Context: an optimization exercise on an open-source flow, tuned for small area, a short achievable clock period and few clock cycles per item. The choices shown serve that exercise and are no tape-out recipe. Where RTL was checked, it was by simulation tests only, not by an equivalence proof against the original. Not every run is shown, and edits may drop behaviour that the tests do not exercise. Only the layout flow was run in runs 4 and 13 to 17; the RTL was not checked for function there.

===== design.v =====
`default_nettype none
`timescale 1ns / 1ps
module cm_mul (input wire [15:0] x, input wire [7:0] one, input wire [7:0] two, input wire [7:0] neg, input wire ys,
               output wire [14:0] a, output wire [14:0] b, output wire cl, output wire sgn);
    wire pp0_0;
    wire w0_0;
    wire pp0_1;
    wire w0_1;
    wire pp0_2;
    wire w0_2;
    wire pp0_3;
    wire w0_3;
    wire pp0_4;
    wire w0_4;
    wire pp0_5;
    wire w0_5;
    wire pp0_6;
    wire w0_6;
    wire pp0_7;
    wire w0_7;
    wire pp0_8;
    wire w0_8;
    wire pp0_9;
    wire w0_9;
    wire pp0_10;
    wire w0_10;
    wire pp0_11;
    wire w0_11;
    wire pp0_12;
    wire w0_12;
    wire pp0_13;
    wire w0_13;
    wire pp0_14;
    wire w0_14;
    wire pp0_15;
    wire w0_15;
    wire pp0_16;
    wire pp0_16_n;
    wire pp1_0;
    wire w1_0;
    wire pp1_1;
    wire w1_1;
    wire pp1_2;
    wire w1_2;
    wire pp1_3;
    wire w1_3;
    wire pp1_4;
    wire w1_4;
    wire pp1_5;
    wire w1_5;
    wire pp1_6;
    wire w1_6;
    wire pp1_7;
    wire w1_7;
    wire pp1_8;
    wire w1_8;
    wire pp1_9;
    wire w1_9;
    wire pp1_10;
    wire w1_10;
    wire pp1_11;
    wire w1_11;
    wire pp1_12;
    wire w1_12;
    wire pp1_13;
    wire w1_13;
    wire pp1_14;
    wire w1_14;
    wire pp1_15;
    wire w1_15;
    wire pp1_16;
    wire pp1_16_n;
    wire pp2_0;
    wire w2_0;
    wire pp2_1;
    wire w2_1;
    wire pp2_2;
    wire w2_2;
    wire pp2_3;
    wire w2_3;
    wire pp2_4;
    wire w2_4;
    wire pp2_5;
    wire w2_5;
    wire pp2_6;
    wire w2_6;
    wire pp2_7;
    wire w2_7;
    wire pp2_8;
    wire w2_8;
    wire pp2_9;
    wire w2_9;
    wire pp2_10;
    wire w2_10;
    wire pp2_11;
    wire w2_11;
    wire pp2_12;
    wire w2_12;
    wire pp2_13;
    wire w2_13;
    wire pp2_14;
    wire w2_14;
    wire pp2_15;
    wire w2_15;
    wire pp2_16;
    wire pp2_16_n;
    wire pp3_0;
    wire w3_0;
    wire pp3_1;
    wire w3_1;
    wire pp3_2;
    wire w3_2;
    wire pp3_3;
    wire w3_3;
    wire pp3_4;
    wire w3_4;
    wire pp3_5;
    wire w3_5;
    wire pp3_6;
    wire w3_6;
    wire pp3_7;
    wire w3_7;
    wire pp3_8;
    wire w3_8;
    wire pp3_9;
    wire w3_9;
    wire pp3_10;
    wire w3_10;
    wire pp3_11;
    wire w3_11;
    wire pp3_12;
    wire w3_12;
    wire pp3_13;
    wire w3_13;
    wire pp3_14;
    wire w3_14;
    wire pp3_15;
    wire w3_15;
    wire pp3_16;
    wire pp3_16_n;
    wire pp4_0;
    wire w4_0;
    wire pp4_1;
    wire w4_1;
    wire pp4_2;
    wire w4_2;
    wire pp4_3;
    wire w4_3;
    wire pp4_4;
    wire w4_4;
    wire pp4_5;
    wire w4_5;
    wire pp4_6;
    wire w4_6;
    wire pp4_7;
    wire w4_7;
    wire pp4_8;
    wire w4_8;
    wire pp4_9;
    wire w4_9;
    wire pp4_10;
    wire w4_10;
    wire pp4_11;
    wire w4_11;
    wire pp4_12;
    wire w4_12;
    wire pp4_13;
    wire w4_13;
    wire pp4_14;
    wire w4_14;
    wire pp4_15;
    wire w4_15;
    wire pp4_16;
    wire pp4_16_n;
    wire pp5_0;
    wire w5_0;
    wire pp5_1;
    wire w5_1;
    wire pp5_2;
    wire w5_2;
    wire pp5_3;
    wire w5_3;
    wire pp5_4;
    wire w5_4;
    wire pp5_5;
    wire w5_5;
    wire pp5_6;
    wire w5_6;
    wire pp5_7;
    wire w5_7;
    wire pp5_8;
    wire w5_8;
    wire pp5_9;
    wire w5_9;
    wire pp5_10;
    wire w5_10;
    wire pp5_11;
    wire w5_11;
    wire pp5_12;
    wire w5_12;
    wire pp5_13;
    wire w5_13;
    wire pp5_14;
    wire w5_14;
    wire pp5_15;
    wire w5_15;
    wire pp5_16;
    wire pp5_16_n;
    wire pp6_0;
    wire w6_0;
    wire pp6_1;
    wire w6_1;
    wire pp6_2;
    wire w6_2;
    wire pp6_3;
    wire w6_3;
    wire pp6_4;
    wire w6_4;
    wire pp6_5;
    wire w6_5;
    wire pp6_6;
    wire w6_6;
    wire pp6_7;
    wire w6_7;
    wire pp6_8;
    wire w6_8;
    wire pp6_9;
    wire w6_9;
    wire pp6_10;
    wire w6_10;
    wire pp6_11;
    wire w6_11;
    wire pp6_12;
    wire w6_12;
    wire pp6_13;
    wire w6_13;
    wire pp6_14;
    wire w6_14;
    wire pp6_15;
    wire w6_15;
    wire pp7_0;
    wire w7_0;
    wire pp7_1;
    wire w7_1;
    wire pp7_2;
    wire w7_2;
    wire pp7_3;
    wire w7_3;
    wire pp7_4;
    wire w7_4;
    wire pp7_5;
    wire w7_5;
    wire pp7_6;
    wire w7_6;
    wire pp7_7;
    wire w7_7;
    wire pp7_8;
    wire w7_8;
    wire pp7_9;
    wire w7_9;
    wire pp7_10;
    wire w7_10;
    wire pp7_11;
    wire w7_11;
    wire pp7_12;
    wire w7_12;
    wire pp7_13;
    wire w7_13;
    wire s1;
    wire c2;
    wire s3;
    wire c4;
    wire s5;
    wire c6;
    wire s7;
    wire c8;
    wire s9;
    wire c10;
    wire s11;
    wire c12;
    wire s13;
    wire c14;
    wire s15;
    wire c16;
    wire s17;
    wire c18;
    wire s19;
    wire c20;
    wire s21;
    wire c22;
    wire s23;
    wire c24;
    wire s25;
    wire c26;
    wire s27;
    wire c28;
    wire s29;
    wire c30;
    wire s31;
    wire c32;
    wire s33;
    wire c34;
    wire s35;
    wire c36;
    wire s37;
    wire c38;
    wire s39;
    wire c40;
    wire s41;
    wire c42;
    wire s43;
    wire c44;
    wire s45;
    wire c46;
    wire s47;
    wire c48;
    wire s49;
    wire c50;
    wire s51;
    wire c52;
    wire s53;
    wire c54;
    wire s55;
    wire c56;
    wire s57;
    wire c58;
    wire s59;
    wire c60;
    wire s61;
    wire c62;
    wire s63;
    wire c64;
    wire s65;
    wire c66;
    wire s67;
    wire c68;
    wire s69;
    wire c70;
    wire s71;
    wire c72;
    wire s73;
    wire c74;
    wire s75;
    wire c76;
    wire s77;
    wire c78;
    wire s79;
    wire c80;
    wire s81;
    wire c82;
    wire s83;
    wire c84;
    wire s85;
    wire c86;
    wire s87;
    wire c88;
    wire s89;
    wire c90;
    wire s91;
    wire c92;
    wire s93;
    wire c94;
    wire s95;
    wire c96;
    wire s97;
    wire c98;
    wire s99;
    wire c100;
    wire s101;
    wire c102;
    wire s103;
    wire c104;
    wire s105;
    wire c106;
    wire s107;
    wire c108;
    wire s109;
    wire c110;
    wire s111;
    wire c112;
    wire s113;
    wire c114;
    wire s115;
    wire c116;
    wire s117;
    wire c118;
    wire s119;
    wire c120;
    wire s121;
    wire c122;
    wire s123;
    wire c124;
    wire s125;
    wire c126;
    wire s127;
    wire c128;
    wire s129;
    wire c130;
    wire s131;
    wire c132;
    wire s133;
    wire c134;
    wire s135;
    wire c136;
    wire s137;
    wire c138;
    wire s139;
    wire c140;
    wire s141;
    wire c142;
    wire s143;
    wire c144;
    wire s145;
    wire c146;
    wire s147;
    wire c148;
    wire s149;
    wire c150;
    wire s151;
    wire c152;
    wire s153;
    wire c154;
    wire s155;
    wire c156;
    wire s157;
    wire c158;
    wire s159;
    wire c160;
    wire s161;
    wire c162;
    wire s163;
    wire c164;
    wire s165;
    wire c166;
    wire s167;
    wire c168;
    wire s169;
    wire c170;
    wire s171;
    wire c172;
    wire s173;
    wire c174;
    wire s175;
    wire c176;
    wire s177;
    wire c178;
    wire s179;
    wire c180;
    wire s181;
    wire c182;
    wire s183;
    wire c184;
    wire s185;
    wire c186;
    wire s187;
    wire c188;
    wire s189;
    wire c190;
    wire s191;
    wire c192;
    wire s193;
    wire c194;
    wire s195;
    wire c196;
    wire s197;
    wire c198;
    wire s199;
    wire c200;
    wire s201;
    wire c202;
    wire s203;
    wire c204;
    wire s205;
    wire c206;
    wire s207;
    wire c208;
    wire s209;
    wire c210;
    wire s211;
    wire c212;
    wire s213;
    wire c214;
    wire s215;
    wire c216;
    wire s217;
    wire c218;
    wire s219;
    wire c220;
    cm_xor2 u_w0_0 (.a(x[0]), .b(neg[0]), .y(w0_0));
    cm_ao22 u_pp0_0 (.a1(one[0]), .a2(w0_0), .b1(two[0]), .b2(neg[0]), .y(pp0_0));
    cm_xor2 u_w0_1 (.a(x[1]), .b(neg[0]), .y(w0_1));
    cm_ao22 u_pp0_1 (.a1(one[0]), .a2(w0_1), .b1(two[0]), .b2(w0_0), .y(pp0_1));
    cm_xor2 u_w0_2 (.a(x[2]), .b(neg[0]), .y(w0_2));
    cm_ao22 u_pp0_2 (.a1(one[0]), .a2(w0_2), .b1(two[0]), .b2(w0_1), .y(pp0_2));
    cm_xor2 u_w0_3 (.a(x[3]), .b(neg[0]), .y(w0_3));
    cm_ao22 u_pp0_3 (.a1(one[0]), .a2(w0_3), .b1(two[0]), .b2(w0_2), .y(pp0_3));
    cm_xor2 u_w0_4 (.a(x[4]), .b(neg[0]), .y(w0_4));
    cm_ao22 u_pp0_4 (.a1(one[0]), .a2(w0_4), .b1(two[0]), .b2(w0_3), .y(pp0_4));
    cm_xor2 u_w0_5 (.a(x[5]), .b(neg[0]), .y(w0_5));
    cm_ao22 u_pp0_5 (.a1(one[0]), .a2(w0_5), .b1(two[0]), .b2(w0_4), .y(pp0_5));
    cm_xor2 u_w0_6 (.a(x[6]), .b(neg[0]), .y(w0_6));
    cm_ao22 u_pp0_6 (.a1(one[0]), .a2(w0_6), .b1(two[0]), .b2(w0_5), .y(pp0_6));
    cm_xor2 u_w0_7 (.a(x[7]), .b(neg[0]), .y(w0_7));
    cm_ao22 u_pp0_7 (.a1(one[0]), .a2(w0_7), .b1(two[0]), .b2(w0_6), .y(pp0_7));
    cm_xor2 u_w0_8 (.a(x[8]), .b(neg[0]), .y(w0_8));
    cm_ao22 u_pp0_8 (.a1(one[0]), .a2(w0_8), .b1(two[0]), .b2(w0_7), .y(pp0_8));
    cm_xor2 u_w0_9 (.a(x[9]), .b(neg[0]), .y(w0_9));
    cm_ao22 u_pp0_9 (.a1(one[0]), .a2(w0_9), .b1(two[0]), .b2(w0_8), .y(pp0_9));
    cm_xor2 u_w0_10 (.a(x[10]), .b(neg[0]), .y(w0_10));
    cm_ao22 u_pp0_10 (.a1(one[0]), .a2(w0_10), .b1(two[0]), .b2(w0_9), .y(pp0_10));
    cm_xor2 u_w0_11 (.a(x[11]), .b(neg[0]), .y(w0_11));
    cm_ao22 u_pp0_11 (.a1(one[0]), .a2(w0_11), .b1(two[0]), .b2(w0_10), .y(pp0_11));
    cm_xor2 u_w0_12 (.a(x[12]), .b(neg[0]), .y(w0_12));
    cm_ao22 u_pp0_12 (.a1(one[0]), .a2(w0_12), .b1(two[0]), .b2(w0_11), .y(pp0_12));
    cm_xor2 u_w0_13 (.a(x[13]), .b(neg[0]), .y(w0_13));
    cm_ao22 u_pp0_13 (.a1(one[0]), .a2(w0_13), .b1(two[0]), .b2(w0_12), .y(pp0_13));
    cm_xor2 u_w0_14 (.a(x[14]), .b(neg[0]), .y(w0_14));
    cm_ao22 u_pp0_14 (.a1(one[0]), .a2(w0_14), .b1(two[0]), .b2(w0_13), .y(pp0_14));
    cm_xor2 u_w0_15 (.a(x[15]), .b(neg[0]), .y(w0_15));
    cm_ao22 u_pp0_15 (.a1(one[0]), .a2(w0_15), .b1(two[0]), .b2(w0_14), .y(pp0_15));
    cm_ao22 u_pp0_16 (.a1(one[0]), .a2(w0_15), .b1(two[0]), .b2(w0_15), .y(pp0_16_n));
    assign pp0_16 = ~pp0_16_n;
    cm_xor2 u_w1_0 (.a(x[0]), .b(neg[1]), .y(w1_0));
    cm_ao22 u_pp1_0 (.a1(one[1]), .a2(w1_0), .b1(two[1]), .b2(neg[1]), .y(pp1_0));
    cm_xor2 u_w1_1 (.a(x[1]), .b(neg[1]), .y(w1_1));
    cm_ao22 u_pp1_1 (.a1(one[1]), .a2(w1_1), .b1(two[1]), .b2(w1_0), .y(pp1_1));
    cm_xor2 u_w1_2 (.a(x[2]), .b(neg[1]), .y(w1_2));
    cm_ao22 u_pp1_2 (.a1(one[1]), .a2(w1_2), .b1(two[1]), .b2(w1_1), .y(pp1_2));
    cm_xor2 u_w1_3 (.a(x[3]), .b(neg[1]), .y(w1_3));
    cm_ao22 u_pp1_3 (.a1(one[1]), .a2(w1_3), .b1(two[1]), .b2(w1_2), .y(pp1_3));
    cm_xor2 u_w1_4 (.a(x[4]), .b(neg[1]), .y(w1_4));
    cm_ao22 u_pp1_4 (.a1(one[1]), .a2(w1_4), .b1(two[1]), .b2(w1_3), .y(pp1_4));
    cm_xor2 u_w1_5 (.a(x[5]), .b(neg[1]), .y(w1_5));
    cm_ao22 u_pp1_5 (.a1(one[1]), .a2(w1_5), .b1(two[1]), .b2(w1_4), .y(pp1_5));
    cm_xor2 u_w1_6 (.a(x[6]), .b(neg[1]), .y(w1_6));
    cm_ao22 u_pp1_6 (.a1(one[1]), .a2(w1_6), .b1(two[1]), .b2(w1_5), .y(pp1_6));
    cm_xor2 u_w1_7 (.a(x[7]), .b(neg[1]), .y(w1_7));
    cm_ao22 u_pp1_7 (.a1(one[1]), .a2(w1_7), .b1(two[1]), .b2(w1_6), .y(pp1_7));
    cm_xor2 u_w1_8 (.a(x[8]), .b(neg[1]), .y(w1_8));
    cm_ao22 u_pp1_8 (.a1(one[1]), .a2(w1_8), .b1(two[1]), .b2(w1_7), .y(pp1_8));
    cm_xor2 u_w1_9 (.a(x[9]), .b(neg[1]), .y(w1_9));
    cm_ao22 u_pp1_9 (.a1(one[1]), .a2(w1_9), .b1(two[1]), .b2(w1_8), .y(pp1_9));
    cm_xor2 u_w1_10 (.a(x[10]), .b(neg[1]), .y(w1_10));
    cm_ao22 u_pp1_10 (.a1(one[1]), .a2(w1_10), .b1(two[1]), .b2(w1_9), .y(pp1_10));
    cm_xor2 u_w1_11 (.a(x[11]), .b(neg[1]), .y(w1_11));
    cm_ao22 u_pp1_11 (.a1(one[1]), .a2(w1_11), .b1(two[1]), .b2(w1_10), .y(pp1_11));
    cm_xor2 u_w1_12 (.a(x[12]), .b(neg[1]), .y(w1_12));
    cm_ao22 u_pp1_12 (.a1(one[1]), .a2(w1_12), .b1(two[1]), .b2(w1_11), .y(pp1_12));
    cm_xor2 u_w1_13 (.a(x[13]), .b(neg[1]), .y(w1_13));
    cm_ao22 u_pp1_13 (.a1(one[1]), .a2(w1_13), .b1(two[1]), .b2(w1_12), .y(pp1_13));
    cm_xor2 u_w1_14 (.a(x[14]), .b(neg[1]), .y(w1_14));
    cm_ao22 u_pp1_14 (.a1(one[1]), .a2(w1_14), .b1(two[1]), .b2(w1_13), .y(pp1_14));
    cm_xor2 u_w1_15 (.a(x[15]), .b(neg[1]), .y(w1_15));
    cm_ao22 u_pp1_15 (.a1(one[1]), .a2(w1_15), .b1(two[1]), .b2(w1_14), .y(pp1_15));
    cm_ao22 u_pp1_16 (.a1(one[1]), .a2(w1_15), .b1(two[1]), .b2(w1_15), .y(pp1_16_n));
    assign pp1_16 = ~pp1_16_n;
    cm_xor2 u_w2_0 (.a(x[0]), .b(neg[2]), .y(w2_0));
    cm_ao22 u_pp2_0 (.a1(one[2]), .a2(w2_0), .b1(two[2]), .b2(neg[2]), .y(pp2_0));
    cm_xor2 u_w2_1 (.a(x[1]), .b(neg[2]), .y(w2_1));
    cm_ao22 u_pp2_1 (.a1(one[2]), .a2(w2_1), .b1(two[2]), .b2(w2_0), .y(pp2_1));
    cm_xor2 u_w2_2 (.a(x[2]), .b(neg[2]), .y(w2_2));
    cm_ao22 u_pp2_2 (.a1(one[2]), .a2(w2_2), .b1(two[2]), .b2(w2_1), .y(pp2_2));
    cm_xor2 u_w2_3 (.a(x[3]), .b(neg[2]), .y(w2_3));
    cm_ao22 u_pp2_3 (.a1(one[2]), .a2(w2_3), .b1(two[2]), .b2(w2_2), .y(pp2_3));
    cm_xor2 u_w2_4 (.a(x[4]), .b(neg[2]), .y(w2_4));
    cm_ao22 u_pp2_4 (.a1(one[2]), .a2(w2_4), .b1(two[2]), .b2(w2_3), .y(pp2_4));
    cm_xor2 u_w2_5 (.a(x[5]), .b(neg[2]), .y(w2_5));
    cm_ao22 u_pp2_5 (.a1(one[2]), .a2(w2_5), .b1(two[2]), .b2(w2_4), .y(pp2_5));
    cm_xor2 u_w2_6 (.a(x[6]), .b(neg[2]), .y(w2_6));
    cm_ao22 u_pp2_6 (.a1(one[2]), .a2(w2_6), .b1(two[2]), .b2(w2_5), .y(pp2_6));
    cm_xor2 u_w2_7 (.a(x[7]), .b(neg[2]), .y(w2_7));
    cm_ao22 u_pp2_7 (.a1(one[2]), .a2(w2_7), .b1(two[2]), .b2(w2_6), .y(pp2_7));
    cm_xor2 u_w2_8 (.a(x[8]), .b(neg[2]), .y(w2_8));
    cm_ao22 u_pp2_8 (.a1(one[2]), .a2(w2_8), .b1(two[2]), .b2(w2_7), .y(pp2_8));
    cm_xor2 u_w2_9 (.a(x[9]), .b(neg[2]), .y(w2_9));
    cm_ao22 u_pp2_9 (.a1(one[2]), .a2(w2_9), .b1(two[2]), .b2(w2_8), .y(pp2_9));
    cm_xor2 u_w2_10 (.a(x[10]), .b(neg[2]), .y(w2_10));
    cm_ao22 u_pp2_10 (.a1(one[2]), .a2(w2_10), .b1(two[2]), .b2(w2_9), .y(pp2_10));
    cm_xor2 u_w2_11 (.a(x[11]), .b(neg[2]), .y(w2_11));
    cm_ao22 u_pp2_11 (.a1(one[2]), .a2(w2_11), .b1(two[2]), .b2(w2_10), .y(pp2_11));
    cm_xor2 u_w2_12 (.a(x[12]), .b(neg[2]), .y(w2_12));
    cm_ao22 u_pp2_12 (.a1(one[2]), .a2(w2_12), .b1(two[2]), .b2(w2_11), .y(pp2_12));
    cm_xor2 u_w2_13 (.a(x[13]), .b(neg[2]), .y(w2_13));
    cm_ao22 u_pp2_13 (.a1(one[2]), .a2(w2_13), .b1(two[2]), .b2(w2_12), .y(pp2_13));
    cm_xor2 u_w2_14 (.a(x[14]), .b(neg[2]), .y(w2_14));
    cm_ao22 u_pp2_14 (.a1(one[2]), .a2(w2_14), .b1(two[2]), .b2(w2_13), .y(pp2_14));
    cm_xor2 u_w2_15 (.a(x[15]), .b(neg[2]), .y(w2_15));
    cm_ao22 u_pp2_15 (.a1(one[2]), .a2(w2_15), .b1(two[2]), .b2(w2_14), .y(pp2_15));
    cm_ao22 u_pp2_16 (.a1(one[2]), .a2(w2_15), .b1(two[2]), .b2(w2_15), .y(pp2_16_n));
    assign pp2_16 = ~pp2_16_n;
    cm_xor2 u_w3_0 (.a(x[0]), .b(neg[3]), .y(w3_0));
    cm_ao22 u_pp3_0 (.a1(one[3]), .a2(w3_0), .b1(two[3]), .b2(neg[3]), .y(pp3_0));
    cm_xor2 u_w3_1 (.a(x[1]), .b(neg[3]), .y(w3_1));
    cm_ao22 u_pp3_1 (.a1(one[3]), .a2(w3_1), .b1(two[3]), .b2(w3_0), .y(pp3_1));
    cm_xor2 u_w3_2 (.a(x[2]), .b(neg[3]), .y(w3_2));
    cm_ao22 u_pp3_2 (.a1(one[3]), .a2(w3_2), .b1(two[3]), .b2(w3_1), .y(pp3_2));
    cm_xor2 u_w3_3 (.a(x[3]), .b(neg[3]), .y(w3_3));
    cm_ao22 u_pp3_3 (.a1(one[3]), .a2(w3_3), .b1(two[3]), .b2(w3_2), .y(pp3_3));
    cm_xor2 u_w3_4 (.a(x[4]), .b(neg[3]), .y(w3_4));
    cm_ao22 u_pp3_4 (.a1(one[3]), .a2(w3_4), .b1(two[3]), .b2(w3_3), .y(pp3_4));
    cm_xor2 u_w3_5 (.a(x[5]), .b(neg[3]), .y(w3_5));
    cm_ao22 u_pp3_5 (.a1(one[3]), .a2(w3_5), .b1(two[3]), .b2(w3_4), .y(pp3_5));
    cm_xor2 u_w3_6 (.a(x[6]), .b(neg[3]), .y(w3_6));
    cm_ao22 u_pp3_6 (.a1(one[3]), .a2(w3_6), .b1(two[3]), .b2(w3_5), .y(pp3_6));
    cm_xor2 u_w3_7 (.a(x[7]), .b(neg[3]), .y(w3_7));
    cm_ao22 u_pp3_7 (.a1(one[3]), .a2(w3_7), .b1(two[3]), .b2(w3_6), .y(pp3_7));
    cm_xor2 u_w3_8 (.a(x[8]), .b(neg[3]), .y(w3_8));
    cm_ao22 u_pp3_8 (.a1(one[3]), .a2(w3_8), .b1(two[3]), .b2(w3_7), .y(pp3_8));
    cm_xor2 u_w3_9 (.a(x[9]), .b(neg[3]), .y(w3_9));
    cm_ao22 u_pp3_9 (.a1(one[3]), .a2(w3_9), .b1(two[3]), .b2(w3_8), .y(pp3_9));
    cm_xor2 u_w3_10 (.a(x[10]), .b(neg[3]), .y(w3_10));
    cm_ao22 u_pp3_10 (.a1(one[3]), .a2(w3_10), .b1(two[3]), .b2(w3_9), .y(pp3_10));
    cm_xor2 u_w3_11 (.a(x[11]), .b(neg[3]), .y(w3_11));
    cm_ao22 u_pp3_11 (.a1(one[3]), .a2(w3_11), .b1(two[3]), .b2(w3_10), .y(pp3_11));
    cm_xor2 u_w3_12 (.a(x[12]), .b(neg[3]), .y(w3_12));
    cm_ao22 u_pp3_12 (.a1(one[3]), .a2(w3_12), .b1(two[3]), .b2(w3_11), .y(pp3_12));
    cm_xor2 u_w3_13 (.a(x[13]), .b(neg[3]), .y(w3_13));
    cm_ao22 u_pp3_13 (.a1(one[3]), .a2(w3_13), .b1(two[3]), .b2(w3_12), .y(pp3_13));
    cm_xor2 u_w3_14 (.a(x[14]), .b(neg[3]), .y(w3_14));
    cm_ao22 u_pp3_14 (.a1(one[3]), .a2(w3_14), .b1(two[3]), .b2(w3_13), .y(pp3_14));
    cm_xor2 u_w3_15 (.a(x[15]), .b(neg[3]), .y(w3_15));
    cm_ao22 u_pp3_15 (.a1(one[3]), .a2(w3_15), .b1(two[3]), .b2(w3_14), .y(pp3_15));
    cm_ao22 u_pp3_16 (.a1(one[3]), .a2(w3_15), .b1(two[3]), .b2(w3_15), .y(pp3_16_n));
    assign pp3_16 = ~pp3_16_n;
    cm_xor2 u_w4_0 (.a(x[0]), .b(neg[4]), .y(w4_0));
    cm_ao22 u_pp4_0 (.a1(one[4]), .a2(w4_0), .b1(two[4]), .b2(neg[4]), .y(pp4_0));
    cm_xor2 u_w4_1 (.a(x[1]), .b(neg[4]), .y(w4_1));
    cm_ao22 u_pp4_1 (.a1(one[4]), .a2(w4_1), .b1(two[4]), .b2(w4_0), .y(pp4_1));
    cm_xor2 u_w4_2 (.a(x[2]), .b(neg[4]), .y(w4_2));
    cm_ao22 u_pp4_2 (.a1(one[4]), .a2(w4_2), .b1(two[4]), .b2(w4_1), .y(pp4_2));
    cm_xor2 u_w4_3 (.a(x[3]), .b(neg[4]), .y(w4_3));
    cm_ao22 u_pp4_3 (.a1(one[4]), .a2(w4_3), .b1(two[4]), .b2(w4_2), .y(pp4_3));
    cm_xor2 u_w4_4 (.a(x[4]), .b(neg[4]), .y(w4_4));
    cm_ao22 u_pp4_4 (.a1(one[4]), .a2(w4_4), .b1(two[4]), .b2(w4_3), .y(pp4_4));
    cm_xor2 u_w4_5 (.a(x[5]), .b(neg[4]), .y(w4_5));
    cm_ao22 u_pp4_5 (.a1(one[4]), .a2(w4_5), .b1(two[4]), .b2(w4_4), .y(pp4_5));
    cm_xor2 u_w4_6 (.a(x[6]), .b(neg[4]), .y(w4_6));
    cm_ao22 u_pp4_6 (.a1(one[4]), .a2(w4_6), .b1(two[4]), .b2(w4_5), .y(pp4_6));
    cm_xor2 u_w4_7 (.a(x[7]), .b(neg[4]), .y(w4_7));
    cm_ao22 u_pp4_7 (.a1(one[4]), .a2(w4_7), .b1(two[4]), .b2(w4_6), .y(pp4_7));
    cm_xor2 u_w4_8 (.a(x[8]), .b(neg[4]), .y(w4_8));
    cm_ao22 u_pp4_8 (.a1(one[4]), .a2(w4_8), .b1(two[4]), .b2(w4_7), .y(pp4_8));
    cm_xor2 u_w4_9 (.a(x[9]), .b(neg[4]), .y(w4_9));
    cm_ao22 u_pp4_9 (.a1(one[4]), .a2(w4_9), .b1(two[4]), .b2(w4_8), .y(pp4_9));
    cm_xor2 u_w4_10 (.a(x[10]), .b(neg[4]), .y(w4_10));
    cm_ao22 u_pp4_10 (.a1(one[4]), .a2(w4_10), .b1(two[4]), .b2(w4_9), .y(pp4_10));
    cm_xor2 u_w4_11 (.a(x[11]), .b(neg[4]), .y(w4_11));
    cm_ao22 u_pp4_11 (.a1(one[4]), .a2(w4_11), .b1(two[4]), .b2(w4_10), .y(pp4_11));
    cm_xor2 u_w4_12 (.a(x[12]), .b(neg[4]), .y(w4_12));
    cm_ao22 u_pp4_12 (.a1(one[4]), .a2(w4_12), .b1(two[4]), .b2(w4_11), .y(pp4_12));
    cm_xor2 u_w4_13 (.a(x[13]), .b(neg[4]), .y(w4_13));
    cm_ao22 u_pp4_13 (.a1(one[4]), .a2(w4_13), .b1(two[4]), .b2(w4_12), .y(pp4_13));
    cm_xor2 u_w4_14 (.a(x[14]), .b(neg[4]), .y(w4_14));
    cm_ao22 u_pp4_14 (.a1(one[4]), .a2(w4_14), .b1(two[4]), .b2(w4_13), .y(pp4_14));
    cm_xor2 u_w4_15 (.a(x[15]), .b(neg[4]), .y(w4_15));
    cm_ao22 u_pp4_15 (.a1(one[4]), .a2(w4_15), .b1(two[4]), .b2(w4_14), .y(pp4_15));
    cm_ao22 u_pp4_16 (.a1(one[4]), .a2(w4_15), .b1(two[4]), .b2(w4_15), .y(pp4_16_n));
    assign pp4_16 = ~pp4_16_n;
    cm_xor2 u_w5_0 (.a(x[0]), .b(neg[5]), .y(w5_0));
    cm_ao22 u_pp5_0 (.a1(one[5]), .a2(w5_0), .b1(two[5]), .b2(neg[5]), .y(pp5_0));
    cm_xor2 u_w5_1 (.a(x[1]), .b(neg[5]), .y(w5_1));
    cm_ao22 u_pp5_1 (.a1(one[5]), .a2(w5_1), .b1(two[5]), .b2(w5_0), .y(pp5_1));
    cm_xor2 u_w5_2 (.a(x[2]), .b(neg[5]), .y(w5_2));
    cm_ao22 u_pp5_2 (.a1(one[5]), .a2(w5_2), .b1(two[5]), .b2(w5_1), .y(pp5_2));
    cm_xor2 u_w5_3 (.a(x[3]), .b(neg[5]), .y(w5_3));
    cm_ao22 u_pp5_3 (.a1(one[5]), .a2(w5_3), .b1(two[5]), .b2(w5_2), .y(pp5_3));
    cm_xor2 u_w5_4 (.a(x[4]), .b(neg[5]), .y(w5_4));
    cm_ao22 u_pp5_4 (.a1(one[5]), .a2(w5_4), .b1(two[5]), .b2(w5_3), .y(pp5_4));
    cm_xor2 u_w5_5 (.a(x[5]), .b(neg[5]), .y(w5_5));
    cm_ao22 u_pp5_5 (.a1(one[5]), .a2(w5_5), .b1(two[5]), .b2(w5_4), .y(pp5_5));
    cm_xor2 u_w5_6 (.a(x[6]), .b(neg[5]), .y(w5_6));
    cm_ao22 u_pp5_6 (.a1(one[5]), .a2(w5_6), .b1(two[5]), .b2(w5_5), .y(pp5_6));
    cm_xor2 u_w5_7 (.a(x[7]), .b(neg[5]), .y(w5_7));
    cm_ao22 u_pp5_7 (.a1(one[5]), .a2(w5_7), .b1(two[5]), .b2(w5_6), .y(pp5_7));
    cm_xor2 u_w5_8 (.a(x[8]), .b(neg[5]), .y(w5_8));
    cm_ao22 u_pp5_8 (.a1(one[5]), .a2(w5_8), .b1(two[5]), .b2(w5_7), .y(pp5_8));
    cm_xor2 u_w5_9 (.a(x[9]), .b(neg[5]), .y(w5_9));
    cm_ao22 u_pp5_9 (.a1(one[5]), .a2(w5_9), .b1(two[5]), .b2(w5_8), .y(pp5_9));
    cm_xor2 u_w5_10 (.a(x[10]), .b(neg[5]), .y(w5_10));
    cm_ao22 u_pp5_10 (.a1(one[5]), .a2(w5_10), .b1(two[5]), .b2(w5_9), .y(pp5_10));
    cm_xor2 u_w5_11 (.a(x[11]), .b(neg[5]), .y(w5_11));
    cm_ao22 u_pp5_11 (.a1(one[5]), .a2(w5_11), .b1(two[5]), .b2(w5_10), .y(pp5_11));
    cm_xor2 u_w5_12 (.a(x[12]), .b(neg[5]), .y(w5_12));
    cm_ao22 u_pp5_12 (.a1(one[5]), .a2(w5_12), .b1(two[5]), .b2(w5_11), .y(pp5_12));
    cm_xor2 u_w5_13 (.a(x[13]), .b(neg[5]), .y(w5_13));
    cm_ao22 u_pp5_13 (.a1(one[5]), .a2(w5_13), .b1(two[5]), .b2(w5_12), .y(pp5_13));
    cm_xor2 u_w5_14 (.a(x[14]), .b(neg[5]), .y(w5_14));
    cm_ao22 u_pp5_14 (.a1(one[5]), .a2(w5_14), .b1(two[5]), .b2(w5_13), .y(pp5_14));
    cm_xor2 u_w5_15 (.a(x[15]), .b(neg[5]), .y(w5_15));
    cm_ao22 u_pp5_15 (.a1(one[5]), .a2(w5_15), .b1(two[5]), .b2(w5_14), .y(pp5_15));
    cm_ao22 u_pp5_16 (.a1(one[5]), .a2(w5_15), .b1(two[5]), .b2(w5_15), .y(pp5_16_n));
    assign pp5_16 = ~pp5_16_n;
    cm_xor2 u_w6_0 (.a(x[0]), .b(neg[6]), .y(w6_0));
    cm_ao22 u_pp6_0 (.a1(one[6]), .a2(w6_0), .b1(two[6]), .b2(neg[6]), .y(pp6_0));
    cm_xor2 u_w6_1 (.a(x[1]), .b(neg[6]), .y(w6_1));
    cm_ao22 u_pp6_1 (.a1(one[6]), .a2(w6_1), .b1(two[6]), .b2(w6_0), .y(pp6_1));
    cm_xor2 u_w6_2 (.a(x[2]), .b(neg[6]), .y(w6_2));
    cm_ao22 u_pp6_2 (.a1(one[6]), .a2(w6_2), .b1(two[6]), .b2(w6_1), .y(pp6_2));
    cm_xor2 u_w6_3 (.a(x[3]), .b(neg[6]), .y(w6_3));
    cm_ao22 u_pp6_3 (.a1(one[6]), .a2(w6_3), .b1(two[6]), .b2(w6_2), .y(pp6_3));
    cm_xor2 u_w6_4 (.a(x[4]), .b(neg[6]), .y(w6_4));
    cm_ao22 u_pp6_4 (.a1(one[6]), .a2(w6_4), .b1(two[6]), .b2(w6_3), .y(pp6_4));
    cm_xor2 u_w6_5 (.a(x[5]), .b(neg[6]), .y(w6_5));
    cm_ao22 u_pp6_5 (.a1(one[6]), .a2(w6_5), .b1(two[6]), .b2(w6_4), .y(pp6_5));
    cm_xor2 u_w6_6 (.a(x[6]), .b(neg[6]), .y(w6_6));
    cm_ao22 u_pp6_6 (.a1(one[6]), .a2(w6_6), .b1(two[6]), .b2(w6_5), .y(pp6_6));
    cm_xor2 u_w6_7 (.a(x[7]), .b(neg[6]), .y(w6_7));
    cm_ao22 u_pp6_7 (.a1(one[6]), .a2(w6_7), .b1(two[6]), .b2(w6_6), .y(pp6_7));
    cm_xor2 u_w6_8 (.a(x[8]), .b(neg[6]), .y(w6_8));
    cm_ao22 u_pp6_8 (.a1(one[6]), .a2(w6_8), .b1(two[6]), .b2(w6_7), .y(pp6_8));
    cm_xor2 u_w6_9 (.a(x[9]), .b(neg[6]), .y(w6_9));
    cm_ao22 u_pp6_9 (.a1(one[6]), .a2(w6_9), .b1(two[6]), .b2(w6_8), .y(pp6_9));
    cm_xor2 u_w6_10 (.a(x[10]), .b(neg[6]), .y(w6_10));
    cm_ao22 u_pp6_10 (.a1(one[6]), .a2(w6_10), .b1(two[6]), .b2(w6_9), .y(pp6_10));
    cm_xor2 u_w6_11 (.a(x[11]), .b(neg[6]), .y(w6_11));
    cm_ao22 u_pp6_11 (.a1(one[6]), .a2(w6_11), .b1(two[6]), .b2(w6_10), .y(pp6_11));
    cm_xor2 u_w6_12 (.a(x[12]), .b(neg[6]), .y(w6_12));
    cm_ao22 u_pp6_12 (.a1(one[6]), .a2(w6_12), .b1(two[6]), .b2(w6_11), .y(pp6_12));
    cm_xor2 u_w6_13 (.a(x[13]), .b(neg[6]), .y(w6_13));
    cm_ao22 u_pp6_13 (.a1(one[6]), .a2(w6_13), .b1(two[6]), .b2(w6_12), .y(pp6_13));
    cm_xor2 u_w6_14 (.a(x[14]), .b(neg[6]), .y(w6_14));
    cm_ao22 u_pp6_14 (.a1(one[6]), .a2(w6_14), .b1(two[6]), .b2(w6_13), .y(pp6_14));
    cm_xor2 u_w6_15 (.a(x[15]), .b(neg[6]), .y(w6_15));
    cm_ao22 u_pp6_15 (.a1(one[6]), .a2(w6_15), .b1(two[6]), .b2(w6_14), .y(pp6_15));
    cm_xor2 u_w7_0 (.a(x[0]), .b(neg[7]), .y(w7_0));
    cm_ao22 u_pp7_0 (.a1(one[7]), .a2(w7_0), .b1(two[7]), .b2(neg[7]), .y(pp7_0));
    cm_xor2 u_w7_1 (.a(x[1]), .b(neg[7]), .y(w7_1));
    cm_ao22 u_pp7_1 (.a1(one[7]), .a2(w7_1), .b1(two[7]), .b2(w7_0), .y(pp7_1));
    cm_xor2 u_w7_2 (.a(x[2]), .b(neg[7]), .y(w7_2));
    cm_ao22 u_pp7_2 (.a1(one[7]), .a2(w7_2), .b1(two[7]), .b2(w7_1), .y(pp7_2));
    cm_xor2 u_w7_3 (.a(x[3]), .b(neg[7]), .y(w7_3));
    cm_ao22 u_pp7_3 (.a1(one[7]), .a2(w7_3), .b1(two[7]), .b2(w7_2), .y(pp7_3));
    cm_xor2 u_w7_4 (.a(x[4]), .b(neg[7]), .y(w7_4));
    cm_ao22 u_pp7_4 (.a1(one[7]), .a2(w7_4), .b1(two[7]), .b2(w7_3), .y(pp7_4));
    cm_xor2 u_w7_5 (.a(x[5]), .b(neg[7]), .y(w7_5));
    cm_ao22 u_pp7_5 (.a1(one[7]), .a2(w7_5), .b1(two[7]), .b2(w7_4), .y(pp7_5));
    cm_xor2 u_w7_6 (.a(x[6]), .b(neg[7]), .y(w7_6));
    cm_ao22 u_pp7_6 (.a1(one[7]), .a2(w7_6), .b1(two[7]), .b2(w7_5), .y(pp7_6));
    cm_xor2 u_w7_7 (.a(x[7]), .b(neg[7]), .y(w7_7));
    cm_ao22 u_pp7_7 (.a1(one[7]), .a2(w7_7), .b1(two[7]), .b2(w7_6), .y(pp7_7));
    cm_xor2 u_w7_8 (.a(x[8]), .b(neg[7]), .y(w7_8));
    cm_ao22 u_pp7_8 (.a1(one[7]), .a2(w7_8), .b1(two[7]), .b2(w7_7), .y(pp7_8));
    cm_xor2 u_w7_9 (.a(x[9]), .b(neg[7]), .y(w7_9));
    cm_ao22 u_pp7_9 (.a1(one[7]), .a2(w7_9), .b1(two[7]), .b2(w7_8), .y(pp7_9));
    cm_xor2 u_w7_10 (.a(x[10]), .b(neg[7]), .y(w7_10));
    cm_ao22 u_pp7_10 (.a1(one[7]), .a2(w7_10), .b1(two[7]), .b2(w7_9), .y(pp7_10));
    cm_xor2 u_w7_11 (.a(x[11]), .b(neg[7]), .y(w7_11));
    cm_ao22 u_pp7_11 (.a1(one[7]), .a2(w7_11), .b1(two[7]), .b2(w7_10), .y(pp7_11));
    cm_xor2 u_w7_12 (.a(x[12]), .b(neg[7]), .y(w7_12));
    cm_ao22 u_pp7_12 (.a1(one[7]), .a2(w7_12), .b1(two[7]), .b2(w7_11), .y(pp7_12));
    cm_xor2 u_w7_13 (.a(x[13]), .b(neg[7]), .y(w7_13));
    cm_ao22 u_pp7_13 (.a1(one[7]), .a2(w7_13), .b1(two[7]), .b2(w7_12), .y(pp7_13));
    cm_ha u_s1 (.a(pp0_10), .b(pp1_8), .s(s1), .co(c2));
    cm_ha u_s3 (.a(pp0_11), .b(pp1_9), .s(s3), .co(c4));
    cm_fa u_s5 (.a(pp0_12), .b(pp1_10), .ci(pp2_8), .s(s5), .co(c6));
    cm_ha u_s7 (.a(pp3_6), .b(pp4_4), .s(s7), .co(c8));
    cm_fa u_s9 (.a(pp0_13), .b(pp1_11), .ci(pp2_9), .s(s9), .co(c10));
    cm_ha u_s11 (.a(pp3_7), .b(pp4_5), .s(s11), .co(c12));
    cm_fa u_s13 (.a(pp0_14), .b(pp1_12), .ci(pp2_10), .s(s13), .co(c14));
    cm_fa u_s15 (.a(pp3_8), .b(pp4_6), .ci(pp5_4), .s(s15), .co(c16));
    cm_ha u_s17 (.a(pp6_2), .b(pp7_0), .s(s17), .co(c18));
    cm_fa u_s19 (.a(pp0_15), .b(pp1_13), .ci(pp2_11), .s(s19), .co(c20));
    cm_fa u_s21 (.a(pp3_9), .b(pp4_7), .ci(pp5_5), .s(s21), .co(c22));
    cm_ha u_s23 (.a(pp6_3), .b(pp7_1), .s(s23), .co(c24));
    cm_fa u_s25 (.a(pp0_16), .b(pp1_14), .ci(pp2_12), .s(s25), .co(c26));
    cm_fa u_s27 (.a(pp3_10), .b(pp4_8), .ci(pp5_6), .s(s27), .co(c28));
    assign s29 = ~(pp6_4 ^ pp7_2);
    assign c30 = pp6_4 | pp7_2;
    cm_fa u_s31 (.a(pp1_15), .b(pp2_13), .ci(pp3_11), .s(s31), .co(c32));
    cm_fa u_s33 (.a(pp4_9), .b(pp5_7), .ci(pp6_5), .s(s33), .co(c34));
    assign s35 = ~pp7_3;
    assign c36 = pp7_3;
    cm_fa u_s37 (.a(pp1_16), .b(pp2_14), .ci(pp3_12), .s(s37), .co(c38));
    cm_fa u_s39 (.a(pp4_10), .b(pp5_8), .ci(pp6_6), .s(s39), .co(c40));
    cm_fa u_s41 (.a(pp2_15), .b(pp3_13), .ci(pp4_11), .s(s41), .co(c42));
    cm_ha u_s43 (.a(pp5_9), .b(pp6_7), .s(s43), .co(c44));
    cm_fa u_s45 (.a(pp2_16), .b(pp3_14), .ci(pp4_12), .s(s45), .co(c46));
    cm_ha u_s47 (.a(pp3_15), .b(pp4_13), .s(s47), .co(c48));
    cm_ha u_s49 (.a(pp0_6), .b(pp1_4), .s(s49), .co(c50));
    cm_ha u_s51 (.a(pp0_7), .b(pp1_5), .s(s51), .co(c52));
    cm_fa u_s53 (.a(pp0_8), .b(pp1_6), .ci(pp2_4), .s(s53), .co(c54));
    cm_ha u_s55 (.a(pp3_2), .b(pp4_0), .s(s55), .co(c56));
    cm_fa u_s57 (.a(pp0_9), .b(pp1_7), .ci(pp2_5), .s(s57), .co(c58));
    cm_ha u_s59 (.a(pp3_3), .b(pp4_1), .s(s59), .co(c60));
    cm_fa u_s61 (.a(s1), .b(pp2_6), .ci(pp3_4), .s(s61), .co(c62));
    cm_fa u_s63 (.a(pp4_2), .b(pp5_0), .ci(neg[5]), .s(s63), .co(c64));
    cm_fa u_s65 (.a(s3), .b(pp2_7), .ci(pp3_5), .s(s65), .co(c66));
    cm_fa u_s67 (.a(pp4_3), .b(pp5_1), .ci(c2), .s(s67), .co(c68));
    cm_fa u_s69 (.a(s5), .b(s7), .ci(pp5_2), .s(s69), .co(c70));
    cm_fa u_s71 (.a(pp6_0), .b(neg[6]), .ci(c4), .s(s71), .co(c72));
    cm_fa u_s73 (.a(s9), .b(s11), .ci(pp5_3), .s(s73), .co(c74));
    cm_fa u_s75 (.a(pp6_1), .b(c6), .ci(c8), .s(s75), .co(c76));
    cm_fa u_s77 (.a(s13), .b(s15), .ci(s17), .s(s77), .co(c78));
    cm_fa u_s79 (.a(neg[7]), .b(c10), .ci(c12), .s(s79), .co(c80));
    cm_fa u_s81 (.a(s19), .b(s21), .ci(s23), .s(s81), .co(c82));
    cm_fa u_s83 (.a(c14), .b(c16), .ci(c18), .s(s83), .co(c84));
    cm_fa u_s85 (.a(s25), .b(s27), .ci(s29), .s(s85), .co(c86));
    cm_fa u_s87 (.a(c20), .b(c22), .ci(c24), .s(s87), .co(c88));
    cm_fa u_s89 (.a(s31), .b(s33), .ci(s35), .s(s89), .co(c90));
    cm_fa u_s91 (.a(c26), .b(c28), .ci(c30), .s(s91), .co(c92));
    cm_fa u_s93 (.a(s37), .b(s39), .ci(pp7_4), .s(s93), .co(c94));
    cm_fa u_s95 (.a(c32), .b(c34), .ci(c36), .s(s95), .co(c96));
    cm_fa u_s97 (.a(s41), .b(s43), .ci(pp7_5), .s(s97), .co(c98));
    assign s99 = ~(c38 ^ c40);
    assign c100 = c38 | c40;
    cm_fa u_s101 (.a(s45), .b(pp5_10), .ci(pp6_8), .s(s101), .co(c102));
    cm_fa u_s103 (.a(pp7_6), .b(c42), .ci(c44), .s(s103), .co(c104));
    cm_fa u_s105 (.a(s47), .b(pp5_11), .ci(pp6_9), .s(s105), .co(c106));
    assign s107 = ~(pp7_7 ^ c46);
    assign c108 = pp7_7 | c46;
    cm_fa u_s109 (.a(pp3_16), .b(pp4_14), .ci(pp5_12), .s(s109), .co(c110));
    cm_fa u_s111 (.a(pp6_10), .b(pp7_8), .ci(c48), .s(s111), .co(c112));
    cm_fa u_s113 (.a(pp4_15), .b(pp5_13), .ci(pp6_11), .s(s113), .co(c114));
    assign s115 = ~pp7_9;
    assign c116 = pp7_9;
    cm_fa u_s117 (.a(pp4_16), .b(pp5_14), .ci(pp6_12), .s(s117), .co(c118));
    cm_ha u_s119 (.a(pp5_15), .b(pp6_13), .s(s119), .co(c120));
    cm_ha u_s121 (.a(pp0_4), .b(pp1_2), .s(s121), .co(c122));
    cm_ha u_s123 (.a(pp0_5), .b(pp1_3), .s(s123), .co(c124));
    cm_fa u_s125 (.a(s49), .b(pp2_2), .ci(pp3_0), .s(s125), .co(c126));
    cm_fa u_s127 (.a(s51), .b(pp2_3), .ci(pp3_1), .s(s127), .co(c128));
    cm_fa u_s129 (.a(s53), .b(s55), .ci(neg[4]), .s(s129), .co(c130));
    cm_fa u_s131 (.a(s57), .b(s59), .ci(c54), .s(s131), .co(c132));
    cm_fa u_s133 (.a(s61), .b(s63), .ci(c58), .s(s133), .co(c134));
    cm_fa u_s135 (.a(s65), .b(s67), .ci(c62), .s(s135), .co(c136));
    cm_fa u_s137 (.a(s69), .b(s71), .ci(c66), .s(s137), .co(c138));
    cm_fa u_s139 (.a(s73), .b(s75), .ci(c70), .s(s139), .co(c140));
    cm_fa u_s141 (.a(s77), .b(s79), .ci(c74), .s(s141), .co(c142));
    cm_fa u_s143 (.a(s81), .b(s83), .ci(c78), .s(s143), .co(c144));
    cm_fa u_s145 (.a(s85), .b(s87), .ci(c82), .s(s145), .co(c146));
    cm_fa u_s147 (.a(s89), .b(s91), .ci(c86), .s(s147), .co(c148));
    cm_fa u_s149 (.a(s93), .b(s95), .ci(c90), .s(s149), .co(c150));
    cm_fa u_s151 (.a(s97), .b(s99), .ci(c94), .s(s151), .co(c152));
    cm_fa u_s153 (.a(s101), .b(s103), .ci(c98), .s(s153), .co(c154));
    cm_fa u_s155 (.a(s105), .b(s107), .ci(c102), .s(s155), .co(c156));
    cm_fa u_s157 (.a(s109), .b(s111), .ci(c106), .s(s157), .co(c158));
    cm_fa u_s159 (.a(s113), .b(s115), .ci(c110), .s(s159), .co(c160));
    cm_fa u_s161 (.a(s117), .b(pp7_10), .ci(c114), .s(s161), .co(c162));
    assign s163 = ~(s119 ^ pp7_11);
    assign c164 = s119 | pp7_11;
    cm_fa u_s165 (.a(pp5_16), .b(pp6_14), .ci(pp7_12), .s(s165), .co(c166));
    cm_ha u_s167 (.a(pp6_15), .b(pp7_13), .s(s167), .co(c168));
    cm_ha u_s169 (.a(pp0_2), .b(pp1_0), .s(s169), .co(c170));
    cm_ha u_s171 (.a(pp0_3), .b(pp1_1), .s(s171), .co(c172));
    cm_fa u_s173 (.a(s121), .b(pp2_0), .ci(neg[2]), .s(s173), .co(c174));
    cm_fa u_s175 (.a(s123), .b(pp2_1), .ci(c122), .s(s175), .co(c176));
    cm_fa u_s177 (.a(s125), .b(neg[3]), .ci(c124), .s(s177), .co(c178));
    cm_fa u_s179 (.a(s127), .b(c50), .ci(c126), .s(s179), .co(c180));
    cm_fa u_s181 (.a(s129), .b(c52), .ci(c128), .s(s181), .co(c182));
    cm_fa u_s183 (.a(s131), .b(c56), .ci(c130), .s(s183), .co(c184));
    cm_fa u_s185 (.a(s133), .b(c60), .ci(c132), .s(s185), .co(c186));
    cm_fa u_s187 (.a(s135), .b(c64), .ci(c134), .s(s187), .co(c188));
    cm_fa u_s189 (.a(s137), .b(c68), .ci(c136), .s(s189), .co(c190));
    cm_fa u_s191 (.a(s139), .b(c72), .ci(c138), .s(s191), .co(c192));
    cm_fa u_s193 (.a(s141), .b(c76), .ci(c140), .s(s193), .co(c194));
    cm_fa u_s195 (.a(s143), .b(c80), .ci(c142), .s(s195), .co(c196));
    cm_fa u_s197 (.a(s145), .b(c84), .ci(c144), .s(s197), .co(c198));
    cm_fa u_s199 (.a(s147), .b(c88), .ci(c146), .s(s199), .co(c200));
    cm_fa u_s201 (.a(s149), .b(c92), .ci(c148), .s(s201), .co(c202));
    cm_fa u_s203 (.a(s151), .b(c96), .ci(c150), .s(s203), .co(c204));
    cm_fa u_s205 (.a(s153), .b(c100), .ci(c152), .s(s205), .co(c206));
    cm_fa u_s207 (.a(s155), .b(c104), .ci(c154), .s(s207), .co(c208));
    cm_fa u_s209 (.a(s157), .b(c108), .ci(c156), .s(s209), .co(c210));
    cm_fa u_s211 (.a(s159), .b(c112), .ci(c158), .s(s211), .co(c212));
    cm_fa u_s213 (.a(s161), .b(c116), .ci(c160), .s(s213), .co(c214));
    cm_fa u_s215 (.a(s163), .b(c118), .ci(c162), .s(s215), .co(c216));
    cm_fa u_s217 (.a(s165), .b(c120), .ci(c164), .s(s217), .co(c218));
    assign s219 = ~(s167 ^ c166);
    assign c220 = s167 | c166;
    wire [27:0] ra = {s219, s217, s215, s213, s211, s209, s207, s205, s203, s201, s199, s197, s195, s193, s191, s189, s187, s185, s183, s181, s179, s177, s175, s173, s171, s169, pp0_1, pp0_0};
    wire [27:0] rb = {c218, c216, c214, c212, c210, c208, c206, c204, c202, c200, c198, c196, c194, c192, c190, c188, c186, c184, c182, c180, c178, c176, c174, c172, c170, neg[1], 1'b0, neg[0]};
    wire [13:0] lo = ra[12:0] + rb[12:0];
    assign cl = lo[13];
    assign a = ra[27:13];
    assign b = rb[27:13];
    assign sgn = (x[15] ^ ys) & (|x) & (|(one | two));
endmodule
module cm_fa (input wire a, input wire b, input wire ci, output wire s, output wire co);
    assign s = a ^ b ^ ci;
    assign co = (a & b) | (a & ci) | (b & ci);
endmodule
module cm_ha (input wire a, input wire b, output wire s, output wire co);
    assign s = a ^ b;
    assign co = a & b;
endmodule
module cm_xor2 (input wire a, input wire b, output wire y);
    assign y = a ^ b;
endmodule
module cm_ao22 (input wire a1, input wire a2, input wire b1, input wire b2, output wire y);
    assign y = (a1 & a2) | (b1 & b2);
endmodule
`default_nettype none
`timescale 1ns / 1ps
module complex_multiplier
#(
    parameter INTEGER_WIDTH = 3,
    parameter FRACTIONAL_WIDTH = 13
)
(
    input  wire                                          clk,
    input  wire                                          rst_n,
    input  wire                                          input_a_tvalid,
    output wire                                          input_a_tready,
    input  wire [2*(INTEGER_WIDTH+FRACTIONAL_WIDTH)-1:0] input_a_tdata,
    input  wire                                          input_b_tvalid,
    output wire                                          input_b_tready,
    input  wire [2*(INTEGER_WIDTH+FRACTIONAL_WIDTH)-1:0] input_b_tdata,
    output reg                                           output_prod_tvalid,
    input  wire                                          output_prod_tready,
    output wire [2*(INTEGER_WIDTH+FRACTIONAL_WIDTH)-1:0] output_prod_tdata
);
    reg         v0, v1, q1v;
    reg  [15:0] ar, ai;
    reg  [24:0] br, bi;     
    function [24:0] booth_enc;
        input [15:0] y;
        integer k;
        reg y2, y1, y0;
        begin
            for (k = 0; k < 8; k = k + 1) begin
                y2 = y[2*k+1];
                y1 = y[2*k];
                y0 = (k == 0) ? 1'b0 : y[2*k-1];
                booth_enc[k]      = y1 ^ y0;                                    
                booth_enc[8 + k]  = (y2 & ~y1 & ~y0) | (~y2 & y1 & y0);         
                booth_enc[16 + k] = y2 & ~(y1 & y0);                            
            end
            booth_enc[24] = y[15];
        end
    endfunction
    reg  [31:0] q0, q1;
    wire take = output_prod_tready;                     
    wire en1  = ~v1 | ~q1v;                             
    wire en0  = ~v0 | en1;
    wire rdy  = ~(v0 & v1 & q1v);
    assign input_a_tready = rdy;
    assign input_b_tready = rdy;
    assign output_prod_tdata = q0;
    wire fire = input_a_tvalid & input_b_tvalid & rdy;
    wire mv1  = v1 & en1;                               
    always @(posedge clk) begin
        if (!rst_n) begin
            v0 <= 1'b0;
            v1 <= 1'b0;
            output_prod_tvalid <= 1'b0;
            q1v <= 1'b0;
        end else begin
            if (en0) v0 <= fire;
            if (en1) v1 <= v0;
            if (~output_prod_tvalid | take)
                output_prod_tvalid <= q1v | mv1;
            if (q1v) begin
                if (take) q1v <= mv1;
            end else begin
                q1v <= mv1 & output_prod_tvalid & ~take;
            end
        end
    end
    wire [14:0] m_a0, m_a1, m_a2, m_a3;
    wire [14:0] m_b0, m_b1, m_b2, m_b3;
    wire [3:0]  m_c, m_s;
    reg  [14:0] c_a0, c_a1, c_a2, c_a3;
    reg  [14:0] c_b0, c_b1, c_b2, c_b3;
    reg  [3:0]  c_c, c_s;
    cm_mul mul_rr1 (.x(ar), .one(br[7:0]), .two(br[15:8]), .neg(br[23:16]), .ys(br[24]), .a(m_a0), .b(m_b0), .cl(m_c[0]), .sgn(m_s[0]));
    cm_mul mul_rr2 (.x(ai), .one(bi[7:0]), .two(bi[15:8]), .neg(bi[23:16]), .ys(bi[24]), .a(m_a1), .b(m_b1), .cl(m_c[1]), .sgn(m_s[1]));
    cm_mul mul_ri1 (.x(ar), .one(bi[7:0]), .two(bi[15:8]), .neg(bi[23:16]), .ys(bi[24]), .a(m_a2), .b(m_b2), .cl(m_c[2]), .sgn(m_s[2]));
    cm_mul mul_ri2 (.x(ai), .one(br[7:0]), .two(br[15:8]), .neg(br[23:16]), .ys(br[24]), .a(m_a3), .b(m_b3), .cl(m_c[3]), .sgn(m_s[3]));
    wire [15:0] u0 = {c_a0, 1'b1} + {c_b0, c_c[0]};
    wire [14:0] h0 = u0[15:1];    
    wire [15:0] u1 = {c_a1, 1'b1} + {c_b1, c_c[1]};
    wire [14:0] h1 = u1[15:1];    
    wire [15:0] u2 = {c_a2, 1'b1} + {c_b2, c_c[2]};
    wire [14:0] h2 = u2[15:1];    
    wire [15:0] u3 = {c_a3, 1'b1} + {c_b3, c_c[3]};
    wire [14:0] h3 = u3[15:1];    
    wire [15:0] prod_real = {c_s[0], h0} - {c_s[1], h1};
    wire [15:0] prod_imag = {c_s[2], h2} + {c_s[3], h3};
    always @(posedge clk) begin
        if (en0) begin
            ar <= input_a_tdata[15:0];
            ai <= input_a_tdata[31:16];
            br <= booth_enc(input_b_tdata[15:0]);
            bi <= booth_enc(input_b_tdata[31:16]);
        end
        if (en1) begin
            c_a0 <= m_a0;
            c_a1 <= m_a1;
            c_a2 <= m_a2;
            c_a3 <= m_a3;
            c_b0 <= m_b0;
            c_b1 <= m_b1;
            c_b2 <= m_b2;
            c_b3 <= m_b3;
            c_c <= m_c;
            c_s <= m_s;
        end
        if (~output_prod_tvalid | take)
            q0 <= q1v ? q1 : {prod_imag, prod_real};
        if (~q1v | take)
            q1 <= {prod_imag, prod_real};
    end
endmodule

===== flow/run.sh =====
#!/bin/bash
# The standard layout (standard.sh), with the port buffers made as sky130_fd_sc_hd__buf_2
# cells instead of buffer_ports' default, and timing repair aiming at 6.3 ns of setup slack.
set -euo pipefail
export BUFFER_PORTS_ARGS="-buffer_cell sky130_fd_sc_hd__buf_2"
export SETUP_SLACK_MARGIN=6.3
bash standard.sh > standard.log 2>&1

===== standard.sh =====
#!/bin/bash
# synth_recipe.tcl (not shown) runs the flow's synth.tcl, then flattens the netlist and writes it again
# the make line also repeats each setting of config.mk as NAME=value (left out here)
make -C /OpenROAD-flow-scripts/flow DESIGN_CONFIG=/design/flow/config.mk WORK_HOME=/design/flow/orfs CLKGATE_MAP_FILE= SYNTH_SCRIPT=/design/flow/synth_recipe.tcl "${@:-finish}"

===== config.mk =====
export PLATFORM = sky130hd
export DESIGN_NAME = complex_multiplier
export DESIGN_NICKNAME = complex_multiplier
export VERILOG_FILES = /design/flow/design.v
export SDC_FILE = /design/flow/constraint.sdc
export NUM_CORES = 4
export LEC_CHECK = 0
export CAP_MARGIN = 20
export CORE_MARGIN = 2
export CORE_UTILIZATION = 40
export SLEW_MARGIN = 20
export SYNTH_HIERARCHICAL = 1
export SYNTH_MINIMUM_KEEP_SIZE = 0

===== constraint.sdc =====
create_clock -name core_clock -period 10.0 [get_ports {clk}]
set_input_delay 2.0000 -clock core_clock [delete_from_list [all_inputs] [get_ports {clk}]]
set_output_delay 2.0000 -clock core_clock [all_outputs]
set_load 0.01 [all_outputs]

==> results.ini, run 1 <==
[run_status]
status=complete, no violations

[finish]
multi_input_area_um2=24500
final_cell_mix=a22o_1, xor2_1, fa_1
clkCellAreaFrac=0.0313
diodes=0
nNetsFinal=3676
final_common_cell=a22o_1

[placement]
pre_cts_ws_ns=5.51
placed_cell_area_um2=34800
gp_congestion=0.853
io_buffer_count=103

[timing]
fin_tns_setup_ns=0
hold_viol=0
hold_slack_ns=0.510
setup_violations=0
setup_ws_ns=6.09
worstMarginPinSlew_ns=1.02
final.min_clock_period_ns=3.91

[floorplanning]
tap_cells=1070
die_area_um2=84900
core_um2=82000
pin_count=104
die_y_um=291

[logic_synthesis]
synth-seq-cells=278
async_flop_share=0
synth_largest_area_cell=edfxtp_1
synth_common_cells=xor2_1, a22o_1, fa_1
synth_top_family_by_area=adder cells
synthAdderAreaFrac=0.297
synthMuxAreaShare=0.00780
ys_types=59
syn_area_per_cell_um2=11.6
syn_area_um2=33100
yosysWarningCount=7
synth_edf_count=274
syn_inst=2846
synth.top_cell.area_share=0.249

[critical_path]
rrSetupSlack_ns=6.09
r2r_end=q0[13]
max_stage_delay_ns=0.49
crit_type=flip-flop to flip-flop
crit_path_end=q0[13]
cp.depth=13
critPathMaxFanout=4
cp_cell_sequence=fa_2 > a21o_1 > a311oi_2 > o211ai_1 > a31oi_1 > o21bai_1 > xnor2_1 > ha_2 > nand4_1 > o21ai_1 > or4b_1 > mux2i_1 > a311oi_1
critical_path_buf_inv_count=0
r2r_cells=13

[cts]
clk_path_buf_depth=3
numCtsBuffers=36
cts_tree=done
htree_levels=2
post_cts_buffers=63
cts-root-buf=clkbuf_16

[global_route]
grt_use_met1=0.316
grt_pass1_wl_um=148000
use_met3=0.0386
antenna_found_initial=3

[worst_hold_path]
hp-class=flip-flop to flip-flop
holdCritStartpoint=q1[22]
whs_endpoint=q0[22]

[drt]
highest_layer=met5
met2_length_um=42300
drt_iter0_drc=1838
vias_per_cell=5.88

Testbench counts for the RTL of run 1, summed over its fixed seeds: cycles 12,024, items 12,000.
### Signal metal coverage by tile, run 1

Scale: 1 px per um. 29 x 29 tiles, from dark blue (low) to red (high), scaled to the fullest tile. Values are wire area over tile area, all layers added.
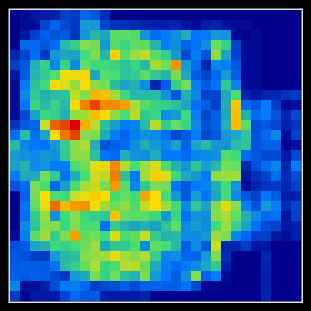
tiles over half the peak: 24%
fullest tile: 0.57
nearly empty tiles: 13%

### Cells by drive strength, run 1

Scale: 2 px per um.
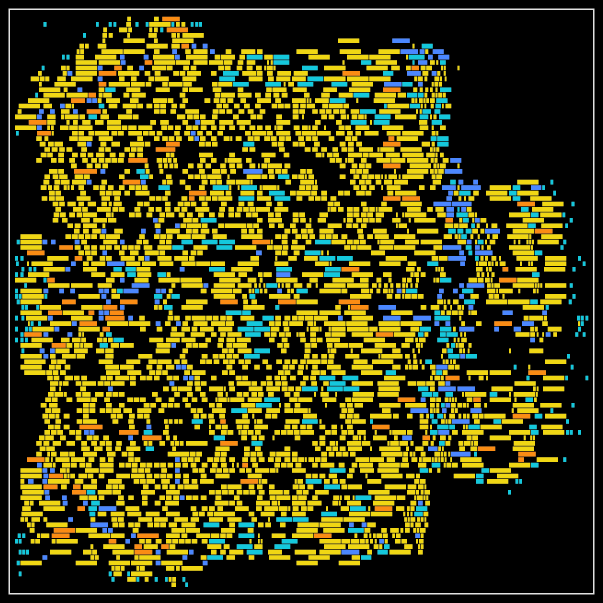
[drive 3 to 4] blue | cells: 192 | most used: buf_4
[drive 1 or less] yellow | cells: 2470 | most used: a22o_1
[drive 2] cyan | cells: 307 | most used: buf_2
[drive 6 and up] orange | cells: 87 | most used: clkbuf_16

### Cell classes on the final placement, run 1

Scale: 2 px per um.
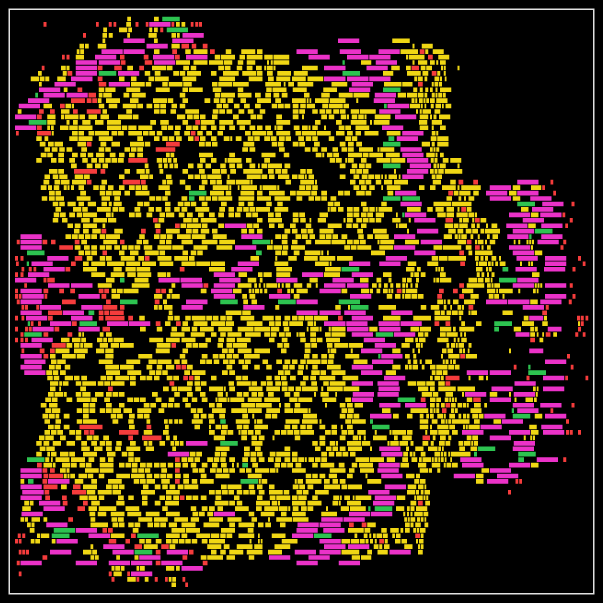
[all other logic] yellow | cells: 2430
[clock drivers and dummy loads] green | cells: 65
[flip-flops] magenta | cells: 278
[other buffers and delay cells] red | cells: 283

==> inputs of run 2 (changes only) <==
==> flow/run.sh (replaced) <==
#!/bin/bash
# The standard layout (standard.sh), with the port buffers made as sky130_fd_sc_hd__buf_2
# cells instead of buffer_ports' default, and timing repair aiming at 6.8 ns of setup slack.
set -euo pipefail
export BUFFER_PORTS_ARGS="-buffer_cell sky130_fd_sc_hd__buf_2"
export SETUP_SLACK_MARGIN=6.8
bash standard.sh > standard.log 2>&1
### Cells by drive strength, run 2

Scale: 2 px per um.
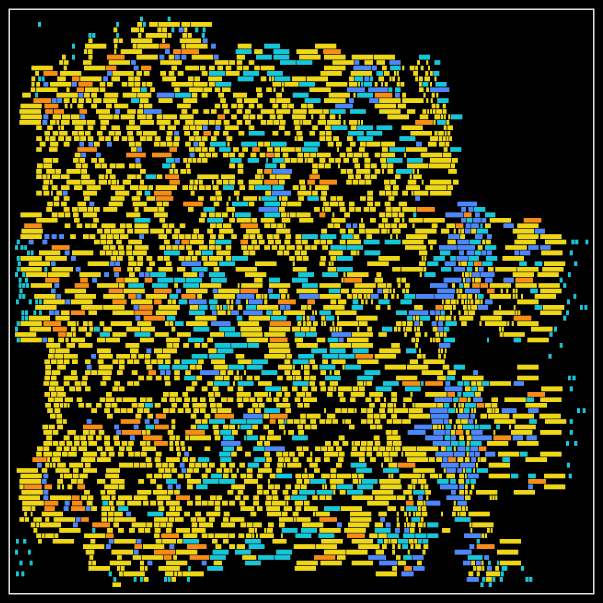
[drive 1 or less] yellow | cells: 2296 | most used: a22o_1
[drive 6 and up] orange | cells: 128 | most used: buf_6
[drive 2] cyan | cells: 431 | most used: fa_2
[drive 3 to 4] blue | cells: 263 | most used: buf_4

### Sequential cells coloured by netlist name, run 2

Scale: 1.5 px per um. Other sequential cells in the stronger grey, the rest of the logic in the fainter grey.
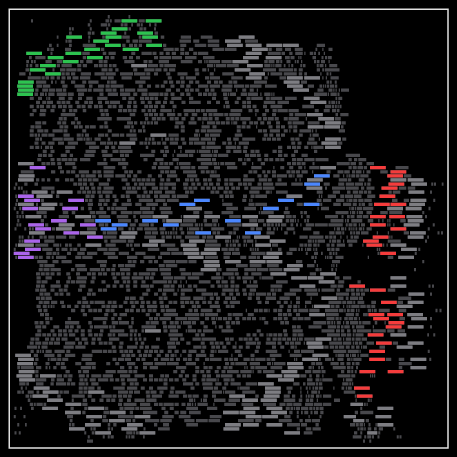
[q1] red | sequential cells: 32
[br] green | sequential cells: 25 | where: top left
[c_b0] blue | sequential cells: 15
[ar] purple | sequential cells: 16 | where: left middle
not coloured: 190

==> run 2 against run 1 <==
First-iteration DRC count up 7.9%. Count of clock-buffer cells in the layout did not move. Critical path type unchanged. Global-route usage is 0.63 points higher.
==> results.ini, run 2 <==
[logic_synthesis]
synth_largest_area_cell=edfxtp_1  ; unchanged
synth-seq-cells=278  ; unchanged
synth_common_cells=xor2_1, a22o_1, fa_1  ; unchanged
async_flop_share=0  ; unchanged
syn_inst=2846  ; unchanged
syn_area_per_cell_um2=11.6  ; unchanged
synth_top_family_by_area=adder cells  ; unchanged
synthFlopType=edfxtp_1  ; unchanged
synth_edf_count=274  ; unchanged
yosysWarningCount=7  ; unchanged
synthAdderAreaFrac=0.297  ; unchanged
ys_types=59  ; unchanged
synth.top_cell.area_share=0.249  ; unchanged
syn_nets=3493  ; unchanged
syn_area_um2=33100  ; unchanged
synthMuxAreaShare=0.00780  ; unchanged

[drt]
vias_per_cell=5.87  ; was 5.88
highest_layer=met4  ; was met5
ant_nets=0  ; unchanged
met2_length_um=42700  ; was 42300 um
drt_iter0_drc=1983  ; was 1838

[critical_path]
cp.depth=11  ; was 13
setup.worst_path.start=bi[18]  ; was c_c[1]
end_kind=flip-flop  ; unchanged
crit_family=adder cells  ; was compound AO/OA/AOI/OAI gates
critical_path_buf_inv_count=1  ; was 0
max_stage_delay_ns=0.58  ; was 0.49 ns
required_ns=10.31  ; was 10.26 ns
crit_type=flip-flop to flip-flop  ; unchanged
r2r_end=c_c[1]  ; was q0[13]
critPathMaxFanout=7  ; was 4
crit_path_end=c_c[1]  ; was q0[13]
cp_cell_sequence=buf_12 > xor2_2 > a22o_1 > fa_1 > fa_1 > fa_1 > fa_2 > ha_2 > a31oi_1 > o2bb2ai_1 > a31oi_1  ; was fa_2 > a21o_1 > a311oi_2 > o211ai_1 > a31oi_1 > o21bai_1 > xnor2_1 > ha_2 > nand4_1 > o21ai_1 > or4b_1 > mux2i_1 > a311oi_1
r2r_cells=11  ; was 13

[floorplanning]
pin_count=104  ; unchanged
tap_cells=1070  ; unchanged
core_um2=82000  ; unchanged

[finish]
final_cell_mix=a22o_1, xor2_1, edfxtp_1  ; was a22o_1, xor2_1, fa_1
diodes=0  ; unchanged
multi_input_area_share=0.640  ; was 0.643
buffers=345  ; was 283
multi_input_area_um2=25600  ; was 24500 um2
nNetsFinal=3738  ; was 3676
largest_cell_class=multi-input gates  ; unchanged
final_layout_size_suffix_gt1_frac=0.264  ; was 0.192
clkCellAreaFrac=0.0296  ; was 0.0313
final_common_cell=a22o_1  ; unchanged

[timing]
hold_slack_ns=0.509  ; was 0.510 ns
hold_viol=0  ; unchanged
setup_ws_ns=6.14  ; was 6.09 ns
drv_slew=0  ; unchanged
slew_headroom=0.431  ; was 0.316
fin_tns_setup_ns=0  ; unchanged
final.min_clock_period_ns=3.86  ; was 3.91 ns
setup_violations=0  ; unchanged
worstMarginPinSlew_ns=0.853  ; was 1.02 ns

[cts]
cts_tree=done  ; unchanged
clock_latency_ns=0.56  ; was 0.59 ns
htree_levels=2  ; unchanged
cts-root-buf=clkbuf_16  ; unchanged
numCtsBuffers=36  ; unchanged
clk_path_buf_depth=3  ; unchanged
post_cts_buffers=118  ; was 63

[global_route]
busiest_layer=met2  ; unchanged
antenna_found_initial=0  ; was 3
grt_pass1_wl_um=153000  ; was 148000 um
grt.overflow.total=0  ; unchanged
grt_use_met1=0.322  ; was 0.316

[worst_hold_path]
hp-class=flip-flop to flip-flop  ; unchanged
whs_endpoint=q0[18]  ; was q0[22]
holdCritStartpoint=q1[18]  ; was q1[22]

[placement]
pre_cts_ws_ns=5.55  ; was 5.51 ns
dp_hpwl_um=66100  ; was 65900 um
placed_cell_area_um2=35000  ; was 34800 um2
io_buffer_count=103  ; unchanged
gp_congestion=0.884  ; was 0.853

[run_status]
status=complete, no violations  ; unchanged

### Top view of the die, run 2

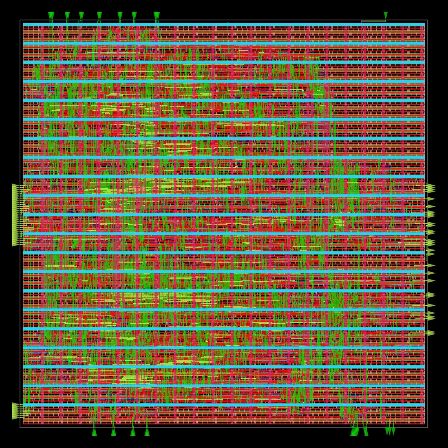
full die area: 84900 um2
Core Util, Final: 0.487
design area: 39900 um2
Die Height: 291 um

### Signal metal coverage by tile, run 2

Scale: 1 px per um. 29 x 29 tiles, from dark blue (low) to red (high), scaled to the fullest tile. Values are wire area over tile area, all layers added.
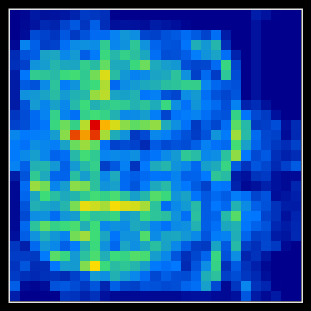
tiles over half the peak: 7.0%
densest ninth of the die: left middle
emptiest ninth of the die: top right
fullest tile: 0.78
mean over tiles: 0.19
nearly empty tiles: 14%

==> inputs of run 3 (changes only) <==
==> flow/run.sh (replaced) <==
#!/bin/bash
# The standard layout (standard.sh), with the port buffers made as sky130_fd_sc_hd__buf_2
# cells instead of buffer_ports' default, and timing repair aiming at 5.8 ns of setup slack.
set -euo pipefail
export BUFFER_PORTS_ARGS="-buffer_cell sky130_fd_sc_hd__buf_2"
export SETUP_SLACK_MARGIN=5.8
bash standard.sh > standard.log 2>&1
### Cells by drive strength, run 3

Scale: 2 px per um.
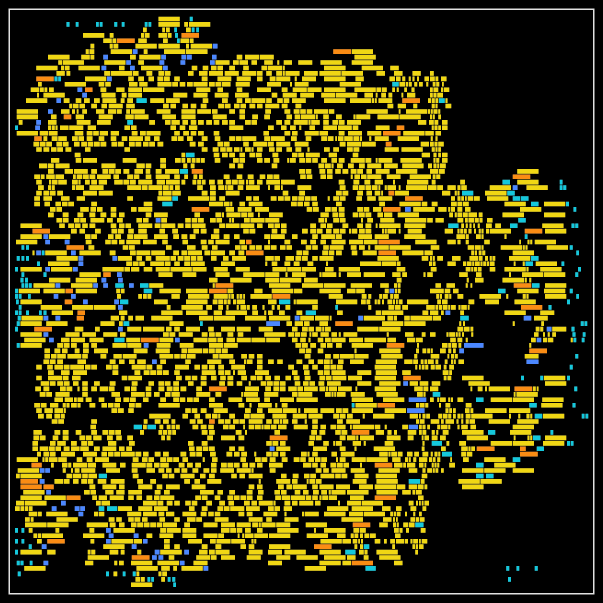
[drive 3 to 4] blue | cells: 93 | most used: buf_4
[drive 6 and up] orange | cells: 61 | most used: clkbuf_16
[drive 1 or less] yellow | cells: 2655 | most used: xor2_1
[drive 2] cyan | cells: 161 | most used: buf_2

### Sequential cells coloured by netlist name, run 3

Scale: 1.5 px per um. Other sequential cells in the stronger grey, the rest of the logic in the fainter grey.
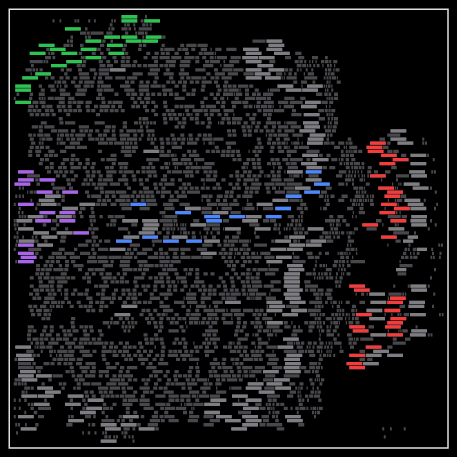
[ar] purple | sequential cells: 16 | where: left middle
[q1] red | sequential cells: 32
[br] green | sequential cells: 25 | where: top left
[c_b0] blue | sequential cells: 15 | where: middle
not coloured: 190

==> run 3 against run 2 <==
Worst hold slack gained 0.0094 ns. Critical path type unchanged. Critical path depth shrank 1. Still clean on timing, DRC and antenna. Clock skew grew 0.0075 ns. Die area is the same. Area after synthesis is the same. Final area shrank 9.6%. Highest routed layer is now met5.
==> results.ini, run 3 <==
[global_route]
grt_pass1_wl_um=144000  ; was 153000 um
antenna_found_initial=3  ; was 0
grt.overflow.total=0  ; unchanged
use_met3=0.0357  ; was 0.0360
grt_use_met1=0.309  ; was 0.322
grt_pass1_vias=24000  ; was 25400
busiest_layer=met2  ; unchanged

[floorplanning]
tap_cells=1070  ; unchanged
die_area_um2=84900  ; unchanged
pin_count=104  ; unchanged
start_util=0.403  ; unchanged
die_y_um=291  ; unchanged

[placement]
gp_congestion=0.869  ; was 0.884
dp_hpwl_um=65500  ; was 66100 um
io_buffer_count=103  ; unchanged
pre_cts_ws_ns=5.55  ; about the same
placed_cell_area_um2=34600  ; was 35000 um2

[logic_synthesis]
ys_types=59  ; unchanged
synth_top_family_by_area=adder cells  ; unchanged
syn_area_um2=33100  ; unchanged
synthMuxAreaShare=0.00780  ; unchanged
synthFlopType=edfxtp_1  ; unchanged
syn_nets=3493  ; unchanged
syn_inst=2846  ; unchanged
yosysWarningCount=7  ; unchanged
synth_common_cells=xor2_1, a22o_1, fa_1  ; unchanged
synthAdderAreaFrac=0.297  ; unchanged
async_flop_share=0  ; unchanged
ys_top_cells_by_area=edfxtp_1, fa_1, xor2_1  ; unchanged
synth_edf_count=274  ; unchanged
synth-seq-cells=278  ; unchanged
synth_largest_area_cell=edfxtp_1  ; unchanged
syn_area_per_cell_um2=11.6  ; unchanged
synth.top_cell.area_share=0.249  ; unchanged

[drt]
ant_nets=0  ; unchanged
drt_iter0_drc=1833  ; was 1983
drc=0  ; unchanged
met2_length_um=39400  ; was 42700 um
highest_layer=met5  ; was met4
vias_per_cell=5.82  ; was 5.87

[timing]
drv_slew=0  ; unchanged
setup_ws_ns=5.93  ; was 6.14 ns
worstMarginPinSlew_ns=1.03  ; was 0.853 ns
fin_tns_setup_ns=0  ; unchanged
final.min_clock_period_ns=4.07  ; was 3.86 ns
clock.fmax_mhz=245  ; was 259 MHz
setup_violations=0  ; unchanged
slew_headroom=0.311  ; was 0.431
hold_slack_ns=0.519  ; was 0.509 ns
grt_setup_unrepaired=true  ; unchanged
hold_viol=0  ; unchanged

[finish]
final_util=0.440  ; was 0.487
nNetsFinal=3590  ; was 3738
final_cell_mix=xor2_1, a22o_1, fa_1  ; was a22o_1, xor2_1, edfxtp_1
largest_cell_class=multi-input gates  ; unchanged
multi_input_area_share=0.649  ; was 0.640
multi_input_area_um2=23400  ; was 25600 um2
diodes=0  ; unchanged
final_common_cell=xor2_1  ; was a22o_1
buffers=195  ; was 345
clkCellAreaFrac=0.0350  ; was 0.0296
final_layout_size_suffix_gt1_frac=0.106  ; was 0.264

[critical_path]
cp.depth=10  ; was 11
max_stage_delay_ns=0.56  ; was 0.58 ns
r2r_end=c_c[1]  ; unchanged
required_ns=10.28  ; was 10.31 ns
crit_path_end=c_c[1]  ; unchanged
end_kind=flip-flop  ; unchanged
r2r_cells=10  ; was 11
critical_path_buf_inv_count=1  ; unchanged
setup.worst_path.start=bi[18]  ; unchanged
crit_type=flip-flop to flip-flop  ; unchanged
cp_cell_sequence=buf_12 > xor2_1 > a22o_1 > fa_1 > fa_1 > fa_1 > fa_1 > ha_2 > a211oi_1 > a31oi_2  ; was buf_12 > xor2_2 > a22o_1 > fa_1 > fa_1 > fa_1 > fa_2 > ha_2 > a31oi_1 > o2bb2ai_1 > a31oi_1
rrSetupSlack_ns=5.93  ; was 6.14 ns

[cts]
post_cts_buffers=5  ; was 118
cts_tree=done  ; unchanged
htree_levels=2  ; unchanged
numCtsBuffers=38  ; was 36
clock_latency_ns=0.57  ; was 0.56 ns
cts-root-buf=clkbuf_16  ; unchanged
clk_path_buf_depth=3  ; unchanged

[worst_hold_path]
hp-class=flip-flop to flip-flop  ; unchanged
holdCritStartpoint=q1[22]  ; was q1[18]
whs_endpoint=q0[22]  ; was q0[18]

[run_status]
status=complete, no violations  ; unchanged

### Signal metal coverage by tile, run 3

Scale: 1 px per um. 29 x 29 tiles, from dark blue (low) to red (high), scaled to the fullest tile. Values are wire area over tile area, all layers added.
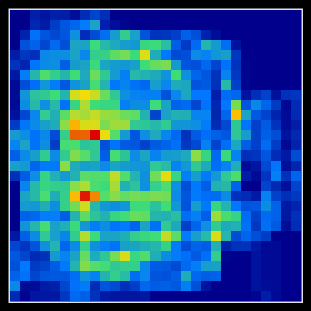
mean over tiles: 0.17
emptiest ninth of the die: top right
nearly empty tiles: 16%

### Top view of the die, run 3

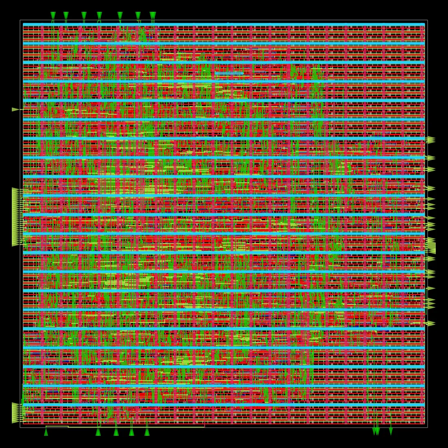
final std cells w/o fill: 4040
num rows: 105
design area: 36100 um2
routed wire length: 90700 um

==> inputs of run 4 (changes only) <==
--- a/design.v
+++ b/design.v
@@ -1,7 +1,7 @@
 `default_nettype none
 `timescale 1ns / 1ps
 module cm_mul (input wire [15:0] x, input wire [7:0] one, input wire [7:0] two, input wire [7:0] neg, input wire ys,
-               output wire [14:0] a, output wire [14:0] b, output wire cl, output wire sgn);
+               output wire [18:0] a, output wire [18:0] b, output wire cl, output wire sgn);
     wire pp0_0;
     wire w0_0;
     wire pp0_1;
@@ -869,10 +869,10 @@
     assign c220 = s167 | c166;
     wire [27:0] ra = {s219, s217, s215, s213, s211, s209, s207, s205, s203, s201, s199, s197, s195, s193, s191, s189, s187, s185, s183, s181, s179, s177, s175, s173, s171, s169, pp0_1, pp0_0};
     wire [27:0] rb = {c218, c216, c214, c212, c210, c208, c206, c204, c202, c200, c198, c196, c194, c192, c190, c188, c186, c184, c182, c180, c178, c176, c174, c172, c170, neg[1], 1'b0, neg[0]};
-    wire [13:0] lo = ra[12:0] + rb[12:0];
-    assign cl = lo[13];
-    assign a = ra[27:13];
-    assign b = rb[27:13];
+    wire [9:0] lo = ra[8:0] + rb[8:0];
+    assign cl = lo[9];
+    assign a = ra[27:9];
+    assign b = rb[27:9];
     assign sgn = (x[15] ^ ys) & (|x) & (|(one | two));
 endmodule
 module cm_fa (input wire a, input wire b, input wire ci, output wire s, output wire co);
@@ -929,13 +929,14 @@
         end
     endfunction
     reg  [31:0] q0, q1;
+    reg         wp, rp;
     wire take = output_prod_tready;                     
-    wire en1  = ~v1 | ~q1v;                             
+    wire en1  = ~v1 | ~q1v | take;                      
     wire en0  = ~v0 | en1;
     wire rdy  = ~(v0 & v1 & q1v);
     assign input_a_tready = rdy;
     assign input_b_tready = rdy;
-    assign output_prod_tdata = q0;
+    assign output_prod_tdata = rp ? q1 : q0;
     wire fire = input_a_tvalid & input_b_tvalid & rdy;
     wire mv1  = v1 & en1;                               
     always @(posedge clk) begin
@@ -944,7 +945,11 @@
             v1 <= 1'b0;
             output_prod_tvalid <= 1'b0;
             q1v <= 1'b0;
+            wp <= 1'b0;
+            rp <= 1'b0;
         end else begin
+            if (mv1) wp <= ~wp;
+            if (output_prod_tvalid & take) rp <= ~rp;
             if (en0) v0 <= fire;
             if (en1) v1 <= v0;
             if (~output_prod_tvalid | take)
@@ -956,24 +961,24 @@
             end
         end
     end
-    wire [14:0] m_a0, m_a1, m_a2, m_a3;
-    wire [14:0] m_b0, m_b1, m_b2, m_b3;
+    wire [18:0] m_a0, m_a1, m_a2, m_a3;
+    wire [18:0] m_b0, m_b1, m_b2, m_b3;
     wire [3:0]  m_c, m_s;
-    reg  [14:0] c_a0, c_a1, c_a2, c_a3;
-    reg  [14:0] c_b0, c_b1, c_b2, c_b3;
+    reg  [18:0] c_a0, c_a1, c_a2, c_a3;
+    reg  [18:0] c_b0, c_b1, c_b2, c_b3;
     reg  [3:0]  c_c, c_s;
     cm_mul mul_rr1 (.x(ar), .one(br[7:0]), .two(br[15:8]), .neg(br[23:16]), .ys(br[24]), .a(m_a0), .b(m_b0), .cl(m_c[0]), .sgn(m_s[0]));
     cm_mul mul_rr2 (.x(ai), .one(bi[7:0]), .two(bi[15:8]), .neg(bi[23:16]), .ys(bi[24]), .a(m_a1), .b(m_b1), .cl(m_c[1]), .sgn(m_s[1]));
     cm_mul mul_ri1 (.x(ar), .one(bi[7:0]), .two(bi[15:8]), .neg(bi[23:16]), .ys(bi[24]), .a(m_a2), .b(m_b2), .cl(m_c[2]), .sgn(m_s[2]));
     cm_mul mul_ri2 (.x(ai), .one(br[7:0]), .two(br[15:8]), .neg(br[23:16]), .ys(br[24]), .a(m_a3), .b(m_b3), .cl(m_c[3]), .sgn(m_s[3]));
-    wire [15:0] u0 = {c_a0, 1'b1} + {c_b0, c_c[0]};
-    wire [14:0] h0 = u0[15:1];    
-    wire [15:0] u1 = {c_a1, 1'b1} + {c_b1, c_c[1]};
-    wire [14:0] h1 = u1[15:1];    
-    wire [15:0] u2 = {c_a2, 1'b1} + {c_b2, c_c[2]};
-    wire [14:0] h2 = u2[15:1];    
-    wire [15:0] u3 = {c_a3, 1'b1} + {c_b3, c_c[3]};
-    wire [14:0] h3 = u3[15:1];    
+    wire [18:0] t0 = c_a0 + c_b0 + c_c[0];
+    wire [14:0] h0 = t0[18:4];
+    wire [18:0] t1 = c_a1 + c_b1 + c_c[1];
+    wire [14:0] h1 = t1[18:4];
+    wire [18:0] t2 = c_a2 + c_b2 + c_c[2];
+    wire [14:0] h2 = t2[18:4];
+    wire [18:0] t3 = c_a3 + c_b3 + c_c[3];
+    wire [14:0] h3 = t3[18:4];
     wire [15:0] prod_real = {c_s[0], h0} - {c_s[1], h1};
     wire [15:0] prod_imag = {c_s[2], h2} + {c_s[3], h3};
     always @(posedge clk) begin
@@ -995,9 +1000,9 @@
             c_c <= m_c;
             c_s <= m_s;
         end
-        if (~output_prod_tvalid | take)
-            q0 <= q1v ? q1 : {prod_imag, prod_real};
-        if (~q1v | take)
+        if (mv1 & ~wp)
+            q0 <= {prod_imag, prod_real};
+        if (mv1 & wp)
             q1 <= {prod_imag, prod_real};
     end
 endmodule
==> run.sh (new file) <==
#!/bin/bash
# synth_recipe.tcl (not shown) runs the flow's synth.tcl, then flattens the netlist and writes it again
# the make line also repeats each setting of config.mk as NAME=value (left out here)
make -C /OpenROAD-flow-scripts/flow DESIGN_CONFIG=/design/flow/config.mk WORK_HOME=/design/flow/orfs CLKGATE_MAP_FILE= SYNTH_SCRIPT=/design/flow/synth_recipe.tcl finish
--- a/config.mk
+++ b/config.mk
@@ -8,6 +8,7 @@
 export CAP_MARGIN = 20
 export CORE_MARGIN = 2
 export CORE_UTILIZATION = 40
+export SETUP_SLACK_MARGIN = 5
 export SLEW_MARGIN = 20
 export SYNTH_HIERARCHICAL = 1
 export SYNTH_MINIMUM_KEEP_SIZE = 0
removed: flow/run.sh
removed: standard.sh
### Sequential cells coloured by netlist name, run 4

Scale: 1.5 px per um. Other sequential cells in the stronger grey, the rest of the logic in the fainter grey.
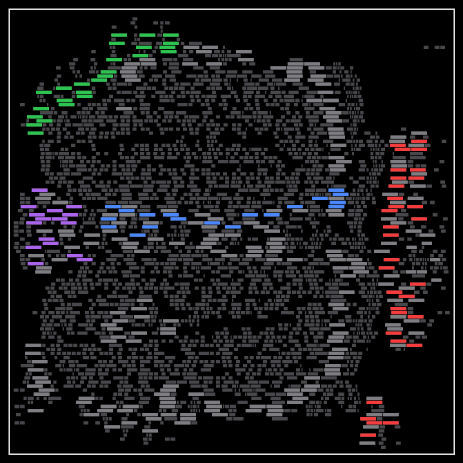
[ar] purple | sequential cells: 16 | where: left middle
[c_b0] blue | sequential cells: 19
[q1] red | sequential cells: 32
[br] green | sequential cells: 25 | where: top left
not coloured: 220

### Signal metal coverage by tile, run 4

Scale: 1 px per um. 30 x 30 tiles, from dark blue (low) to red (high), scaled to the fullest tile. Values are wire area over tile area, all layers added.
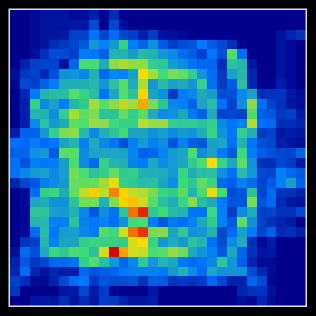
mean over tiles: 0.17
densest ninth of the die: middle
fullest tile: 0.67
nearly empty tiles: 16%
emptiest ninth of the die: top right
tiles over half the peak: 12%

==> run 4 against run 3 <==
Worst setup slack worse by 0.54 ns. Register-to-register slack lost 0.39 ns. Utilization is 0.34 points higher. First-iteration DRC count up 9.7%. Worst hold slack worse by 0.023 ns. Routed wire length decreased by 0.53%. Non-clock buffer count decreased by 7. Critical path depth fell by 7. Sequential share of layout area rose by 2.0 points. Critical path type is now flip-flop to primary output.
==> results.ini, run 4 <==
[run_status]
status=complete, no violations  ; unchanged

[logic_synthesis]
async_flop_share=0  ; unchanged
synth-seq-cells=312  ; was 278
synthAdderAreaFrac=0.287  ; was 0.297
syn_inst=2820  ; was 2846
ys_top_cells_by_area=edfxtp_1, fa_1, xor2_1  ; unchanged
syn_area_um2=34000  ; was 33100 um2
synth.top_cell.area_share=0.270  ; was 0.249
synthFlopType=edfxtp_1  ; unchanged

[critical_path]
rrSetupSlack_ns=5.54  ; was 5.93 ns
critPathMaxFanout=17  ; was 36
setup.worst_path.start=rp  ; was bi[18]
critical_path_buf_inv_count=2  ; was 1
r2r_cells=15  ; was 10
crit_type=flip-flop to primary output  ; was flip-flop to flip-flop
required_ns=8.00  ; was 10.28 ns

[timing]
setup_ws_ns=5.39  ; was 5.93 ns
slew_headroom=0.341  ; was 0.311
worstMarginPinSlew_ns=0.985  ; was 1.03 ns
drv_slew=0  ; unchanged
hold_viol=0  ; unchanged

[cts]
post_cts_buffers=0  ; was 5
cts-root-buf=clkbuf_16  ; unchanged
htree_levels=2  ; unchanged
clk_path_buf_depth=3  ; unchanged
clock_latency_ns=0.56  ; was 0.57 ns

[placement]
pre_cts_ws_ns=4.88  ; was 5.55 ns
dp_hpwl_um=64200  ; was 65500 um
placed_cell_area_um2=35900  ; was 34600 um2
gp_congestion=0.876  ; was 0.869

[worst_hold_path]
holdCritStartpoint=v0  ; was q1[22]
whs_endpoint=v1  ; was q0[22]
hp-class=flip-flop to flip-flop  ; unchanged

[floorplanning]
start_util=0.405  ; was 0.403
die_area_um2=87400  ; was 84900 um2

[global_route]
grt_use_met1=0.305  ; was 0.309
antenna_found_initial=3  ; unchanged

[drt]
ant_nets=0  ; unchanged

[finish]
final_cell_mix=xor2_1, a22o_1, fa_1  ; unchanged
final_util=0.444  ; was 0.440
final_layout_size_suffix_gt1_frac=0.0723  ; was 0.106

### Cells by drive strength, run 4

Scale: 2 px per um.
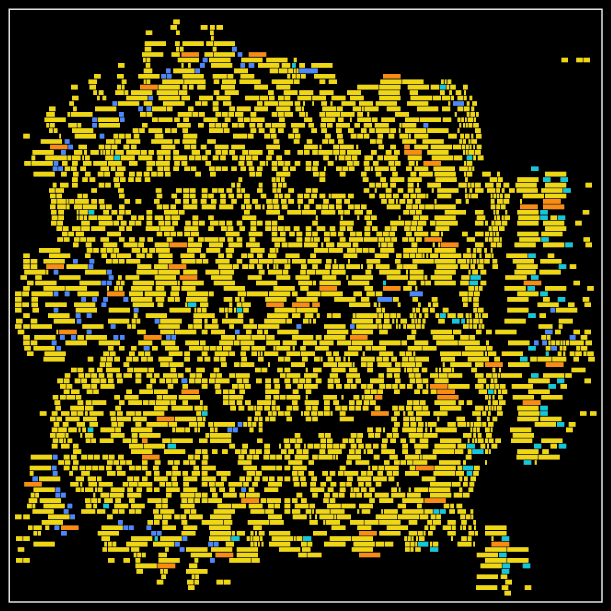
[drive 1 or less] yellow | cells: 2708 | most used: xor2_1
[drive 2] cyan | cells: 62 | most used: mux2_2
[drive 3 to 4] blue | cells: 100 | most used: buf_4
[drive 6 and up] orange | cells: 49 | most used: clkbuf_16

### Top view of the die, run 4

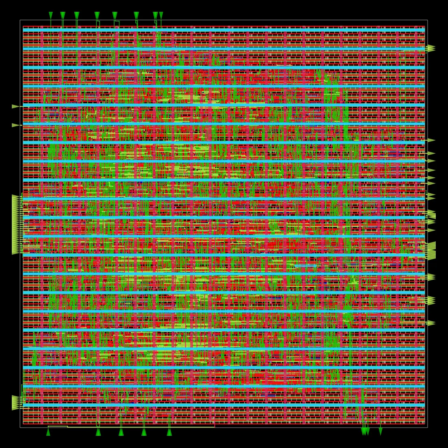
Die Height: 296 um
routed wire length: 90200 um

==> inputs of run 5 (changes only) <==
--- a/design.v
+++ b/design.v
@@ -1,7 +1,7 @@
 `default_nettype none
 `timescale 1ns / 1ps
 module cm_mul (input wire [15:0] x, input wire [7:0] one, input wire [7:0] two, input wire [7:0] neg, input wire ys,
-               output wire [18:0] a, output wire [18:0] b, output wire cl, output wire sgn);
+               output wire [14:0] a, output wire [14:0] b, output wire cl, output wire sgn);
     wire pp0_0;
     wire w0_0;
     wire pp0_1;
@@ -782,34 +782,34 @@
     cm_ha u_s55 (.a(pp3_2), .b(pp4_0), .s(s55), .co(c56));
     cm_fa u_s57 (.a(pp0_9), .b(pp1_7), .ci(pp2_5), .s(s57), .co(c58));
     cm_ha u_s59 (.a(pp3_3), .b(pp4_1), .s(s59), .co(c60));
-    cm_fa u_s61 (.a(s1), .b(pp2_6), .ci(pp3_4), .s(s61), .co(c62));
-    cm_fa u_s63 (.a(pp4_2), .b(pp5_0), .ci(neg[5]), .s(s63), .co(c64));
-    cm_fa u_s65 (.a(s3), .b(pp2_7), .ci(pp3_5), .s(s65), .co(c66));
-    cm_fa u_s67 (.a(pp4_3), .b(pp5_1), .ci(c2), .s(s67), .co(c68));
-    cm_fa u_s69 (.a(s5), .b(s7), .ci(pp5_2), .s(s69), .co(c70));
-    cm_fa u_s71 (.a(pp6_0), .b(neg[6]), .ci(c4), .s(s71), .co(c72));
-    cm_fa u_s73 (.a(s9), .b(s11), .ci(pp5_3), .s(s73), .co(c74));
-    cm_fa u_s75 (.a(pp6_1), .b(c6), .ci(c8), .s(s75), .co(c76));
-    cm_fa u_s77 (.a(s13), .b(s15), .ci(s17), .s(s77), .co(c78));
-    cm_fa u_s79 (.a(neg[7]), .b(c10), .ci(c12), .s(s79), .co(c80));
-    cm_fa u_s81 (.a(s19), .b(s21), .ci(s23), .s(s81), .co(c82));
-    cm_fa u_s83 (.a(c14), .b(c16), .ci(c18), .s(s83), .co(c84));
-    cm_fa u_s85 (.a(s25), .b(s27), .ci(s29), .s(s85), .co(c86));
-    cm_fa u_s87 (.a(c20), .b(c22), .ci(c24), .s(s87), .co(c88));
-    cm_fa u_s89 (.a(s31), .b(s33), .ci(s35), .s(s89), .co(c90));
-    cm_fa u_s91 (.a(c26), .b(c28), .ci(c30), .s(s91), .co(c92));
-    cm_fa u_s93 (.a(s37), .b(s39), .ci(pp7_4), .s(s93), .co(c94));
-    cm_fa u_s95 (.a(c32), .b(c34), .ci(c36), .s(s95), .co(c96));
-    cm_fa u_s97 (.a(s41), .b(s43), .ci(pp7_5), .s(s97), .co(c98));
-    assign s99 = ~(c38 ^ c40);
-    assign c100 = c38 | c40;
-    cm_fa u_s101 (.a(s45), .b(pp5_10), .ci(pp6_8), .s(s101), .co(c102));
-    cm_fa u_s103 (.a(pp7_6), .b(c42), .ci(c44), .s(s103), .co(c104));
-    cm_fa u_s105 (.a(s47), .b(pp5_11), .ci(pp6_9), .s(s105), .co(c106));
-    assign s107 = ~(pp7_7 ^ c46);
-    assign c108 = pp7_7 | c46;
+    cm_fa u_s61 (.a(pp2_6), .b(pp3_4), .ci(pp4_2), .s(s61), .co(c62));
+    cm_fa u_s63 (.a(pp5_0), .b(neg[5]), .ci(c60), .s(s63), .co(c64));
+    cm_fa u_s65 (.a(pp2_7), .b(pp3_5), .ci(pp4_3), .s(s65), .co(c66));
+    cm_fa u_s67 (.a(pp5_1), .b(c2), .ci(s3), .s(s67), .co(c68));
+    cm_fa u_s69 (.a(pp5_2), .b(pp6_0), .ci(neg[6]), .s(s69), .co(c70));
+    cm_fa u_s71 (.a(c4), .b(s7), .ci(c66), .s(s71), .co(c72));
+    cm_fa u_s73 (.a(pp5_3), .b(pp6_1), .ci(c8), .s(s73), .co(c74));
+    cm_fa u_s75 (.a(s11), .b(c6), .ci(c70), .s(s75), .co(c76));
+    cm_fa u_s77 (.a(neg[7]), .b(c12), .ci(s17), .s(s77), .co(c78));
+    cm_fa u_s79 (.a(c10), .b(s13), .ci(s15), .s(s79), .co(c80));
+    cm_fa u_s81 (.a(c18), .b(s23), .ci(c14), .s(s81), .co(c82));
+    cm_fa u_s83 (.a(c16), .b(s19), .ci(s21), .s(s83), .co(c84));
+    cm_fa u_s85 (.a(s29), .b(c24), .ci(c20), .s(s85), .co(c86));
+    cm_fa u_s87 (.a(c22), .b(s25), .ci(s27), .s(s87), .co(c88));
+    cm_fa u_s89 (.a(s35), .b(c30), .ci(c26), .s(s89), .co(c90));
+    cm_fa u_s91 (.a(c28), .b(s31), .ci(s33), .s(s91), .co(c92));
+    cm_fa u_s93 (.a(pp7_4), .b(c36), .ci(c32), .s(s93), .co(c94));
+    cm_fa u_s95 (.a(c34), .b(s37), .ci(s39), .s(s95), .co(c96));
+    assign s97 = ~(pp7_5 ^ s43);
+    assign c98 = pp7_5 | s43;
+    cm_fa u_s99 (.a(c38), .b(c40), .ci(s41), .s(s99), .co(c100));
+    cm_fa u_s101 (.a(pp5_10), .b(pp6_8), .ci(pp7_6), .s(s101), .co(c102));
+    cm_fa u_s103 (.a(c98), .b(c44), .ci(c42), .s(s103), .co(c104));
+    cm_fa u_s105 (.a(pp5_11), .b(pp6_9), .ci(pp7_7), .s(s105), .co(c106));
+    assign s107 = ~(s47 ^ c46);
+    assign c108 = s47 | c46;
     cm_fa u_s109 (.a(pp3_16), .b(pp4_14), .ci(pp5_12), .s(s109), .co(c110));
-    cm_fa u_s111 (.a(pp6_10), .b(pp7_8), .ci(c48), .s(s111), .co(c112));
+    cm_fa u_s111 (.a(pp6_10), .b(pp7_8), .ci(c108), .s(s111), .co(c112));
     cm_fa u_s113 (.a(pp4_15), .b(pp5_13), .ci(pp6_11), .s(s113), .co(c114));
     assign s115 = ~pp7_9;
     assign c116 = pp7_9;
@@ -817,62 +817,62 @@
     cm_ha u_s119 (.a(pp5_15), .b(pp6_13), .s(s119), .co(c120));
     cm_ha u_s121 (.a(pp0_4), .b(pp1_2), .s(s121), .co(c122));
     cm_ha u_s123 (.a(pp0_5), .b(pp1_3), .s(s123), .co(c124));
-    cm_fa u_s125 (.a(s49), .b(pp2_2), .ci(pp3_0), .s(s125), .co(c126));
-    cm_fa u_s127 (.a(s51), .b(pp2_3), .ci(pp3_1), .s(s127), .co(c128));
-    cm_fa u_s129 (.a(s53), .b(s55), .ci(neg[4]), .s(s129), .co(c130));
-    cm_fa u_s131 (.a(s57), .b(s59), .ci(c54), .s(s131), .co(c132));
-    cm_fa u_s133 (.a(s61), .b(s63), .ci(c58), .s(s133), .co(c134));
-    cm_fa u_s135 (.a(s65), .b(s67), .ci(c62), .s(s135), .co(c136));
-    cm_fa u_s137 (.a(s69), .b(s71), .ci(c66), .s(s137), .co(c138));
-    cm_fa u_s139 (.a(s73), .b(s75), .ci(c70), .s(s139), .co(c140));
-    cm_fa u_s141 (.a(s77), .b(s79), .ci(c74), .s(s141), .co(c142));
-    cm_fa u_s143 (.a(s81), .b(s83), .ci(c78), .s(s143), .co(c144));
-    cm_fa u_s145 (.a(s85), .b(s87), .ci(c82), .s(s145), .co(c146));
-    cm_fa u_s147 (.a(s89), .b(s91), .ci(c86), .s(s147), .co(c148));
-    cm_fa u_s149 (.a(s93), .b(s95), .ci(c90), .s(s149), .co(c150));
-    cm_fa u_s151 (.a(s97), .b(s99), .ci(c94), .s(s151), .co(c152));
-    cm_fa u_s153 (.a(s101), .b(s103), .ci(c98), .s(s153), .co(c154));
-    cm_fa u_s155 (.a(s105), .b(s107), .ci(c102), .s(s155), .co(c156));
-    cm_fa u_s157 (.a(s109), .b(s111), .ci(c106), .s(s157), .co(c158));
-    cm_fa u_s159 (.a(s113), .b(s115), .ci(c110), .s(s159), .co(c160));
-    cm_fa u_s161 (.a(s117), .b(pp7_10), .ci(c114), .s(s161), .co(c162));
-    assign s163 = ~(s119 ^ pp7_11);
-    assign c164 = s119 | pp7_11;
+    cm_fa u_s125 (.a(pp2_2), .b(pp3_0), .ci(neg[3]), .s(s125), .co(c126));
+    cm_fa u_s127 (.a(pp2_3), .b(pp3_1), .ci(c50), .s(s127), .co(c128));
+    cm_fa u_s129 (.a(neg[4]), .b(c52), .ci(s55), .s(s129), .co(c130));
+    cm_fa u_s131 (.a(c56), .b(s59), .ci(c54), .s(s131), .co(c132));
+    cm_fa u_s133 (.a(s1), .b(c58), .ci(s61), .s(s133), .co(c134));
+    cm_fa u_s135 (.a(c62), .b(s65), .ci(c64), .s(s135), .co(c136));
+    cm_fa u_s137 (.a(s69), .b(s5), .ci(c68), .s(s137), .co(c138));
+    cm_fa u_s139 (.a(s9), .b(s73), .ci(c72), .s(s139), .co(c140));
+    cm_fa u_s141 (.a(c74), .b(s77), .ci(c76), .s(s141), .co(c142));
+    cm_fa u_s143 (.a(c78), .b(s81), .ci(c80), .s(s143), .co(c144));
+    cm_fa u_s145 (.a(c82), .b(s85), .ci(c84), .s(s145), .co(c146));
+    cm_fa u_s147 (.a(c86), .b(s89), .ci(c88), .s(s147), .co(c148));
+    cm_fa u_s149 (.a(c90), .b(s93), .ci(c92), .s(s149), .co(c150));
+    cm_fa u_s151 (.a(s97), .b(c94), .ci(c96), .s(s151), .co(c152));
+    cm_fa u_s153 (.a(s101), .b(s45), .ci(s103), .s(s153), .co(c154));
+    cm_fa u_s155 (.a(s107), .b(c102), .ci(s105), .s(s155), .co(c156));
+    cm_fa u_s157 (.a(c48), .b(c106), .ci(s109), .s(s157), .co(c158));
+    cm_fa u_s159 (.a(s115), .b(c110), .ci(c112), .s(s159), .co(c160));
+    cm_fa u_s161 (.a(pp7_10), .b(c116), .ci(c114), .s(s161), .co(c162));
+    assign s163 = ~(pp7_11 ^ s119);
+    assign c164 = pp7_11 | s119;
     cm_fa u_s165 (.a(pp5_16), .b(pp6_14), .ci(pp7_12), .s(s165), .co(c166));
     cm_ha u_s167 (.a(pp6_15), .b(pp7_13), .s(s167), .co(c168));
     cm_ha u_s169 (.a(pp0_2), .b(pp1_0), .s(s169), .co(c170));
     cm_ha u_s171 (.a(pp0_3), .b(pp1_1), .s(s171), .co(c172));
-    cm_fa u_s173 (.a(s121), .b(pp2_0), .ci(neg[2]), .s(s173), .co(c174));
-    cm_fa u_s175 (.a(s123), .b(pp2_1), .ci(c122), .s(s175), .co(c176));
-    cm_fa u_s177 (.a(s125), .b(neg[3]), .ci(c124), .s(s177), .co(c178));
-    cm_fa u_s179 (.a(s127), .b(c50), .ci(c126), .s(s179), .co(c180));
-    cm_fa u_s181 (.a(s129), .b(c52), .ci(c128), .s(s181), .co(c182));
-    cm_fa u_s183 (.a(s131), .b(c56), .ci(c130), .s(s183), .co(c184));
-    cm_fa u_s185 (.a(s133), .b(c60), .ci(c132), .s(s185), .co(c186));
-    cm_fa u_s187 (.a(s135), .b(c64), .ci(c134), .s(s187), .co(c188));
-    cm_fa u_s189 (.a(s137), .b(c68), .ci(c136), .s(s189), .co(c190));
-    cm_fa u_s191 (.a(s139), .b(c72), .ci(c138), .s(s191), .co(c192));
-    cm_fa u_s193 (.a(s141), .b(c76), .ci(c140), .s(s193), .co(c194));
-    cm_fa u_s195 (.a(s143), .b(c80), .ci(c142), .s(s195), .co(c196));
-    cm_fa u_s197 (.a(s145), .b(c84), .ci(c144), .s(s197), .co(c198));
-    cm_fa u_s199 (.a(s147), .b(c88), .ci(c146), .s(s199), .co(c200));
-    cm_fa u_s201 (.a(s149), .b(c92), .ci(c148), .s(s201), .co(c202));
-    cm_fa u_s203 (.a(s151), .b(c96), .ci(c150), .s(s203), .co(c204));
-    cm_fa u_s205 (.a(s153), .b(c100), .ci(c152), .s(s205), .co(c206));
-    cm_fa u_s207 (.a(s155), .b(c104), .ci(c154), .s(s207), .co(c208));
-    cm_fa u_s209 (.a(s157), .b(c108), .ci(c156), .s(s209), .co(c210));
-    cm_fa u_s211 (.a(s159), .b(c112), .ci(c158), .s(s211), .co(c212));
-    cm_fa u_s213 (.a(s161), .b(c116), .ci(c160), .s(s213), .co(c214));
+    cm_fa u_s173 (.a(pp2_0), .b(neg[2]), .ci(c172), .s(s173), .co(c174));
+    cm_fa u_s175 (.a(pp2_1), .b(c122), .ci(s123), .s(s175), .co(c176));
+    cm_fa u_s177 (.a(c124), .b(s49), .ci(s125), .s(s177), .co(c178));
+    cm_fa u_s179 (.a(s51), .b(c126), .ci(s127), .s(s179), .co(c180));
+    cm_fa u_s181 (.a(s53), .b(c128), .ci(s129), .s(s181), .co(c182));
+    cm_fa u_s183 (.a(s57), .b(c130), .ci(s131), .s(s183), .co(c184));
+    cm_fa u_s185 (.a(s63), .b(c132), .ci(s133), .s(s185), .co(c186));
+    cm_fa u_s187 (.a(s67), .b(c134), .ci(s135), .s(s187), .co(c188));
+    cm_fa u_s189 (.a(s71), .b(c136), .ci(s137), .s(s189), .co(c190));
+    cm_fa u_s191 (.a(s75), .b(c138), .ci(s139), .s(s191), .co(c192));
+    cm_fa u_s193 (.a(s79), .b(c140), .ci(s141), .s(s193), .co(c194));
+    cm_fa u_s195 (.a(s83), .b(c142), .ci(s143), .s(s195), .co(c196));
+    cm_fa u_s197 (.a(s87), .b(c144), .ci(s145), .s(s197), .co(c198));
+    cm_fa u_s199 (.a(s91), .b(c146), .ci(s147), .s(s199), .co(c200));
+    cm_fa u_s201 (.a(s95), .b(c148), .ci(s149), .s(s201), .co(c202));
+    cm_fa u_s203 (.a(s99), .b(c150), .ci(s151), .s(s203), .co(c204));
+    cm_fa u_s205 (.a(c100), .b(c152), .ci(s153), .s(s205), .co(c206));
+    cm_fa u_s207 (.a(c104), .b(s155), .ci(c154), .s(s207), .co(c208));
+    cm_fa u_s209 (.a(s111), .b(c156), .ci(s157), .s(s209), .co(c210));
+    cm_fa u_s211 (.a(s113), .b(s159), .ci(c158), .s(s211), .co(c212));
+    cm_fa u_s213 (.a(s117), .b(c160), .ci(s161), .s(s213), .co(c214));
     cm_fa u_s215 (.a(s163), .b(c118), .ci(c162), .s(s215), .co(c216));
-    cm_fa u_s217 (.a(s165), .b(c120), .ci(c164), .s(s217), .co(c218));
+    cm_fa u_s217 (.a(c164), .b(c120), .ci(s165), .s(s217), .co(c218));
     assign s219 = ~(s167 ^ c166);
     assign c220 = s167 | c166;
     wire [27:0] ra = {s219, s217, s215, s213, s211, s209, s207, s205, s203, s201, s199, s197, s195, s193, s191, s189, s187, s185, s183, s181, s179, s177, s175, s173, s171, s169, pp0_1, pp0_0};
-    wire [27:0] rb = {c218, c216, c214, c212, c210, c208, c206, c204, c202, c200, c198, c196, c194, c192, c190, c188, c186, c184, c182, c180, c178, c176, c174, c172, c170, neg[1], 1'b0, neg[0]};
-    wire [9:0] lo = ra[8:0] + rb[8:0];
-    assign cl = lo[9];
-    assign a = ra[27:9];
-    assign b = rb[27:9];
+    wire [27:0] rb = {c218, c216, c214, c212, c210, c208, c206, c204, c202, c200, c198, c196, c194, c192, c190, c188, c186, c184, c182, c180, c178, c176, c174, s121, c170, neg[1], 1'b0, neg[0]};
+    wire [13:0] lo = ra[12:0] + rb[12:0];
+    assign cl = lo[13];
+    assign a = ra[27:13];
+    assign b = rb[27:13];
     assign sgn = (x[15] ^ ys) & (|x) & (|(one | two));
 endmodule
 module cm_fa (input wire a, input wire b, input wire ci, output wire s, output wire co);
@@ -929,14 +929,13 @@
         end
     endfunction
     reg  [31:0] q0, q1;
-    reg         wp, rp;
     wire take = output_prod_tready;                     
-    wire en1  = ~v1 | ~q1v | take;                      
+    wire en1  = ~v1 | ~q1v;                             
     wire en0  = ~v0 | en1;
     wire rdy  = ~(v0 & v1 & q1v);
     assign input_a_tready = rdy;
     assign input_b_tready = rdy;
-    assign output_prod_tdata = rp ? q1 : q0;
+    assign output_prod_tdata = q0;
     wire fire = input_a_tvalid & input_b_tvalid & rdy;
     wire mv1  = v1 & en1;                               
     always @(posedge clk) begin
@@ -945,11 +944,7 @@
             v1 <= 1'b0;
             output_prod_tvalid <= 1'b0;
             q1v <= 1'b0;
-            wp <= 1'b0;
-            rp <= 1'b0;
         end else begin
-            if (mv1) wp <= ~wp;
-            if (output_prod_tvalid & take) rp <= ~rp;
             if (en0) v0 <= fire;
             if (en1) v1 <= v0;
             if (~output_prod_tvalid | take)
@@ -961,24 +956,24 @@
             end
         end
     end
-    wire [18:0] m_a0, m_a1, m_a2, m_a3;
-    wire [18:0] m_b0, m_b1, m_b2, m_b3;
+    wire [14:0] m_a0, m_a1, m_a2, m_a3;
+    wire [14:0] m_b0, m_b1, m_b2, m_b3;
     wire [3:0]  m_c, m_s;
-    reg  [18:0] c_a0, c_a1, c_a2, c_a3;
-    reg  [18:0] c_b0, c_b1, c_b2, c_b3;
+    reg  [14:0] c_a0, c_a1, c_a2, c_a3;
+    reg  [14:0] c_b0, c_b1, c_b2, c_b3;
     reg  [3:0]  c_c, c_s;
     cm_mul mul_rr1 (.x(ar), .one(br[7:0]), .two(br[15:8]), .neg(br[23:16]), .ys(br[24]), .a(m_a0), .b(m_b0), .cl(m_c[0]), .sgn(m_s[0]));
     cm_mul mul_rr2 (.x(ai), .one(bi[7:0]), .two(bi[15:8]), .neg(bi[23:16]), .ys(bi[24]), .a(m_a1), .b(m_b1), .cl(m_c[1]), .sgn(m_s[1]));
     cm_mul mul_ri1 (.x(ar), .one(bi[7:0]), .two(bi[15:8]), .neg(bi[23:16]), .ys(bi[24]), .a(m_a2), .b(m_b2), .cl(m_c[2]), .sgn(m_s[2]));
     cm_mul mul_ri2 (.x(ai), .one(br[7:0]), .two(br[15:8]), .neg(br[23:16]), .ys(br[24]), .a(m_a3), .b(m_b3), .cl(m_c[3]), .sgn(m_s[3]));
-    wire [18:0] t0 = c_a0 + c_b0 + c_c[0];
-    wire [14:0] h0 = t0[18:4];
-    wire [18:0] t1 = c_a1 + c_b1 + c_c[1];
-    wire [14:0] h1 = t1[18:4];
-    wire [18:0] t2 = c_a2 + c_b2 + c_c[2];
-    wire [14:0] h2 = t2[18:4];
-    wire [18:0] t3 = c_a3 + c_b3 + c_c[3];
-    wire [14:0] h3 = t3[18:4];
+    wire [15:0] u0 = {c_a0, 1'b1} + {c_b0, c_c[0]};
+    wire [14:0] h0 = u0[15:1];    
+    wire [15:0] u1 = {c_a1, 1'b1} + {c_b1, c_c[1]};
+    wire [14:0] h1 = u1[15:1];    
+    wire [15:0] u2 = {c_a2, 1'b1} + {c_b2, c_c[2]};
+    wire [14:0] h2 = u2[15:1];    
+    wire [15:0] u3 = {c_a3, 1'b1} + {c_b3, c_c[3]};
+    wire [14:0] h3 = u3[15:1];    
     wire [15:0] prod_real = {c_s[0], h0} - {c_s[1], h1};
     wire [15:0] prod_imag = {c_s[2], h2} + {c_s[3], h3};
     always @(posedge clk) begin
@@ -1000,9 +995,9 @@
             c_c <= m_c;
             c_s <= m_s;
         end
-        if (mv1 & ~wp)
-            q0 <= {prod_imag, prod_real};
-        if (mv1 & wp)
+        if (~output_prod_tvalid | take)
+            q0 <= q1v ? q1 : {prod_imag, prod_real};
+        if (~q1v | take)
             q1 <= {prod_imag, prod_real};
     end
 endmodule
### Top view of the die, run 5

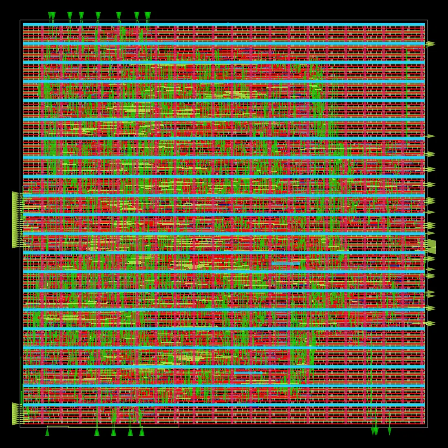
Die Height: 291 um
final std cells w/o fill: 4027
design area: 36300 um2

### Cells by drive strength, run 5

Scale: 2 px per um.
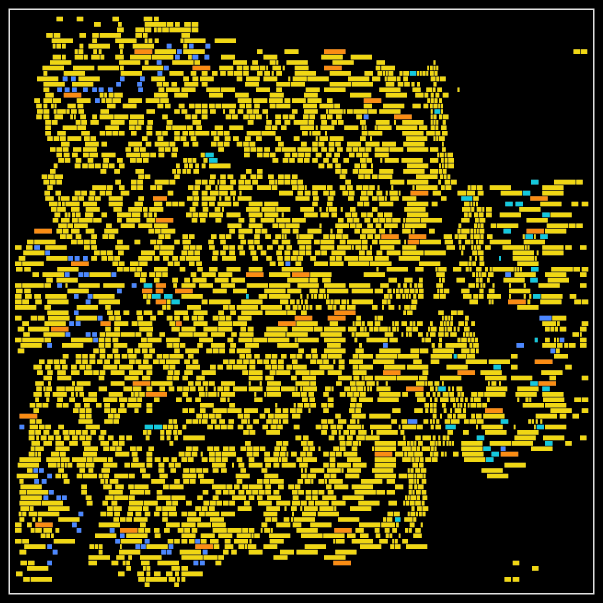
[drive 6 and up] orange | cells: 48 | most used: clkbuf_16
[drive 3 to 4] blue | cells: 88 | most used: buf_4
[drive 1 or less] yellow | cells: 2782 | most used: xor2_1
[drive 2] cyan | cells: 39 | most used: mux2_2

==> run 5 against run 4 <==
Routed wire length rose by 1.0%. Count of clock-buffer cells in the layout fell by 7. Synthesized cell count rose by 0.92%. Largest cell class unchanged. Area after synthesis fell by 2.8%. Critical path type is now flip-flop to flip-flop. Utilization fell by 0.10 points. Register-to-register slack improved by 0.11 ns. Cell count fell by 0.67%. Final area fell by 2.6%. Global-route usage rose by 0.65 points.
==> results.ini, run 5 <==
[run_status]
status=complete, no violations  ; unchanged

[floorplanning]
tap_cells=1070  ; was 1134
start_util=0.403  ; was 0.405

[finish]
diodes=0  ; was 1
final_layout_size_suffix_gt1_frac=0.0592  ; was 0.0723
multi_input_area_share=0.642  ; was 0.620
clkCellAreaFrac=0.0324  ; was 0.0351
buffers=185  ; was 188
largest_cell_class=multi-input gates  ; unchanged
multi_input_area_um2=23300  ; was 23100 um2

[global_route]
grt_pass1_wl_um=145000  ; was 142000 um
grt_use_met1=0.307  ; was 0.305
use_met3=0.0328  ; was 0.0369
grt.overflow.total=0  ; unchanged
busiest_layer=met2  ; unchanged
antenna_found_initial=2  ; was 3

[logic_synthesis]
syn_inst=2846  ; was 2820
synthAdderAreaFrac=0.297  ; was 0.287
synth_common_cells=xor2_1, a22o_1, fa_1  ; unchanged
syn_nets=3493  ; was 3463
syn_area_um2=33100  ; was 34000 um2
synth.top_cell.area_share=0.249  ; was 0.270
yosysWarningCount=7  ; unchanged
ys_types=59  ; was 73
synth_largest_area_cell=edfxtp_1  ; unchanged
synth-seq-cells=278  ; was 312
synthMuxAreaShare=0.00780  ; was 0.0106

[critical_path]
cp_cell_sequence=xor2_1 > a22o_1 > fa_1 > fa_1 > fa_1 > ha_1 > a21o_1 > a21oi_1 > o2bb2ai_1 > a31oi_1  ; was buf_4 > mux2_2 > clkdlybuf4s50_1
cp.depth=10  ; was 3
critical_path_buf_inv_count=0  ; was 2
required_ns=10.33  ; was 8.00 ns
r2r_cells=10  ; was 15
rrSetupSlack_ns=5.65  ; was 5.54 ns
max_stage_delay_ns=1.12  ; was 0.80 ns
critPathMaxFanout=18  ; was 17
r2r_end=c_c[0]  ; was q0[13]
crit_path_end=c_c[0]  ; was output_prod_tdata[5]

[timing]
final.min_clock_period_ns=4.35  ; was 4.61 ns
hold_slack_ns=0.510  ; was 0.495 ns
hold_viol=0  ; unchanged
setup_violations=0  ; unchanged
worstMarginPinSlew_ns=1.16  ; was 0.985 ns
fin_tns_setup_ns=0  ; unchanged

[worst_hold_path]
holdCritStartpoint=q1[22]  ; was v0

[placement]
dp_hpwl_um=65900  ; was 64200 um

[drt]
drc=0  ; unchanged
ant_nets=0  ; unchanged
drt_iter0_drc=1795  ; was 2011

[cts]
post_cts_buffers=0  ; unchanged
htree_levels=2  ; unchanged
cts-root-buf=clkbuf_16  ; unchanged
numCtsBuffers=37  ; was 40
clock_latency_ns=0.59  ; was 0.56 ns
clk_path_buf_depth=3  ; unchanged

Testbench counts for the RTL of run 5, summed over its fixed seeds: cycles 12,024, items 12,000.
### Signal metal coverage by tile, run 5

Scale: 1 px per um. 29 x 29 tiles, from dark blue (low) to red (high), scaled to the fullest tile. Values are wire area over tile area, all layers added.
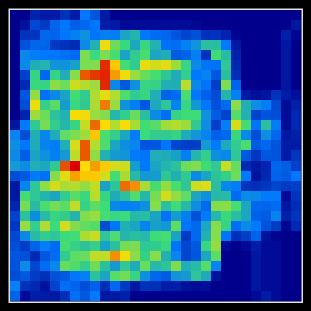
densest ninth of the die: left middle
tiles over half the peak: 21%
emptiest ninth of the die: top right
mean over tiles: 0.17

### Cell classes on the final placement, run 5

Scale: 2 px per um.
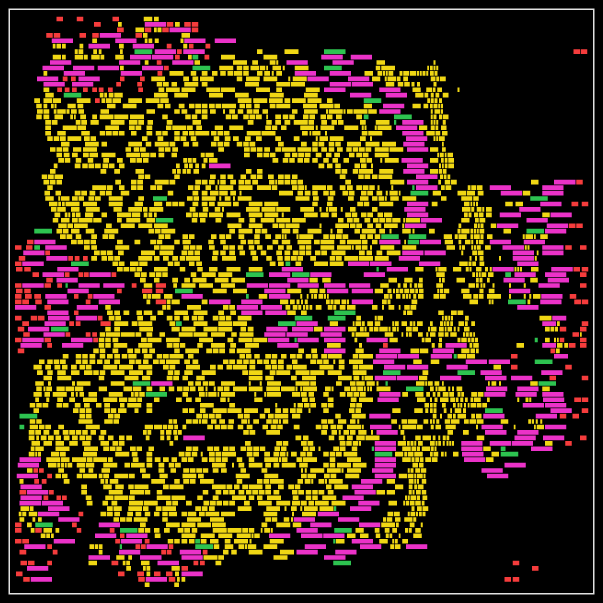
[flip-flops] magenta | cells: 278
[all other logic] yellow | cells: 2430
[other buffers and delay cells] red | cells: 185
[clock drivers and dummy loads] green | cells: 64

==> inputs of run 6 (changes only) <==
==> flow/run.sh (new file) <==
#!/bin/bash
# The standard layout (standard.sh), with the port buffers made as sky130_fd_sc_hd__buf_2
# cells instead of buffer_ports' default, and timing repair aiming at 5.8 ns of setup slack.
set -euo pipefail
export BUFFER_PORTS_ARGS="-buffer_cell sky130_fd_sc_hd__buf_2"
export SETUP_SLACK_MARGIN=5.8
bash standard.sh > standard.log 2>&1
==> standard.sh (new file) <==
#!/bin/bash
# synth_recipe.tcl (not shown) runs the flow's synth.tcl, then flattens the netlist and writes it again
# the make line also repeats each setting of config.mk as NAME=value (left out here)
make -C /OpenROAD-flow-scripts/flow DESIGN_CONFIG=/design/flow/config.mk WORK_HOME=/design/flow/orfs CLKGATE_MAP_FILE= SYNTH_SCRIPT=/design/flow/synth_recipe.tcl "${@:-finish}"
--- a/config.mk
+++ b/config.mk
@@ -8,7 +8,6 @@
 export CAP_MARGIN = 20
 export CORE_MARGIN = 2
 export CORE_UTILIZATION = 40
-export SETUP_SLACK_MARGIN = 5
 export SLEW_MARGIN = 20
 export SYNTH_HIERARCHICAL = 1
 export SYNTH_MINIMUM_KEEP_SIZE = 0
removed: run.sh
### Sequential cells coloured by netlist name, run 6

Scale: 1.5 px per um. Other sequential cells in the stronger grey, the rest of the logic in the fainter grey.
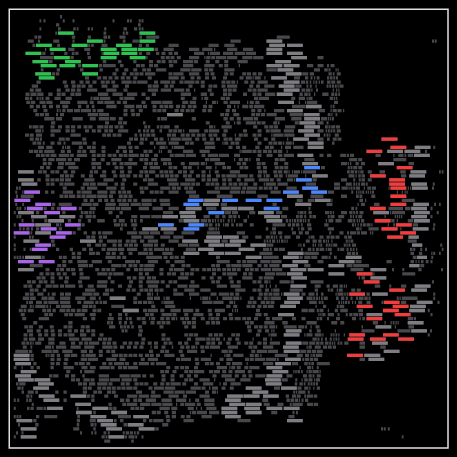
[q1] red | sequential cells: 32
[ar] purple | sequential cells: 16 | where: left middle
[c_b0] blue | sequential cells: 15 | where: middle
[br] green | sequential cells: 25 | where: top left

### Cells by drive strength, run 6

Scale: 2 px per um.
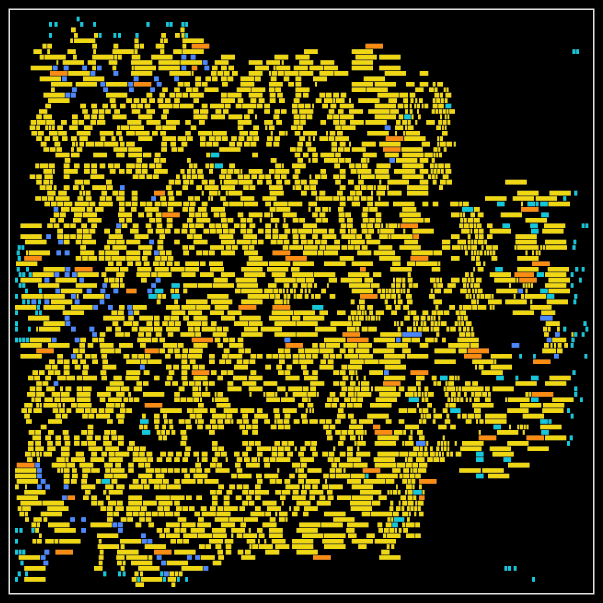
[drive 1 or less] yellow | cells: 2674 | most used: xor2_1
[drive 3 to 4] blue | cells: 107 | most used: buf_4
[drive 6 and up] orange | cells: 51 | most used: clkbuf_16
[drive 2] cyan | cells: 145 | most used: buf_2

==> run 6 against run 5 <==
Still clean. Global-route usage barely moved. Fmax rose by 7.2%. Synthesized cell count did not move. Critical endpoint unchanged. Highest routed layer is now met4.
==> results.ini, run 6 <==
[logic_synthesis]
synth-simple-area-share=0.0491  ; unchanged
syn_area_per_cell_um2=11.6  ; unchanged
async_flop_share=0  ; unchanged
yosysWarningCount=7  ; unchanged
synth_edf_count=274  ; unchanged
ys_types=59  ; unchanged
ys_top_cells_by_area=edfxtp_1, fa_1, xor2_1  ; unchanged
synth.top_cell.area_share=0.249  ; unchanged
synth_compound_area_frac=0.194  ; unchanged
synth_top_family_by_area=adder cells  ; unchanged
synthFlopType=edfxtp_1  ; unchanged
synth-seq-cells=278  ; unchanged
yosysMostFrequentCell=xor2_1  ; unchanged
synth_common_cells=xor2_1, a22o_1, fa_1  ; unchanged
syn_inst=2846  ; unchanged
syn_nets=3493  ; unchanged
syn_area_um2=33100  ; unchanged
synthMuxAreaShare=0.00780  ; unchanged
synth_largest_area_cell=edfxtp_1  ; unchanged
synthAdderAreaFrac=0.297  ; unchanged

[cts]
numCtsBuffers=36  ; was 37
htree_levels=2  ; unchanged
cts_resized=0  ; unchanged
clock_latency_ns=0.58  ; was 0.59 ns
post_cts_buffers=16  ; was 0
cts_tree=done  ; unchanged
cts-root-buf=clkbuf_16  ; unchanged
clk_path_buf_depth=3  ; unchanged

[finish]
diodes=0  ; unchanged
nNetsFinal=3597  ; was 3579
multi_input_area_um2=23400  ; was 23300 um2
final_cell_mix=xor2_1, a22o_1, fa_1  ; unchanged
final_common_cell=xor2_1  ; unchanged
final_layout_size_suffix_gt1_frac=0.102  ; was 0.0592
area_delta_synth_final_pct=8.95  ; was 9.81%
largest_cell_class=multi-input gates  ; unchanged
clkCellAreaFrac=0.0339  ; was 0.0324
final_area_um2=36000  ; was 36300 um2
buffers=204  ; was 185
multi_input_area_share=0.648  ; was 0.642

[worst_hold_path]
hp-class=flip-flop to flip-flop  ; unchanged
whs_endpoint=q0[23]  ; was q0[22]
whs_path_depth=2  ; unchanged
holdCritStartpoint=q1[23]  ; was q1[22]

[floorplanning]
die_w_um=291  ; unchanged
core_um2=82000  ; unchanged
tap_cells=1070  ; unchanged
die_area_um2=84900  ; unchanged
die_y_um=291  ; unchanged
rows=105  ; unchanged
start_util=0.403  ; unchanged

[timing]
worstMarginPinSlew_ns=1.07  ; was 1.16 ns
skew_ns=0.0343  ; was 0.0338 ns
setup_ws_ns=5.94  ; was 5.65 ns
grt_setup_unrepaired=true  ; was false
drv_slew=0  ; unchanged
hold_slack_ns=0.523  ; was 0.510 ns
setup_violations=0  ; unchanged
clock.fmax_mhz=246  ; was 230 MHz
hold_viol=0  ; unchanged
final.min_clock_period_ns=4.06  ; was 4.35 ns
slew_headroom=0.288  ; was 0.230
fin_tns_setup_ns=0  ; unchanged

[critical_path]
cp_cell_sequence=buf_8 > xor2_1 > a22o_1 > ha_1 > fa_1 > fa_1 > fa_1 > ha_1 > a31oi_1 > o2bb2ai_1 > a31oi_1  ; was xor2_1 > a22o_1 > fa_1 > fa_1 > fa_1 > ha_1 > a21o_1 > a21oi_1 > o2bb2ai_1 > a31oi_1
max_stage_delay_ns=0.85  ; was 1.12 ns
setup.worst_path.start=ar[10]  ; was ar[5]
r2r_end=c_c[0]  ; unchanged
critPathMaxFanout=11  ; was 18
crit_path_end=c_c[0]  ; unchanged
crit_type=flip-flop to flip-flop  ; unchanged
r2r_cells=11  ; was 10
required_ns=10.33  ; about the same
end_kind=flip-flop  ; unchanged
r2r-start=ar[10]  ; was ar[5]
rrSetupSlack_ns=5.94  ; was 5.65 ns
crit_family=adder cells  ; unchanged
critical_path_buf_inv_count=1  ; was 0
crit_path_start_kind=flip-flop  ; unchanged
cp.depth=11  ; was 10

[drt]
met2_length_um=39400  ; was 40300 um
highest_layer=met4  ; was met5
drt_iter0_drc=1907  ; was 1795
wl_met1_um=41100  ; was 42100 um
dr_total_vias=23700  ; was 23800
ant_nets=0  ; unchanged
vias_per_cell=5.86  ; was 5.92
drc=0  ; unchanged

[global_route]
grt.overflow.total=0  ; unchanged
grt_use_met1=0.302  ; was 0.307
grt_pass1_vias=24100  ; was 24300
busiest_layer=met2  ; unchanged
grt_max_degree=82  ; was 80
grt_pass1_wl_um=144000  ; was 145000 um
antenna_found_initial=1  ; was 2
use_met3=0.0431  ; was 0.0328

[placement]
pre_cts_ws_ns=5.70  ; was 5.72 ns
gp_congestion=0.912  ; was 0.882
io_buffer_count=103  ; unchanged
dp_hpwl_um=65600  ; was 65900 um
placed_cell_area_um2=34600  ; was 35000 um2

[run_status]
status=complete, no violations  ; unchanged

### Top view of the die, run 6

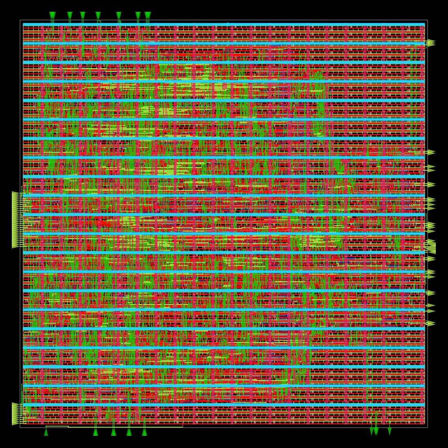
Core Util, Final: 0.439
final std cells w/o fill: 4047
routed wire length: 90900 um
io pins: 104

### Signal metal coverage by tile, run 6

Scale: 1 px per um. 29 x 29 tiles, from dark blue (low) to red (high), scaled to the fullest tile. Values are wire area over tile area, all layers added.
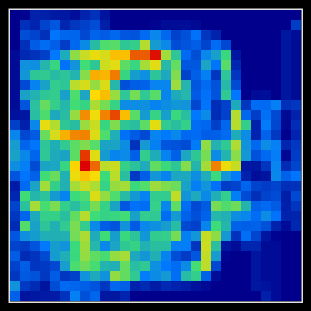
tiles over half the peak: 17%
nearly empty tiles: 13%
densest ninth of the die: left middle
mean over tiles: 0.18

==> inputs of run 7 (changes only) <==
==> flow/run.sh (replaced) <==
#!/bin/bash
# The standard layout (standard.sh), with the port buffers made as sky130_fd_sc_hd__buf_2
# cells instead of buffer_ports' default, and timing repair aiming at 5.5 ns of setup slack.
set -euo pipefail
export BUFFER_PORTS_ARGS="-buffer_cell sky130_fd_sc_hd__buf_2"
export SETUP_SLACK_MARGIN=5.5
bash standard.sh > standard.log 2>&1
### Cell classes on the final placement, run 7

Scale: 2 px per um.
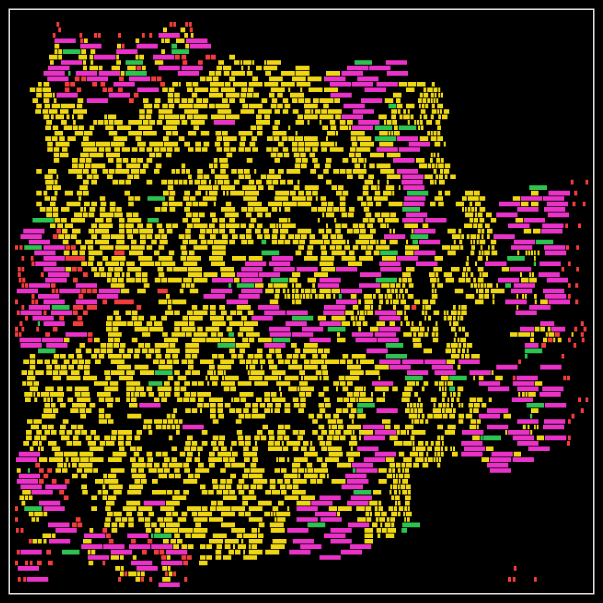
[flip-flops] magenta | cells: 278
[other buffers and delay cells] red | cells: 188
[all other logic] yellow | cells: 2430
[clock drivers and dummy loads] green | cells: 65

### Sequential cells coloured by netlist name, run 7

Scale: 1.5 px per um. Other sequential cells in the stronger grey, the rest of the logic in the fainter grey.
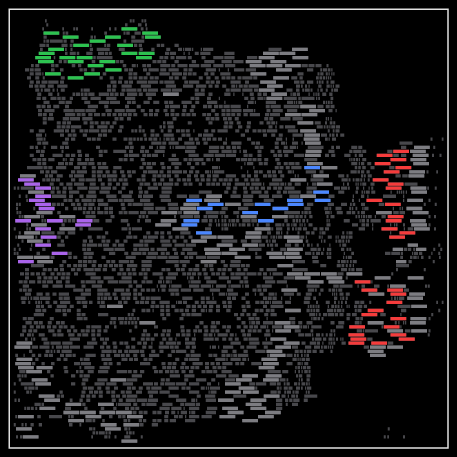
[ar] purple | sequential cells: 16 | where: left middle
[q1] red | sequential cells: 32
[c_b0] blue | sequential cells: 15 | where: middle
[br] green | sequential cells: 25 | where: top left
not coloured: 190

==> run 7 against run 6 <==
Still clean on timing, DRC and antenna. Non-clock buffer count down 16. First-iteration DRC count up 2.2%. Highest routed layer unchanged. Final area down 0.17%. Via count down 0.19%. Die area unchanged. Critical endpoint is now q0[31].
==> results.ini, run 7 <==
[finish]
nNetsFinal=3581  ; was 3597
diodes=0  ; unchanged
multi_input_area_um2=23300  ; was 23400 um2
multi_input_area_share=0.649  ; was 0.648
area_delta_synth_final_pct=8.77  ; was 8.95%
largest_cell_class=multi-input gates  ; unchanged
final_layout_size_suffix_gt1_frac=0.0963  ; was 0.102
final_common_cell=xor2_1  ; unchanged

[worst_hold_path]
whs_path_depth=2  ; unchanged
holdCritStartpoint=q1[22]  ; was q1[23]
whs_endpoint=q0[22]  ; was q0[23]
hp-class=flip-flop to flip-flop  ; unchanged

[drt]
highest_layer=met4  ; unchanged
vias_per_cell=5.87  ; was 5.86
dr_total_vias=23700  ; about the same
wl_met1_um=40800  ; was 41100 um
drt_iter0_drc=1949  ; was 1907
met2_length_um=38900  ; was 39400 um
drc=0  ; unchanged

[run_status]
status=complete, no violations  ; unchanged

[timing]
setup_violations=0  ; unchanged
clock.fmax_mhz=236  ; was 246 MHz
slew_headroom=0.335  ; was 0.288
drv_slew=0  ; unchanged
worstMarginPinSlew_ns=0.991  ; was 1.07 ns
hold_slack_ns=0.518  ; was 0.523 ns
setup_ws_ns=5.76  ; was 5.94 ns
hold_viol=0  ; unchanged

[logic_synthesis]
synth-simple-area-share=0.0491  ; unchanged
synth.top_cell.area_share=0.249  ; unchanged
synthAdderAreaFrac=0.297  ; unchanged
synth-seq-cells=278  ; unchanged
synth_top_family_by_area=adder cells  ; unchanged
async_flop_share=0  ; unchanged
ys_top_cells_by_area=edfxtp_1, fa_1, xor2_1  ; unchanged
synthMuxAreaShare=0.00780  ; unchanged
yosysWarningCount=7  ; unchanged
syn_nets=3493  ; unchanged
syn_area_per_cell_um2=11.6  ; unchanged
syn_area_um2=33100  ; unchanged
ys_types=59  ; unchanged
synthFlopType=edfxtp_1  ; unchanged
syn_inst=2846  ; unchanged
yosysMostFrequentCell=xor2_1  ; unchanged

[floorplanning]
die_area_um2=84900  ; unchanged
tap_cells=1070  ; unchanged
core_um2=82000  ; unchanged
pin_count=104  ; unchanged

[critical_path]
critical_path_buf_inv_count=0  ; was 1
end_kind=flip-flop  ; unchanged
cp_cell_sequence=ha_1 > a21oi_1 > o211ai_1 > o41ai_1 > o21a_1 > o21ai_0 > xor2_1 > ha_1 > a21oi_1 > o21ai_0 > a221oi_1 > o21ai_1 > xnor2_1 > mux2_2  ; was buf_8 > xor2_1 > a22o_1 > ha_1 > fa_1 > fa_1 > fa_1 > ha_1 > a31oi_1 > o2bb2ai_1 > a31oi_1
cp.depth=14  ; was 11
crit_path_start_kind=flip-flop  ; unchanged
r2r-start=c_a2[0]  ; was ar[10]
crit_type=flip-flop to flip-flop  ; unchanged
max_stage_delay_ns=0.58  ; was 0.85 ns
r2r_cells=14  ; was 11
crit_path_end=q0[31]  ; was c_c[0]
rrSetupSlack_ns=5.76  ; was 5.94 ns
r2r_end=q0[31]  ; was c_c[0]

[cts]
post_cts_buffers=0  ; was 16
clock_latency_ns=0.57  ; was 0.58 ns
numCtsBuffers=36  ; unchanged
cts-root-buf=clkbuf_16  ; unchanged
cts_resized=0  ; unchanged
cts_tree=done  ; unchanged
clk_path_buf_depth=3  ; unchanged

[global_route]
grt_use_met1=0.300  ; was 0.302
busiest_layer=met2  ; unchanged
grt_pass1_vias=24200  ; was 24100
grt_max_degree=66  ; was 82
antenna_found_initial=0  ; was 1
grt.overflow.total=0  ; unchanged
use_met3=0.0460  ; was 0.0431

[placement]
pre_cts_ws_ns=5.73  ; was 5.70 ns
dp_hpwl_um=65300  ; was 65600 um
placed_cell_area_um2=34600  ; about the same
io_buffer_count=103  ; unchanged

### Top view of the die, run 7

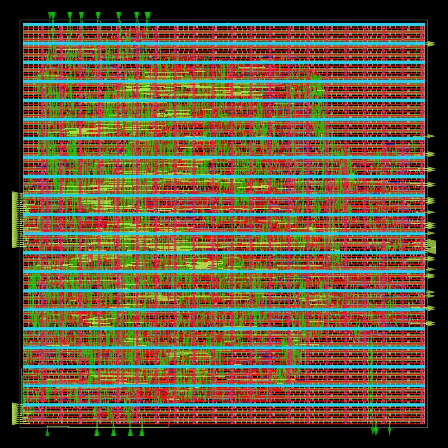
Core Util, Final: 0.439
design area: 35900 um2
routed wire length: 90000 um
final std cells w/o fill: 4031
Horiz. Die Dim: 291 um

### Cells by drive strength, run 7

Scale: 2 px per um.
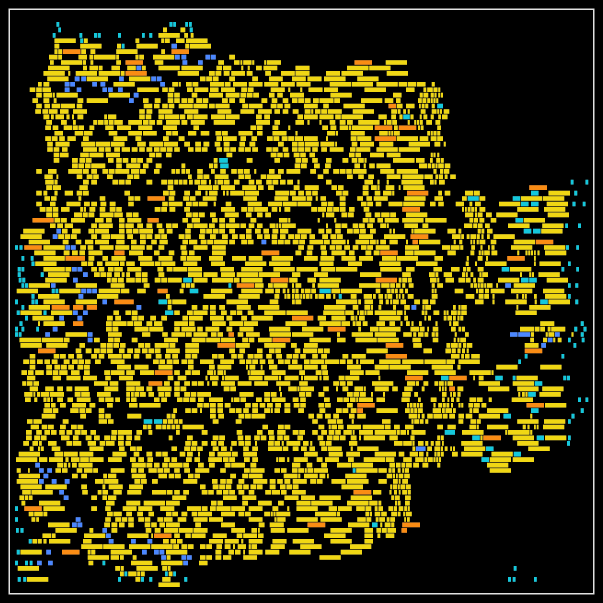
[drive 6 and up] orange | cells: 58 | most used: clkbuf_16
[drive 2] cyan | cells: 143 | most used: buf_2
[drive 3 to 4] blue | cells: 84 | most used: buf_4
[drive 1 or less] yellow | cells: 2676 | most used: xor2_1

==> inputs of run 8 (changes only) <==
==> flow/run.sh (replaced) <==
#!/bin/bash
# The standard layout (standard.sh), with the port buffers made as sky130_fd_sc_hd__buf_2
# cells instead of buffer_ports' default, and timing repair aiming at 6.3 ns of setup slack.
set -euo pipefail
export BUFFER_PORTS_ARGS="-buffer_cell sky130_fd_sc_hd__buf_2"
export SETUP_SLACK_MARGIN=6.3
bash standard.sh > standard.log 2>&1
### Cells by drive strength, run 8

Scale: 2 px per um.
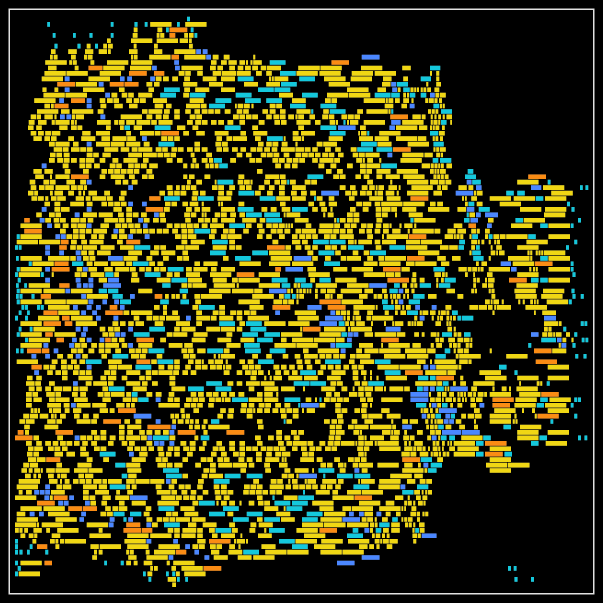
[drive 6 and up] orange | cells: 93 | most used: clkbuf_16
[drive 1 or less] yellow | cells: 2420 | most used: a22o_1
[drive 2] cyan | cells: 360 | most used: fa_2
[drive 3 to 4] blue | cells: 203 | most used: buf_4

### Top view of the die, run 8

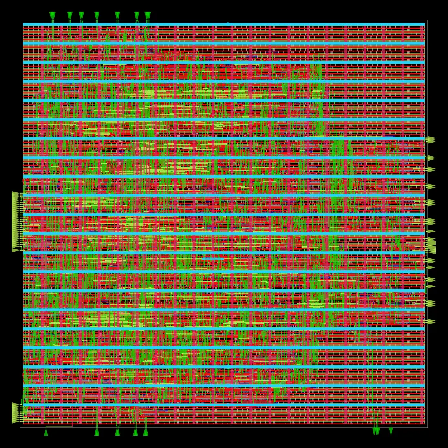
final std cells w/o fill: 4146
design area: 38300 um2
routed wire length: 96300 um
Core Util, Final: 0.468

==> run 8 against run 7 <==
Register-to-register slack improved by 0.50 ns. Critical path depth fell by 3. Non-clock buffer count rose by 114. Clock skew fell by 0.0073 ns. Sequential share of layout area fell by 1.4 points. Routed wire length rose by 7.0%. Sequential cell count did not move. Largest cell class unchanged. Utilization rose by 2.9 points. Via count rose by 2.9%. Worst setup slack improved by 0.50 ns.
==> results.ini, run 8 <==
[critical_path]
required_ns=10.28  ; was 10.30 ns
crit_family=adder cells  ; was compound AO/OA/AOI/OAI gates
crit_path_end=c_c[0]  ; was q0[31]
critical_path_buf_inv_count=1  ; was 0
cp_cell_sequence=buf_12 > xor2_1 > a22o_1 > fa_1 > fa_1 > fa_1 > ha_4 > a21o_1 > a21oi_4 > o2bb2ai_2 > a31oi_4  ; was ha_1 > a21oi_1 > o211ai_1 > o41ai_1 > o21a_1 > o21ai_0 > xor2_1 > ha_1 > a21oi_1 > o21ai_0 > a221oi_1 > o21ai_1 > xnor2_1 > mux2_2
r2r_cells=11  ; was 14
cp.depth=11  ; was 14
end_kind=flip-flop  ; unchanged
critPathMaxFanout=36  ; was 6
max_stage_delay_ns=0.55  ; was 0.58 ns
crit_type=flip-flop to flip-flop  ; unchanged
rrSetupSlack_ns=6.26  ; was 5.76 ns
r2r-start=br[19]  ; was c_a2[0]

[logic_synthesis]
synthAdderAreaFrac=0.297  ; unchanged
syn_nets=3493  ; unchanged
syn_inst=2846  ; unchanged
syn_area_per_cell_um2=11.6  ; unchanged
synth-seq-cells=278  ; unchanged
synthMuxAreaShare=0.00780  ; unchanged
synth_edf_count=274  ; unchanged
synth_compound_area_frac=0.194  ; unchanged
syn_area_um2=33100  ; unchanged
ys_top_cells_by_area=edfxtp_1, fa_1, xor2_1  ; unchanged
synth-simple-area-share=0.0491  ; unchanged
yosysMostFrequentCell=xor2_1  ; unchanged
ys_types=59  ; unchanged
synthFlopType=edfxtp_1  ; unchanged

[cts]
post_cts_buffers=62  ; was 0
numCtsBuffers=37  ; was 36
cts-root-buf=clkbuf_16  ; unchanged
htree_levels=2  ; unchanged
clock_latency_ns=0.57  ; about the same

[timing]
worstMarginPinSlew_ns=1.03  ; was 0.991 ns
hold_slack_ns=0.517  ; was 0.518 ns
drv_slew=0  ; unchanged
fin_tns_setup_ns=0  ; unchanged
hold_viol=0  ; unchanged
grt_setup_unrepaired=true  ; was false
setup_violations=0  ; unchanged
clock.fmax_mhz=268  ; was 236 MHz
setup_ws_ns=6.26  ; was 5.76 ns

[worst_hold_path]
whs_path_depth=2  ; unchanged
holdCritStartpoint=q1[23]  ; was q1[22]
whs_endpoint=q0[23]  ; was q0[22]

[global_route]
grt_pass1_vias=24500  ; was 24200
grt_use_met1=0.310  ; was 0.300
grt_max_degree=82  ; was 66
grt_pass1_wl_um=147000  ; was 143000 um
antenna_found_initial=1  ; was 0
use_met3=0.0418  ; was 0.0460
grt.overflow.total=0  ; unchanged

[floorplanning]
rows=105  ; unchanged
tap_cells=1070  ; unchanged
die_y_um=291  ; unchanged
die_area_um2=84900  ; unchanged

[finish]
multi_input_area_share=0.638  ; was 0.649
final_cell_mix=a22o_1, xor2_1, edfxtp_1  ; was xor2_1, a22o_1, fa_1
nNetsFinal=3696  ; was 3581
largest_cell_class=multi-input gates  ; unchanged
area_delta_synth_final_pct=16.0  ; was 8.77%
buffers=302  ; was 188
final_common_cell=a22o_1  ; was xor2_1
final_layout_size_suffix_gt1_frac=0.213  ; was 0.0963

[placement]
dp_hpwl_um=65900  ; was 65300 um
io_buffer_count=103  ; unchanged
gp_congestion=0.912  ; was 0.901
pre_cts_ws_ns=5.60  ; was 5.73 ns
placed_cell_area_um2=34900  ; was 34600 um2

[drt]
met2_length_um=42500  ; was 38900 um
dr_total_vias=24400  ; was 23700
highest_layer=met5  ; was met4
wl_met1_um=43200  ; was 40800 um
vias_per_cell=5.87  ; about the same
drc=0  ; unchanged

[run_status]
status=complete, no violations  ; unchanged

### Sequential cells coloured by netlist name, run 8

Scale: 1.5 px per um. Other sequential cells in the stronger grey, the rest of the logic in the fainter grey.
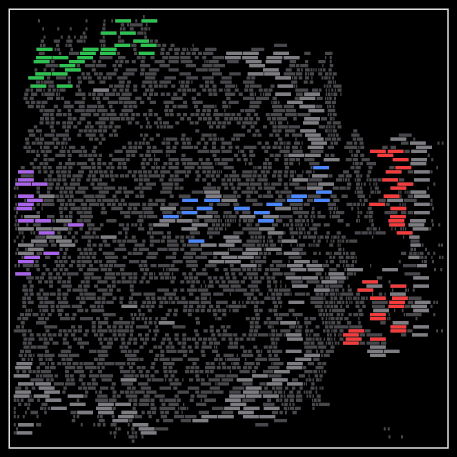
[q1] red | sequential cells: 32
[c_b0] blue | sequential cells: 15 | where: middle
[ar] purple | sequential cells: 16 | where: left middle
[br] green | sequential cells: 25 | where: top left
not coloured: 190

### Cell classes on the final placement, run 8

Scale: 2 px per um.
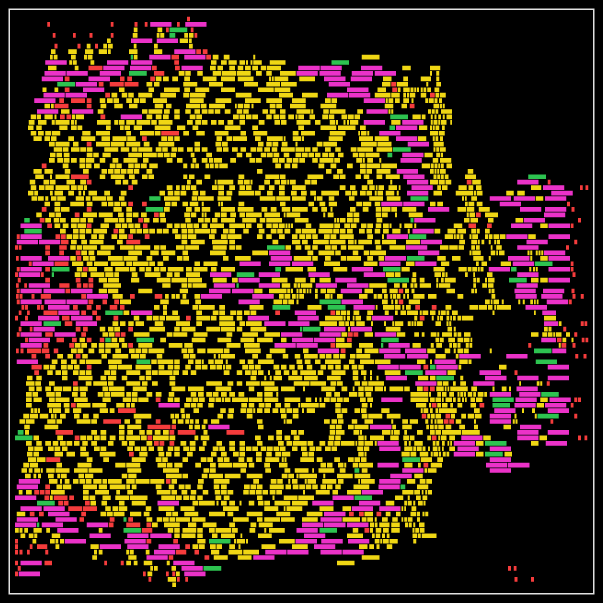
[all other logic] yellow | cells: 2430
[clock drivers and dummy loads] green | cells: 66
[flip-flops] magenta | cells: 278
[other buffers and delay cells] red | cells: 302

==> inputs of run 9 (changes only) <==
==> flow/run.sh (replaced) <==
#!/bin/bash
# The standard layout (standard.sh), with the port buffers made as sky130_fd_sc_hd__buf_2
# cells instead of buffer_ports' default, and timing repair aiming at 6.0 ns of setup slack.
set -euo pipefail
export BUFFER_PORTS_ARGS="-buffer_cell sky130_fd_sc_hd__buf_2"
export SETUP_SLACK_MARGIN=6.0
bash standard.sh > standard.log 2>&1
### Sequential cells coloured by netlist name, run 9

Scale: 1.5 px per um. Other sequential cells in the stronger grey, the rest of the logic in the fainter grey.
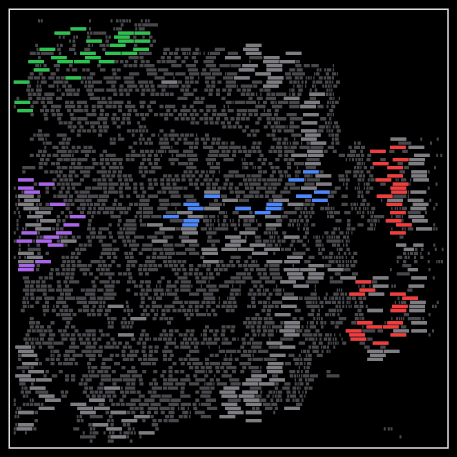
[c_b0] blue | sequential cells: 15 | where: middle
[br] green | sequential cells: 25 | where: top left
[q1] red | sequential cells: 32
[ar] purple | sequential cells: 16 | where: left middle
not coloured: 190

### Top view of the die, run 9

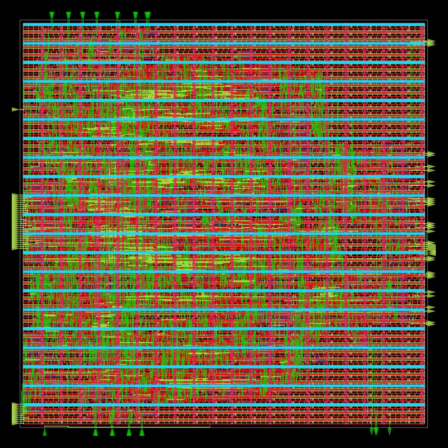
design area: 36300 um2
Core Util, Final: 0.443

==> run 9 against run 8 <==
Still clean on timing, DRC and antenna. Die area stayed put. Non-clock buffer count is 74 lower. Cell count is 1.7% lower. First-iteration DRC count stayed put. Area after synthesis stayed put. Worst setup slack worse by 0.17 ns. Register-to-register slack worse by 0.17 ns. Sequential share of layout area is 1.2 points higher. Critical endpoint is now q0[14].
==> results.ini, run 9 <==
[critical_path]
end_kind=flip-flop  ; unchanged
r2r-start=c_c[1]  ; was br[19]
crit_path_start_kind=flip-flop  ; unchanged
rrSetupSlack_ns=6.09  ; was 6.26 ns
crit_family=compound AO/OA/AOI/OAI gates  ; was adder cells
cp.depth=13  ; was 11
crit_type=flip-flop to flip-flop  ; unchanged
required_ns=10.44  ; was 10.28 ns
cp.arrival_ns=4.35  ; was 4.02 ns
critical_path_buf_inv_count=0  ; was 1
r2r_cells=13  ; was 11
cp_cell_sequence=fa_2 > a21o_1 > a311oi_2 > o211ai_1 > a31oi_1 > o21bai_1 > xnor2_2 > ha_4 > a21oi_1 > o21ai_0 > a221o_1 > or4b_1 > nand3_1  ; was buf_12 > xor2_1 > a22o_1 > fa_1 > fa_1 > fa_1 > ha_4 > a21o_1 > a21oi_4 > o2bb2ai_2 > a31oi_4

[finish]
area_delta_synth_final_pct=9.86  ; was 16.0%
fin_cells=4074  ; was 4146
nNetsFinal=3622  ; was 3696
multi_input_area_um2=23500  ; was 24400 um2
final_layout_size_suffix_gt1_frac=0.120  ; was 0.213
clkCellAreaFrac=0.0329  ; was 0.0345
largest_cell_class=multi-input gates  ; unchanged
multi_input_area_share=0.646  ; was 0.638
diodes=1  ; was 0
buffers=228  ; was 302
final_cell_mix=xor2_1, a22o_1, fa_1  ; was a22o_1, xor2_1, edfxtp_1

[floorplanning]
die_area_um2=84900  ; unchanged
tap_cells=1070  ; unchanged
core_um2=82000  ; unchanged
start_util=0.403  ; unchanged
pin_count=104  ; unchanged
die_w_um=291  ; unchanged

[logic_synthesis]
synth_edf_count=274  ; unchanged
synth-simple-area-share=0.0491  ; unchanged
syn_nets=3493  ; unchanged
synthMuxAreaShare=0.00780  ; unchanged
syn_area_um2=33100  ; unchanged
async_flop_share=0  ; unchanged
yosysWarningCount=7  ; unchanged
synth_common_cells=xor2_1, a22o_1, fa_1  ; unchanged
synth_top_family_by_area=adder cells  ; unchanged
syn_inst=2846  ; unchanged
synthAdderAreaFrac=0.297  ; unchanged
ys_top_cells_by_area=edfxtp_1, fa_1, xor2_1  ; unchanged
syn_area_per_cell_um2=11.6  ; unchanged
synthFlopType=edfxtp_1  ; unchanged
synth_compound_area_frac=0.194  ; unchanged
yosysMostFrequentCell=xor2_1  ; unchanged
synth_largest_area_cell=edfxtp_1  ; unchanged
synth-seq-cells=278  ; unchanged
synth.top_cell.area_share=0.249  ; unchanged

[cts]
htree_levels=2  ; unchanged
post_cts_buffers=30  ; was 62
clk_path_buf_depth=3  ; unchanged
numCtsBuffers=37  ; unchanged
cts_tree=done  ; unchanged
cts-root-buf=clkbuf_16  ; unchanged
clock_latency_ns=0.58  ; was 0.57 ns
cts_resized=6  ; was 88

[placement]
placed_cell_area_um2=34600  ; was 34900 um2
pre_cts_ws_ns=5.76  ; was 5.60 ns
dp_hpwl_um=65400  ; was 65900 um
gp_congestion=0.911  ; was 0.912

[drt]
dr_total_vias=23800  ; was 24400
finalWirelength_um=90500  ; was 96300 um
drt_iter0_drc=1956  ; unchanged
highest_layer=met4  ; was met5
drc=0  ; unchanged
wl_met1_um=41400  ; was 43200 um
vias_per_cell=5.85  ; was 5.87
ant_nets=0  ; unchanged

[run_status]
status=complete, no violations  ; unchanged

[timing]
slew_headroom=0.340  ; was 0.311
setup_ws_ns=6.09  ; was 6.26 ns
fin_tns_setup_ns=0  ; unchanged
setup_violations=0  ; unchanged
skew_ns=0.0210  ; was 0.0195 ns
hold_viol=0  ; unchanged
hold_slack_ns=0.510  ; was 0.517 ns
final.min_clock_period_ns=3.91  ; was 3.74 ns
clock.fmax_mhz=256  ; was 268 MHz
grt_setup_unrepaired=true  ; unchanged
worstMarginPinSlew_ns=0.984  ; was 1.03 ns
drv_slew=0  ; unchanged

[global_route]
busiest_layer=met2  ; unchanged
grt_pass1_wl_um=143000  ; was 147000 um
antenna_found_initial=1  ; unchanged
grt_use_met1=0.305  ; was 0.310
grt_max_degree=67  ; was 82
grt.overflow.total=0  ; unchanged
use_met3=0.0334  ; was 0.0418
grt_pass1_vias=24100  ; was 24500

[worst_hold_path]
holdCritStartpoint=q1[18]  ; was q1[23]
hp-class=flip-flop to flip-flop  ; unchanged
whs_endpoint=q0[18]  ; was q0[23]
whs_path_depth=2  ; unchanged

### Cell classes on the final placement, run 9

Scale: 2 px per um.
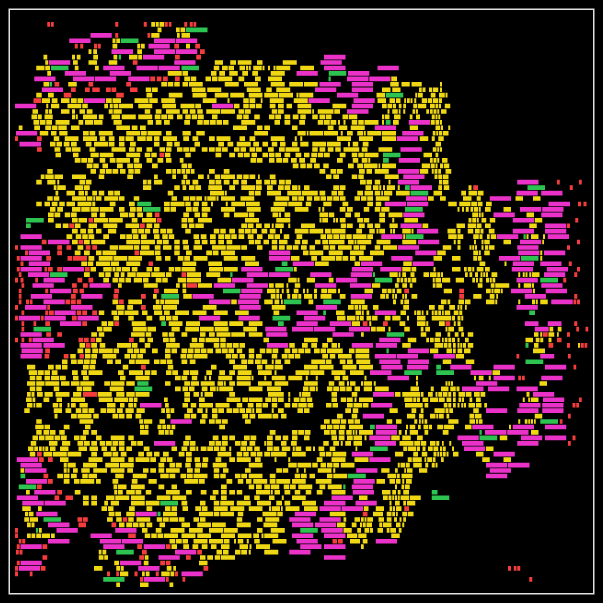
[all other logic] yellow | cells: 2430
[flip-flops] magenta | cells: 278
[clock drivers and dummy loads] green | cells: 67
[other buffers and delay cells] red | cells: 228

### Signal metal coverage by tile, run 9

Scale: 1 px per um. 29 x 29 tiles, from dark blue (low) to red (high), scaled to the fullest tile. Values are wire area over tile area, all layers added.
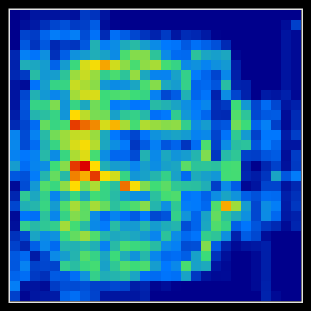
nearly empty tiles: 14%
fullest tile: 0.66
mean over tiles: 0.17

==> inputs of run 10 (changes only) <==
--- a/design.v
+++ b/design.v
@@ -929,13 +929,14 @@
         end
     endfunction
     reg  [31:0] q0, q1;
+    reg         wp, rp;
     wire take = output_prod_tready;                     
     wire en1  = ~v1 | ~q1v;                             
     wire en0  = ~v0 | en1;
     wire rdy  = ~(v0 & v1 & q1v);
     assign input_a_tready = rdy;
     assign input_b_tready = rdy;
-    assign output_prod_tdata = q0;
+    assign output_prod_tdata = rp ? q1 : q0;
     wire fire = input_a_tvalid & input_b_tvalid & rdy;
     wire mv1  = v1 & en1;                               
     always @(posedge clk) begin
@@ -944,7 +945,11 @@
             v1 <= 1'b0;
             output_prod_tvalid <= 1'b0;
             q1v <= 1'b0;
+            wp <= 1'b0;
+            rp <= 1'b0;
         end else begin
+            if (mv1) wp <= ~wp;
+            if (output_prod_tvalid & take) rp <= ~rp;
             if (en0) v0 <= fire;
             if (en1) v1 <= v0;
             if (~output_prod_tvalid | take)
@@ -995,9 +1000,9 @@
             c_c <= m_c;
             c_s <= m_s;
         end
-        if (~output_prod_tvalid | take)
-            q0 <= q1v ? q1 : {prod_imag, prod_real};
-        if (~q1v | take)
+        if (mv1 & ~wp)
+            q0 <= {prod_imag, prod_real};
+        if (mv1 & wp)
             q1 <= {prod_imag, prod_real};
     end
 endmodule
--- a/config.mk
+++ b/config.mk
@@ -8,6 +8,8 @@
 export CAP_MARGIN = 20
 export CORE_MARGIN = 2
 export CORE_UTILIZATION = 40
+export CTS_CLUSTER_DIAMETER = 100
+export CTS_CLUSTER_SIZE = 30
 export SLEW_MARGIN = 20
 export SYNTH_HIERARCHICAL = 1
 export SYNTH_MINIMUM_KEEP_SIZE = 0
### Cells by drive strength, run 10

Scale: 2 px per um.
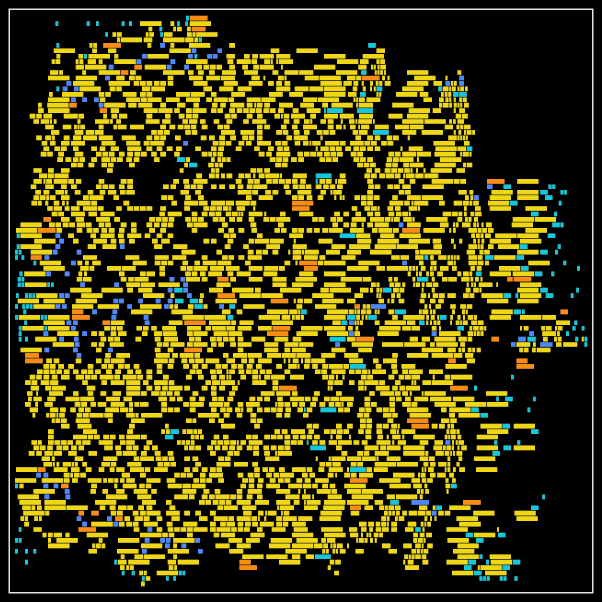
[drive 6 and up] orange | cells: 53 | most used: clkbuf_16
[drive 1 or less] yellow | cells: 2576 | most used: xor2_1
[drive 2] cyan | cells: 186 | most used: buf_2
[drive 3 to 4] blue | cells: 107 | most used: buf_4

### Cell classes on the final placement, run 10

Scale: 2 px per um.
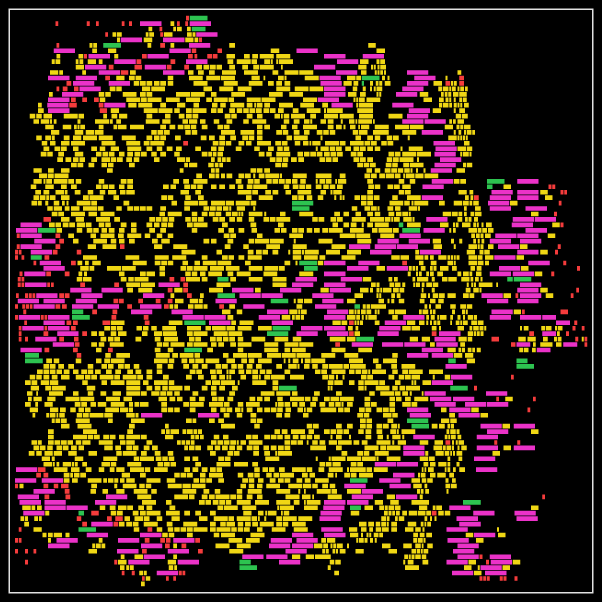
[clock drivers and dummy loads] green | cells: 44
[all other logic] yellow | cells: 2382
[flip-flops] magenta | cells: 280
[other buffers and delay cells] red | cells: 216

==> run 10 against run 9 <==
Fmax increased by 1.8%. Still clean. Die area decreased by 0.29%. Critical path type unchanged. Register-to-register slack improved by 0.07 ns. Clock skew increased by 0.041 ns. Highest routed layer unchanged.
==> results.ini, run 10 <==
[critical_path]
end_kind=flip-flop  ; unchanged
cp.arrival_ns=4.29  ; was 4.35 ns
crit_path_end=q0[14]  ; unchanged
cp_cell_sequence=fa_2 > buf_4 > xor2_1 > inv_1 > fa_1 > nor2b_1 > o2111ai_1 > a31oi_1 > a211oi_1 > o31ai_1 > xor2_1  ; was fa_2 > a21o_1 > a311oi_2 > o211ai_1 > a31oi_1 > o21bai_1 > xnor2_2 > ha_4 > a21oi_1 > o21ai_0 > a221o_1 > or4b_1 > nand3_1
crit_type=flip-flop to flip-flop  ; unchanged
r2r_cells=11  ; was 13
required_ns=10.45  ; was 10.44 ns
critical_path_buf_inv_count=2  ; was 0

[floorplanning]
core_um2=81800  ; was 82000 um2
pin_count=104  ; unchanged
start_util=0.403  ; about the same

[finish]
largest_cell_class=multi-input gates  ; unchanged
diodes=0  ; was 1
final_layout_size_suffix_gt1_frac=0.118  ; was 0.120
nNetsFinal=3551  ; was 3622
buffers=216  ; was 228

[drt]
wl_met1_um=43300  ; was 41400 um
highest_layer=met4  ; unchanged
drt_iter0_drc=1823  ; was 1956
met2_length_um=41100  ; was 39700 um

[timing]
worstMarginPinSlew_ns=0.800  ; was 0.984 ns
fin_tns_setup_ns=0  ; unchanged
drv_slew=0  ; unchanged
setup_violations=0  ; unchanged

[logic_synthesis]
ys_types=66  ; was 59
yosysWarningCount=7  ; unchanged
synth_largest_area_cell=edfxtp_1  ; unchanged
synth.top_cell.area_share=0.250  ; was 0.249
synthAdderAreaFrac=0.298  ; was 0.297
synth-simple-area-share=0.0437  ; was 0.0491

[worst_hold_path]
holdCritStartpoint=output_prod_tvalid  ; was q1[18]
hp-class=flip-flop to flip-flop  ; unchanged
whs_path_depth=2  ; unchanged
whs_endpoint=q1v  ; was q0[18]

[cts]
cts-root-buf=clkbuf_16  ; unchanged
cts_tree=done  ; unchanged
post_cts_buffers=10  ; was 30

[run_status]
status=complete, no violations  ; unchanged

[placement]
gp_congestion=0.895  ; was 0.911

[global_route]
grt_pass1_vias=24100  ; about the same
grt.overflow.total=0  ; unchanged

Testbench counts for the RTL of run 10, summed over its fixed seeds: cycles 12,024, items 12,000.
### Sequential cells coloured by netlist name, run 10

Scale: 1.5 px per um. Other sequential cells in the stronger grey, the rest of the logic in the fainter grey.
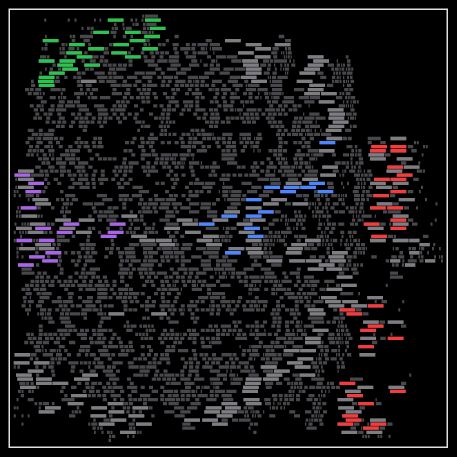
[q1] red | sequential cells: 32 | where: a vertical strip on the right
[c_b0] blue | sequential cells: 15 | where: middle
[br] green | sequential cells: 25 | where: top left
[ar] purple | sequential cells: 16 | where: left middle
not coloured: 192

### Top view of the die, run 10

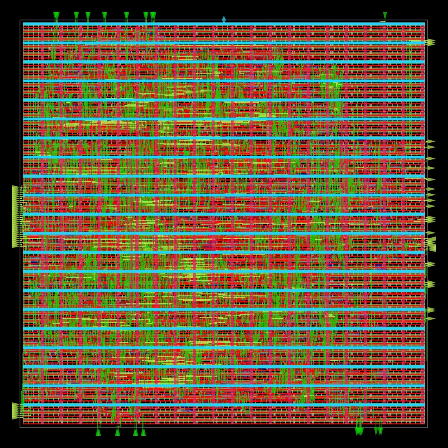
full die area: 84700 um2
final std cells w/o fill: 3992
Core Util, Final: 0.438
design area: 35800 um2
Horiz. Die Dim: 291 um

==> inputs of run 11 (changes only) <==
--- a/config.mk
+++ b/config.mk
@@ -8,8 +8,6 @@
 export CAP_MARGIN = 20
 export CORE_MARGIN = 2
 export CORE_UTILIZATION = 40
-export CTS_CLUSTER_DIAMETER = 100
-export CTS_CLUSTER_SIZE = 30
 export SLEW_MARGIN = 20
 export SYNTH_HIERARCHICAL = 1
 export SYNTH_MINIMUM_KEEP_SIZE = 0
### Cells by drive strength, run 11

Scale: 2 px per um.
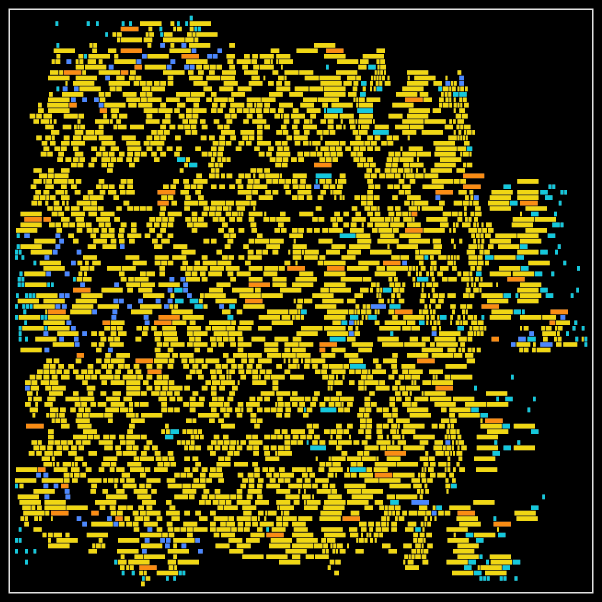
[drive 6 and up] orange | cells: 58 | most used: clkbuf_16
[drive 3 to 4] blue | cells: 106 | most used: buf_4
[drive 2] cyan | cells: 191 | most used: buf_2
[drive 1 or less] yellow | cells: 2585 | most used: xor2_1

### Top view of the die, run 11

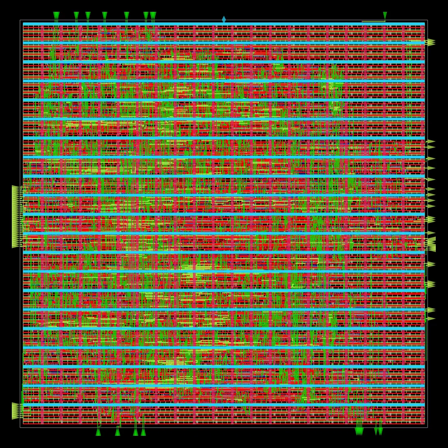
design area: 36100 um2
Die Height: 291 um
Core Util, Final: 0.441

==> run 11 against run 10 <==
Fmax is 0.62% lower. Count of clock-buffer cells in the layout is 17 higher. Die area stayed put. Critical path type unchanged. Non-clock buffer count is 4 lower. Critical path depth is 5 higher. Clock skew is 0.035 ns lower. Cell count is 0.45% higher. Utilization is 0.30 points higher. Area after synthesis stayed put. Highest routed layer unchanged.
==> results.ini, run 11 <==
[logic_synthesis]
synthAdderAreaFrac=0.298  ; unchanged
synth_common_cells=xor2_1, a22o_1, fa_1  ; unchanged
synthMuxAreaShare=0.0109  ; unchanged
ys_top_cells_by_area=edfxtp_1, fa_1, xor2_1  ; unchanged
synth_top_family_by_area=adder cells  ; unchanged
synthFlopType=edfxtp_1  ; unchanged
synth-seq-cells=280  ; unchanged
syn_area_um2=33000  ; unchanged
syn_nets=3445  ; unchanged
ys_types=66  ; unchanged
synth_compound_area_frac=0.194  ; unchanged
synth-simple-area-share=0.0437  ; unchanged
yosysWarningCount=7  ; unchanged
synth_largest_area_cell=edfxtp_1  ; unchanged
yosysMostFrequentCell=xor2_1  ; unchanged
syn_area_per_cell_um2=11.8  ; unchanged
syn_inst=2798  ; unchanged

[floorplanning]
die_w_um=291  ; unchanged
tap_cells=1070  ; unchanged
die_area_um2=84700  ; unchanged
start_util=0.403  ; unchanged
pin_count=104  ; unchanged
rows=105  ; unchanged
core_um2=81800  ; unchanged

[global_route]
antenna_found_initial=0  ; unchanged
grt_pass1_wl_um=146000  ; was 145000 um
grt_pass1_vias=24200  ; was 24100
grt_max_degree=82  ; unchanged
grt_use_met1=0.314  ; about the same
busiest_layer=met2  ; unchanged
use_met3=0.0343  ; was 0.0312

[critical_path]
setup.worst_path.start=c_c[3]  ; was c_c[0]
end_kind=flip-flop  ; unchanged
crit_type=flip-flop to flip-flop  ; unchanged
max_stage_delay_ns=0.53  ; was 0.55 ns
r2r_cells=16  ; was 11
r2r_end=q0[29]  ; was q0[14]
critical_path_buf_inv_count=1  ; was 2
crit_path_end=q0[29]  ; was q0[14]
r2r-start=c_c[3]  ; was c_c[0]
required_ns=10.30  ; was 10.45 ns
cp.depth=16  ; was 11
critPathMaxFanout=4  ; was 3
rrSetupSlack_ns=6.14  ; was 6.16 ns
crit_path_start_kind=flip-flop  ; unchanged
crit_family=compound AO/OA/AOI/OAI gates  ; unchanged
cp.arrival_ns=4.16  ; was 4.29 ns

[cts]
htree_levels=2  ; was 1
clk_path_buf_depth=3  ; unchanged
cts-root-buf=clkbuf_16  ; unchanged
cts_resized=0  ; unchanged
path_clk_slew_ns=0.06  ; was 0.09 ns
cts_tree=done  ; unchanged
numCtsBuffers=36  ; was 24
post_cts_buffers=10  ; unchanged
clock_latency_ns=0.58  ; was 0.63 ns

[drt]
drc=0  ; unchanged
highest_layer=met4  ; unchanged
ant_nets=0  ; unchanged
wl_met1_um=42800  ; was 43300 um
finalWirelength_um=93400  ; was 93000 um
drt_iter0_drc=1799  ; was 1823
dr_total_vias=23500  ; about the same
met2_length_um=41100  ; about the same

[placement]
io_buffer_count=103  ; unchanged
gp_congestion=0.895  ; unchanged
dp_hpwl_um=67100  ; unchanged
pre_cts_ws_ns=5.80  ; unchanged

[timing]
clock.fmax_mhz=259  ; was 260 MHz
fin_tns_setup_ns=0  ; unchanged
hold_slack_ns=0.557  ; was 0.562 ns
worstMarginPinSlew_ns=0.810  ; was 0.800 ns
drv_slew=0  ; unchanged
final.min_clock_period_ns=3.86  ; was 3.84 ns
grt_setup_unrepaired=false  ; unchanged
hold_viol=0  ; unchanged
skew_ns=0.0278  ; was 0.0623 ns
slew_headroom=0.460  ; was 0.467

[finish]
buffers=212  ; was 216
area_delta_synth_final_pct=9.42  ; was 8.66%
clkCellAreaFrac=0.0338  ; was 0.0261
multi_input_area_share=0.647  ; was 0.652
n_clock_buffer=42  ; was 25
fin_cells=4010  ; was 3992
multi_input_area_um2=23300  ; about the same
largest_cell_class=multi-input gates  ; unchanged

[worst_hold_path]
whs_endpoint=q1v  ; unchanged
whs_path_depth=2  ; unchanged
holdCritStartpoint=output_prod_tvalid  ; unchanged
hp-class=flip-flop to flip-flop  ; unchanged

[run_status]
status=complete, no violations  ; unchanged

### Signal metal coverage by tile, run 11

Scale: 1 px per um. 29 x 29 tiles, from dark blue (low) to red (high), scaled to the fullest tile. Values are wire area over tile area, all layers added.
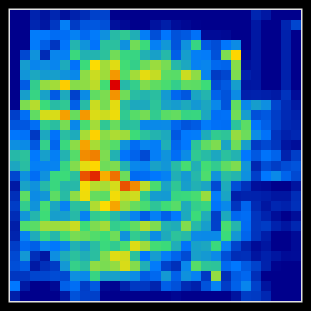
fullest tile: 0.61
emptiest ninth of the die: top right
nearly empty tiles: 13%
tiles over half the peak: 20%
mean over tiles: 0.18

### Sequential cells coloured by netlist name, run 11

Scale: 1.5 px per um. Other sequential cells in the stronger grey, the rest of the logic in the fainter grey.
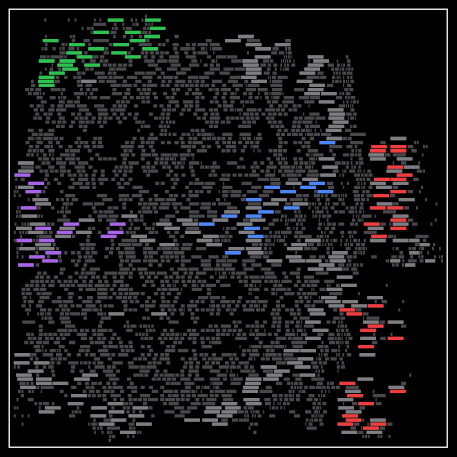
[br] green | sequential cells: 25 | where: top left
[q1] red | sequential cells: 32 | where: a vertical strip on the right
[ar] purple | sequential cells: 16 | where: left middle
[c_b0] blue | sequential cells: 15 | where: middle
not coloured: 192

==> inputs of run 12 (changes only) <==
--- a/config.mk
+++ b/config.mk
@@ -8,6 +8,7 @@
 export CAP_MARGIN = 20
 export CORE_MARGIN = 2
 export CORE_UTILIZATION = 40
+export CTS_BUF_LIST = sky130_fd_sc_hd__clkbuf_4 sky130_fd_sc_hd__clkbuf_8
 export SLEW_MARGIN = 20
 export SYNTH_HIERARCHICAL = 1
 export SYNTH_MINIMUM_KEEP_SIZE = 0
### Signal metal coverage by tile, run 12

Scale: 1 px per um. 29 x 29 tiles, from dark blue (low) to red (high), scaled to the fullest tile. Values are wire area over tile area, all layers added.
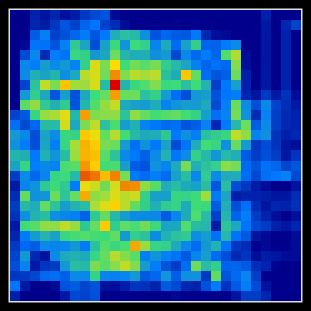
densest ninth of the die: left middle
tiles over half the peak: 18%
nearly empty tiles: 13%
fullest tile: 0.62

### Cell classes on the final placement, run 12

Scale: 2 px per um.
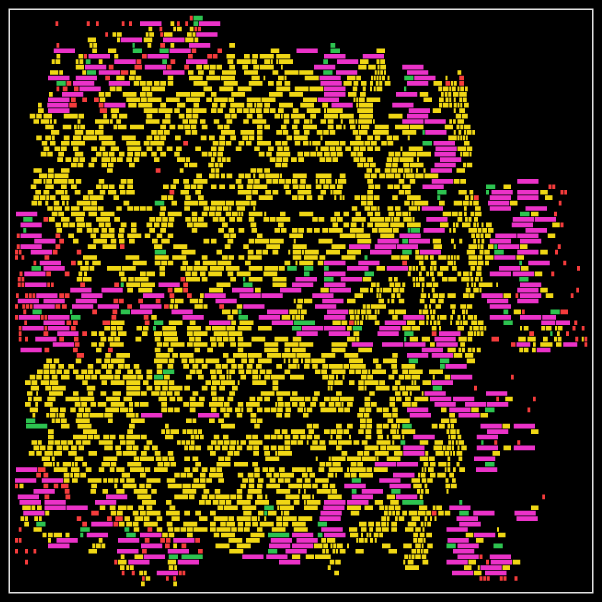
[other buffers and delay cells] red | cells: 214
[clock drivers and dummy loads] green | cells: 96
[flip-flops] magenta | cells: 280
[all other logic] yellow | cells: 2382

==> run 12 against run 11 <==
Register-to-register slack about the same. Non-clock buffer count up 2. Critical endpoint is now q1[29]. Worst hold slack about the same. Synthesized cell count unchanged. Critical path type unchanged. First-iteration DRC count down 3.7%.
==> results.ini, run 12 <==
[run_status]
status=complete, no violations  ; unchanged

[placement]
gp_congestion=0.895  ; unchanged
io_buffer_count=103  ; unchanged
dp_hpwl_um=67100  ; unchanged

[cts]
cts-root-buf=clkbuf_8  ; was clkbuf_16
cts_tree=done  ; unchanged
htree_levels=2  ; unchanged
numCtsBuffers=54  ; was 36
clock_latency_ns=0.72  ; was 0.58 ns
post_cts_buffers=9  ; was 10
path_clk_slew_ns=0.06  ; about the same

[global_route]
grt_pass1_wl_um=146000  ; about the same
busiest_layer=met2  ; unchanged
grt_max_degree=82  ; unchanged
use_met3=0.0366  ; was 0.0343
antenna_found_initial=1  ; was 0
grt_use_met1=0.313  ; was 0.314

[timing]
skew_ns=0.0700  ; was 0.0278 ns
setup_ws_ns=6.14  ; about the same
worstMarginPinSlew_ns=0.805  ; was 0.810 ns
fin_tns_setup_ns=0  ; unchanged
final.min_clock_period_ns=3.86  ; about the same

[critical_path]
critical_path_buf_inv_count=1  ; unchanged
r2r_end=q1[29]  ; was q0[29]
required_ns=10.39  ; was 10.30 ns
setup.worst_path.start=c_c[3]  ; unchanged
cp_cell_sequence=inv_1 > fa_2 > nor2b_2 > o21ai_2 > a21boi_2 > o31a_1 > o22a_1 > a31oi_1 > xnor2_1 > ha_1 > nor2b_1 > o21ai_0 > nand2b_1 > a41o_1 > o31ai_2 > xnor2_1  ; unchanged
r2r_cells=16  ; unchanged
max_stage_delay_ns=0.54  ; was 0.53 ns
crit_path_start_kind=flip-flop  ; unchanged
cp.depth=16  ; unchanged

[finish]
n_clock_buffer=64  ; was 42
multi_input_area_um2=23300  ; about the same
largest_cell_class=multi-input gates  ; unchanged
clkCellAreaFrac=0.0313  ; was 0.0338
nNetsFinal=3579  ; was 3559

[worst_hold_path]
whs_endpoint=q1v  ; unchanged
hp-class=flip-flop to flip-flop  ; unchanged

[drt]
dr_total_vias=23700  ; was 23500
ant_nets=0  ; unchanged
wl_met1_um=43100  ; was 42800 um

[logic_synthesis]
syn_inst=2798  ; unchanged
synth.top_cell.area_share=0.250  ; unchanged
ys_types=66  ; unchanged
yosysWarningCount=7  ; unchanged
synthMuxAreaShare=0.0109  ; unchanged
syn_area_per_cell_um2=11.8  ; unchanged
synth_top_family_by_area=adder cells  ; unchanged
async_flop_share=0  ; unchanged
synth_common_cells=xor2_1, a22o_1, fa_1  ; unchanged
synth-seq-cells=280  ; unchanged
synthAdderAreaFrac=0.298  ; unchanged
synth_compound_area_frac=0.194  ; unchanged
synth-simple-area-share=0.0437  ; unchanged

[floorplanning]
start_util=0.403  ; unchanged
die_y_um=291  ; unchanged
core_um2=81800  ; unchanged

### Sequential cells coloured by netlist name, run 12

Scale: 1.5 px per um. Other sequential cells in the stronger grey, the rest of the logic in the fainter grey.
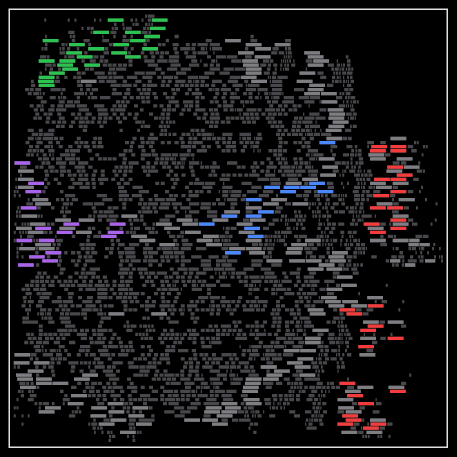
[ar] purple | sequential cells: 16 | where: left middle
[c_b0] blue | sequential cells: 15 | where: middle
[q1] red | sequential cells: 32 | where: a vertical strip on the right
[br] green | sequential cells: 25 | where: top left

### Top view of the die, run 12

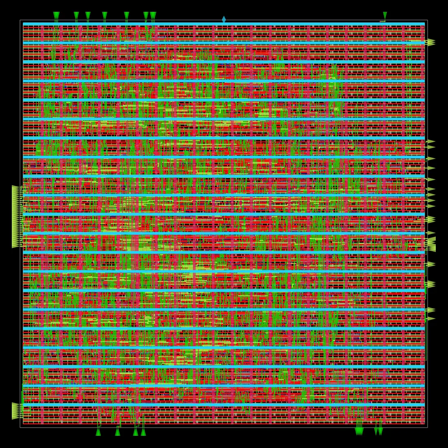
Core Util, Final: 0.439
routed wire length: 93400 um
final std cells w/o fill: 4044
design area: 36000 um2

==> inputs of run 13 (changes only) <==
--- a/design.v
+++ b/design.v
@@ -929,14 +929,13 @@
         end
     endfunction
     reg  [31:0] q0, q1;
-    reg         wp, rp;
     wire take = output_prod_tready;                     
     wire en1  = ~v1 | ~q1v;                             
     wire en0  = ~v0 | en1;
     wire rdy  = ~(v0 & v1 & q1v);
     assign input_a_tready = rdy;
     assign input_b_tready = rdy;
-    assign output_prod_tdata = rp ? q1 : q0;
+    assign output_prod_tdata = q0;
     wire fire = input_a_tvalid & input_b_tvalid & rdy;
     wire mv1  = v1 & en1;                               
     always @(posedge clk) begin
@@ -945,11 +944,7 @@
             v1 <= 1'b0;
             output_prod_tvalid <= 1'b0;
             q1v <= 1'b0;
-            wp <= 1'b0;
-            rp <= 1'b0;
         end else begin
-            if (mv1) wp <= ~wp;
-            if (output_prod_tvalid & take) rp <= ~rp;
             if (en0) v0 <= fire;
             if (en1) v1 <= v0;
             if (~output_prod_tvalid | take)
@@ -971,16 +966,18 @@
     cm_mul mul_rr2 (.x(ai), .one(bi[7:0]), .two(bi[15:8]), .neg(bi[23:16]), .ys(bi[24]), .a(m_a1), .b(m_b1), .cl(m_c[1]), .sgn(m_s[1]));
     cm_mul mul_ri1 (.x(ar), .one(bi[7:0]), .two(bi[15:8]), .neg(bi[23:16]), .ys(bi[24]), .a(m_a2), .b(m_b2), .cl(m_c[2]), .sgn(m_s[2]));
     cm_mul mul_ri2 (.x(ai), .one(br[7:0]), .two(br[15:8]), .neg(br[23:16]), .ys(br[24]), .a(m_a3), .b(m_b3), .cl(m_c[3]), .sgn(m_s[3]));
-    wire [15:0] u0 = {c_a0, 1'b1} + {c_b0, c_c[0]};
-    wire [14:0] h0 = u0[15:1];    
-    wire [15:0] u1 = {c_a1, 1'b1} + {c_b1, c_c[1]};
-    wire [14:0] h1 = u1[15:1];    
-    wire [15:0] u2 = {c_a2, 1'b1} + {c_b2, c_c[2]};
-    wire [14:0] h2 = u2[15:1];    
-    wire [15:0] u3 = {c_a3, 1'b1} + {c_b3, c_c[3]};
-    wire [14:0] h3 = u3[15:1];    
-    wire [15:0] prod_real = {c_s[0], h0} - {c_s[1], h1};
-    wire [15:0] prod_imag = {c_s[2], h2} + {c_s[3], h3};
+    wire [16:0] u0 = {1'b0, c_a0, 1'b1} + {1'b0, c_b0, c_c[0]};
+    wire o0 = u0[16];    
+    wire [16:0] u1 = {1'b0, c_a1, 1'b1} + {1'b0, c_b1, c_c[1]};
+    wire o1 = u1[16];    
+    wire [16:0] u2 = {1'b0, c_a2, 1'b1} + {1'b0, c_b2, c_c[2]};
+    wire o2 = u2[16];    
+    wire [16:0] u3 = {1'b0, c_a3, 1'b1} + {1'b0, c_b3, c_c[3]};
+    wire o3 = u3[16];    
+    wire [15:0] t_re = {1'b0, c_a0} + {1'b0, c_b0} + c_c[0] - {1'b0, c_a1} - {1'b0, c_b1} - c_c[1];
+    wire [15:0] t_im = {1'b0, c_a2} + {1'b0, c_b2} + c_c[2] + {1'b0, c_a3} + {1'b0, c_b3} + c_c[3];
+    wire [15:0] prod_real = {t_re[15] ^ o0 ^ o1 ^ c_s[0] ^ c_s[1], t_re[14:0]};
+    wire [15:0] prod_imag = {t_im[15] ^ o2 ^ o3 ^ c_s[2] ^ c_s[3], t_im[14:0]};
     always @(posedge clk) begin
         if (en0) begin
             ar <= input_a_tdata[15:0];
@@ -1000,9 +997,9 @@
             c_c <= m_c;
             c_s <= m_s;
         end
-        if (mv1 & ~wp)
-            q0 <= {prod_imag, prod_real};
-        if (mv1 & wp)
+        if (~output_prod_tvalid | take)
+            q0 <= q1v ? q1 : {prod_imag, prod_real};
+        if (~q1v | take)
             q1 <= {prod_imag, prod_real};
     end
 endmodule
==> flow/run.sh (replaced) <==
#!/bin/bash
# The standard layout (standard.sh), with the port buffers made as sky130_fd_sc_hd__buf_2
# cells instead of buffer_ports' default, and timing repair aiming at 5.8 ns of setup slack.
set -euo pipefail
export BUFFER_PORTS_ARGS="-buffer_cell sky130_fd_sc_hd__buf_2"
export SETUP_SLACK_MARGIN=5.8
bash standard.sh > standard.log 2>&1
--- a/config.mk
+++ b/config.mk
@@ -8,7 +8,6 @@
 export CAP_MARGIN = 20
 export CORE_MARGIN = 2
 export CORE_UTILIZATION = 40
-export CTS_BUF_LIST = sky130_fd_sc_hd__clkbuf_4 sky130_fd_sc_hd__clkbuf_8
 export SLEW_MARGIN = 20
 export SYNTH_HIERARCHICAL = 1
 export SYNTH_MINIMUM_KEEP_SIZE = 0
### Sequential cells coloured by netlist name, run 13

Scale: 1.5 px per um. Other sequential cells in the stronger grey, the rest of the logic in the fainter grey.
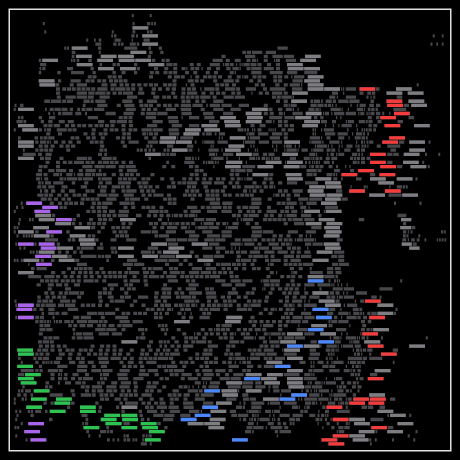
[q1] red | sequential cells: 32 | where: a vertical strip on the right
[ar] purple | sequential cells: 16
[br] green | sequential cells: 25 | where: bottom left
[c_b0] blue | sequential cells: 15

### Cells by drive strength, run 13

Scale: 2 px per um.
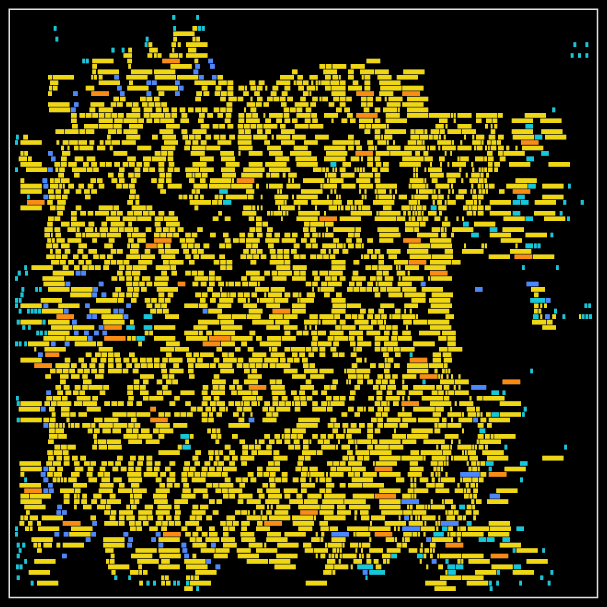
[drive 1 or less] yellow | cells: 2626 | most used: a22o_1
[drive 6 and up] orange | cells: 44 | most used: clkbuf_16
[drive 3 to 4] blue | cells: 99 | most used: buf_4
[drive 2] cyan | cells: 158 | most used: buf_2

==> run 13 against run 12 <==
First-iteration DRC count is 8.5% higher. Worst setup slack worse by 0.30 ns. Synthesized cell count is essentially flat. Register-to-register slack worse by 0.30 ns. Routed wire length down 1.8%. Worst hold slack lost 0.022 ns.
==> results.ini, run 13 <==
[timing]
clock.fmax_mhz=240  ; was 259 MHz
setup_violations=0  ; unchanged
fin_tns_setup_ns=0  ; unchanged
slew_headroom=0.361  ; was 0.464
drv_slew=0  ; unchanged
hold_slack_ns=0.535  ; was 0.557 ns
worstMarginPinSlew_ns=0.935  ; was 0.805 ns
grt_setup_unrepaired=true  ; was false
final.min_clock_period_ns=4.16  ; was 3.86 ns
setup_ws_ns=5.84  ; was 6.14 ns

[worst_hold_path]
holdCritStartpoint=q1[17]  ; was output_prod_tvalid
hp-class=flip-flop to flip-flop  ; unchanged
whs_path_depth=2  ; unchanged

[cts]
numCtsBuffers=36  ; was 54
htree_levels=2  ; unchanged
cts-root-buf=clkbuf_16  ; was clkbuf_8
cts_tree=done  ; unchanged
post_cts_buffers=2  ; was 9
path_clk_slew_ns=0.06  ; about the same
clock_latency_ns=0.58  ; was 0.72 ns

[drt]
drt_iter0_drc=1880  ; was 1732
dr_total_vias=22900  ; was 23700
drc=0  ; unchanged
met2_length_um=41200  ; was 40800 um
ant_nets=0  ; unchanged
vias_per_cell=5.72  ; was 5.86

[critical_path]
max_stage_delay_ns=0.60  ; was 0.54 ns
r2r_end=q1[14]  ; was q1[29]
crit_family=adder cells  ; was compound AO/OA/AOI/OAI gates
cp.depth=15  ; was 16
r2r_cells=15  ; was 16
crit_type=flip-flop to flip-flop  ; unchanged
end_kind=flip-flop  ; unchanged
crit_path_start_kind=flip-flop  ; unchanged
critical_path_buf_inv_count=2  ; was 1

[logic_synthesis]
synth-seq-cells=278  ; was 280
synthAdderAreaFrac=0.335  ; was 0.298
synth_edf_count=274  ; unchanged
yosysMostFrequentCell=a22o_1  ; was xor2_1
syn_inst=2797  ; was 2798
synthFlopType=edfxtp_1  ; unchanged
yosysWarningCount=7  ; unchanged
async_flop_share=0  ; unchanged
synth_largest_area_cell=edfxtp_1  ; unchanged
synth_common_cells=a22o_1, xor2_1, fa_1  ; was xor2_1, a22o_1, fa_1
ys_top_cells_by_area=edfxtp_1, fa_1, a22o_1  ; was edfxtp_1, fa_1, xor2_1
synth-simple-area-share=0.0330  ; was 0.0437
synth_top_family_by_area=adder cells  ; unchanged
syn_area_per_cell_um2=12.0  ; was 11.8 um2
syn_nets=3519  ; was 3445

[global_route]
use_met3=0.0328  ; was 0.0366
grt_pass1_vias=23900  ; was 24400
grt_use_met1=0.303  ; was 0.313
grt_pass1_wl_um=144000  ; was 146000 um
grt.overflow.total=0  ; unchanged
antenna_found_initial=1  ; unchanged

[finish]
largest_cell_class=multi-input gates  ; unchanged
final_common_cell=a22o_1  ; was xor2_1
clkCellAreaFrac=0.0312  ; was 0.0313
final_layout_size_suffix_gt1_frac=0.103  ; was 0.130
diodes=0  ; was 2
n_clock_buffer=40  ; was 64
multi_input_area_share=0.642  ; was 0.648

[placement]
gp_congestion=0.933  ; was 0.895
io_buffer_count=103  ; unchanged
pre_cts_ws_ns=5.48  ; was 5.80 ns

[run_status]
status=complete, no violations  ; unchanged

[floorplanning]
pin_count=104  ; unchanged
die_area_um2=86100  ; was 84700 um2
tap_cells=1080  ; was 1070

### Cell classes on the final placement, run 13

Scale: 2 px per um.
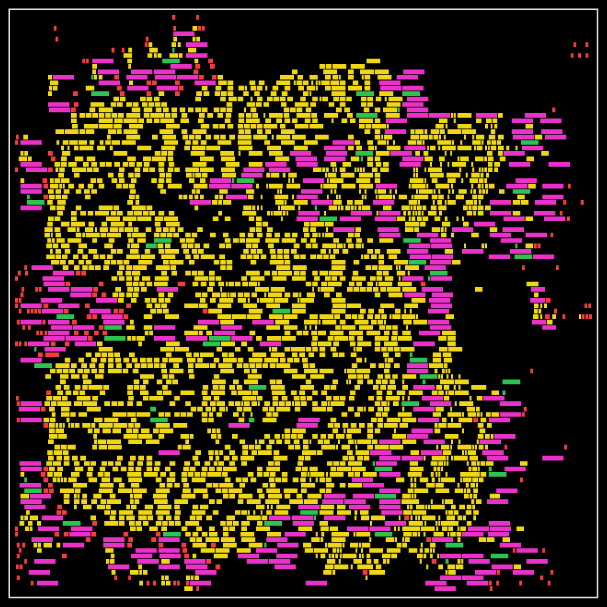
[flip-flops] magenta | cells: 278
[other buffers and delay cells] red | cells: 194
[all other logic] yellow | cells: 2393
[clock drivers and dummy loads] green | cells: 62

### Top view of the die, run 13

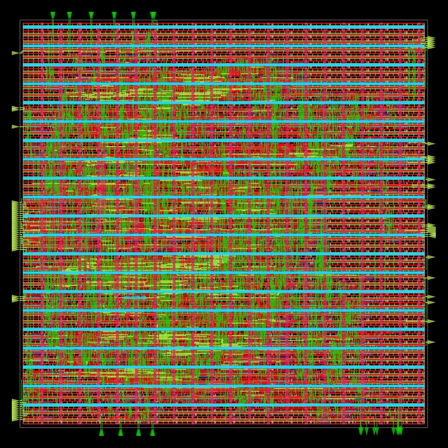
num rows: 106
routed wire length: 91700 um
Die Height: 293 um
design area: 36400 um2

==> inputs of run 14 (changes only) <==
--- a/design.v
+++ b/design.v
@@ -752,119 +752,119 @@
     cm_ao22 u_pp7_13 (.a1(one[7]), .a2(w7_13), .b1(two[7]), .b2(w7_12), .y(pp7_13));
     cm_ha u_s1 (.a(pp0_10), .b(pp1_8), .s(s1), .co(c2));
     cm_ha u_s3 (.a(pp0_11), .b(pp1_9), .s(s3), .co(c4));
-    cm_fa u_s5 (.a(pp0_12), .b(pp1_10), .ci(pp2_8), .s(s5), .co(c6));
+    cm_fx u_s5 (.a(pp0_12), .b(pp1_10), .ci(pp2_8), .s(s5), .co(c6));
     cm_ha u_s7 (.a(pp3_6), .b(pp4_4), .s(s7), .co(c8));
-    cm_fa u_s9 (.a(pp0_13), .b(pp1_11), .ci(pp2_9), .s(s9), .co(c10));
+    cm_fx u_s9 (.a(pp0_13), .b(pp1_11), .ci(pp2_9), .s(s9), .co(c10));
     cm_ha u_s11 (.a(pp3_7), .b(pp4_5), .s(s11), .co(c12));
-    cm_fa u_s13 (.a(pp0_14), .b(pp1_12), .ci(pp2_10), .s(s13), .co(c14));
-    cm_fa u_s15 (.a(pp3_8), .b(pp4_6), .ci(pp5_4), .s(s15), .co(c16));
+    cm_fx u_s13 (.a(pp0_14), .b(pp1_12), .ci(pp2_10), .s(s13), .co(c14));
+    cm_fx u_s15 (.a(pp3_8), .b(pp4_6), .ci(pp5_4), .s(s15), .co(c16));
     cm_ha u_s17 (.a(pp6_2), .b(pp7_0), .s(s17), .co(c18));
-    cm_fa u_s19 (.a(pp0_15), .b(pp1_13), .ci(pp2_11), .s(s19), .co(c20));
-    cm_fa u_s21 (.a(pp3_9), .b(pp4_7), .ci(pp5_5), .s(s21), .co(c22));
+    cm_fx u_s19 (.a(pp0_15), .b(pp1_13), .ci(pp2_11), .s(s19), .co(c20));
+    cm_fx u_s21 (.a(pp3_9), .b(pp4_7), .ci(pp5_5), .s(s21), .co(c22));
     cm_ha u_s23 (.a(pp6_3), .b(pp7_1), .s(s23), .co(c24));
-    cm_fa u_s25 (.a(pp0_16), .b(pp1_14), .ci(pp2_12), .s(s25), .co(c26));
-    cm_fa u_s27 (.a(pp3_10), .b(pp4_8), .ci(pp5_6), .s(s27), .co(c28));
+    cm_fx u_s25 (.a(pp0_16), .b(pp1_14), .ci(pp2_12), .s(s25), .co(c26));
+    cm_fx u_s27 (.a(pp3_10), .b(pp4_8), .ci(pp5_6), .s(s27), .co(c28));
     assign s29 = ~(pp6_4 ^ pp7_2);
     assign c30 = pp6_4 | pp7_2;
-    cm_fa u_s31 (.a(pp1_15), .b(pp2_13), .ci(pp3_11), .s(s31), .co(c32));
-    cm_fa u_s33 (.a(pp4_9), .b(pp5_7), .ci(pp6_5), .s(s33), .co(c34));
+    cm_fx u_s31 (.a(pp1_15), .b(pp2_13), .ci(pp3_11), .s(s31), .co(c32));
+    cm_fx u_s33 (.a(pp4_9), .b(pp5_7), .ci(pp6_5), .s(s33), .co(c34));
     assign s35 = ~pp7_3;
     assign c36 = pp7_3;
-    cm_fa u_s37 (.a(pp1_16), .b(pp2_14), .ci(pp3_12), .s(s37), .co(c38));
-    cm_fa u_s39 (.a(pp4_10), .b(pp5_8), .ci(pp6_6), .s(s39), .co(c40));
-    cm_fa u_s41 (.a(pp2_15), .b(pp3_13), .ci(pp4_11), .s(s41), .co(c42));
+    cm_fx u_s37 (.a(pp1_16), .b(pp2_14), .ci(pp3_12), .s(s37), .co(c38));
+    cm_fx u_s39 (.a(pp4_10), .b(pp5_8), .ci(pp6_6), .s(s39), .co(c40));
+    cm_fx u_s41 (.a(pp2_15), .b(pp3_13), .ci(pp4_11), .s(s41), .co(c42));
     cm_ha u_s43 (.a(pp5_9), .b(pp6_7), .s(s43), .co(c44));
-    cm_fa u_s45 (.a(pp2_16), .b(pp3_14), .ci(pp4_12), .s(s45), .co(c46));
+    cm_fx u_s45 (.a(pp2_16), .b(pp3_14), .ci(pp4_12), .s(s45), .co(c46));
     cm_ha u_s47 (.a(pp3_15), .b(pp4_13), .s(s47), .co(c48));
     cm_ha u_s49 (.a(pp0_6), .b(pp1_4), .s(s49), .co(c50));
     cm_ha u_s51 (.a(pp0_7), .b(pp1_5), .s(s51), .co(c52));
-    cm_fa u_s53 (.a(pp0_8), .b(pp1_6), .ci(pp2_4), .s(s53), .co(c54));
+    cm_fx u_s53 (.a(pp0_8), .b(pp1_6), .ci(pp2_4), .s(s53), .co(c54));
     cm_ha u_s55 (.a(pp3_2), .b(pp4_0), .s(s55), .co(c56));
-    cm_fa u_s57 (.a(pp0_9), .b(pp1_7), .ci(pp2_5), .s(s57), .co(c58));
+    cm_fx u_s57 (.a(pp0_9), .b(pp1_7), .ci(pp2_5), .s(s57), .co(c58));
     cm_ha u_s59 (.a(pp3_3), .b(pp4_1), .s(s59), .co(c60));
-    cm_fa u_s61 (.a(pp2_6), .b(pp3_4), .ci(pp4_2), .s(s61), .co(c62));
-    cm_fa u_s63 (.a(pp5_0), .b(neg[5]), .ci(c60), .s(s63), .co(c64));
-    cm_fa u_s65 (.a(pp2_7), .b(pp3_5), .ci(pp4_3), .s(s65), .co(c66));
-    cm_fa u_s67 (.a(pp5_1), .b(c2), .ci(s3), .s(s67), .co(c68));
-    cm_fa u_s69 (.a(pp5_2), .b(pp6_0), .ci(neg[6]), .s(s69), .co(c70));
-    cm_fa u_s71 (.a(c4), .b(s7), .ci(c66), .s(s71), .co(c72));
-    cm_fa u_s73 (.a(pp5_3), .b(pp6_1), .ci(c8), .s(s73), .co(c74));
-    cm_fa u_s75 (.a(s11), .b(c6), .ci(c70), .s(s75), .co(c76));
-    cm_fa u_s77 (.a(neg[7]), .b(c12), .ci(s17), .s(s77), .co(c78));
-    cm_fa u_s79 (.a(c10), .b(s13), .ci(s15), .s(s79), .co(c80));
-    cm_fa u_s81 (.a(c18), .b(s23), .ci(c14), .s(s81), .co(c82));
-    cm_fa u_s83 (.a(c16), .b(s19), .ci(s21), .s(s83), .co(c84));
-    cm_fa u_s85 (.a(s29), .b(c24), .ci(c20), .s(s85), .co(c86));
-    cm_fa u_s87 (.a(c22), .b(s25), .ci(s27), .s(s87), .co(c88));
-    cm_fa u_s89 (.a(s35), .b(c30), .ci(c26), .s(s89), .co(c90));
-    cm_fa u_s91 (.a(c28), .b(s31), .ci(s33), .s(s91), .co(c92));
-    cm_fa u_s93 (.a(pp7_4), .b(c36), .ci(c32), .s(s93), .co(c94));
-    cm_fa u_s95 (.a(c34), .b(s37), .ci(s39), .s(s95), .co(c96));
+    cm_fx u_s61 (.a(pp2_6), .b(pp3_4), .ci(pp4_2), .s(s61), .co(c62));
+    cm_fx u_s63 (.a(pp5_0), .b(neg[5]), .ci(c60), .s(s63), .co(c64));
+    cm_fx u_s65 (.a(pp2_7), .b(pp3_5), .ci(pp4_3), .s(s65), .co(c66));
+    cm_fx u_s67 (.a(pp5_1), .b(c2), .ci(s3), .s(s67), .co(c68));
+    cm_fx u_s69 (.a(pp5_2), .b(pp6_0), .ci(neg[6]), .s(s69), .co(c70));
+    cm_fx u_s71 (.a(c4), .b(s7), .ci(c66), .s(s71), .co(c72));
+    cm_fx u_s73 (.a(pp5_3), .b(pp6_1), .ci(c8), .s(s73), .co(c74));
+    cm_fx u_s75 (.a(s11), .b(c6), .ci(c70), .s(s75), .co(c76));
+    cm_fx u_s77 (.a(neg[7]), .b(c12), .ci(s17), .s(s77), .co(c78));
+    cm_fx u_s79 (.a(c10), .b(s13), .ci(s15), .s(s79), .co(c80));
+    cm_fx u_s81 (.a(c18), .b(s23), .ci(c14), .s(s81), .co(c82));
+    cm_fx u_s83 (.a(c16), .b(s19), .ci(s21), .s(s83), .co(c84));
+    cm_fx u_s85 (.a(s29), .b(c24), .ci(c20), .s(s85), .co(c86));
+    cm_fx u_s87 (.a(c22), .b(s25), .ci(s27), .s(s87), .co(c88));
+    cm_fx u_s89 (.a(s35), .b(c30), .ci(c26), .s(s89), .co(c90));
+    cm_fx u_s91 (.a(c28), .b(s31), .ci(s33), .s(s91), .co(c92));
+    cm_fx u_s93 (.a(pp7_4), .b(c36), .ci(c32), .s(s93), .co(c94));
+    cm_fx u_s95 (.a(c34), .b(s37), .ci(s39), .s(s95), .co(c96));
     assign s97 = ~(pp7_5 ^ s43);
     assign c98 = pp7_5 | s43;
-    cm_fa u_s99 (.a(c38), .b(c40), .ci(s41), .s(s99), .co(c100));
-    cm_fa u_s101 (.a(pp5_10), .b(pp6_8), .ci(pp7_6), .s(s101), .co(c102));
-    cm_fa u_s103 (.a(c98), .b(c44), .ci(c42), .s(s103), .co(c104));
-    cm_fa u_s105 (.a(pp5_11), .b(pp6_9), .ci(pp7_7), .s(s105), .co(c106));
+    cm_fx u_s99 (.a(c38), .b(c40), .ci(s41), .s(s99), .co(c100));
+    cm_fx u_s101 (.a(pp5_10), .b(pp6_8), .ci(pp7_6), .s(s101), .co(c102));
+    cm_fx u_s103 (.a(c98), .b(c44), .ci(c42), .s(s103), .co(c104));
+    cm_fx u_s105 (.a(pp5_11), .b(pp6_9), .ci(pp7_7), .s(s105), .co(c106));
     assign s107 = ~(s47 ^ c46);
     assign c108 = s47 | c46;
-    cm_fa u_s109 (.a(pp3_16), .b(pp4_14), .ci(pp5_12), .s(s109), .co(c110));
-    cm_fa u_s111 (.a(pp6_10), .b(pp7_8), .ci(c108), .s(s111), .co(c112));
-    cm_fa u_s113 (.a(pp4_15), .b(pp5_13), .ci(pp6_11), .s(s113), .co(c114));
+    cm_fx u_s109 (.a(pp3_16), .b(pp4_14), .ci(pp5_12), .s(s109), .co(c110));
+    cm_fx u_s111 (.a(pp6_10), .b(pp7_8), .ci(c108), .s(s111), .co(c112));
+    cm_fx u_s113 (.a(pp4_15), .b(pp5_13), .ci(pp6_11), .s(s113), .co(c114));
     assign s115 = ~pp7_9;
     assign c116 = pp7_9;
-    cm_fa u_s117 (.a(pp4_16), .b(pp5_14), .ci(pp6_12), .s(s117), .co(c118));
+    cm_fx u_s117 (.a(pp4_16), .b(pp5_14), .ci(pp6_12), .s(s117), .co(c118));
     cm_ha u_s119 (.a(pp5_15), .b(pp6_13), .s(s119), .co(c120));
     cm_ha u_s121 (.a(pp0_4), .b(pp1_2), .s(s121), .co(c122));
     cm_ha u_s123 (.a(pp0_5), .b(pp1_3), .s(s123), .co(c124));
-    cm_fa u_s125 (.a(pp2_2), .b(pp3_0), .ci(neg[3]), .s(s125), .co(c126));
-    cm_fa u_s127 (.a(pp2_3), .b(pp3_1), .ci(c50), .s(s127), .co(c128));
-    cm_fa u_s129 (.a(neg[4]), .b(c52), .ci(s55), .s(s129), .co(c130));
-    cm_fa u_s131 (.a(c56), .b(s59), .ci(c54), .s(s131), .co(c132));
-    cm_fa u_s133 (.a(s1), .b(c58), .ci(s61), .s(s133), .co(c134));
-    cm_fa u_s135 (.a(c62), .b(s65), .ci(c64), .s(s135), .co(c136));
-    cm_fa u_s137 (.a(s69), .b(s5), .ci(c68), .s(s137), .co(c138));
-    cm_fa u_s139 (.a(s9), .b(s73), .ci(c72), .s(s139), .co(c140));
-    cm_fa u_s141 (.a(c74), .b(s77), .ci(c76), .s(s141), .co(c142));
-    cm_fa u_s143 (.a(c78), .b(s81), .ci(c80), .s(s143), .co(c144));
-    cm_fa u_s145 (.a(c82), .b(s85), .ci(c84), .s(s145), .co(c146));
-    cm_fa u_s147 (.a(c86), .b(s89), .ci(c88), .s(s147), .co(c148));
-    cm_fa u_s149 (.a(c90), .b(s93), .ci(c92), .s(s149), .co(c150));
-    cm_fa u_s151 (.a(s97), .b(c94), .ci(c96), .s(s151), .co(c152));
-    cm_fa u_s153 (.a(s101), .b(s45), .ci(s103), .s(s153), .co(c154));
-    cm_fa u_s155 (.a(s107), .b(c102), .ci(s105), .s(s155), .co(c156));
-    cm_fa u_s157 (.a(c48), .b(c106), .ci(s109), .s(s157), .co(c158));
-    cm_fa u_s159 (.a(s115), .b(c110), .ci(c112), .s(s159), .co(c160));
-    cm_fa u_s161 (.a(pp7_10), .b(c116), .ci(c114), .s(s161), .co(c162));
+    cm_fx u_s125 (.a(pp2_2), .b(pp3_0), .ci(neg[3]), .s(s125), .co(c126));
+    cm_fx u_s127 (.a(pp2_3), .b(pp3_1), .ci(c50), .s(s127), .co(c128));
+    cm_fx u_s129 (.a(neg[4]), .b(c52), .ci(s55), .s(s129), .co(c130));
+    cm_fx u_s131 (.a(c56), .b(s59), .ci(c54), .s(s131), .co(c132));
+    cm_fx u_s133 (.a(s1), .b(c58), .ci(s61), .s(s133), .co(c134));
+    cm_fx u_s135 (.a(c62), .b(s65), .ci(c64), .s(s135), .co(c136));
+    cm_fx u_s137 (.a(s69), .b(s5), .ci(c68), .s(s137), .co(c138));
+    cm_fx u_s139 (.a(s9), .b(s73), .ci(c72), .s(s139), .co(c140));
+    cm_fx u_s141 (.a(c74), .b(c76), .ci(s77), .s(s141), .co(c142));
+    cm_fx u_s143 (.a(c78), .b(s81), .ci(c80), .s(s143), .co(c144));
+    cm_fx u_s145 (.a(c82), .b(s85), .ci(c84), .s(s145), .co(c146));
+    cm_fx u_s147 (.a(s89), .b(c86), .ci(c88), .s(s147), .co(c148));
+    cm_fx u_s149 (.a(s93), .b(c90), .ci(c92), .s(s149), .co(c150));
+    cm_fx u_s151 (.a(s97), .b(c94), .ci(s99), .s(s151), .co(c152));
+    cm_fx u_s153 (.a(s101), .b(s45), .ci(s103), .s(s153), .co(c154));
+    cm_fx u_s155 (.a(s107), .b(c102), .ci(s105), .s(s155), .co(c156));
+    cm_fx u_s157 (.a(c48), .b(c106), .ci(s109), .s(s157), .co(c158));
+    cm_fx u_s159 (.a(s115), .b(c110), .ci(c112), .s(s159), .co(c160));
+    cm_fx u_s161 (.a(pp7_10), .b(c116), .ci(c114), .s(s161), .co(c162));
     assign s163 = ~(pp7_11 ^ s119);
     assign c164 = pp7_11 | s119;
-    cm_fa u_s165 (.a(pp5_16), .b(pp6_14), .ci(pp7_12), .s(s165), .co(c166));
+    cm_fx u_s165 (.a(pp5_16), .b(pp6_14), .ci(pp7_12), .s(s165), .co(c166));
     cm_ha u_s167 (.a(pp6_15), .b(pp7_13), .s(s167), .co(c168));
     cm_ha u_s169 (.a(pp0_2), .b(pp1_0), .s(s169), .co(c170));
     cm_ha u_s171 (.a(pp0_3), .b(pp1_1), .s(s171), .co(c172));
-    cm_fa u_s173 (.a(pp2_0), .b(neg[2]), .ci(c172), .s(s173), .co(c174));
-    cm_fa u_s175 (.a(pp2_1), .b(c122), .ci(s123), .s(s175), .co(c176));
-    cm_fa u_s177 (.a(c124), .b(s49), .ci(s125), .s(s177), .co(c178));
-    cm_fa u_s179 (.a(s51), .b(c126), .ci(s127), .s(s179), .co(c180));
-    cm_fa u_s181 (.a(s53), .b(c128), .ci(s129), .s(s181), .co(c182));
-    cm_fa u_s183 (.a(s57), .b(c130), .ci(s131), .s(s183), .co(c184));
-    cm_fa u_s185 (.a(s63), .b(c132), .ci(s133), .s(s185), .co(c186));
-    cm_fa u_s187 (.a(s67), .b(c134), .ci(s135), .s(s187), .co(c188));
-    cm_fa u_s189 (.a(s71), .b(c136), .ci(s137), .s(s189), .co(c190));
-    cm_fa u_s191 (.a(s75), .b(c138), .ci(s139), .s(s191), .co(c192));
-    cm_fa u_s193 (.a(s79), .b(c140), .ci(s141), .s(s193), .co(c194));
-    cm_fa u_s195 (.a(s83), .b(c142), .ci(s143), .s(s195), .co(c196));
-    cm_fa u_s197 (.a(s87), .b(c144), .ci(s145), .s(s197), .co(c198));
-    cm_fa u_s199 (.a(s91), .b(c146), .ci(s147), .s(s199), .co(c200));
-    cm_fa u_s201 (.a(s95), .b(c148), .ci(s149), .s(s201), .co(c202));
-    cm_fa u_s203 (.a(s99), .b(c150), .ci(s151), .s(s203), .co(c204));
-    cm_fa u_s205 (.a(c100), .b(c152), .ci(s153), .s(s205), .co(c206));
-    cm_fa u_s207 (.a(c104), .b(s155), .ci(c154), .s(s207), .co(c208));
-    cm_fa u_s209 (.a(s111), .b(c156), .ci(s157), .s(s209), .co(c210));
-    cm_fa u_s211 (.a(s113), .b(s159), .ci(c158), .s(s211), .co(c212));
-    cm_fa u_s213 (.a(s117), .b(c160), .ci(s161), .s(s213), .co(c214));
-    cm_fa u_s215 (.a(s163), .b(c118), .ci(c162), .s(s215), .co(c216));
-    cm_fa u_s217 (.a(c164), .b(c120), .ci(s165), .s(s217), .co(c218));
+    cm_fx u_s173 (.a(pp2_0), .b(neg[2]), .ci(c172), .s(s173), .co(c174));
+    cm_fx u_s175 (.a(pp2_1), .b(c122), .ci(s123), .s(s175), .co(c176));
+    cm_fx u_s177 (.a(c124), .b(s49), .ci(s125), .s(s177), .co(c178));
+    cm_fx u_s179 (.a(s51), .b(c126), .ci(s127), .s(s179), .co(c180));
+    cm_fx u_s181 (.a(s53), .b(c128), .ci(s129), .s(s181), .co(c182));
+    cm_fx u_s183 (.a(s57), .b(c130), .ci(s131), .s(s183), .co(c184));
+    cm_fx u_s185 (.a(s63), .b(c132), .ci(s133), .s(s185), .co(c186));
+    cm_fx u_s187 (.a(s67), .b(c134), .ci(s135), .s(s187), .co(c188));
+    cm_fx u_s189 (.a(s71), .b(s137), .ci(c136), .s(s189), .co(c190));
+    cm_fx u_s191 (.a(s75), .b(s139), .ci(c138), .s(s191), .co(c192));
+    cm_fx u_s193 (.a(s79), .b(c140), .ci(s141), .s(s193), .co(c194));
+    cm_fx u_s195 (.a(s83), .b(c142), .ci(s143), .s(s195), .co(c196));
+    cm_fx u_s197 (.a(s87), .b(c144), .ci(s145), .s(s197), .co(c198));
+    cm_fx u_s199 (.a(s91), .b(s147), .ci(c146), .s(s199), .co(c200));
+    cm_fx u_s201 (.a(s95), .b(s149), .ci(c148), .s(s201), .co(c202));
+    cm_fx u_s203 (.a(c96), .b(s151), .ci(c150), .s(s203), .co(c204));
+    cm_fx u_s205 (.a(c100), .b(s153), .ci(c152), .s(s205), .co(c206));
+    cm_fx u_s207 (.a(c104), .b(s155), .ci(c154), .s(s207), .co(c208));
+    cm_fx u_s209 (.a(s111), .b(s157), .ci(c156), .s(s209), .co(c210));
+    cm_fx u_s211 (.a(s113), .b(s159), .ci(c158), .s(s211), .co(c212));
+    cm_fx u_s213 (.a(s117), .b(s161), .ci(c160), .s(s213), .co(c214));
+    cm_fx u_s215 (.a(s163), .b(c118), .ci(c162), .s(s215), .co(c216));
+    cm_fx u_s217 (.a(c164), .b(c120), .ci(s165), .s(s217), .co(c218));
     assign s219 = ~(s167 ^ c166);
     assign c220 = s167 | c166;
     wire [27:0] ra = {s219, s217, s215, s213, s211, s209, s207, s205, s203, s201, s199, s197, s195, s193, s191, s189, s187, s185, s183, s181, s179, s177, s175, s173, s171, s169, pp0_1, pp0_0};
@@ -883,6 +883,15 @@
     assign s = a ^ b;
     assign co = a & b;
 endmodule
+module cm_fx (input wire a, input wire b, input wire ci, output wire s, output wire co);
+    wire t;
+    cm_xor2 u_t (.a(a), .b(b), .y(t));
+    cm_xor2 u_s (.a(t), .b(ci), .y(s));
+    cm_maj3 u_c (.a(a), .b(b), .c(ci), .y(co));
+endmodule
+module cm_maj3 (input wire a, input wire b, input wire c, output wire y);
+    assign y = (a & b) | (a & c) | (b & c);
+endmodule
 module cm_xor2 (input wire a, input wire b, output wire y);
     assign y = a ^ b;
 endmodule
==> flow/run.sh (replaced) <==
#!/bin/bash
# The standard layout (standard.sh), with the port buffers made as sky130_fd_sc_hd__buf_2
# cells instead of buffer_ports' default, and timing repair aiming at 6.3 ns of setup slack.
set -euo pipefail
export BUFFER_PORTS_ARGS="-buffer_cell sky130_fd_sc_hd__buf_2"
export SETUP_SLACK_MARGIN=6.3
bash standard.sh > standard.log 2>&1
### Top view of the die, run 14

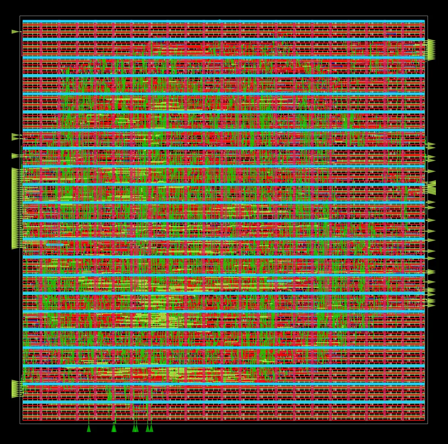
design area: 39900 um2
full die area: 93600 um2
Die Height: 306 um

### Cell classes on the final placement, run 14

Scale: 2 px per um.
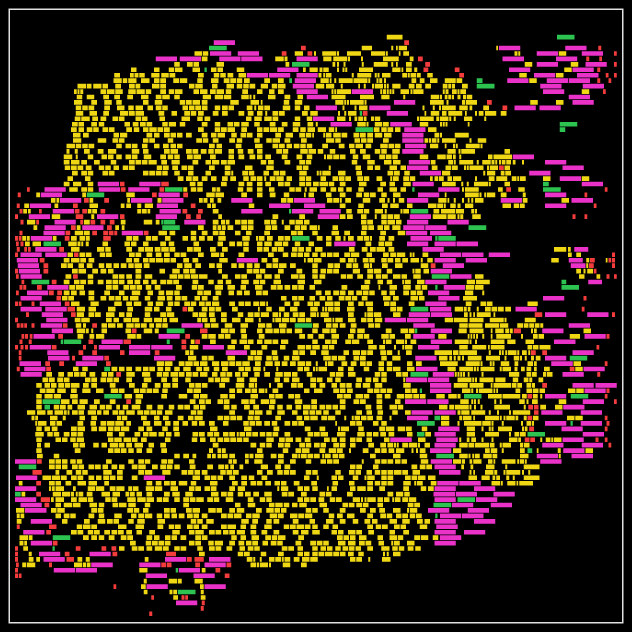
[all other logic] yellow | cells: 3073
[flip-flops] magenta | cells: 278
[other buffers and delay cells] red | cells: 227
[clock drivers and dummy loads] green | cells: 63

==> run 14 against run 13 <==
Still clean on timing, DRC and antenna. Worst hold slack got worse by 0.016 ns. Fmax rose by 3.1%. Non-clock buffer count rose by 33. Sequential cell count did not move. Cell count rose by 20%. Critical path depth rose by 1. Critical path type unchanged. Critical endpoint is now q0[14]. Largest cell class unchanged.
==> results.ini, run 14 <==
[critical_path]
r2r-start=c_c[1]  ; unchanged
crit_family=adder cells  ; unchanged
r2r_end=q0[14]  ; was q1[14]
crit_type=flip-flop to flip-flop  ; unchanged
end_kind=flip-flop  ; unchanged
r2r_cells=16  ; was 15
setup.worst_path.start=c_c[1]  ; unchanged
critical_path_buf_inv_count=3  ; was 2
required_ns=10.44  ; was 10.30 ns
crit_path_end=q0[14]  ; was q1[14]
max_stage_delay_ns=0.52  ; was 0.60 ns
critPathMaxFanout=5  ; unchanged
cp.arrival_ns=4.48  ; was 4.46 ns
rrSetupSlack_ns=5.96  ; was 5.84 ns
cp_cell_sequence=buf_6 > ha_4 > fa_1 > fa_1 > fa_2 > inv_2 > fa_2 > a21o_1 > a21oi_2 > o21bai_1 > a21oi_2 > buf_4 > o211ai_1 > a21oi_2 > or4_1 > nand3_1  ; was buf_6 > ha_4 > fa_1 > fa_1 > fa_2 > inv_2 > fa_2 > a21o_1 > a21oi_2 > o21bai_1 > a21oi_2 > o211ai_1 > a21oi_2 > o21bai_1 > xor2_1

[cts]
cts-root-buf=clkbuf_16  ; unchanged
numCtsBuffers=36  ; unchanged
clock_latency_ns=0.57  ; was 0.58 ns
cts_resized=25  ; was 2
clk_path_buf_depth=3  ; unchanged
post_cts_buffers=22  ; was 2
htree_levels=2  ; unchanged
cts_tree=done  ; unchanged

[logic_synthesis]
synthFlopType=edfxtp_1  ; unchanged
async_flop_share=0  ; unchanged
syn_area_per_cell_um2=10.5  ; was 12.0 um2
ys_top_cells_by_area=xor2_1, edfxtp_1, a22o_1  ; was edfxtp_1, fa_1, a22o_1
synthMuxAreaShare=0.00803  ; was 0.00874
synth_compound_area_frac=0.160  ; was 0.174
synth.top_cell.area_share=0.287  ; was 0.246
synthAdderAreaFrac=0.226  ; was 0.335
synth-simple-area-share=0.0303  ; was 0.0330
yosysWarningCount=7  ; unchanged
syn_area_um2=36500  ; was 33500 um2
syn_inst=3477  ; was 2797
synth_common_cells=xor2_1, a22o_1, maj3_2  ; was a22o_1, xor2_1, fa_1
ys_types=57  ; was 56
synth_top_family_by_area=XOR/XNOR gates  ; was adder cells
synth-seq-cells=278  ; unchanged
synth_largest_area_cell=xor2_1  ; was edfxtp_1

[finish]
nNetsFinal=3998  ; was 3625
largest_cell_class=multi-input gates  ; unchanged
final_util=0.442  ; was 0.437
final_layout_size_suffix_gt1_frac=0.194  ; was 0.103
multi_input_area_um2=26500  ; was 23400 um2
final_cell_mix=xor2_1, a22o_1, maj3_2  ; was a22o_1, xor2_1, fa_1
multi_input_area_share=0.665  ; was 0.642
diodes=2  ; was 0
area_delta_synth_final_pct=9.34  ; was 8.63%
n_clock_buffer=43  ; was 40
clkCellAreaFrac=0.0268  ; was 0.0312
buffers=227  ; was 194
final_common_cell=xor2_1  ; was a22o_1

[placement]
dp_hpwl_um=71200  ; was 67100 um
pre_cts_ws_ns=5.81  ; was 5.48 ns
gp_congestion=0.844  ; was 0.933

[timing]
slew_headroom=0.370  ; was 0.361
drv_slew=0  ; unchanged
setup_violations=0  ; unchanged
setup_ws_ns=5.96  ; was 5.84 ns
clock.fmax_mhz=247  ; was 240 MHz
fin_tns_setup_ns=0  ; unchanged
final.min_clock_period_ns=4.04  ; was 4.16 ns
hold_slack_ns=0.519  ; was 0.535 ns
hold_viol=0  ; unchanged

[drt]
drc=0  ; unchanged
ant_nets=0  ; unchanged
dr_total_vias=26400  ; was 22900
finalWirelength_um=97000  ; was 91700 um
met2_length_um=42100  ; was 41200 um
highest_layer=met5  ; unchanged
drt_iter0_drc=1853  ; was 1880

[global_route]
busiest_layer=met2  ; unchanged
grt_pass1_vias=25700  ; was 23900
grt_use_met1=0.285  ; was 0.303
grt_pass1_wl_um=152000  ; was 144000 um
grt.overflow.total=0  ; unchanged
grt_max_degree=69  ; was 82
use_met3=0.0348  ; was 0.0328

[worst_hold_path]
holdCritStartpoint=q1[0]  ; was q1[17]
whs_endpoint=q0[0]  ; was q0[17]
whs_path_depth=2  ; unchanged
hp-class=flip-flop to flip-flop  ; unchanged

[floorplanning]
tap_cells=1176  ; was 1080
rows=110  ; was 106
start_util=0.405  ; was 0.402

[run_status]
status=complete, no violations  ; unchanged

### Cells by drive strength, run 14

Scale: 2 px per um.
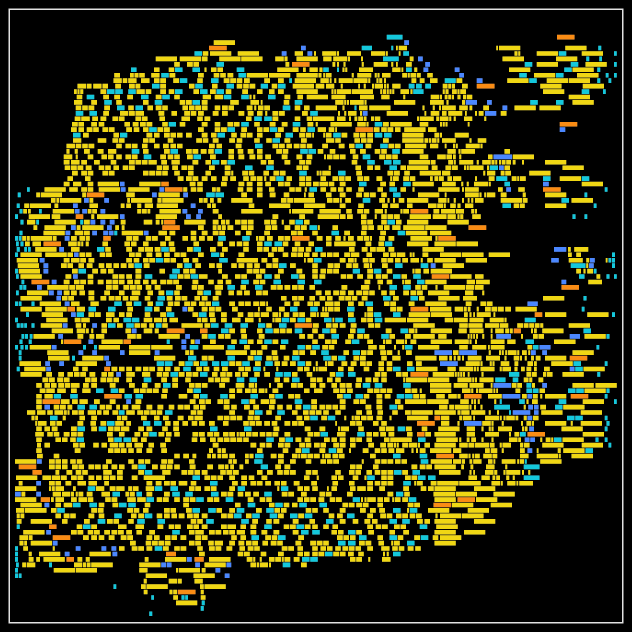
[drive 1 or less] yellow | cells: 2936 | most used: xor2_1
[drive 2] cyan | cells: 518 | most used: maj3_2
[drive 3 to 4] blue | cells: 133 | most used: buf_4
[drive 6 and up] orange | cells: 54 | most used: clkbuf_16

### Sequential cells coloured by netlist name, run 14

Scale: 1.5 px per um. Other sequential cells in the stronger grey, the rest of the logic in the fainter grey.
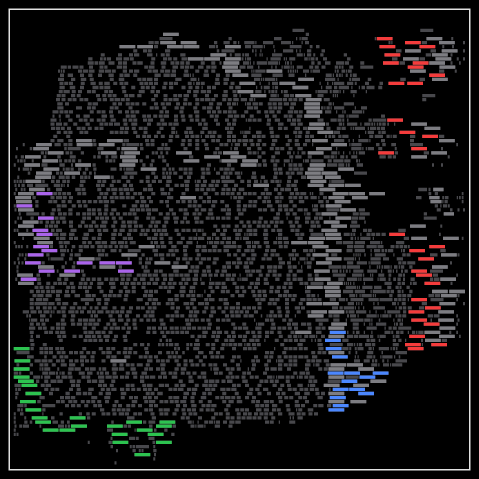
[c_b0] blue | sequential cells: 15 | where: bottom right
[ar] purple | sequential cells: 16 | where: left middle
[br] green | sequential cells: 25 | where: bottom left
[q1] red | sequential cells: 32 | where: a vertical strip on the right
not coloured: 190

==> inputs of run 15 (changes only) <==
--- a/design.v
+++ b/design.v
@@ -975,18 +975,16 @@
     cm_mul mul_rr2 (.x(ai), .one(bi[7:0]), .two(bi[15:8]), .neg(bi[23:16]), .ys(bi[24]), .a(m_a1), .b(m_b1), .cl(m_c[1]), .sgn(m_s[1]));
     cm_mul mul_ri1 (.x(ar), .one(bi[7:0]), .two(bi[15:8]), .neg(bi[23:16]), .ys(bi[24]), .a(m_a2), .b(m_b2), .cl(m_c[2]), .sgn(m_s[2]));
     cm_mul mul_ri2 (.x(ai), .one(br[7:0]), .two(br[15:8]), .neg(br[23:16]), .ys(br[24]), .a(m_a3), .b(m_b3), .cl(m_c[3]), .sgn(m_s[3]));
-    wire [16:0] u0 = {1'b0, c_a0, 1'b1} + {1'b0, c_b0, c_c[0]};
-    wire o0 = u0[16];    
-    wire [16:0] u1 = {1'b0, c_a1, 1'b1} + {1'b0, c_b1, c_c[1]};
-    wire o1 = u1[16];    
-    wire [16:0] u2 = {1'b0, c_a2, 1'b1} + {1'b0, c_b2, c_c[2]};
-    wire o2 = u2[16];    
-    wire [16:0] u3 = {1'b0, c_a3, 1'b1} + {1'b0, c_b3, c_c[3]};
-    wire o3 = u3[16];    
-    wire [15:0] t_re = {1'b0, c_a0} + {1'b0, c_b0} + c_c[0] - {1'b0, c_a1} - {1'b0, c_b1} - c_c[1];
-    wire [15:0] t_im = {1'b0, c_a2} + {1'b0, c_b2} + c_c[2] + {1'b0, c_a3} + {1'b0, c_b3} + c_c[3];
-    wire [15:0] prod_real = {t_re[15] ^ o0 ^ o1 ^ c_s[0] ^ c_s[1], t_re[14:0]};
-    wire [15:0] prod_imag = {t_im[15] ^ o2 ^ o3 ^ c_s[2] ^ c_s[3], t_im[14:0]};
+    wire [15:0] u0 = {c_a0, 1'b1} + {c_b0, c_c[0]};
+    wire [14:0] h0 = u0[15:1];    
+    wire [15:0] u1 = {c_a1, 1'b1} + {c_b1, c_c[1]};
+    wire [14:0] h1 = u1[15:1];    
+    wire [15:0] u2 = {c_a2, 1'b1} + {c_b2, c_c[2]};
+    wire [14:0] h2 = u2[15:1];    
+    wire [15:0] u3 = {c_a3, 1'b1} + {c_b3, c_c[3]};
+    wire [14:0] h3 = u3[15:1];    
+    wire [15:0] prod_real = {c_s[0], h0} - {c_s[1], h1};
+    wire [15:0] prod_imag = {c_s[2], h2} + {c_s[3], h3};
     always @(posedge clk) begin
         if (en0) begin
             ar <= input_a_tdata[15:0];
### Cells by drive strength, run 15

Scale: 2 px per um.
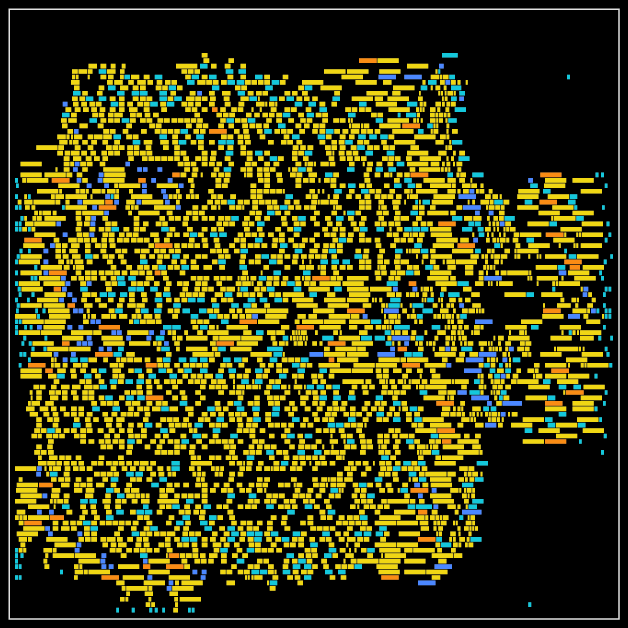
[drive 6 and up] orange | cells: 59 | most used: clkbuf_16
[drive 2] cyan | cells: 555 | most used: maj3_2
[drive 1 or less] yellow | cells: 2927 | most used: xor2_1
[drive 3 to 4] blue | cells: 141 | most used: buf_4

### Top view of the die, run 15

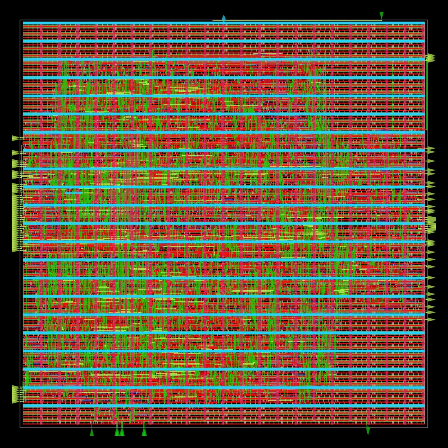
final std cells w/o fill: 4859
Horiz. Die Dim: 304 um
routed wire length: 95400 um

==> run 15 against run 14 <==
Sequential cell count unchanged. Still clean. Sequential share of layout area about the same.
==> results.ini, run 15 <==
[logic_synthesis]
synth_top_family_by_area=XOR/XNOR gates  ; unchanged
synth_compound_area_frac=0.178  ; was 0.160
synth.top_cell.area_share=0.295  ; was 0.287
synth-simple-area-share=0.0450  ; was 0.0303
synthMuxAreaShare=0.00715  ; was 0.00803
syn_inst=3526  ; was 3477
syn_area_per_cell_um2=10.2  ; was 10.5 um2
syn_area_um2=36000  ; was 36500 um2
ys_types=60  ; was 57
yosysMostFrequentCell=xor2_1  ; unchanged
synth_common_cells=xor2_1, a22o_1, maj3_2  ; unchanged
synth_edf_count=274  ; unchanged
synthFlopType=edfxtp_1  ; unchanged
ys_top_cells_by_area=xor2_1, edfxtp_1, a22o_1  ; unchanged

[cts]
htree_levels=2  ; unchanged
numCtsBuffers=36  ; unchanged
cts_tree=done  ; unchanged
post_cts_buffers=20  ; was 22
cts_resized=31  ; was 25
clock_latency_ns=0.57  ; about the same
path_clk_slew_ns=0.06  ; about the same

[placement]
pre_cts_ws_ns=5.90  ; was 5.81 ns
dp_hpwl_um=69400  ; was 71200 um
placed_cell_area_um2=37700  ; was 38300 um2
io_buffer_count=103  ; unchanged

[critical_path]
max_stage_delay_ns=0.54  ; was 0.52 ns
r2r_end=q0[14]  ; unchanged
crit_type=flip-flop to flip-flop  ; unchanged
cp_cell_sequence=fa_2 > a21o_1 > a311oi_2 > o211ai_1 > a31oi_1 > o21bai_1 > xnor2_2 > ha_4 > a21oi_2 > o21ai_1 > a221o_1 > or4b_1 > nand3_1  ; was buf_6 > ha_4 > fa_1 > fa_1 > fa_2 > inv_2 > fa_2 > a21o_1 > a21oi_2 > o21bai_1 > a21oi_2 > buf_4 > o211ai_1 > a21oi_2 > or4_1 > nand3_1
r2r_cells=13  ; was 16
cp.depth=13  ; was 16
critical_path_buf_inv_count=0  ; was 3
required_ns=10.42  ; was 10.44 ns
cp.arrival_ns=4.17  ; was 4.48 ns
end_kind=flip-flop  ; unchanged
rrSetupSlack_ns=6.26  ; was 5.96 ns

[finish]
final_util=0.445  ; was 0.442
multi_input_area_share=0.674  ; was 0.665
area_delta_synth_final_pct=10.6  ; was 9.34%
final_common_cell=xor2_1  ; unchanged
nNetsFinal=3965  ; was 3998
diodes=1  ; was 2
largest_cell_class=multi-input gates  ; unchanged
multi_input_area_um2=26900  ; was 26500 um2
n_clock_buffer=45  ; was 43
clkCellAreaFrac=0.0290  ; was 0.0268
final_layout_size_suffix_gt1_frac=0.205  ; was 0.194
buffers=232  ; was 227
final_cell_mix=xor2_1, a22o_1, maj3_2  ; unchanged

[timing]
hold_slack_ns=0.515  ; was 0.519 ns
drv_slew=0  ; unchanged
slew_headroom=0.316  ; was 0.370
setup_ws_ns=6.26  ; was 5.96 ns
hold_viol=0  ; unchanged
skew_ns=0.0239  ; was 0.0254 ns
clock.fmax_mhz=267  ; was 247 MHz
grt_setup_unrepaired=true  ; unchanged
setup_violations=0  ; unchanged
worstMarginPinSlew_ns=1.03  ; was 0.945 ns
fin_tns_setup_ns=0  ; unchanged

[drt]
highest_layer=met5  ; unchanged
drt_iter0_drc=1819  ; was 1853
dr_total_vias=27200  ; was 26400
wl_met1_um=47600  ; was 45500 um
met2_length_um=40400  ; was 42100 um

[global_route]
grt_use_met1=0.296  ; was 0.285
busiest_layer=met2  ; unchanged
grt_pass1_vias=25500  ; was 25700
grt_pass1_wl_um=150000  ; was 152000 um
antenna_found_initial=1  ; was 8
grt_max_degree=90  ; was 69

[worst_hold_path]
hp-class=flip-flop to flip-flop  ; unchanged

[floorplanning]
rows=110  ; unchanged
die_area_um2=92500  ; was 93600 um2
core_um2=89600  ; was 90100 um2

[run_status]
status=complete, no violations  ; unchanged

### Signal metal coverage by tile, run 15

Scale: 1 px per um. 30 x 30 tiles, from dark blue (low) to red (high), scaled to the fullest tile. Values are wire area over tile area, all layers added.
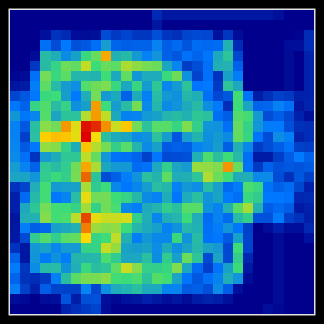
tiles over half the peak: 15%
nearly empty tiles: 17%
mean over tiles: 0.16
densest ninth of the die: left middle

### Sequential cells coloured by netlist name, run 15

Scale: 1.5 px per um. Other sequential cells in the stronger grey, the rest of the logic in the fainter grey.
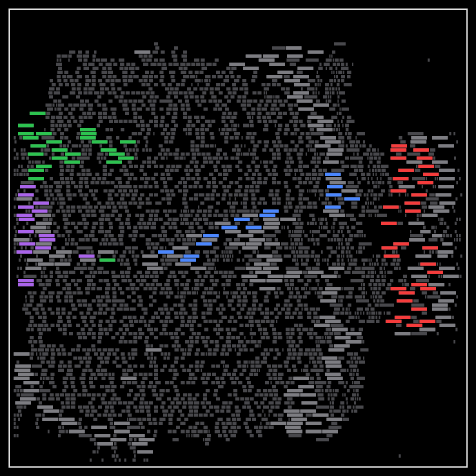
[br] green | sequential cells: 25
[q1] red | sequential cells: 32 | where: right middle
[ar] purple | sequential cells: 16 | where: left middle
[c_b0] blue | sequential cells: 15 | where: middle
not coloured: 190

==> inputs of run 16 (changes only) <==
==> run.sh (new file) <==
#!/bin/bash
# synth_recipe.tcl (not shown) runs the flow's synth.tcl, then flattens the netlist and writes it again
# the make line also repeats each setting of config.mk as NAME=value (left out here)
make -C /OpenROAD-flow-scripts/flow DESIGN_CONFIG=/design/flow/config.mk WORK_HOME=/design/flow/orfs CLKGATE_MAP_FILE= SYNTH_SCRIPT=/design/flow/synth_recipe.tcl finish
--- a/config.mk
+++ b/config.mk
@@ -8,6 +8,7 @@
 export CAP_MARGIN = 20
 export CORE_MARGIN = 2
 export CORE_UTILIZATION = 40
+export SETUP_SLACK_MARGIN = 5
 export SLEW_MARGIN = 20
 export SYNTH_HIERARCHICAL = 1
 export SYNTH_MINIMUM_KEEP_SIZE = 0
removed: flow/run.sh
removed: standard.sh
### Cells by drive strength, run 16

Scale: 2 px per um.
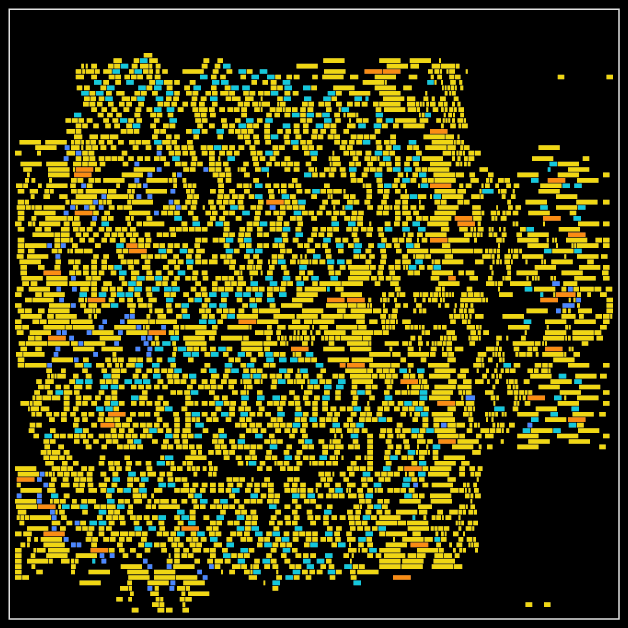
[drive 3 to 4] blue | cells: 93 | most used: buf_4
[drive 2] cyan | cells: 381 | most used: maj3_2
[drive 1 or less] yellow | cells: 3126 | most used: xor2_1
[drive 6 and up] orange | cells: 45 | most used: clkbuf_16

### Sequential cells coloured by netlist name, run 16

Scale: 1.5 px per um. Other sequential cells in the stronger grey, the rest of the logic in the fainter grey.
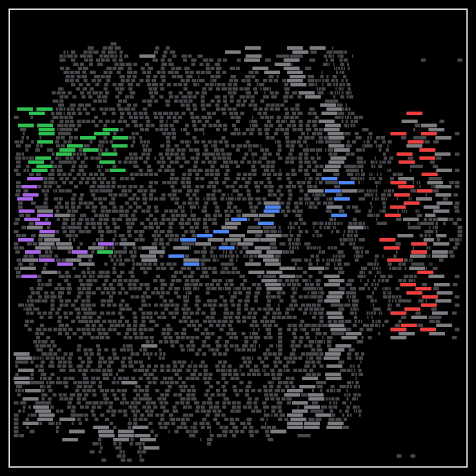
[br] green | sequential cells: 25
[c_b0] blue | sequential cells: 15 | where: middle
[q1] red | sequential cells: 32 | where: right middle
[ar] purple | sequential cells: 16 | where: left middle
not coloured: 190

==> run 16 against run 15 <==
Clock skew fell by 0.0029 ns. Sequential cell count stayed put. Sequential share of layout area rose by 0.22 points. Die area unchanged. Routed wire length is 0.20% lower. Via count is 0.37% lower. Non-clock buffer count decreased by 43. Worst setup slack worse by 0.43 ns. Area after synthesis did not move. Cell count shrank 0.78%. Fmax fell by 10%. Highest routed layer is now met4.
==> results.ini, run 16 <==
[run_status]
status=complete, no violations  ; unchanged

[drt]
drt_iter0_drc=1799  ; was 1819
drc=0  ; unchanged
highest_layer=met4  ; was met5
wl_met1_um=47200  ; was 47600 um
met2_length_um=40100  ; was 40400 um

[finish]
diodes=0  ; was 1
final_layout_size_suffix_gt1_frac=0.142  ; was 0.205
n_clock_buffer=43  ; was 45
multi_input_area_um2=26300  ; was 26900 um2
multi_input_area_share=0.667  ; was 0.674
area_delta_synth_final_pct=9.44  ; was 10.6%
nNetsFinal=3923  ; was 3965
buffers=189  ; was 232
final_cell_mix=xor2_1, a22o_1, maj3_2  ; unchanged

[critical_path]
critPathMaxFanout=6  ; unchanged
r2r_cells=14  ; was 13
cp.arrival_ns=4.50  ; was 4.17 ns
cp.depth=14  ; was 13
critical_path_buf_inv_count=0  ; unchanged
setup.worst_path.start=c_a2[0]  ; was c_c[1]
crit_path_end=q0[31]  ; was q0[14]
rrSetupSlack_ns=5.83  ; was 6.26 ns
required_ns=10.33  ; was 10.42 ns
end_kind=flip-flop  ; unchanged
crit_path_start_kind=flip-flop  ; unchanged
cp_cell_sequence=ha_1 > a21oi_1 > o211ai_1 > o41ai_1 > o21a_1 > o21ai_0 > xor2_1 > ha_1 > a21oi_1 > o21ai_0 > a221oi_1 > o21ai_1 > xnor2_1 > mux2_2  ; was fa_2 > a21o_1 > a311oi_2 > o211ai_1 > a31oi_1 > o21bai_1 > xnor2_2 > ha_4 > a21oi_2 > o21ai_1 > a221o_1 > or4b_1 > nand3_1

[cts]
numCtsBuffers=37  ; was 36
htree_levels=2  ; unchanged
post_cts_buffers=0  ; was 20
clk_path_buf_depth=3  ; unchanged
cts-root-buf=clkbuf_16  ; unchanged
path_clk_slew_ns=0.06  ; about the same
cts_tree=done  ; unchanged

[worst_hold_path]
whs_endpoint=q0[20]  ; was q0[22]
hp-class=flip-flop to flip-flop  ; unchanged

[timing]
hold_slack_ns=0.515  ; about the same
skew_ns=0.0210  ; was 0.0239 ns
hold_viol=0  ; unchanged

[logic_synthesis]
syn_inst=3526  ; unchanged
synth_edf_count=274  ; unchanged
yosysMostFrequentCell=xor2_1  ; unchanged
syn_nets=3833  ; unchanged
synthAdderAreaFrac=0.190  ; unchanged
synthFlopType=edfxtp_1  ; unchanged
synth_largest_area_cell=xor2_1  ; unchanged
synth_common_cells=xor2_1, a22o_1, maj3_2  ; unchanged
syn_area_per_cell_um2=10.2  ; unchanged

[global_route]
grt_use_met1=0.294  ; was 0.296
grt_max_degree=90  ; unchanged
grt_pass1_wl_um=150000  ; about the same
grt_pass1_vias=25600  ; was 25500
grt.overflow.total=0  ; unchanged

[placement]
placed_cell_area_um2=38200  ; was 37700 um2
io_buffer_count=103  ; unchanged
gp_congestion=0.854  ; about the same

[floorplanning]
pin_count=104  ; unchanged
die_area_um2=92500  ; unchanged
tap_cells=1176  ; unchanged
core_um2=89600  ; unchanged
rows=110  ; unchanged

### Top view of the die, run 16

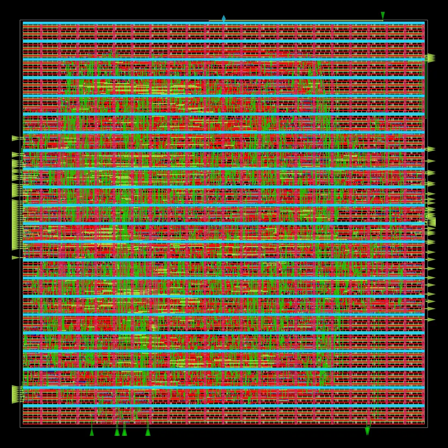
Die Height: 304 um
design area: 39400 um2
Core Util, Final: 0.440
routed wire length: 95200 um
final std cells w/o fill: 4821

### Cell classes on the final placement, run 16

Scale: 2 px per um.
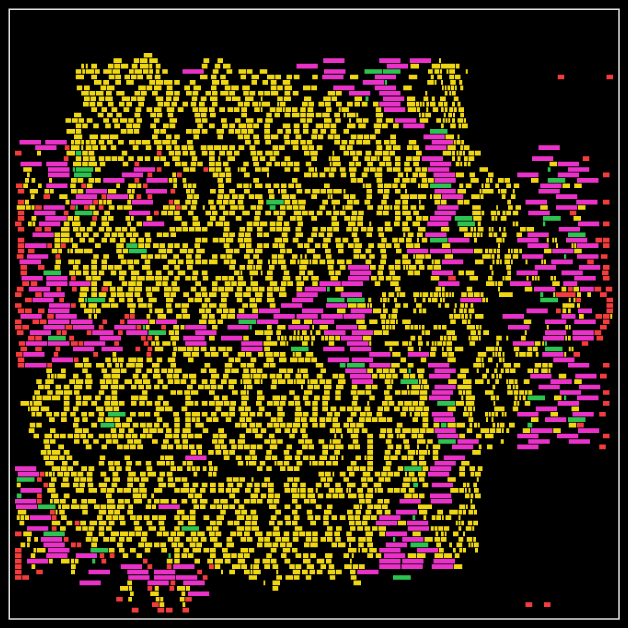
[all other logic] yellow | cells: 3110
[other buffers and delay cells] red | cells: 189
[clock drivers and dummy loads] green | cells: 68
[flip-flops] magenta | cells: 278

==> inputs of run 17 (changes only) <==
--- a/design.v
+++ b/design.v
@@ -938,13 +938,14 @@
         end
     endfunction
     reg  [31:0] q0, q1;
+    reg         wp, rp;
     wire take = output_prod_tready;                     
     wire en1  = ~v1 | ~q1v;                             
     wire en0  = ~v0 | en1;
     wire rdy  = ~(v0 & v1 & q1v);
     assign input_a_tready = rdy;
     assign input_b_tready = rdy;
-    assign output_prod_tdata = q0;
+    assign output_prod_tdata = rp ? q1 : q0;
     wire fire = input_a_tvalid & input_b_tvalid & rdy;
     wire mv1  = v1 & en1;                               
     always @(posedge clk) begin
@@ -953,7 +954,11 @@
             v1 <= 1'b0;
             output_prod_tvalid <= 1'b0;
             q1v <= 1'b0;
+            wp <= 1'b0;
+            rp <= 1'b0;
         end else begin
+            if (mv1) wp <= ~wp;
+            if (output_prod_tvalid & take) rp <= ~rp;
             if (en0) v0 <= fire;
             if (en1) v1 <= v0;
             if (~output_prod_tvalid | take)
@@ -1004,9 +1009,9 @@
             c_c <= m_c;
             c_s <= m_s;
         end
-        if (~output_prod_tvalid | take)
-            q0 <= q1v ? q1 : {prod_imag, prod_real};
-        if (~q1v | take)
+        if (mv1 & ~wp)
+            q0 <= {prod_imag, prod_real};
+        if (mv1 & wp)
             q1 <= {prod_imag, prod_real};
     end
 endmodule
==> flow/run.sh (new file) <==
#!/bin/bash
# The standard layout (standard.sh), with the port buffers made as sky130_fd_sc_hd__buf_2
# cells instead of buffer_ports' default, and timing repair aiming at 6.3 ns of setup slack.
set -euo pipefail
export BUFFER_PORTS_ARGS="-buffer_cell sky130_fd_sc_hd__buf_2"
export SETUP_SLACK_MARGIN=6.3
bash standard.sh > standard.log 2>&1
==> standard.sh (new file) <==
#!/bin/bash
# synth_recipe.tcl (not shown) runs the flow's synth.tcl, then flattens the netlist and writes it again
# the make line also repeats each setting of config.mk as NAME=value (left out here)
make -C /OpenROAD-flow-scripts/flow DESIGN_CONFIG=/design/flow/config.mk WORK_HOME=/design/flow/orfs CLKGATE_MAP_FILE= SYNTH_SCRIPT=/design/flow/synth_recipe.tcl "${@:-finish}"
--- a/config.mk
+++ b/config.mk
@@ -8,7 +8,6 @@
 export CAP_MARGIN = 20
 export CORE_MARGIN = 2
 export CORE_UTILIZATION = 40
-export SETUP_SLACK_MARGIN = 5
 export SLEW_MARGIN = 20
 export SYNTH_HIERARCHICAL = 1
 export SYNTH_MINIMUM_KEEP_SIZE = 0
removed: run.sh
### Cell classes on the final placement, run 17

Scale: 2 px per um.
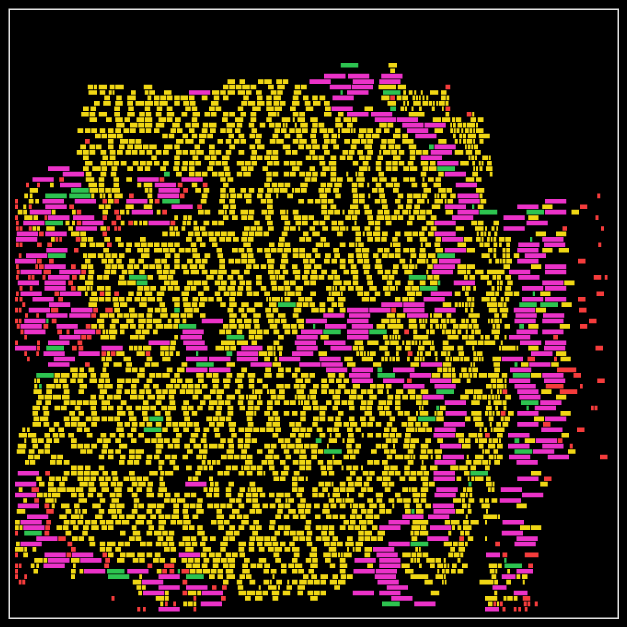
[other buffers and delay cells] red | cells: 207
[clock drivers and dummy loads] green | cells: 68
[flip-flops] magenta | cells: 280
[all other logic] yellow | cells: 3062

### Signal metal coverage by tile, run 17

Scale: 1 px per um. 30 x 30 tiles, from dark blue (low) to red (high), scaled to the fullest tile. Values are wire area over tile area, all layers added.
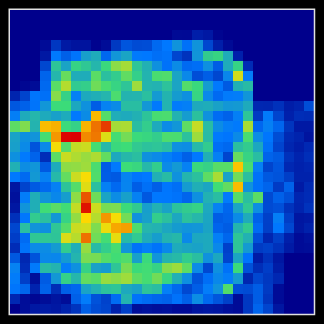
tiles over half the peak: 15%
emptiest ninth of the die: top right
densest ninth of the die: left middle

==> run 17 against run 16 <==
First-iteration DRC count up 7.4%. Still clean on timing, DRC and antenna. Non-clock buffer count rose by 18. Count of clock-buffer cells in the layout stayed put. Routed wire length is 2.8% lower. Cell count decreased by 0.81%.
==> results.ini, run 17 <==
[logic_synthesis]
synth_edf_count=274  ; unchanged
ys_types=67  ; was 60
synthAdderAreaFrac=0.191  ; was 0.190
yosysMostFrequentCell=xor2_1  ; unchanged
async_flop_share=0  ; unchanged
syn_area_per_cell_um2=10.3  ; was 10.2 um2
synth-seq-cells=280  ; was 278
synthMuxAreaShare=0.0100  ; was 0.00715
synth.top_cell.area_share=0.296  ; was 0.295
yosysWarningCount=7  ; unchanged
synth-simple-area-share=0.0401  ; was 0.0450
syn_nets=3785  ; was 3833
synth_top_family_by_area=XOR/XNOR gates  ; unchanged
synth_common_cells=xor2_1, a22o_1, maj3_2  ; unchanged
synth_largest_area_cell=xor2_1  ; unchanged
synthFlopType=edfxtp_1  ; unchanged
synth_compound_area_frac=0.178  ; about the same

[finish]
clkCellAreaFrac=0.0308  ; was 0.0300
largest_cell_class=multi-input gates  ; unchanged
area_delta_synth_final_pct=10.1  ; was 9.44%
buffers=207  ; was 189
diodes=0  ; unchanged
final_layout_size_suffix_gt1_frac=0.197  ; was 0.142
nNetsFinal=3895  ; was 3923
final_area_um2=39600  ; was 39400 um2
multi_input_area_um2=26600  ; was 26300 um2
final_common_cell=xor2_1  ; unchanged
multi_input_area_share=0.672  ; was 0.667
n_clock_buffer=43  ; unchanged

[critical_path]
crit_type=flip-flop to primary output  ; was flip-flop to flip-flop
cp_cell_sequence=clkbuf_16 > mux2_2 > buf_2  ; was ha_1 > a21oi_1 > o211ai_1 > o41ai_1 > o21a_1 > o21ai_0 > xor2_1 > ha_1 > a21oi_1 > o21ai_0 > a221oi_1 > o21ai_1 > xnor2_1 > mux2_2
crit_path_start_kind=flip-flop  ; unchanged
r2r_cells=13  ; was 14
required_ns=8.00  ; was 10.33 ns
r2r_end=q0[15]  ; was q0[31]
critPathMaxFanout=8  ; was 6
cp.arrival_ns=1.68  ; was 4.50 ns
cp.depth=3  ; was 14
r2r-start=c_a0[0]  ; was c_a2[0]
rrSetupSlack_ns=6.39  ; was 5.83 ns
critical_path_buf_inv_count=2  ; was 0
setup.worst_path.start=rp  ; was c_a2[0]
crit_family=flip-flops  ; was compound AO/OA/AOI/OAI gates
end_kind=primary output  ; was flip-flop
crit_path_end=output_prod_tdata[14]  ; was q0[31]

[drt]
highest_layer=met5  ; was met4
dr_total_vias=26900  ; was 27100
met2_length_um=39600  ; was 40100 um
drc=0  ; unchanged
wl_met1_um=46000  ; was 47200 um
vias_per_cell=5.62  ; was 5.61

[floorplanning]
pin_count=104  ; unchanged
start_util=0.405  ; was 0.402
rows=109  ; was 110
core_um2=88600  ; was 89600 um2

[placement]
placed_cell_area_um2=37600  ; was 38200 um2
dp_hpwl_um=67200  ; was 69900 um
pre_cts_ws_ns=6.08  ; was 5.89 ns
gp_congestion=0.851  ; was 0.854

[timing]
drv_slew=0  ; unchanged
fin_tns_setup_ns=0  ; unchanged
setup_violations=0  ; unchanged
clock.fmax_mhz=272  ; was 240 MHz
worstMarginPinSlew_ns=0.986  ; was 1.01 ns
skew_ns=0.0202  ; was 0.0210 ns

[cts]
path_clk_slew_ns=0.06  ; about the same
clock_latency_ns=0.57  ; was 0.58 ns
cts_resized=20  ; was 0
cts_tree=done  ; unchanged
clk_path_buf_depth=3  ; unchanged
post_cts_buffers=7  ; was 0
cts-root-buf=clkbuf_16  ; unchanged

[global_route]
grt.overflow.total=0  ; unchanged
grt_use_met1=0.286  ; was 0.294
grt_pass1_vias=25200  ; was 25600
grt_pass1_wl_um=146000  ; was 150000 um
antenna_found_initial=2  ; was 1
grt_max_degree=74  ; was 90
busiest_layer=met2  ; unchanged
use_met3=0.0261  ; was 0.0258

[worst_hold_path]
hp-class=flip-flop to flip-flop  ; unchanged
holdCritStartpoint=output_prod_tvalid  ; was q1[20]
whs_endpoint=q1v  ; was q0[20]

[run_status]
status=complete, no violations  ; unchanged

### Top view of the die, run 17

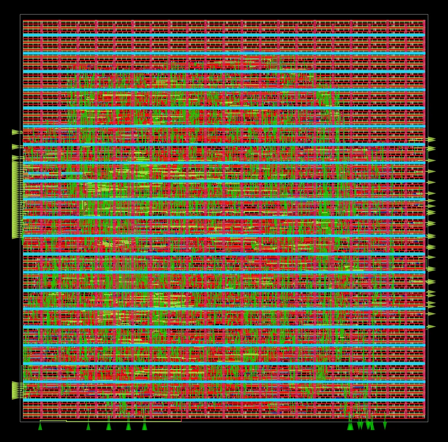
routed wire length: 92500 um
Horiz. Die Dim: 304 um
final std cells w/o fill: 4782
Core Util, Final: 0.446
full die area: 92200 um2

### Sequential cells coloured by netlist name, run 17

Scale: 1.5 px per um. Other sequential cells in the stronger grey, the rest of the logic in the fainter grey.
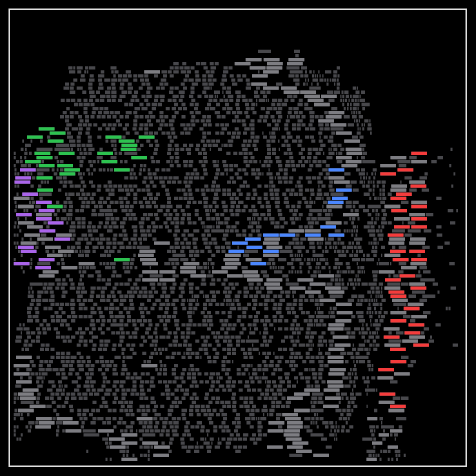
[br] green | sequential cells: 25
[ar] purple | sequential cells: 16 | where: left middle
[c_b0] blue | sequential cells: 15 | where: middle
[q1] red | sequential cells: 32
not coloured: 192


==> gallery <==
Cell classes on the final placement.
Scale: 2 px per um.
(a)
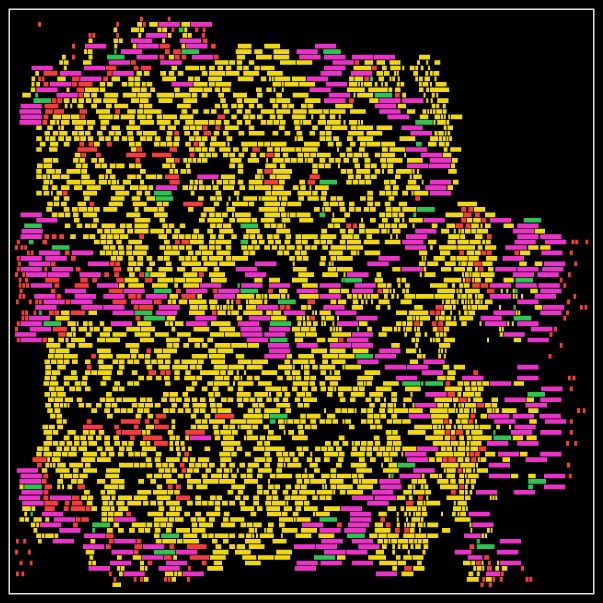
(b)
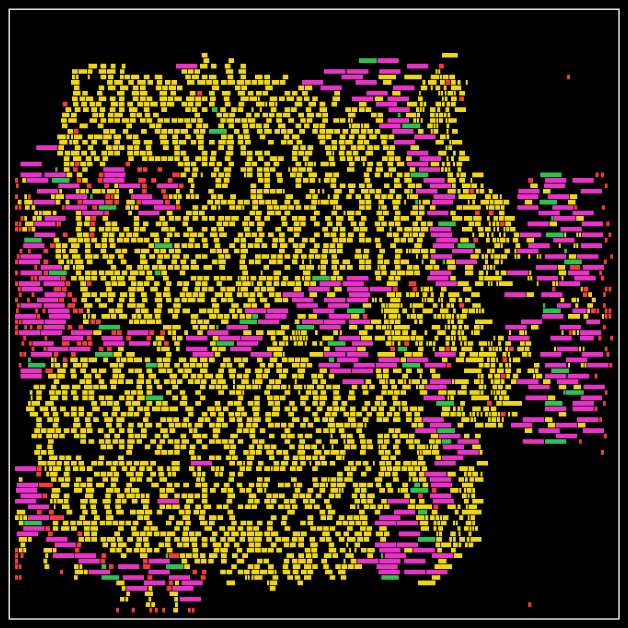
run 15 -> (b)
run 2 -> (a)
- most cells: (b)

Key to (b):
[all other logic] yellow | cells: 3110
[clock drivers and dummy loads] green | cells: 62
[flip-flops] magenta | cells: 278
[other buffers and delay cells] red | cells: 232

[static timing again, ports no longer ideal]
The flow's constraints put no driver on any port. The routed layouts listed below were extracted and timed again, unchanged, in two steps. Step 1, drivers: a clkbuf_16 drives clk and a buf_2 each remaining input, both assumed. Step 2 times the ports against the registers' clock, not the clock port: input delays grow and output delays shrink by t, the midpoint of the rising clock arrivals with the driver on. Three values: ideal, step 1, step 2; two values: the first two.
| run | t (ns) | setup WS [ns] | hold slack, ns |
|---|---|---|---|
| run 1 | 0.625 | 6.093 / 6.093 / 6.093 | 0.510 / 0.510 / 0.510 |
| run 2 | 0.617 | 6.138 / 6.138 / 6.138 | 0.509 / 0.509 / 0.509 |
| run 3 | 0.619 | 5.925 / 5.925 / 5.925 | 0.519 / 0.519 / 0.519 |
| run 4 | 0.613 | 5.387 / 5.327 / 4.854 | 0.495 / 0.495 / 0.495 |
| run 5 | 0.629 | 5.649 / 5.634 / 5.649 | 0.510 / 0.510 / 0.510 |
| run 6 | 0.629 | 5.943 / 5.943 / 5.943 | 0.523 / 0.523 / 0.523 |
| run 7 | 0.621 | 5.764 / 5.764 / 5.764 | 0.518 / 0.518 / 0.518 |
| run 8 | 0.629 | 6.262 / 6.262 / 6.262 | 0.517 / 0.517 / 0.517 |
| run 9 | 0.627 | 6.092 / 6.092 / 6.092 | 0.510 / 0.510 / 0.510 |
| run 10 | 0.670 | 6.160 / 6.109 / 6.160 | 0.562 / 0.562 / 0.562 |
| run 11 | 0.629 | 6.136 / 6.094 / 6.136 | 0.557 / 0.557 / 0.557 |
| run 12 | 0.740 | 6.139 / 6.091 / 6.139 | 0.557 / 0.557 / 0.557 |
| run 13 | 0.621 | 5.835 / 5.835 / 5.835 | 0.535 / 0.535 / 0.535 |
| run 14 | 0.630 | 5.959 / 5.959 / 5.959 | 0.519 / 0.519 / 0.519 |
| run 15 | 0.625 | 6.256 / 6.256 / 6.256 | 0.515 / 0.515 / 0.515 |
| run 16 | 0.636 | 5.830 / 5.830 / 5.830 | 0.515 / 0.515 / 0.515 |
| run 17 | 0.623 | 6.324 / 6.262 / 6.389 | 0.562 / 0.562 / 0.562 |
After both steps setup and hold are still met in every run listed. For run 4, which loses most, drivers alone change the setup slack by -0.060 ns; drivers and shift together by -0.533 ns.
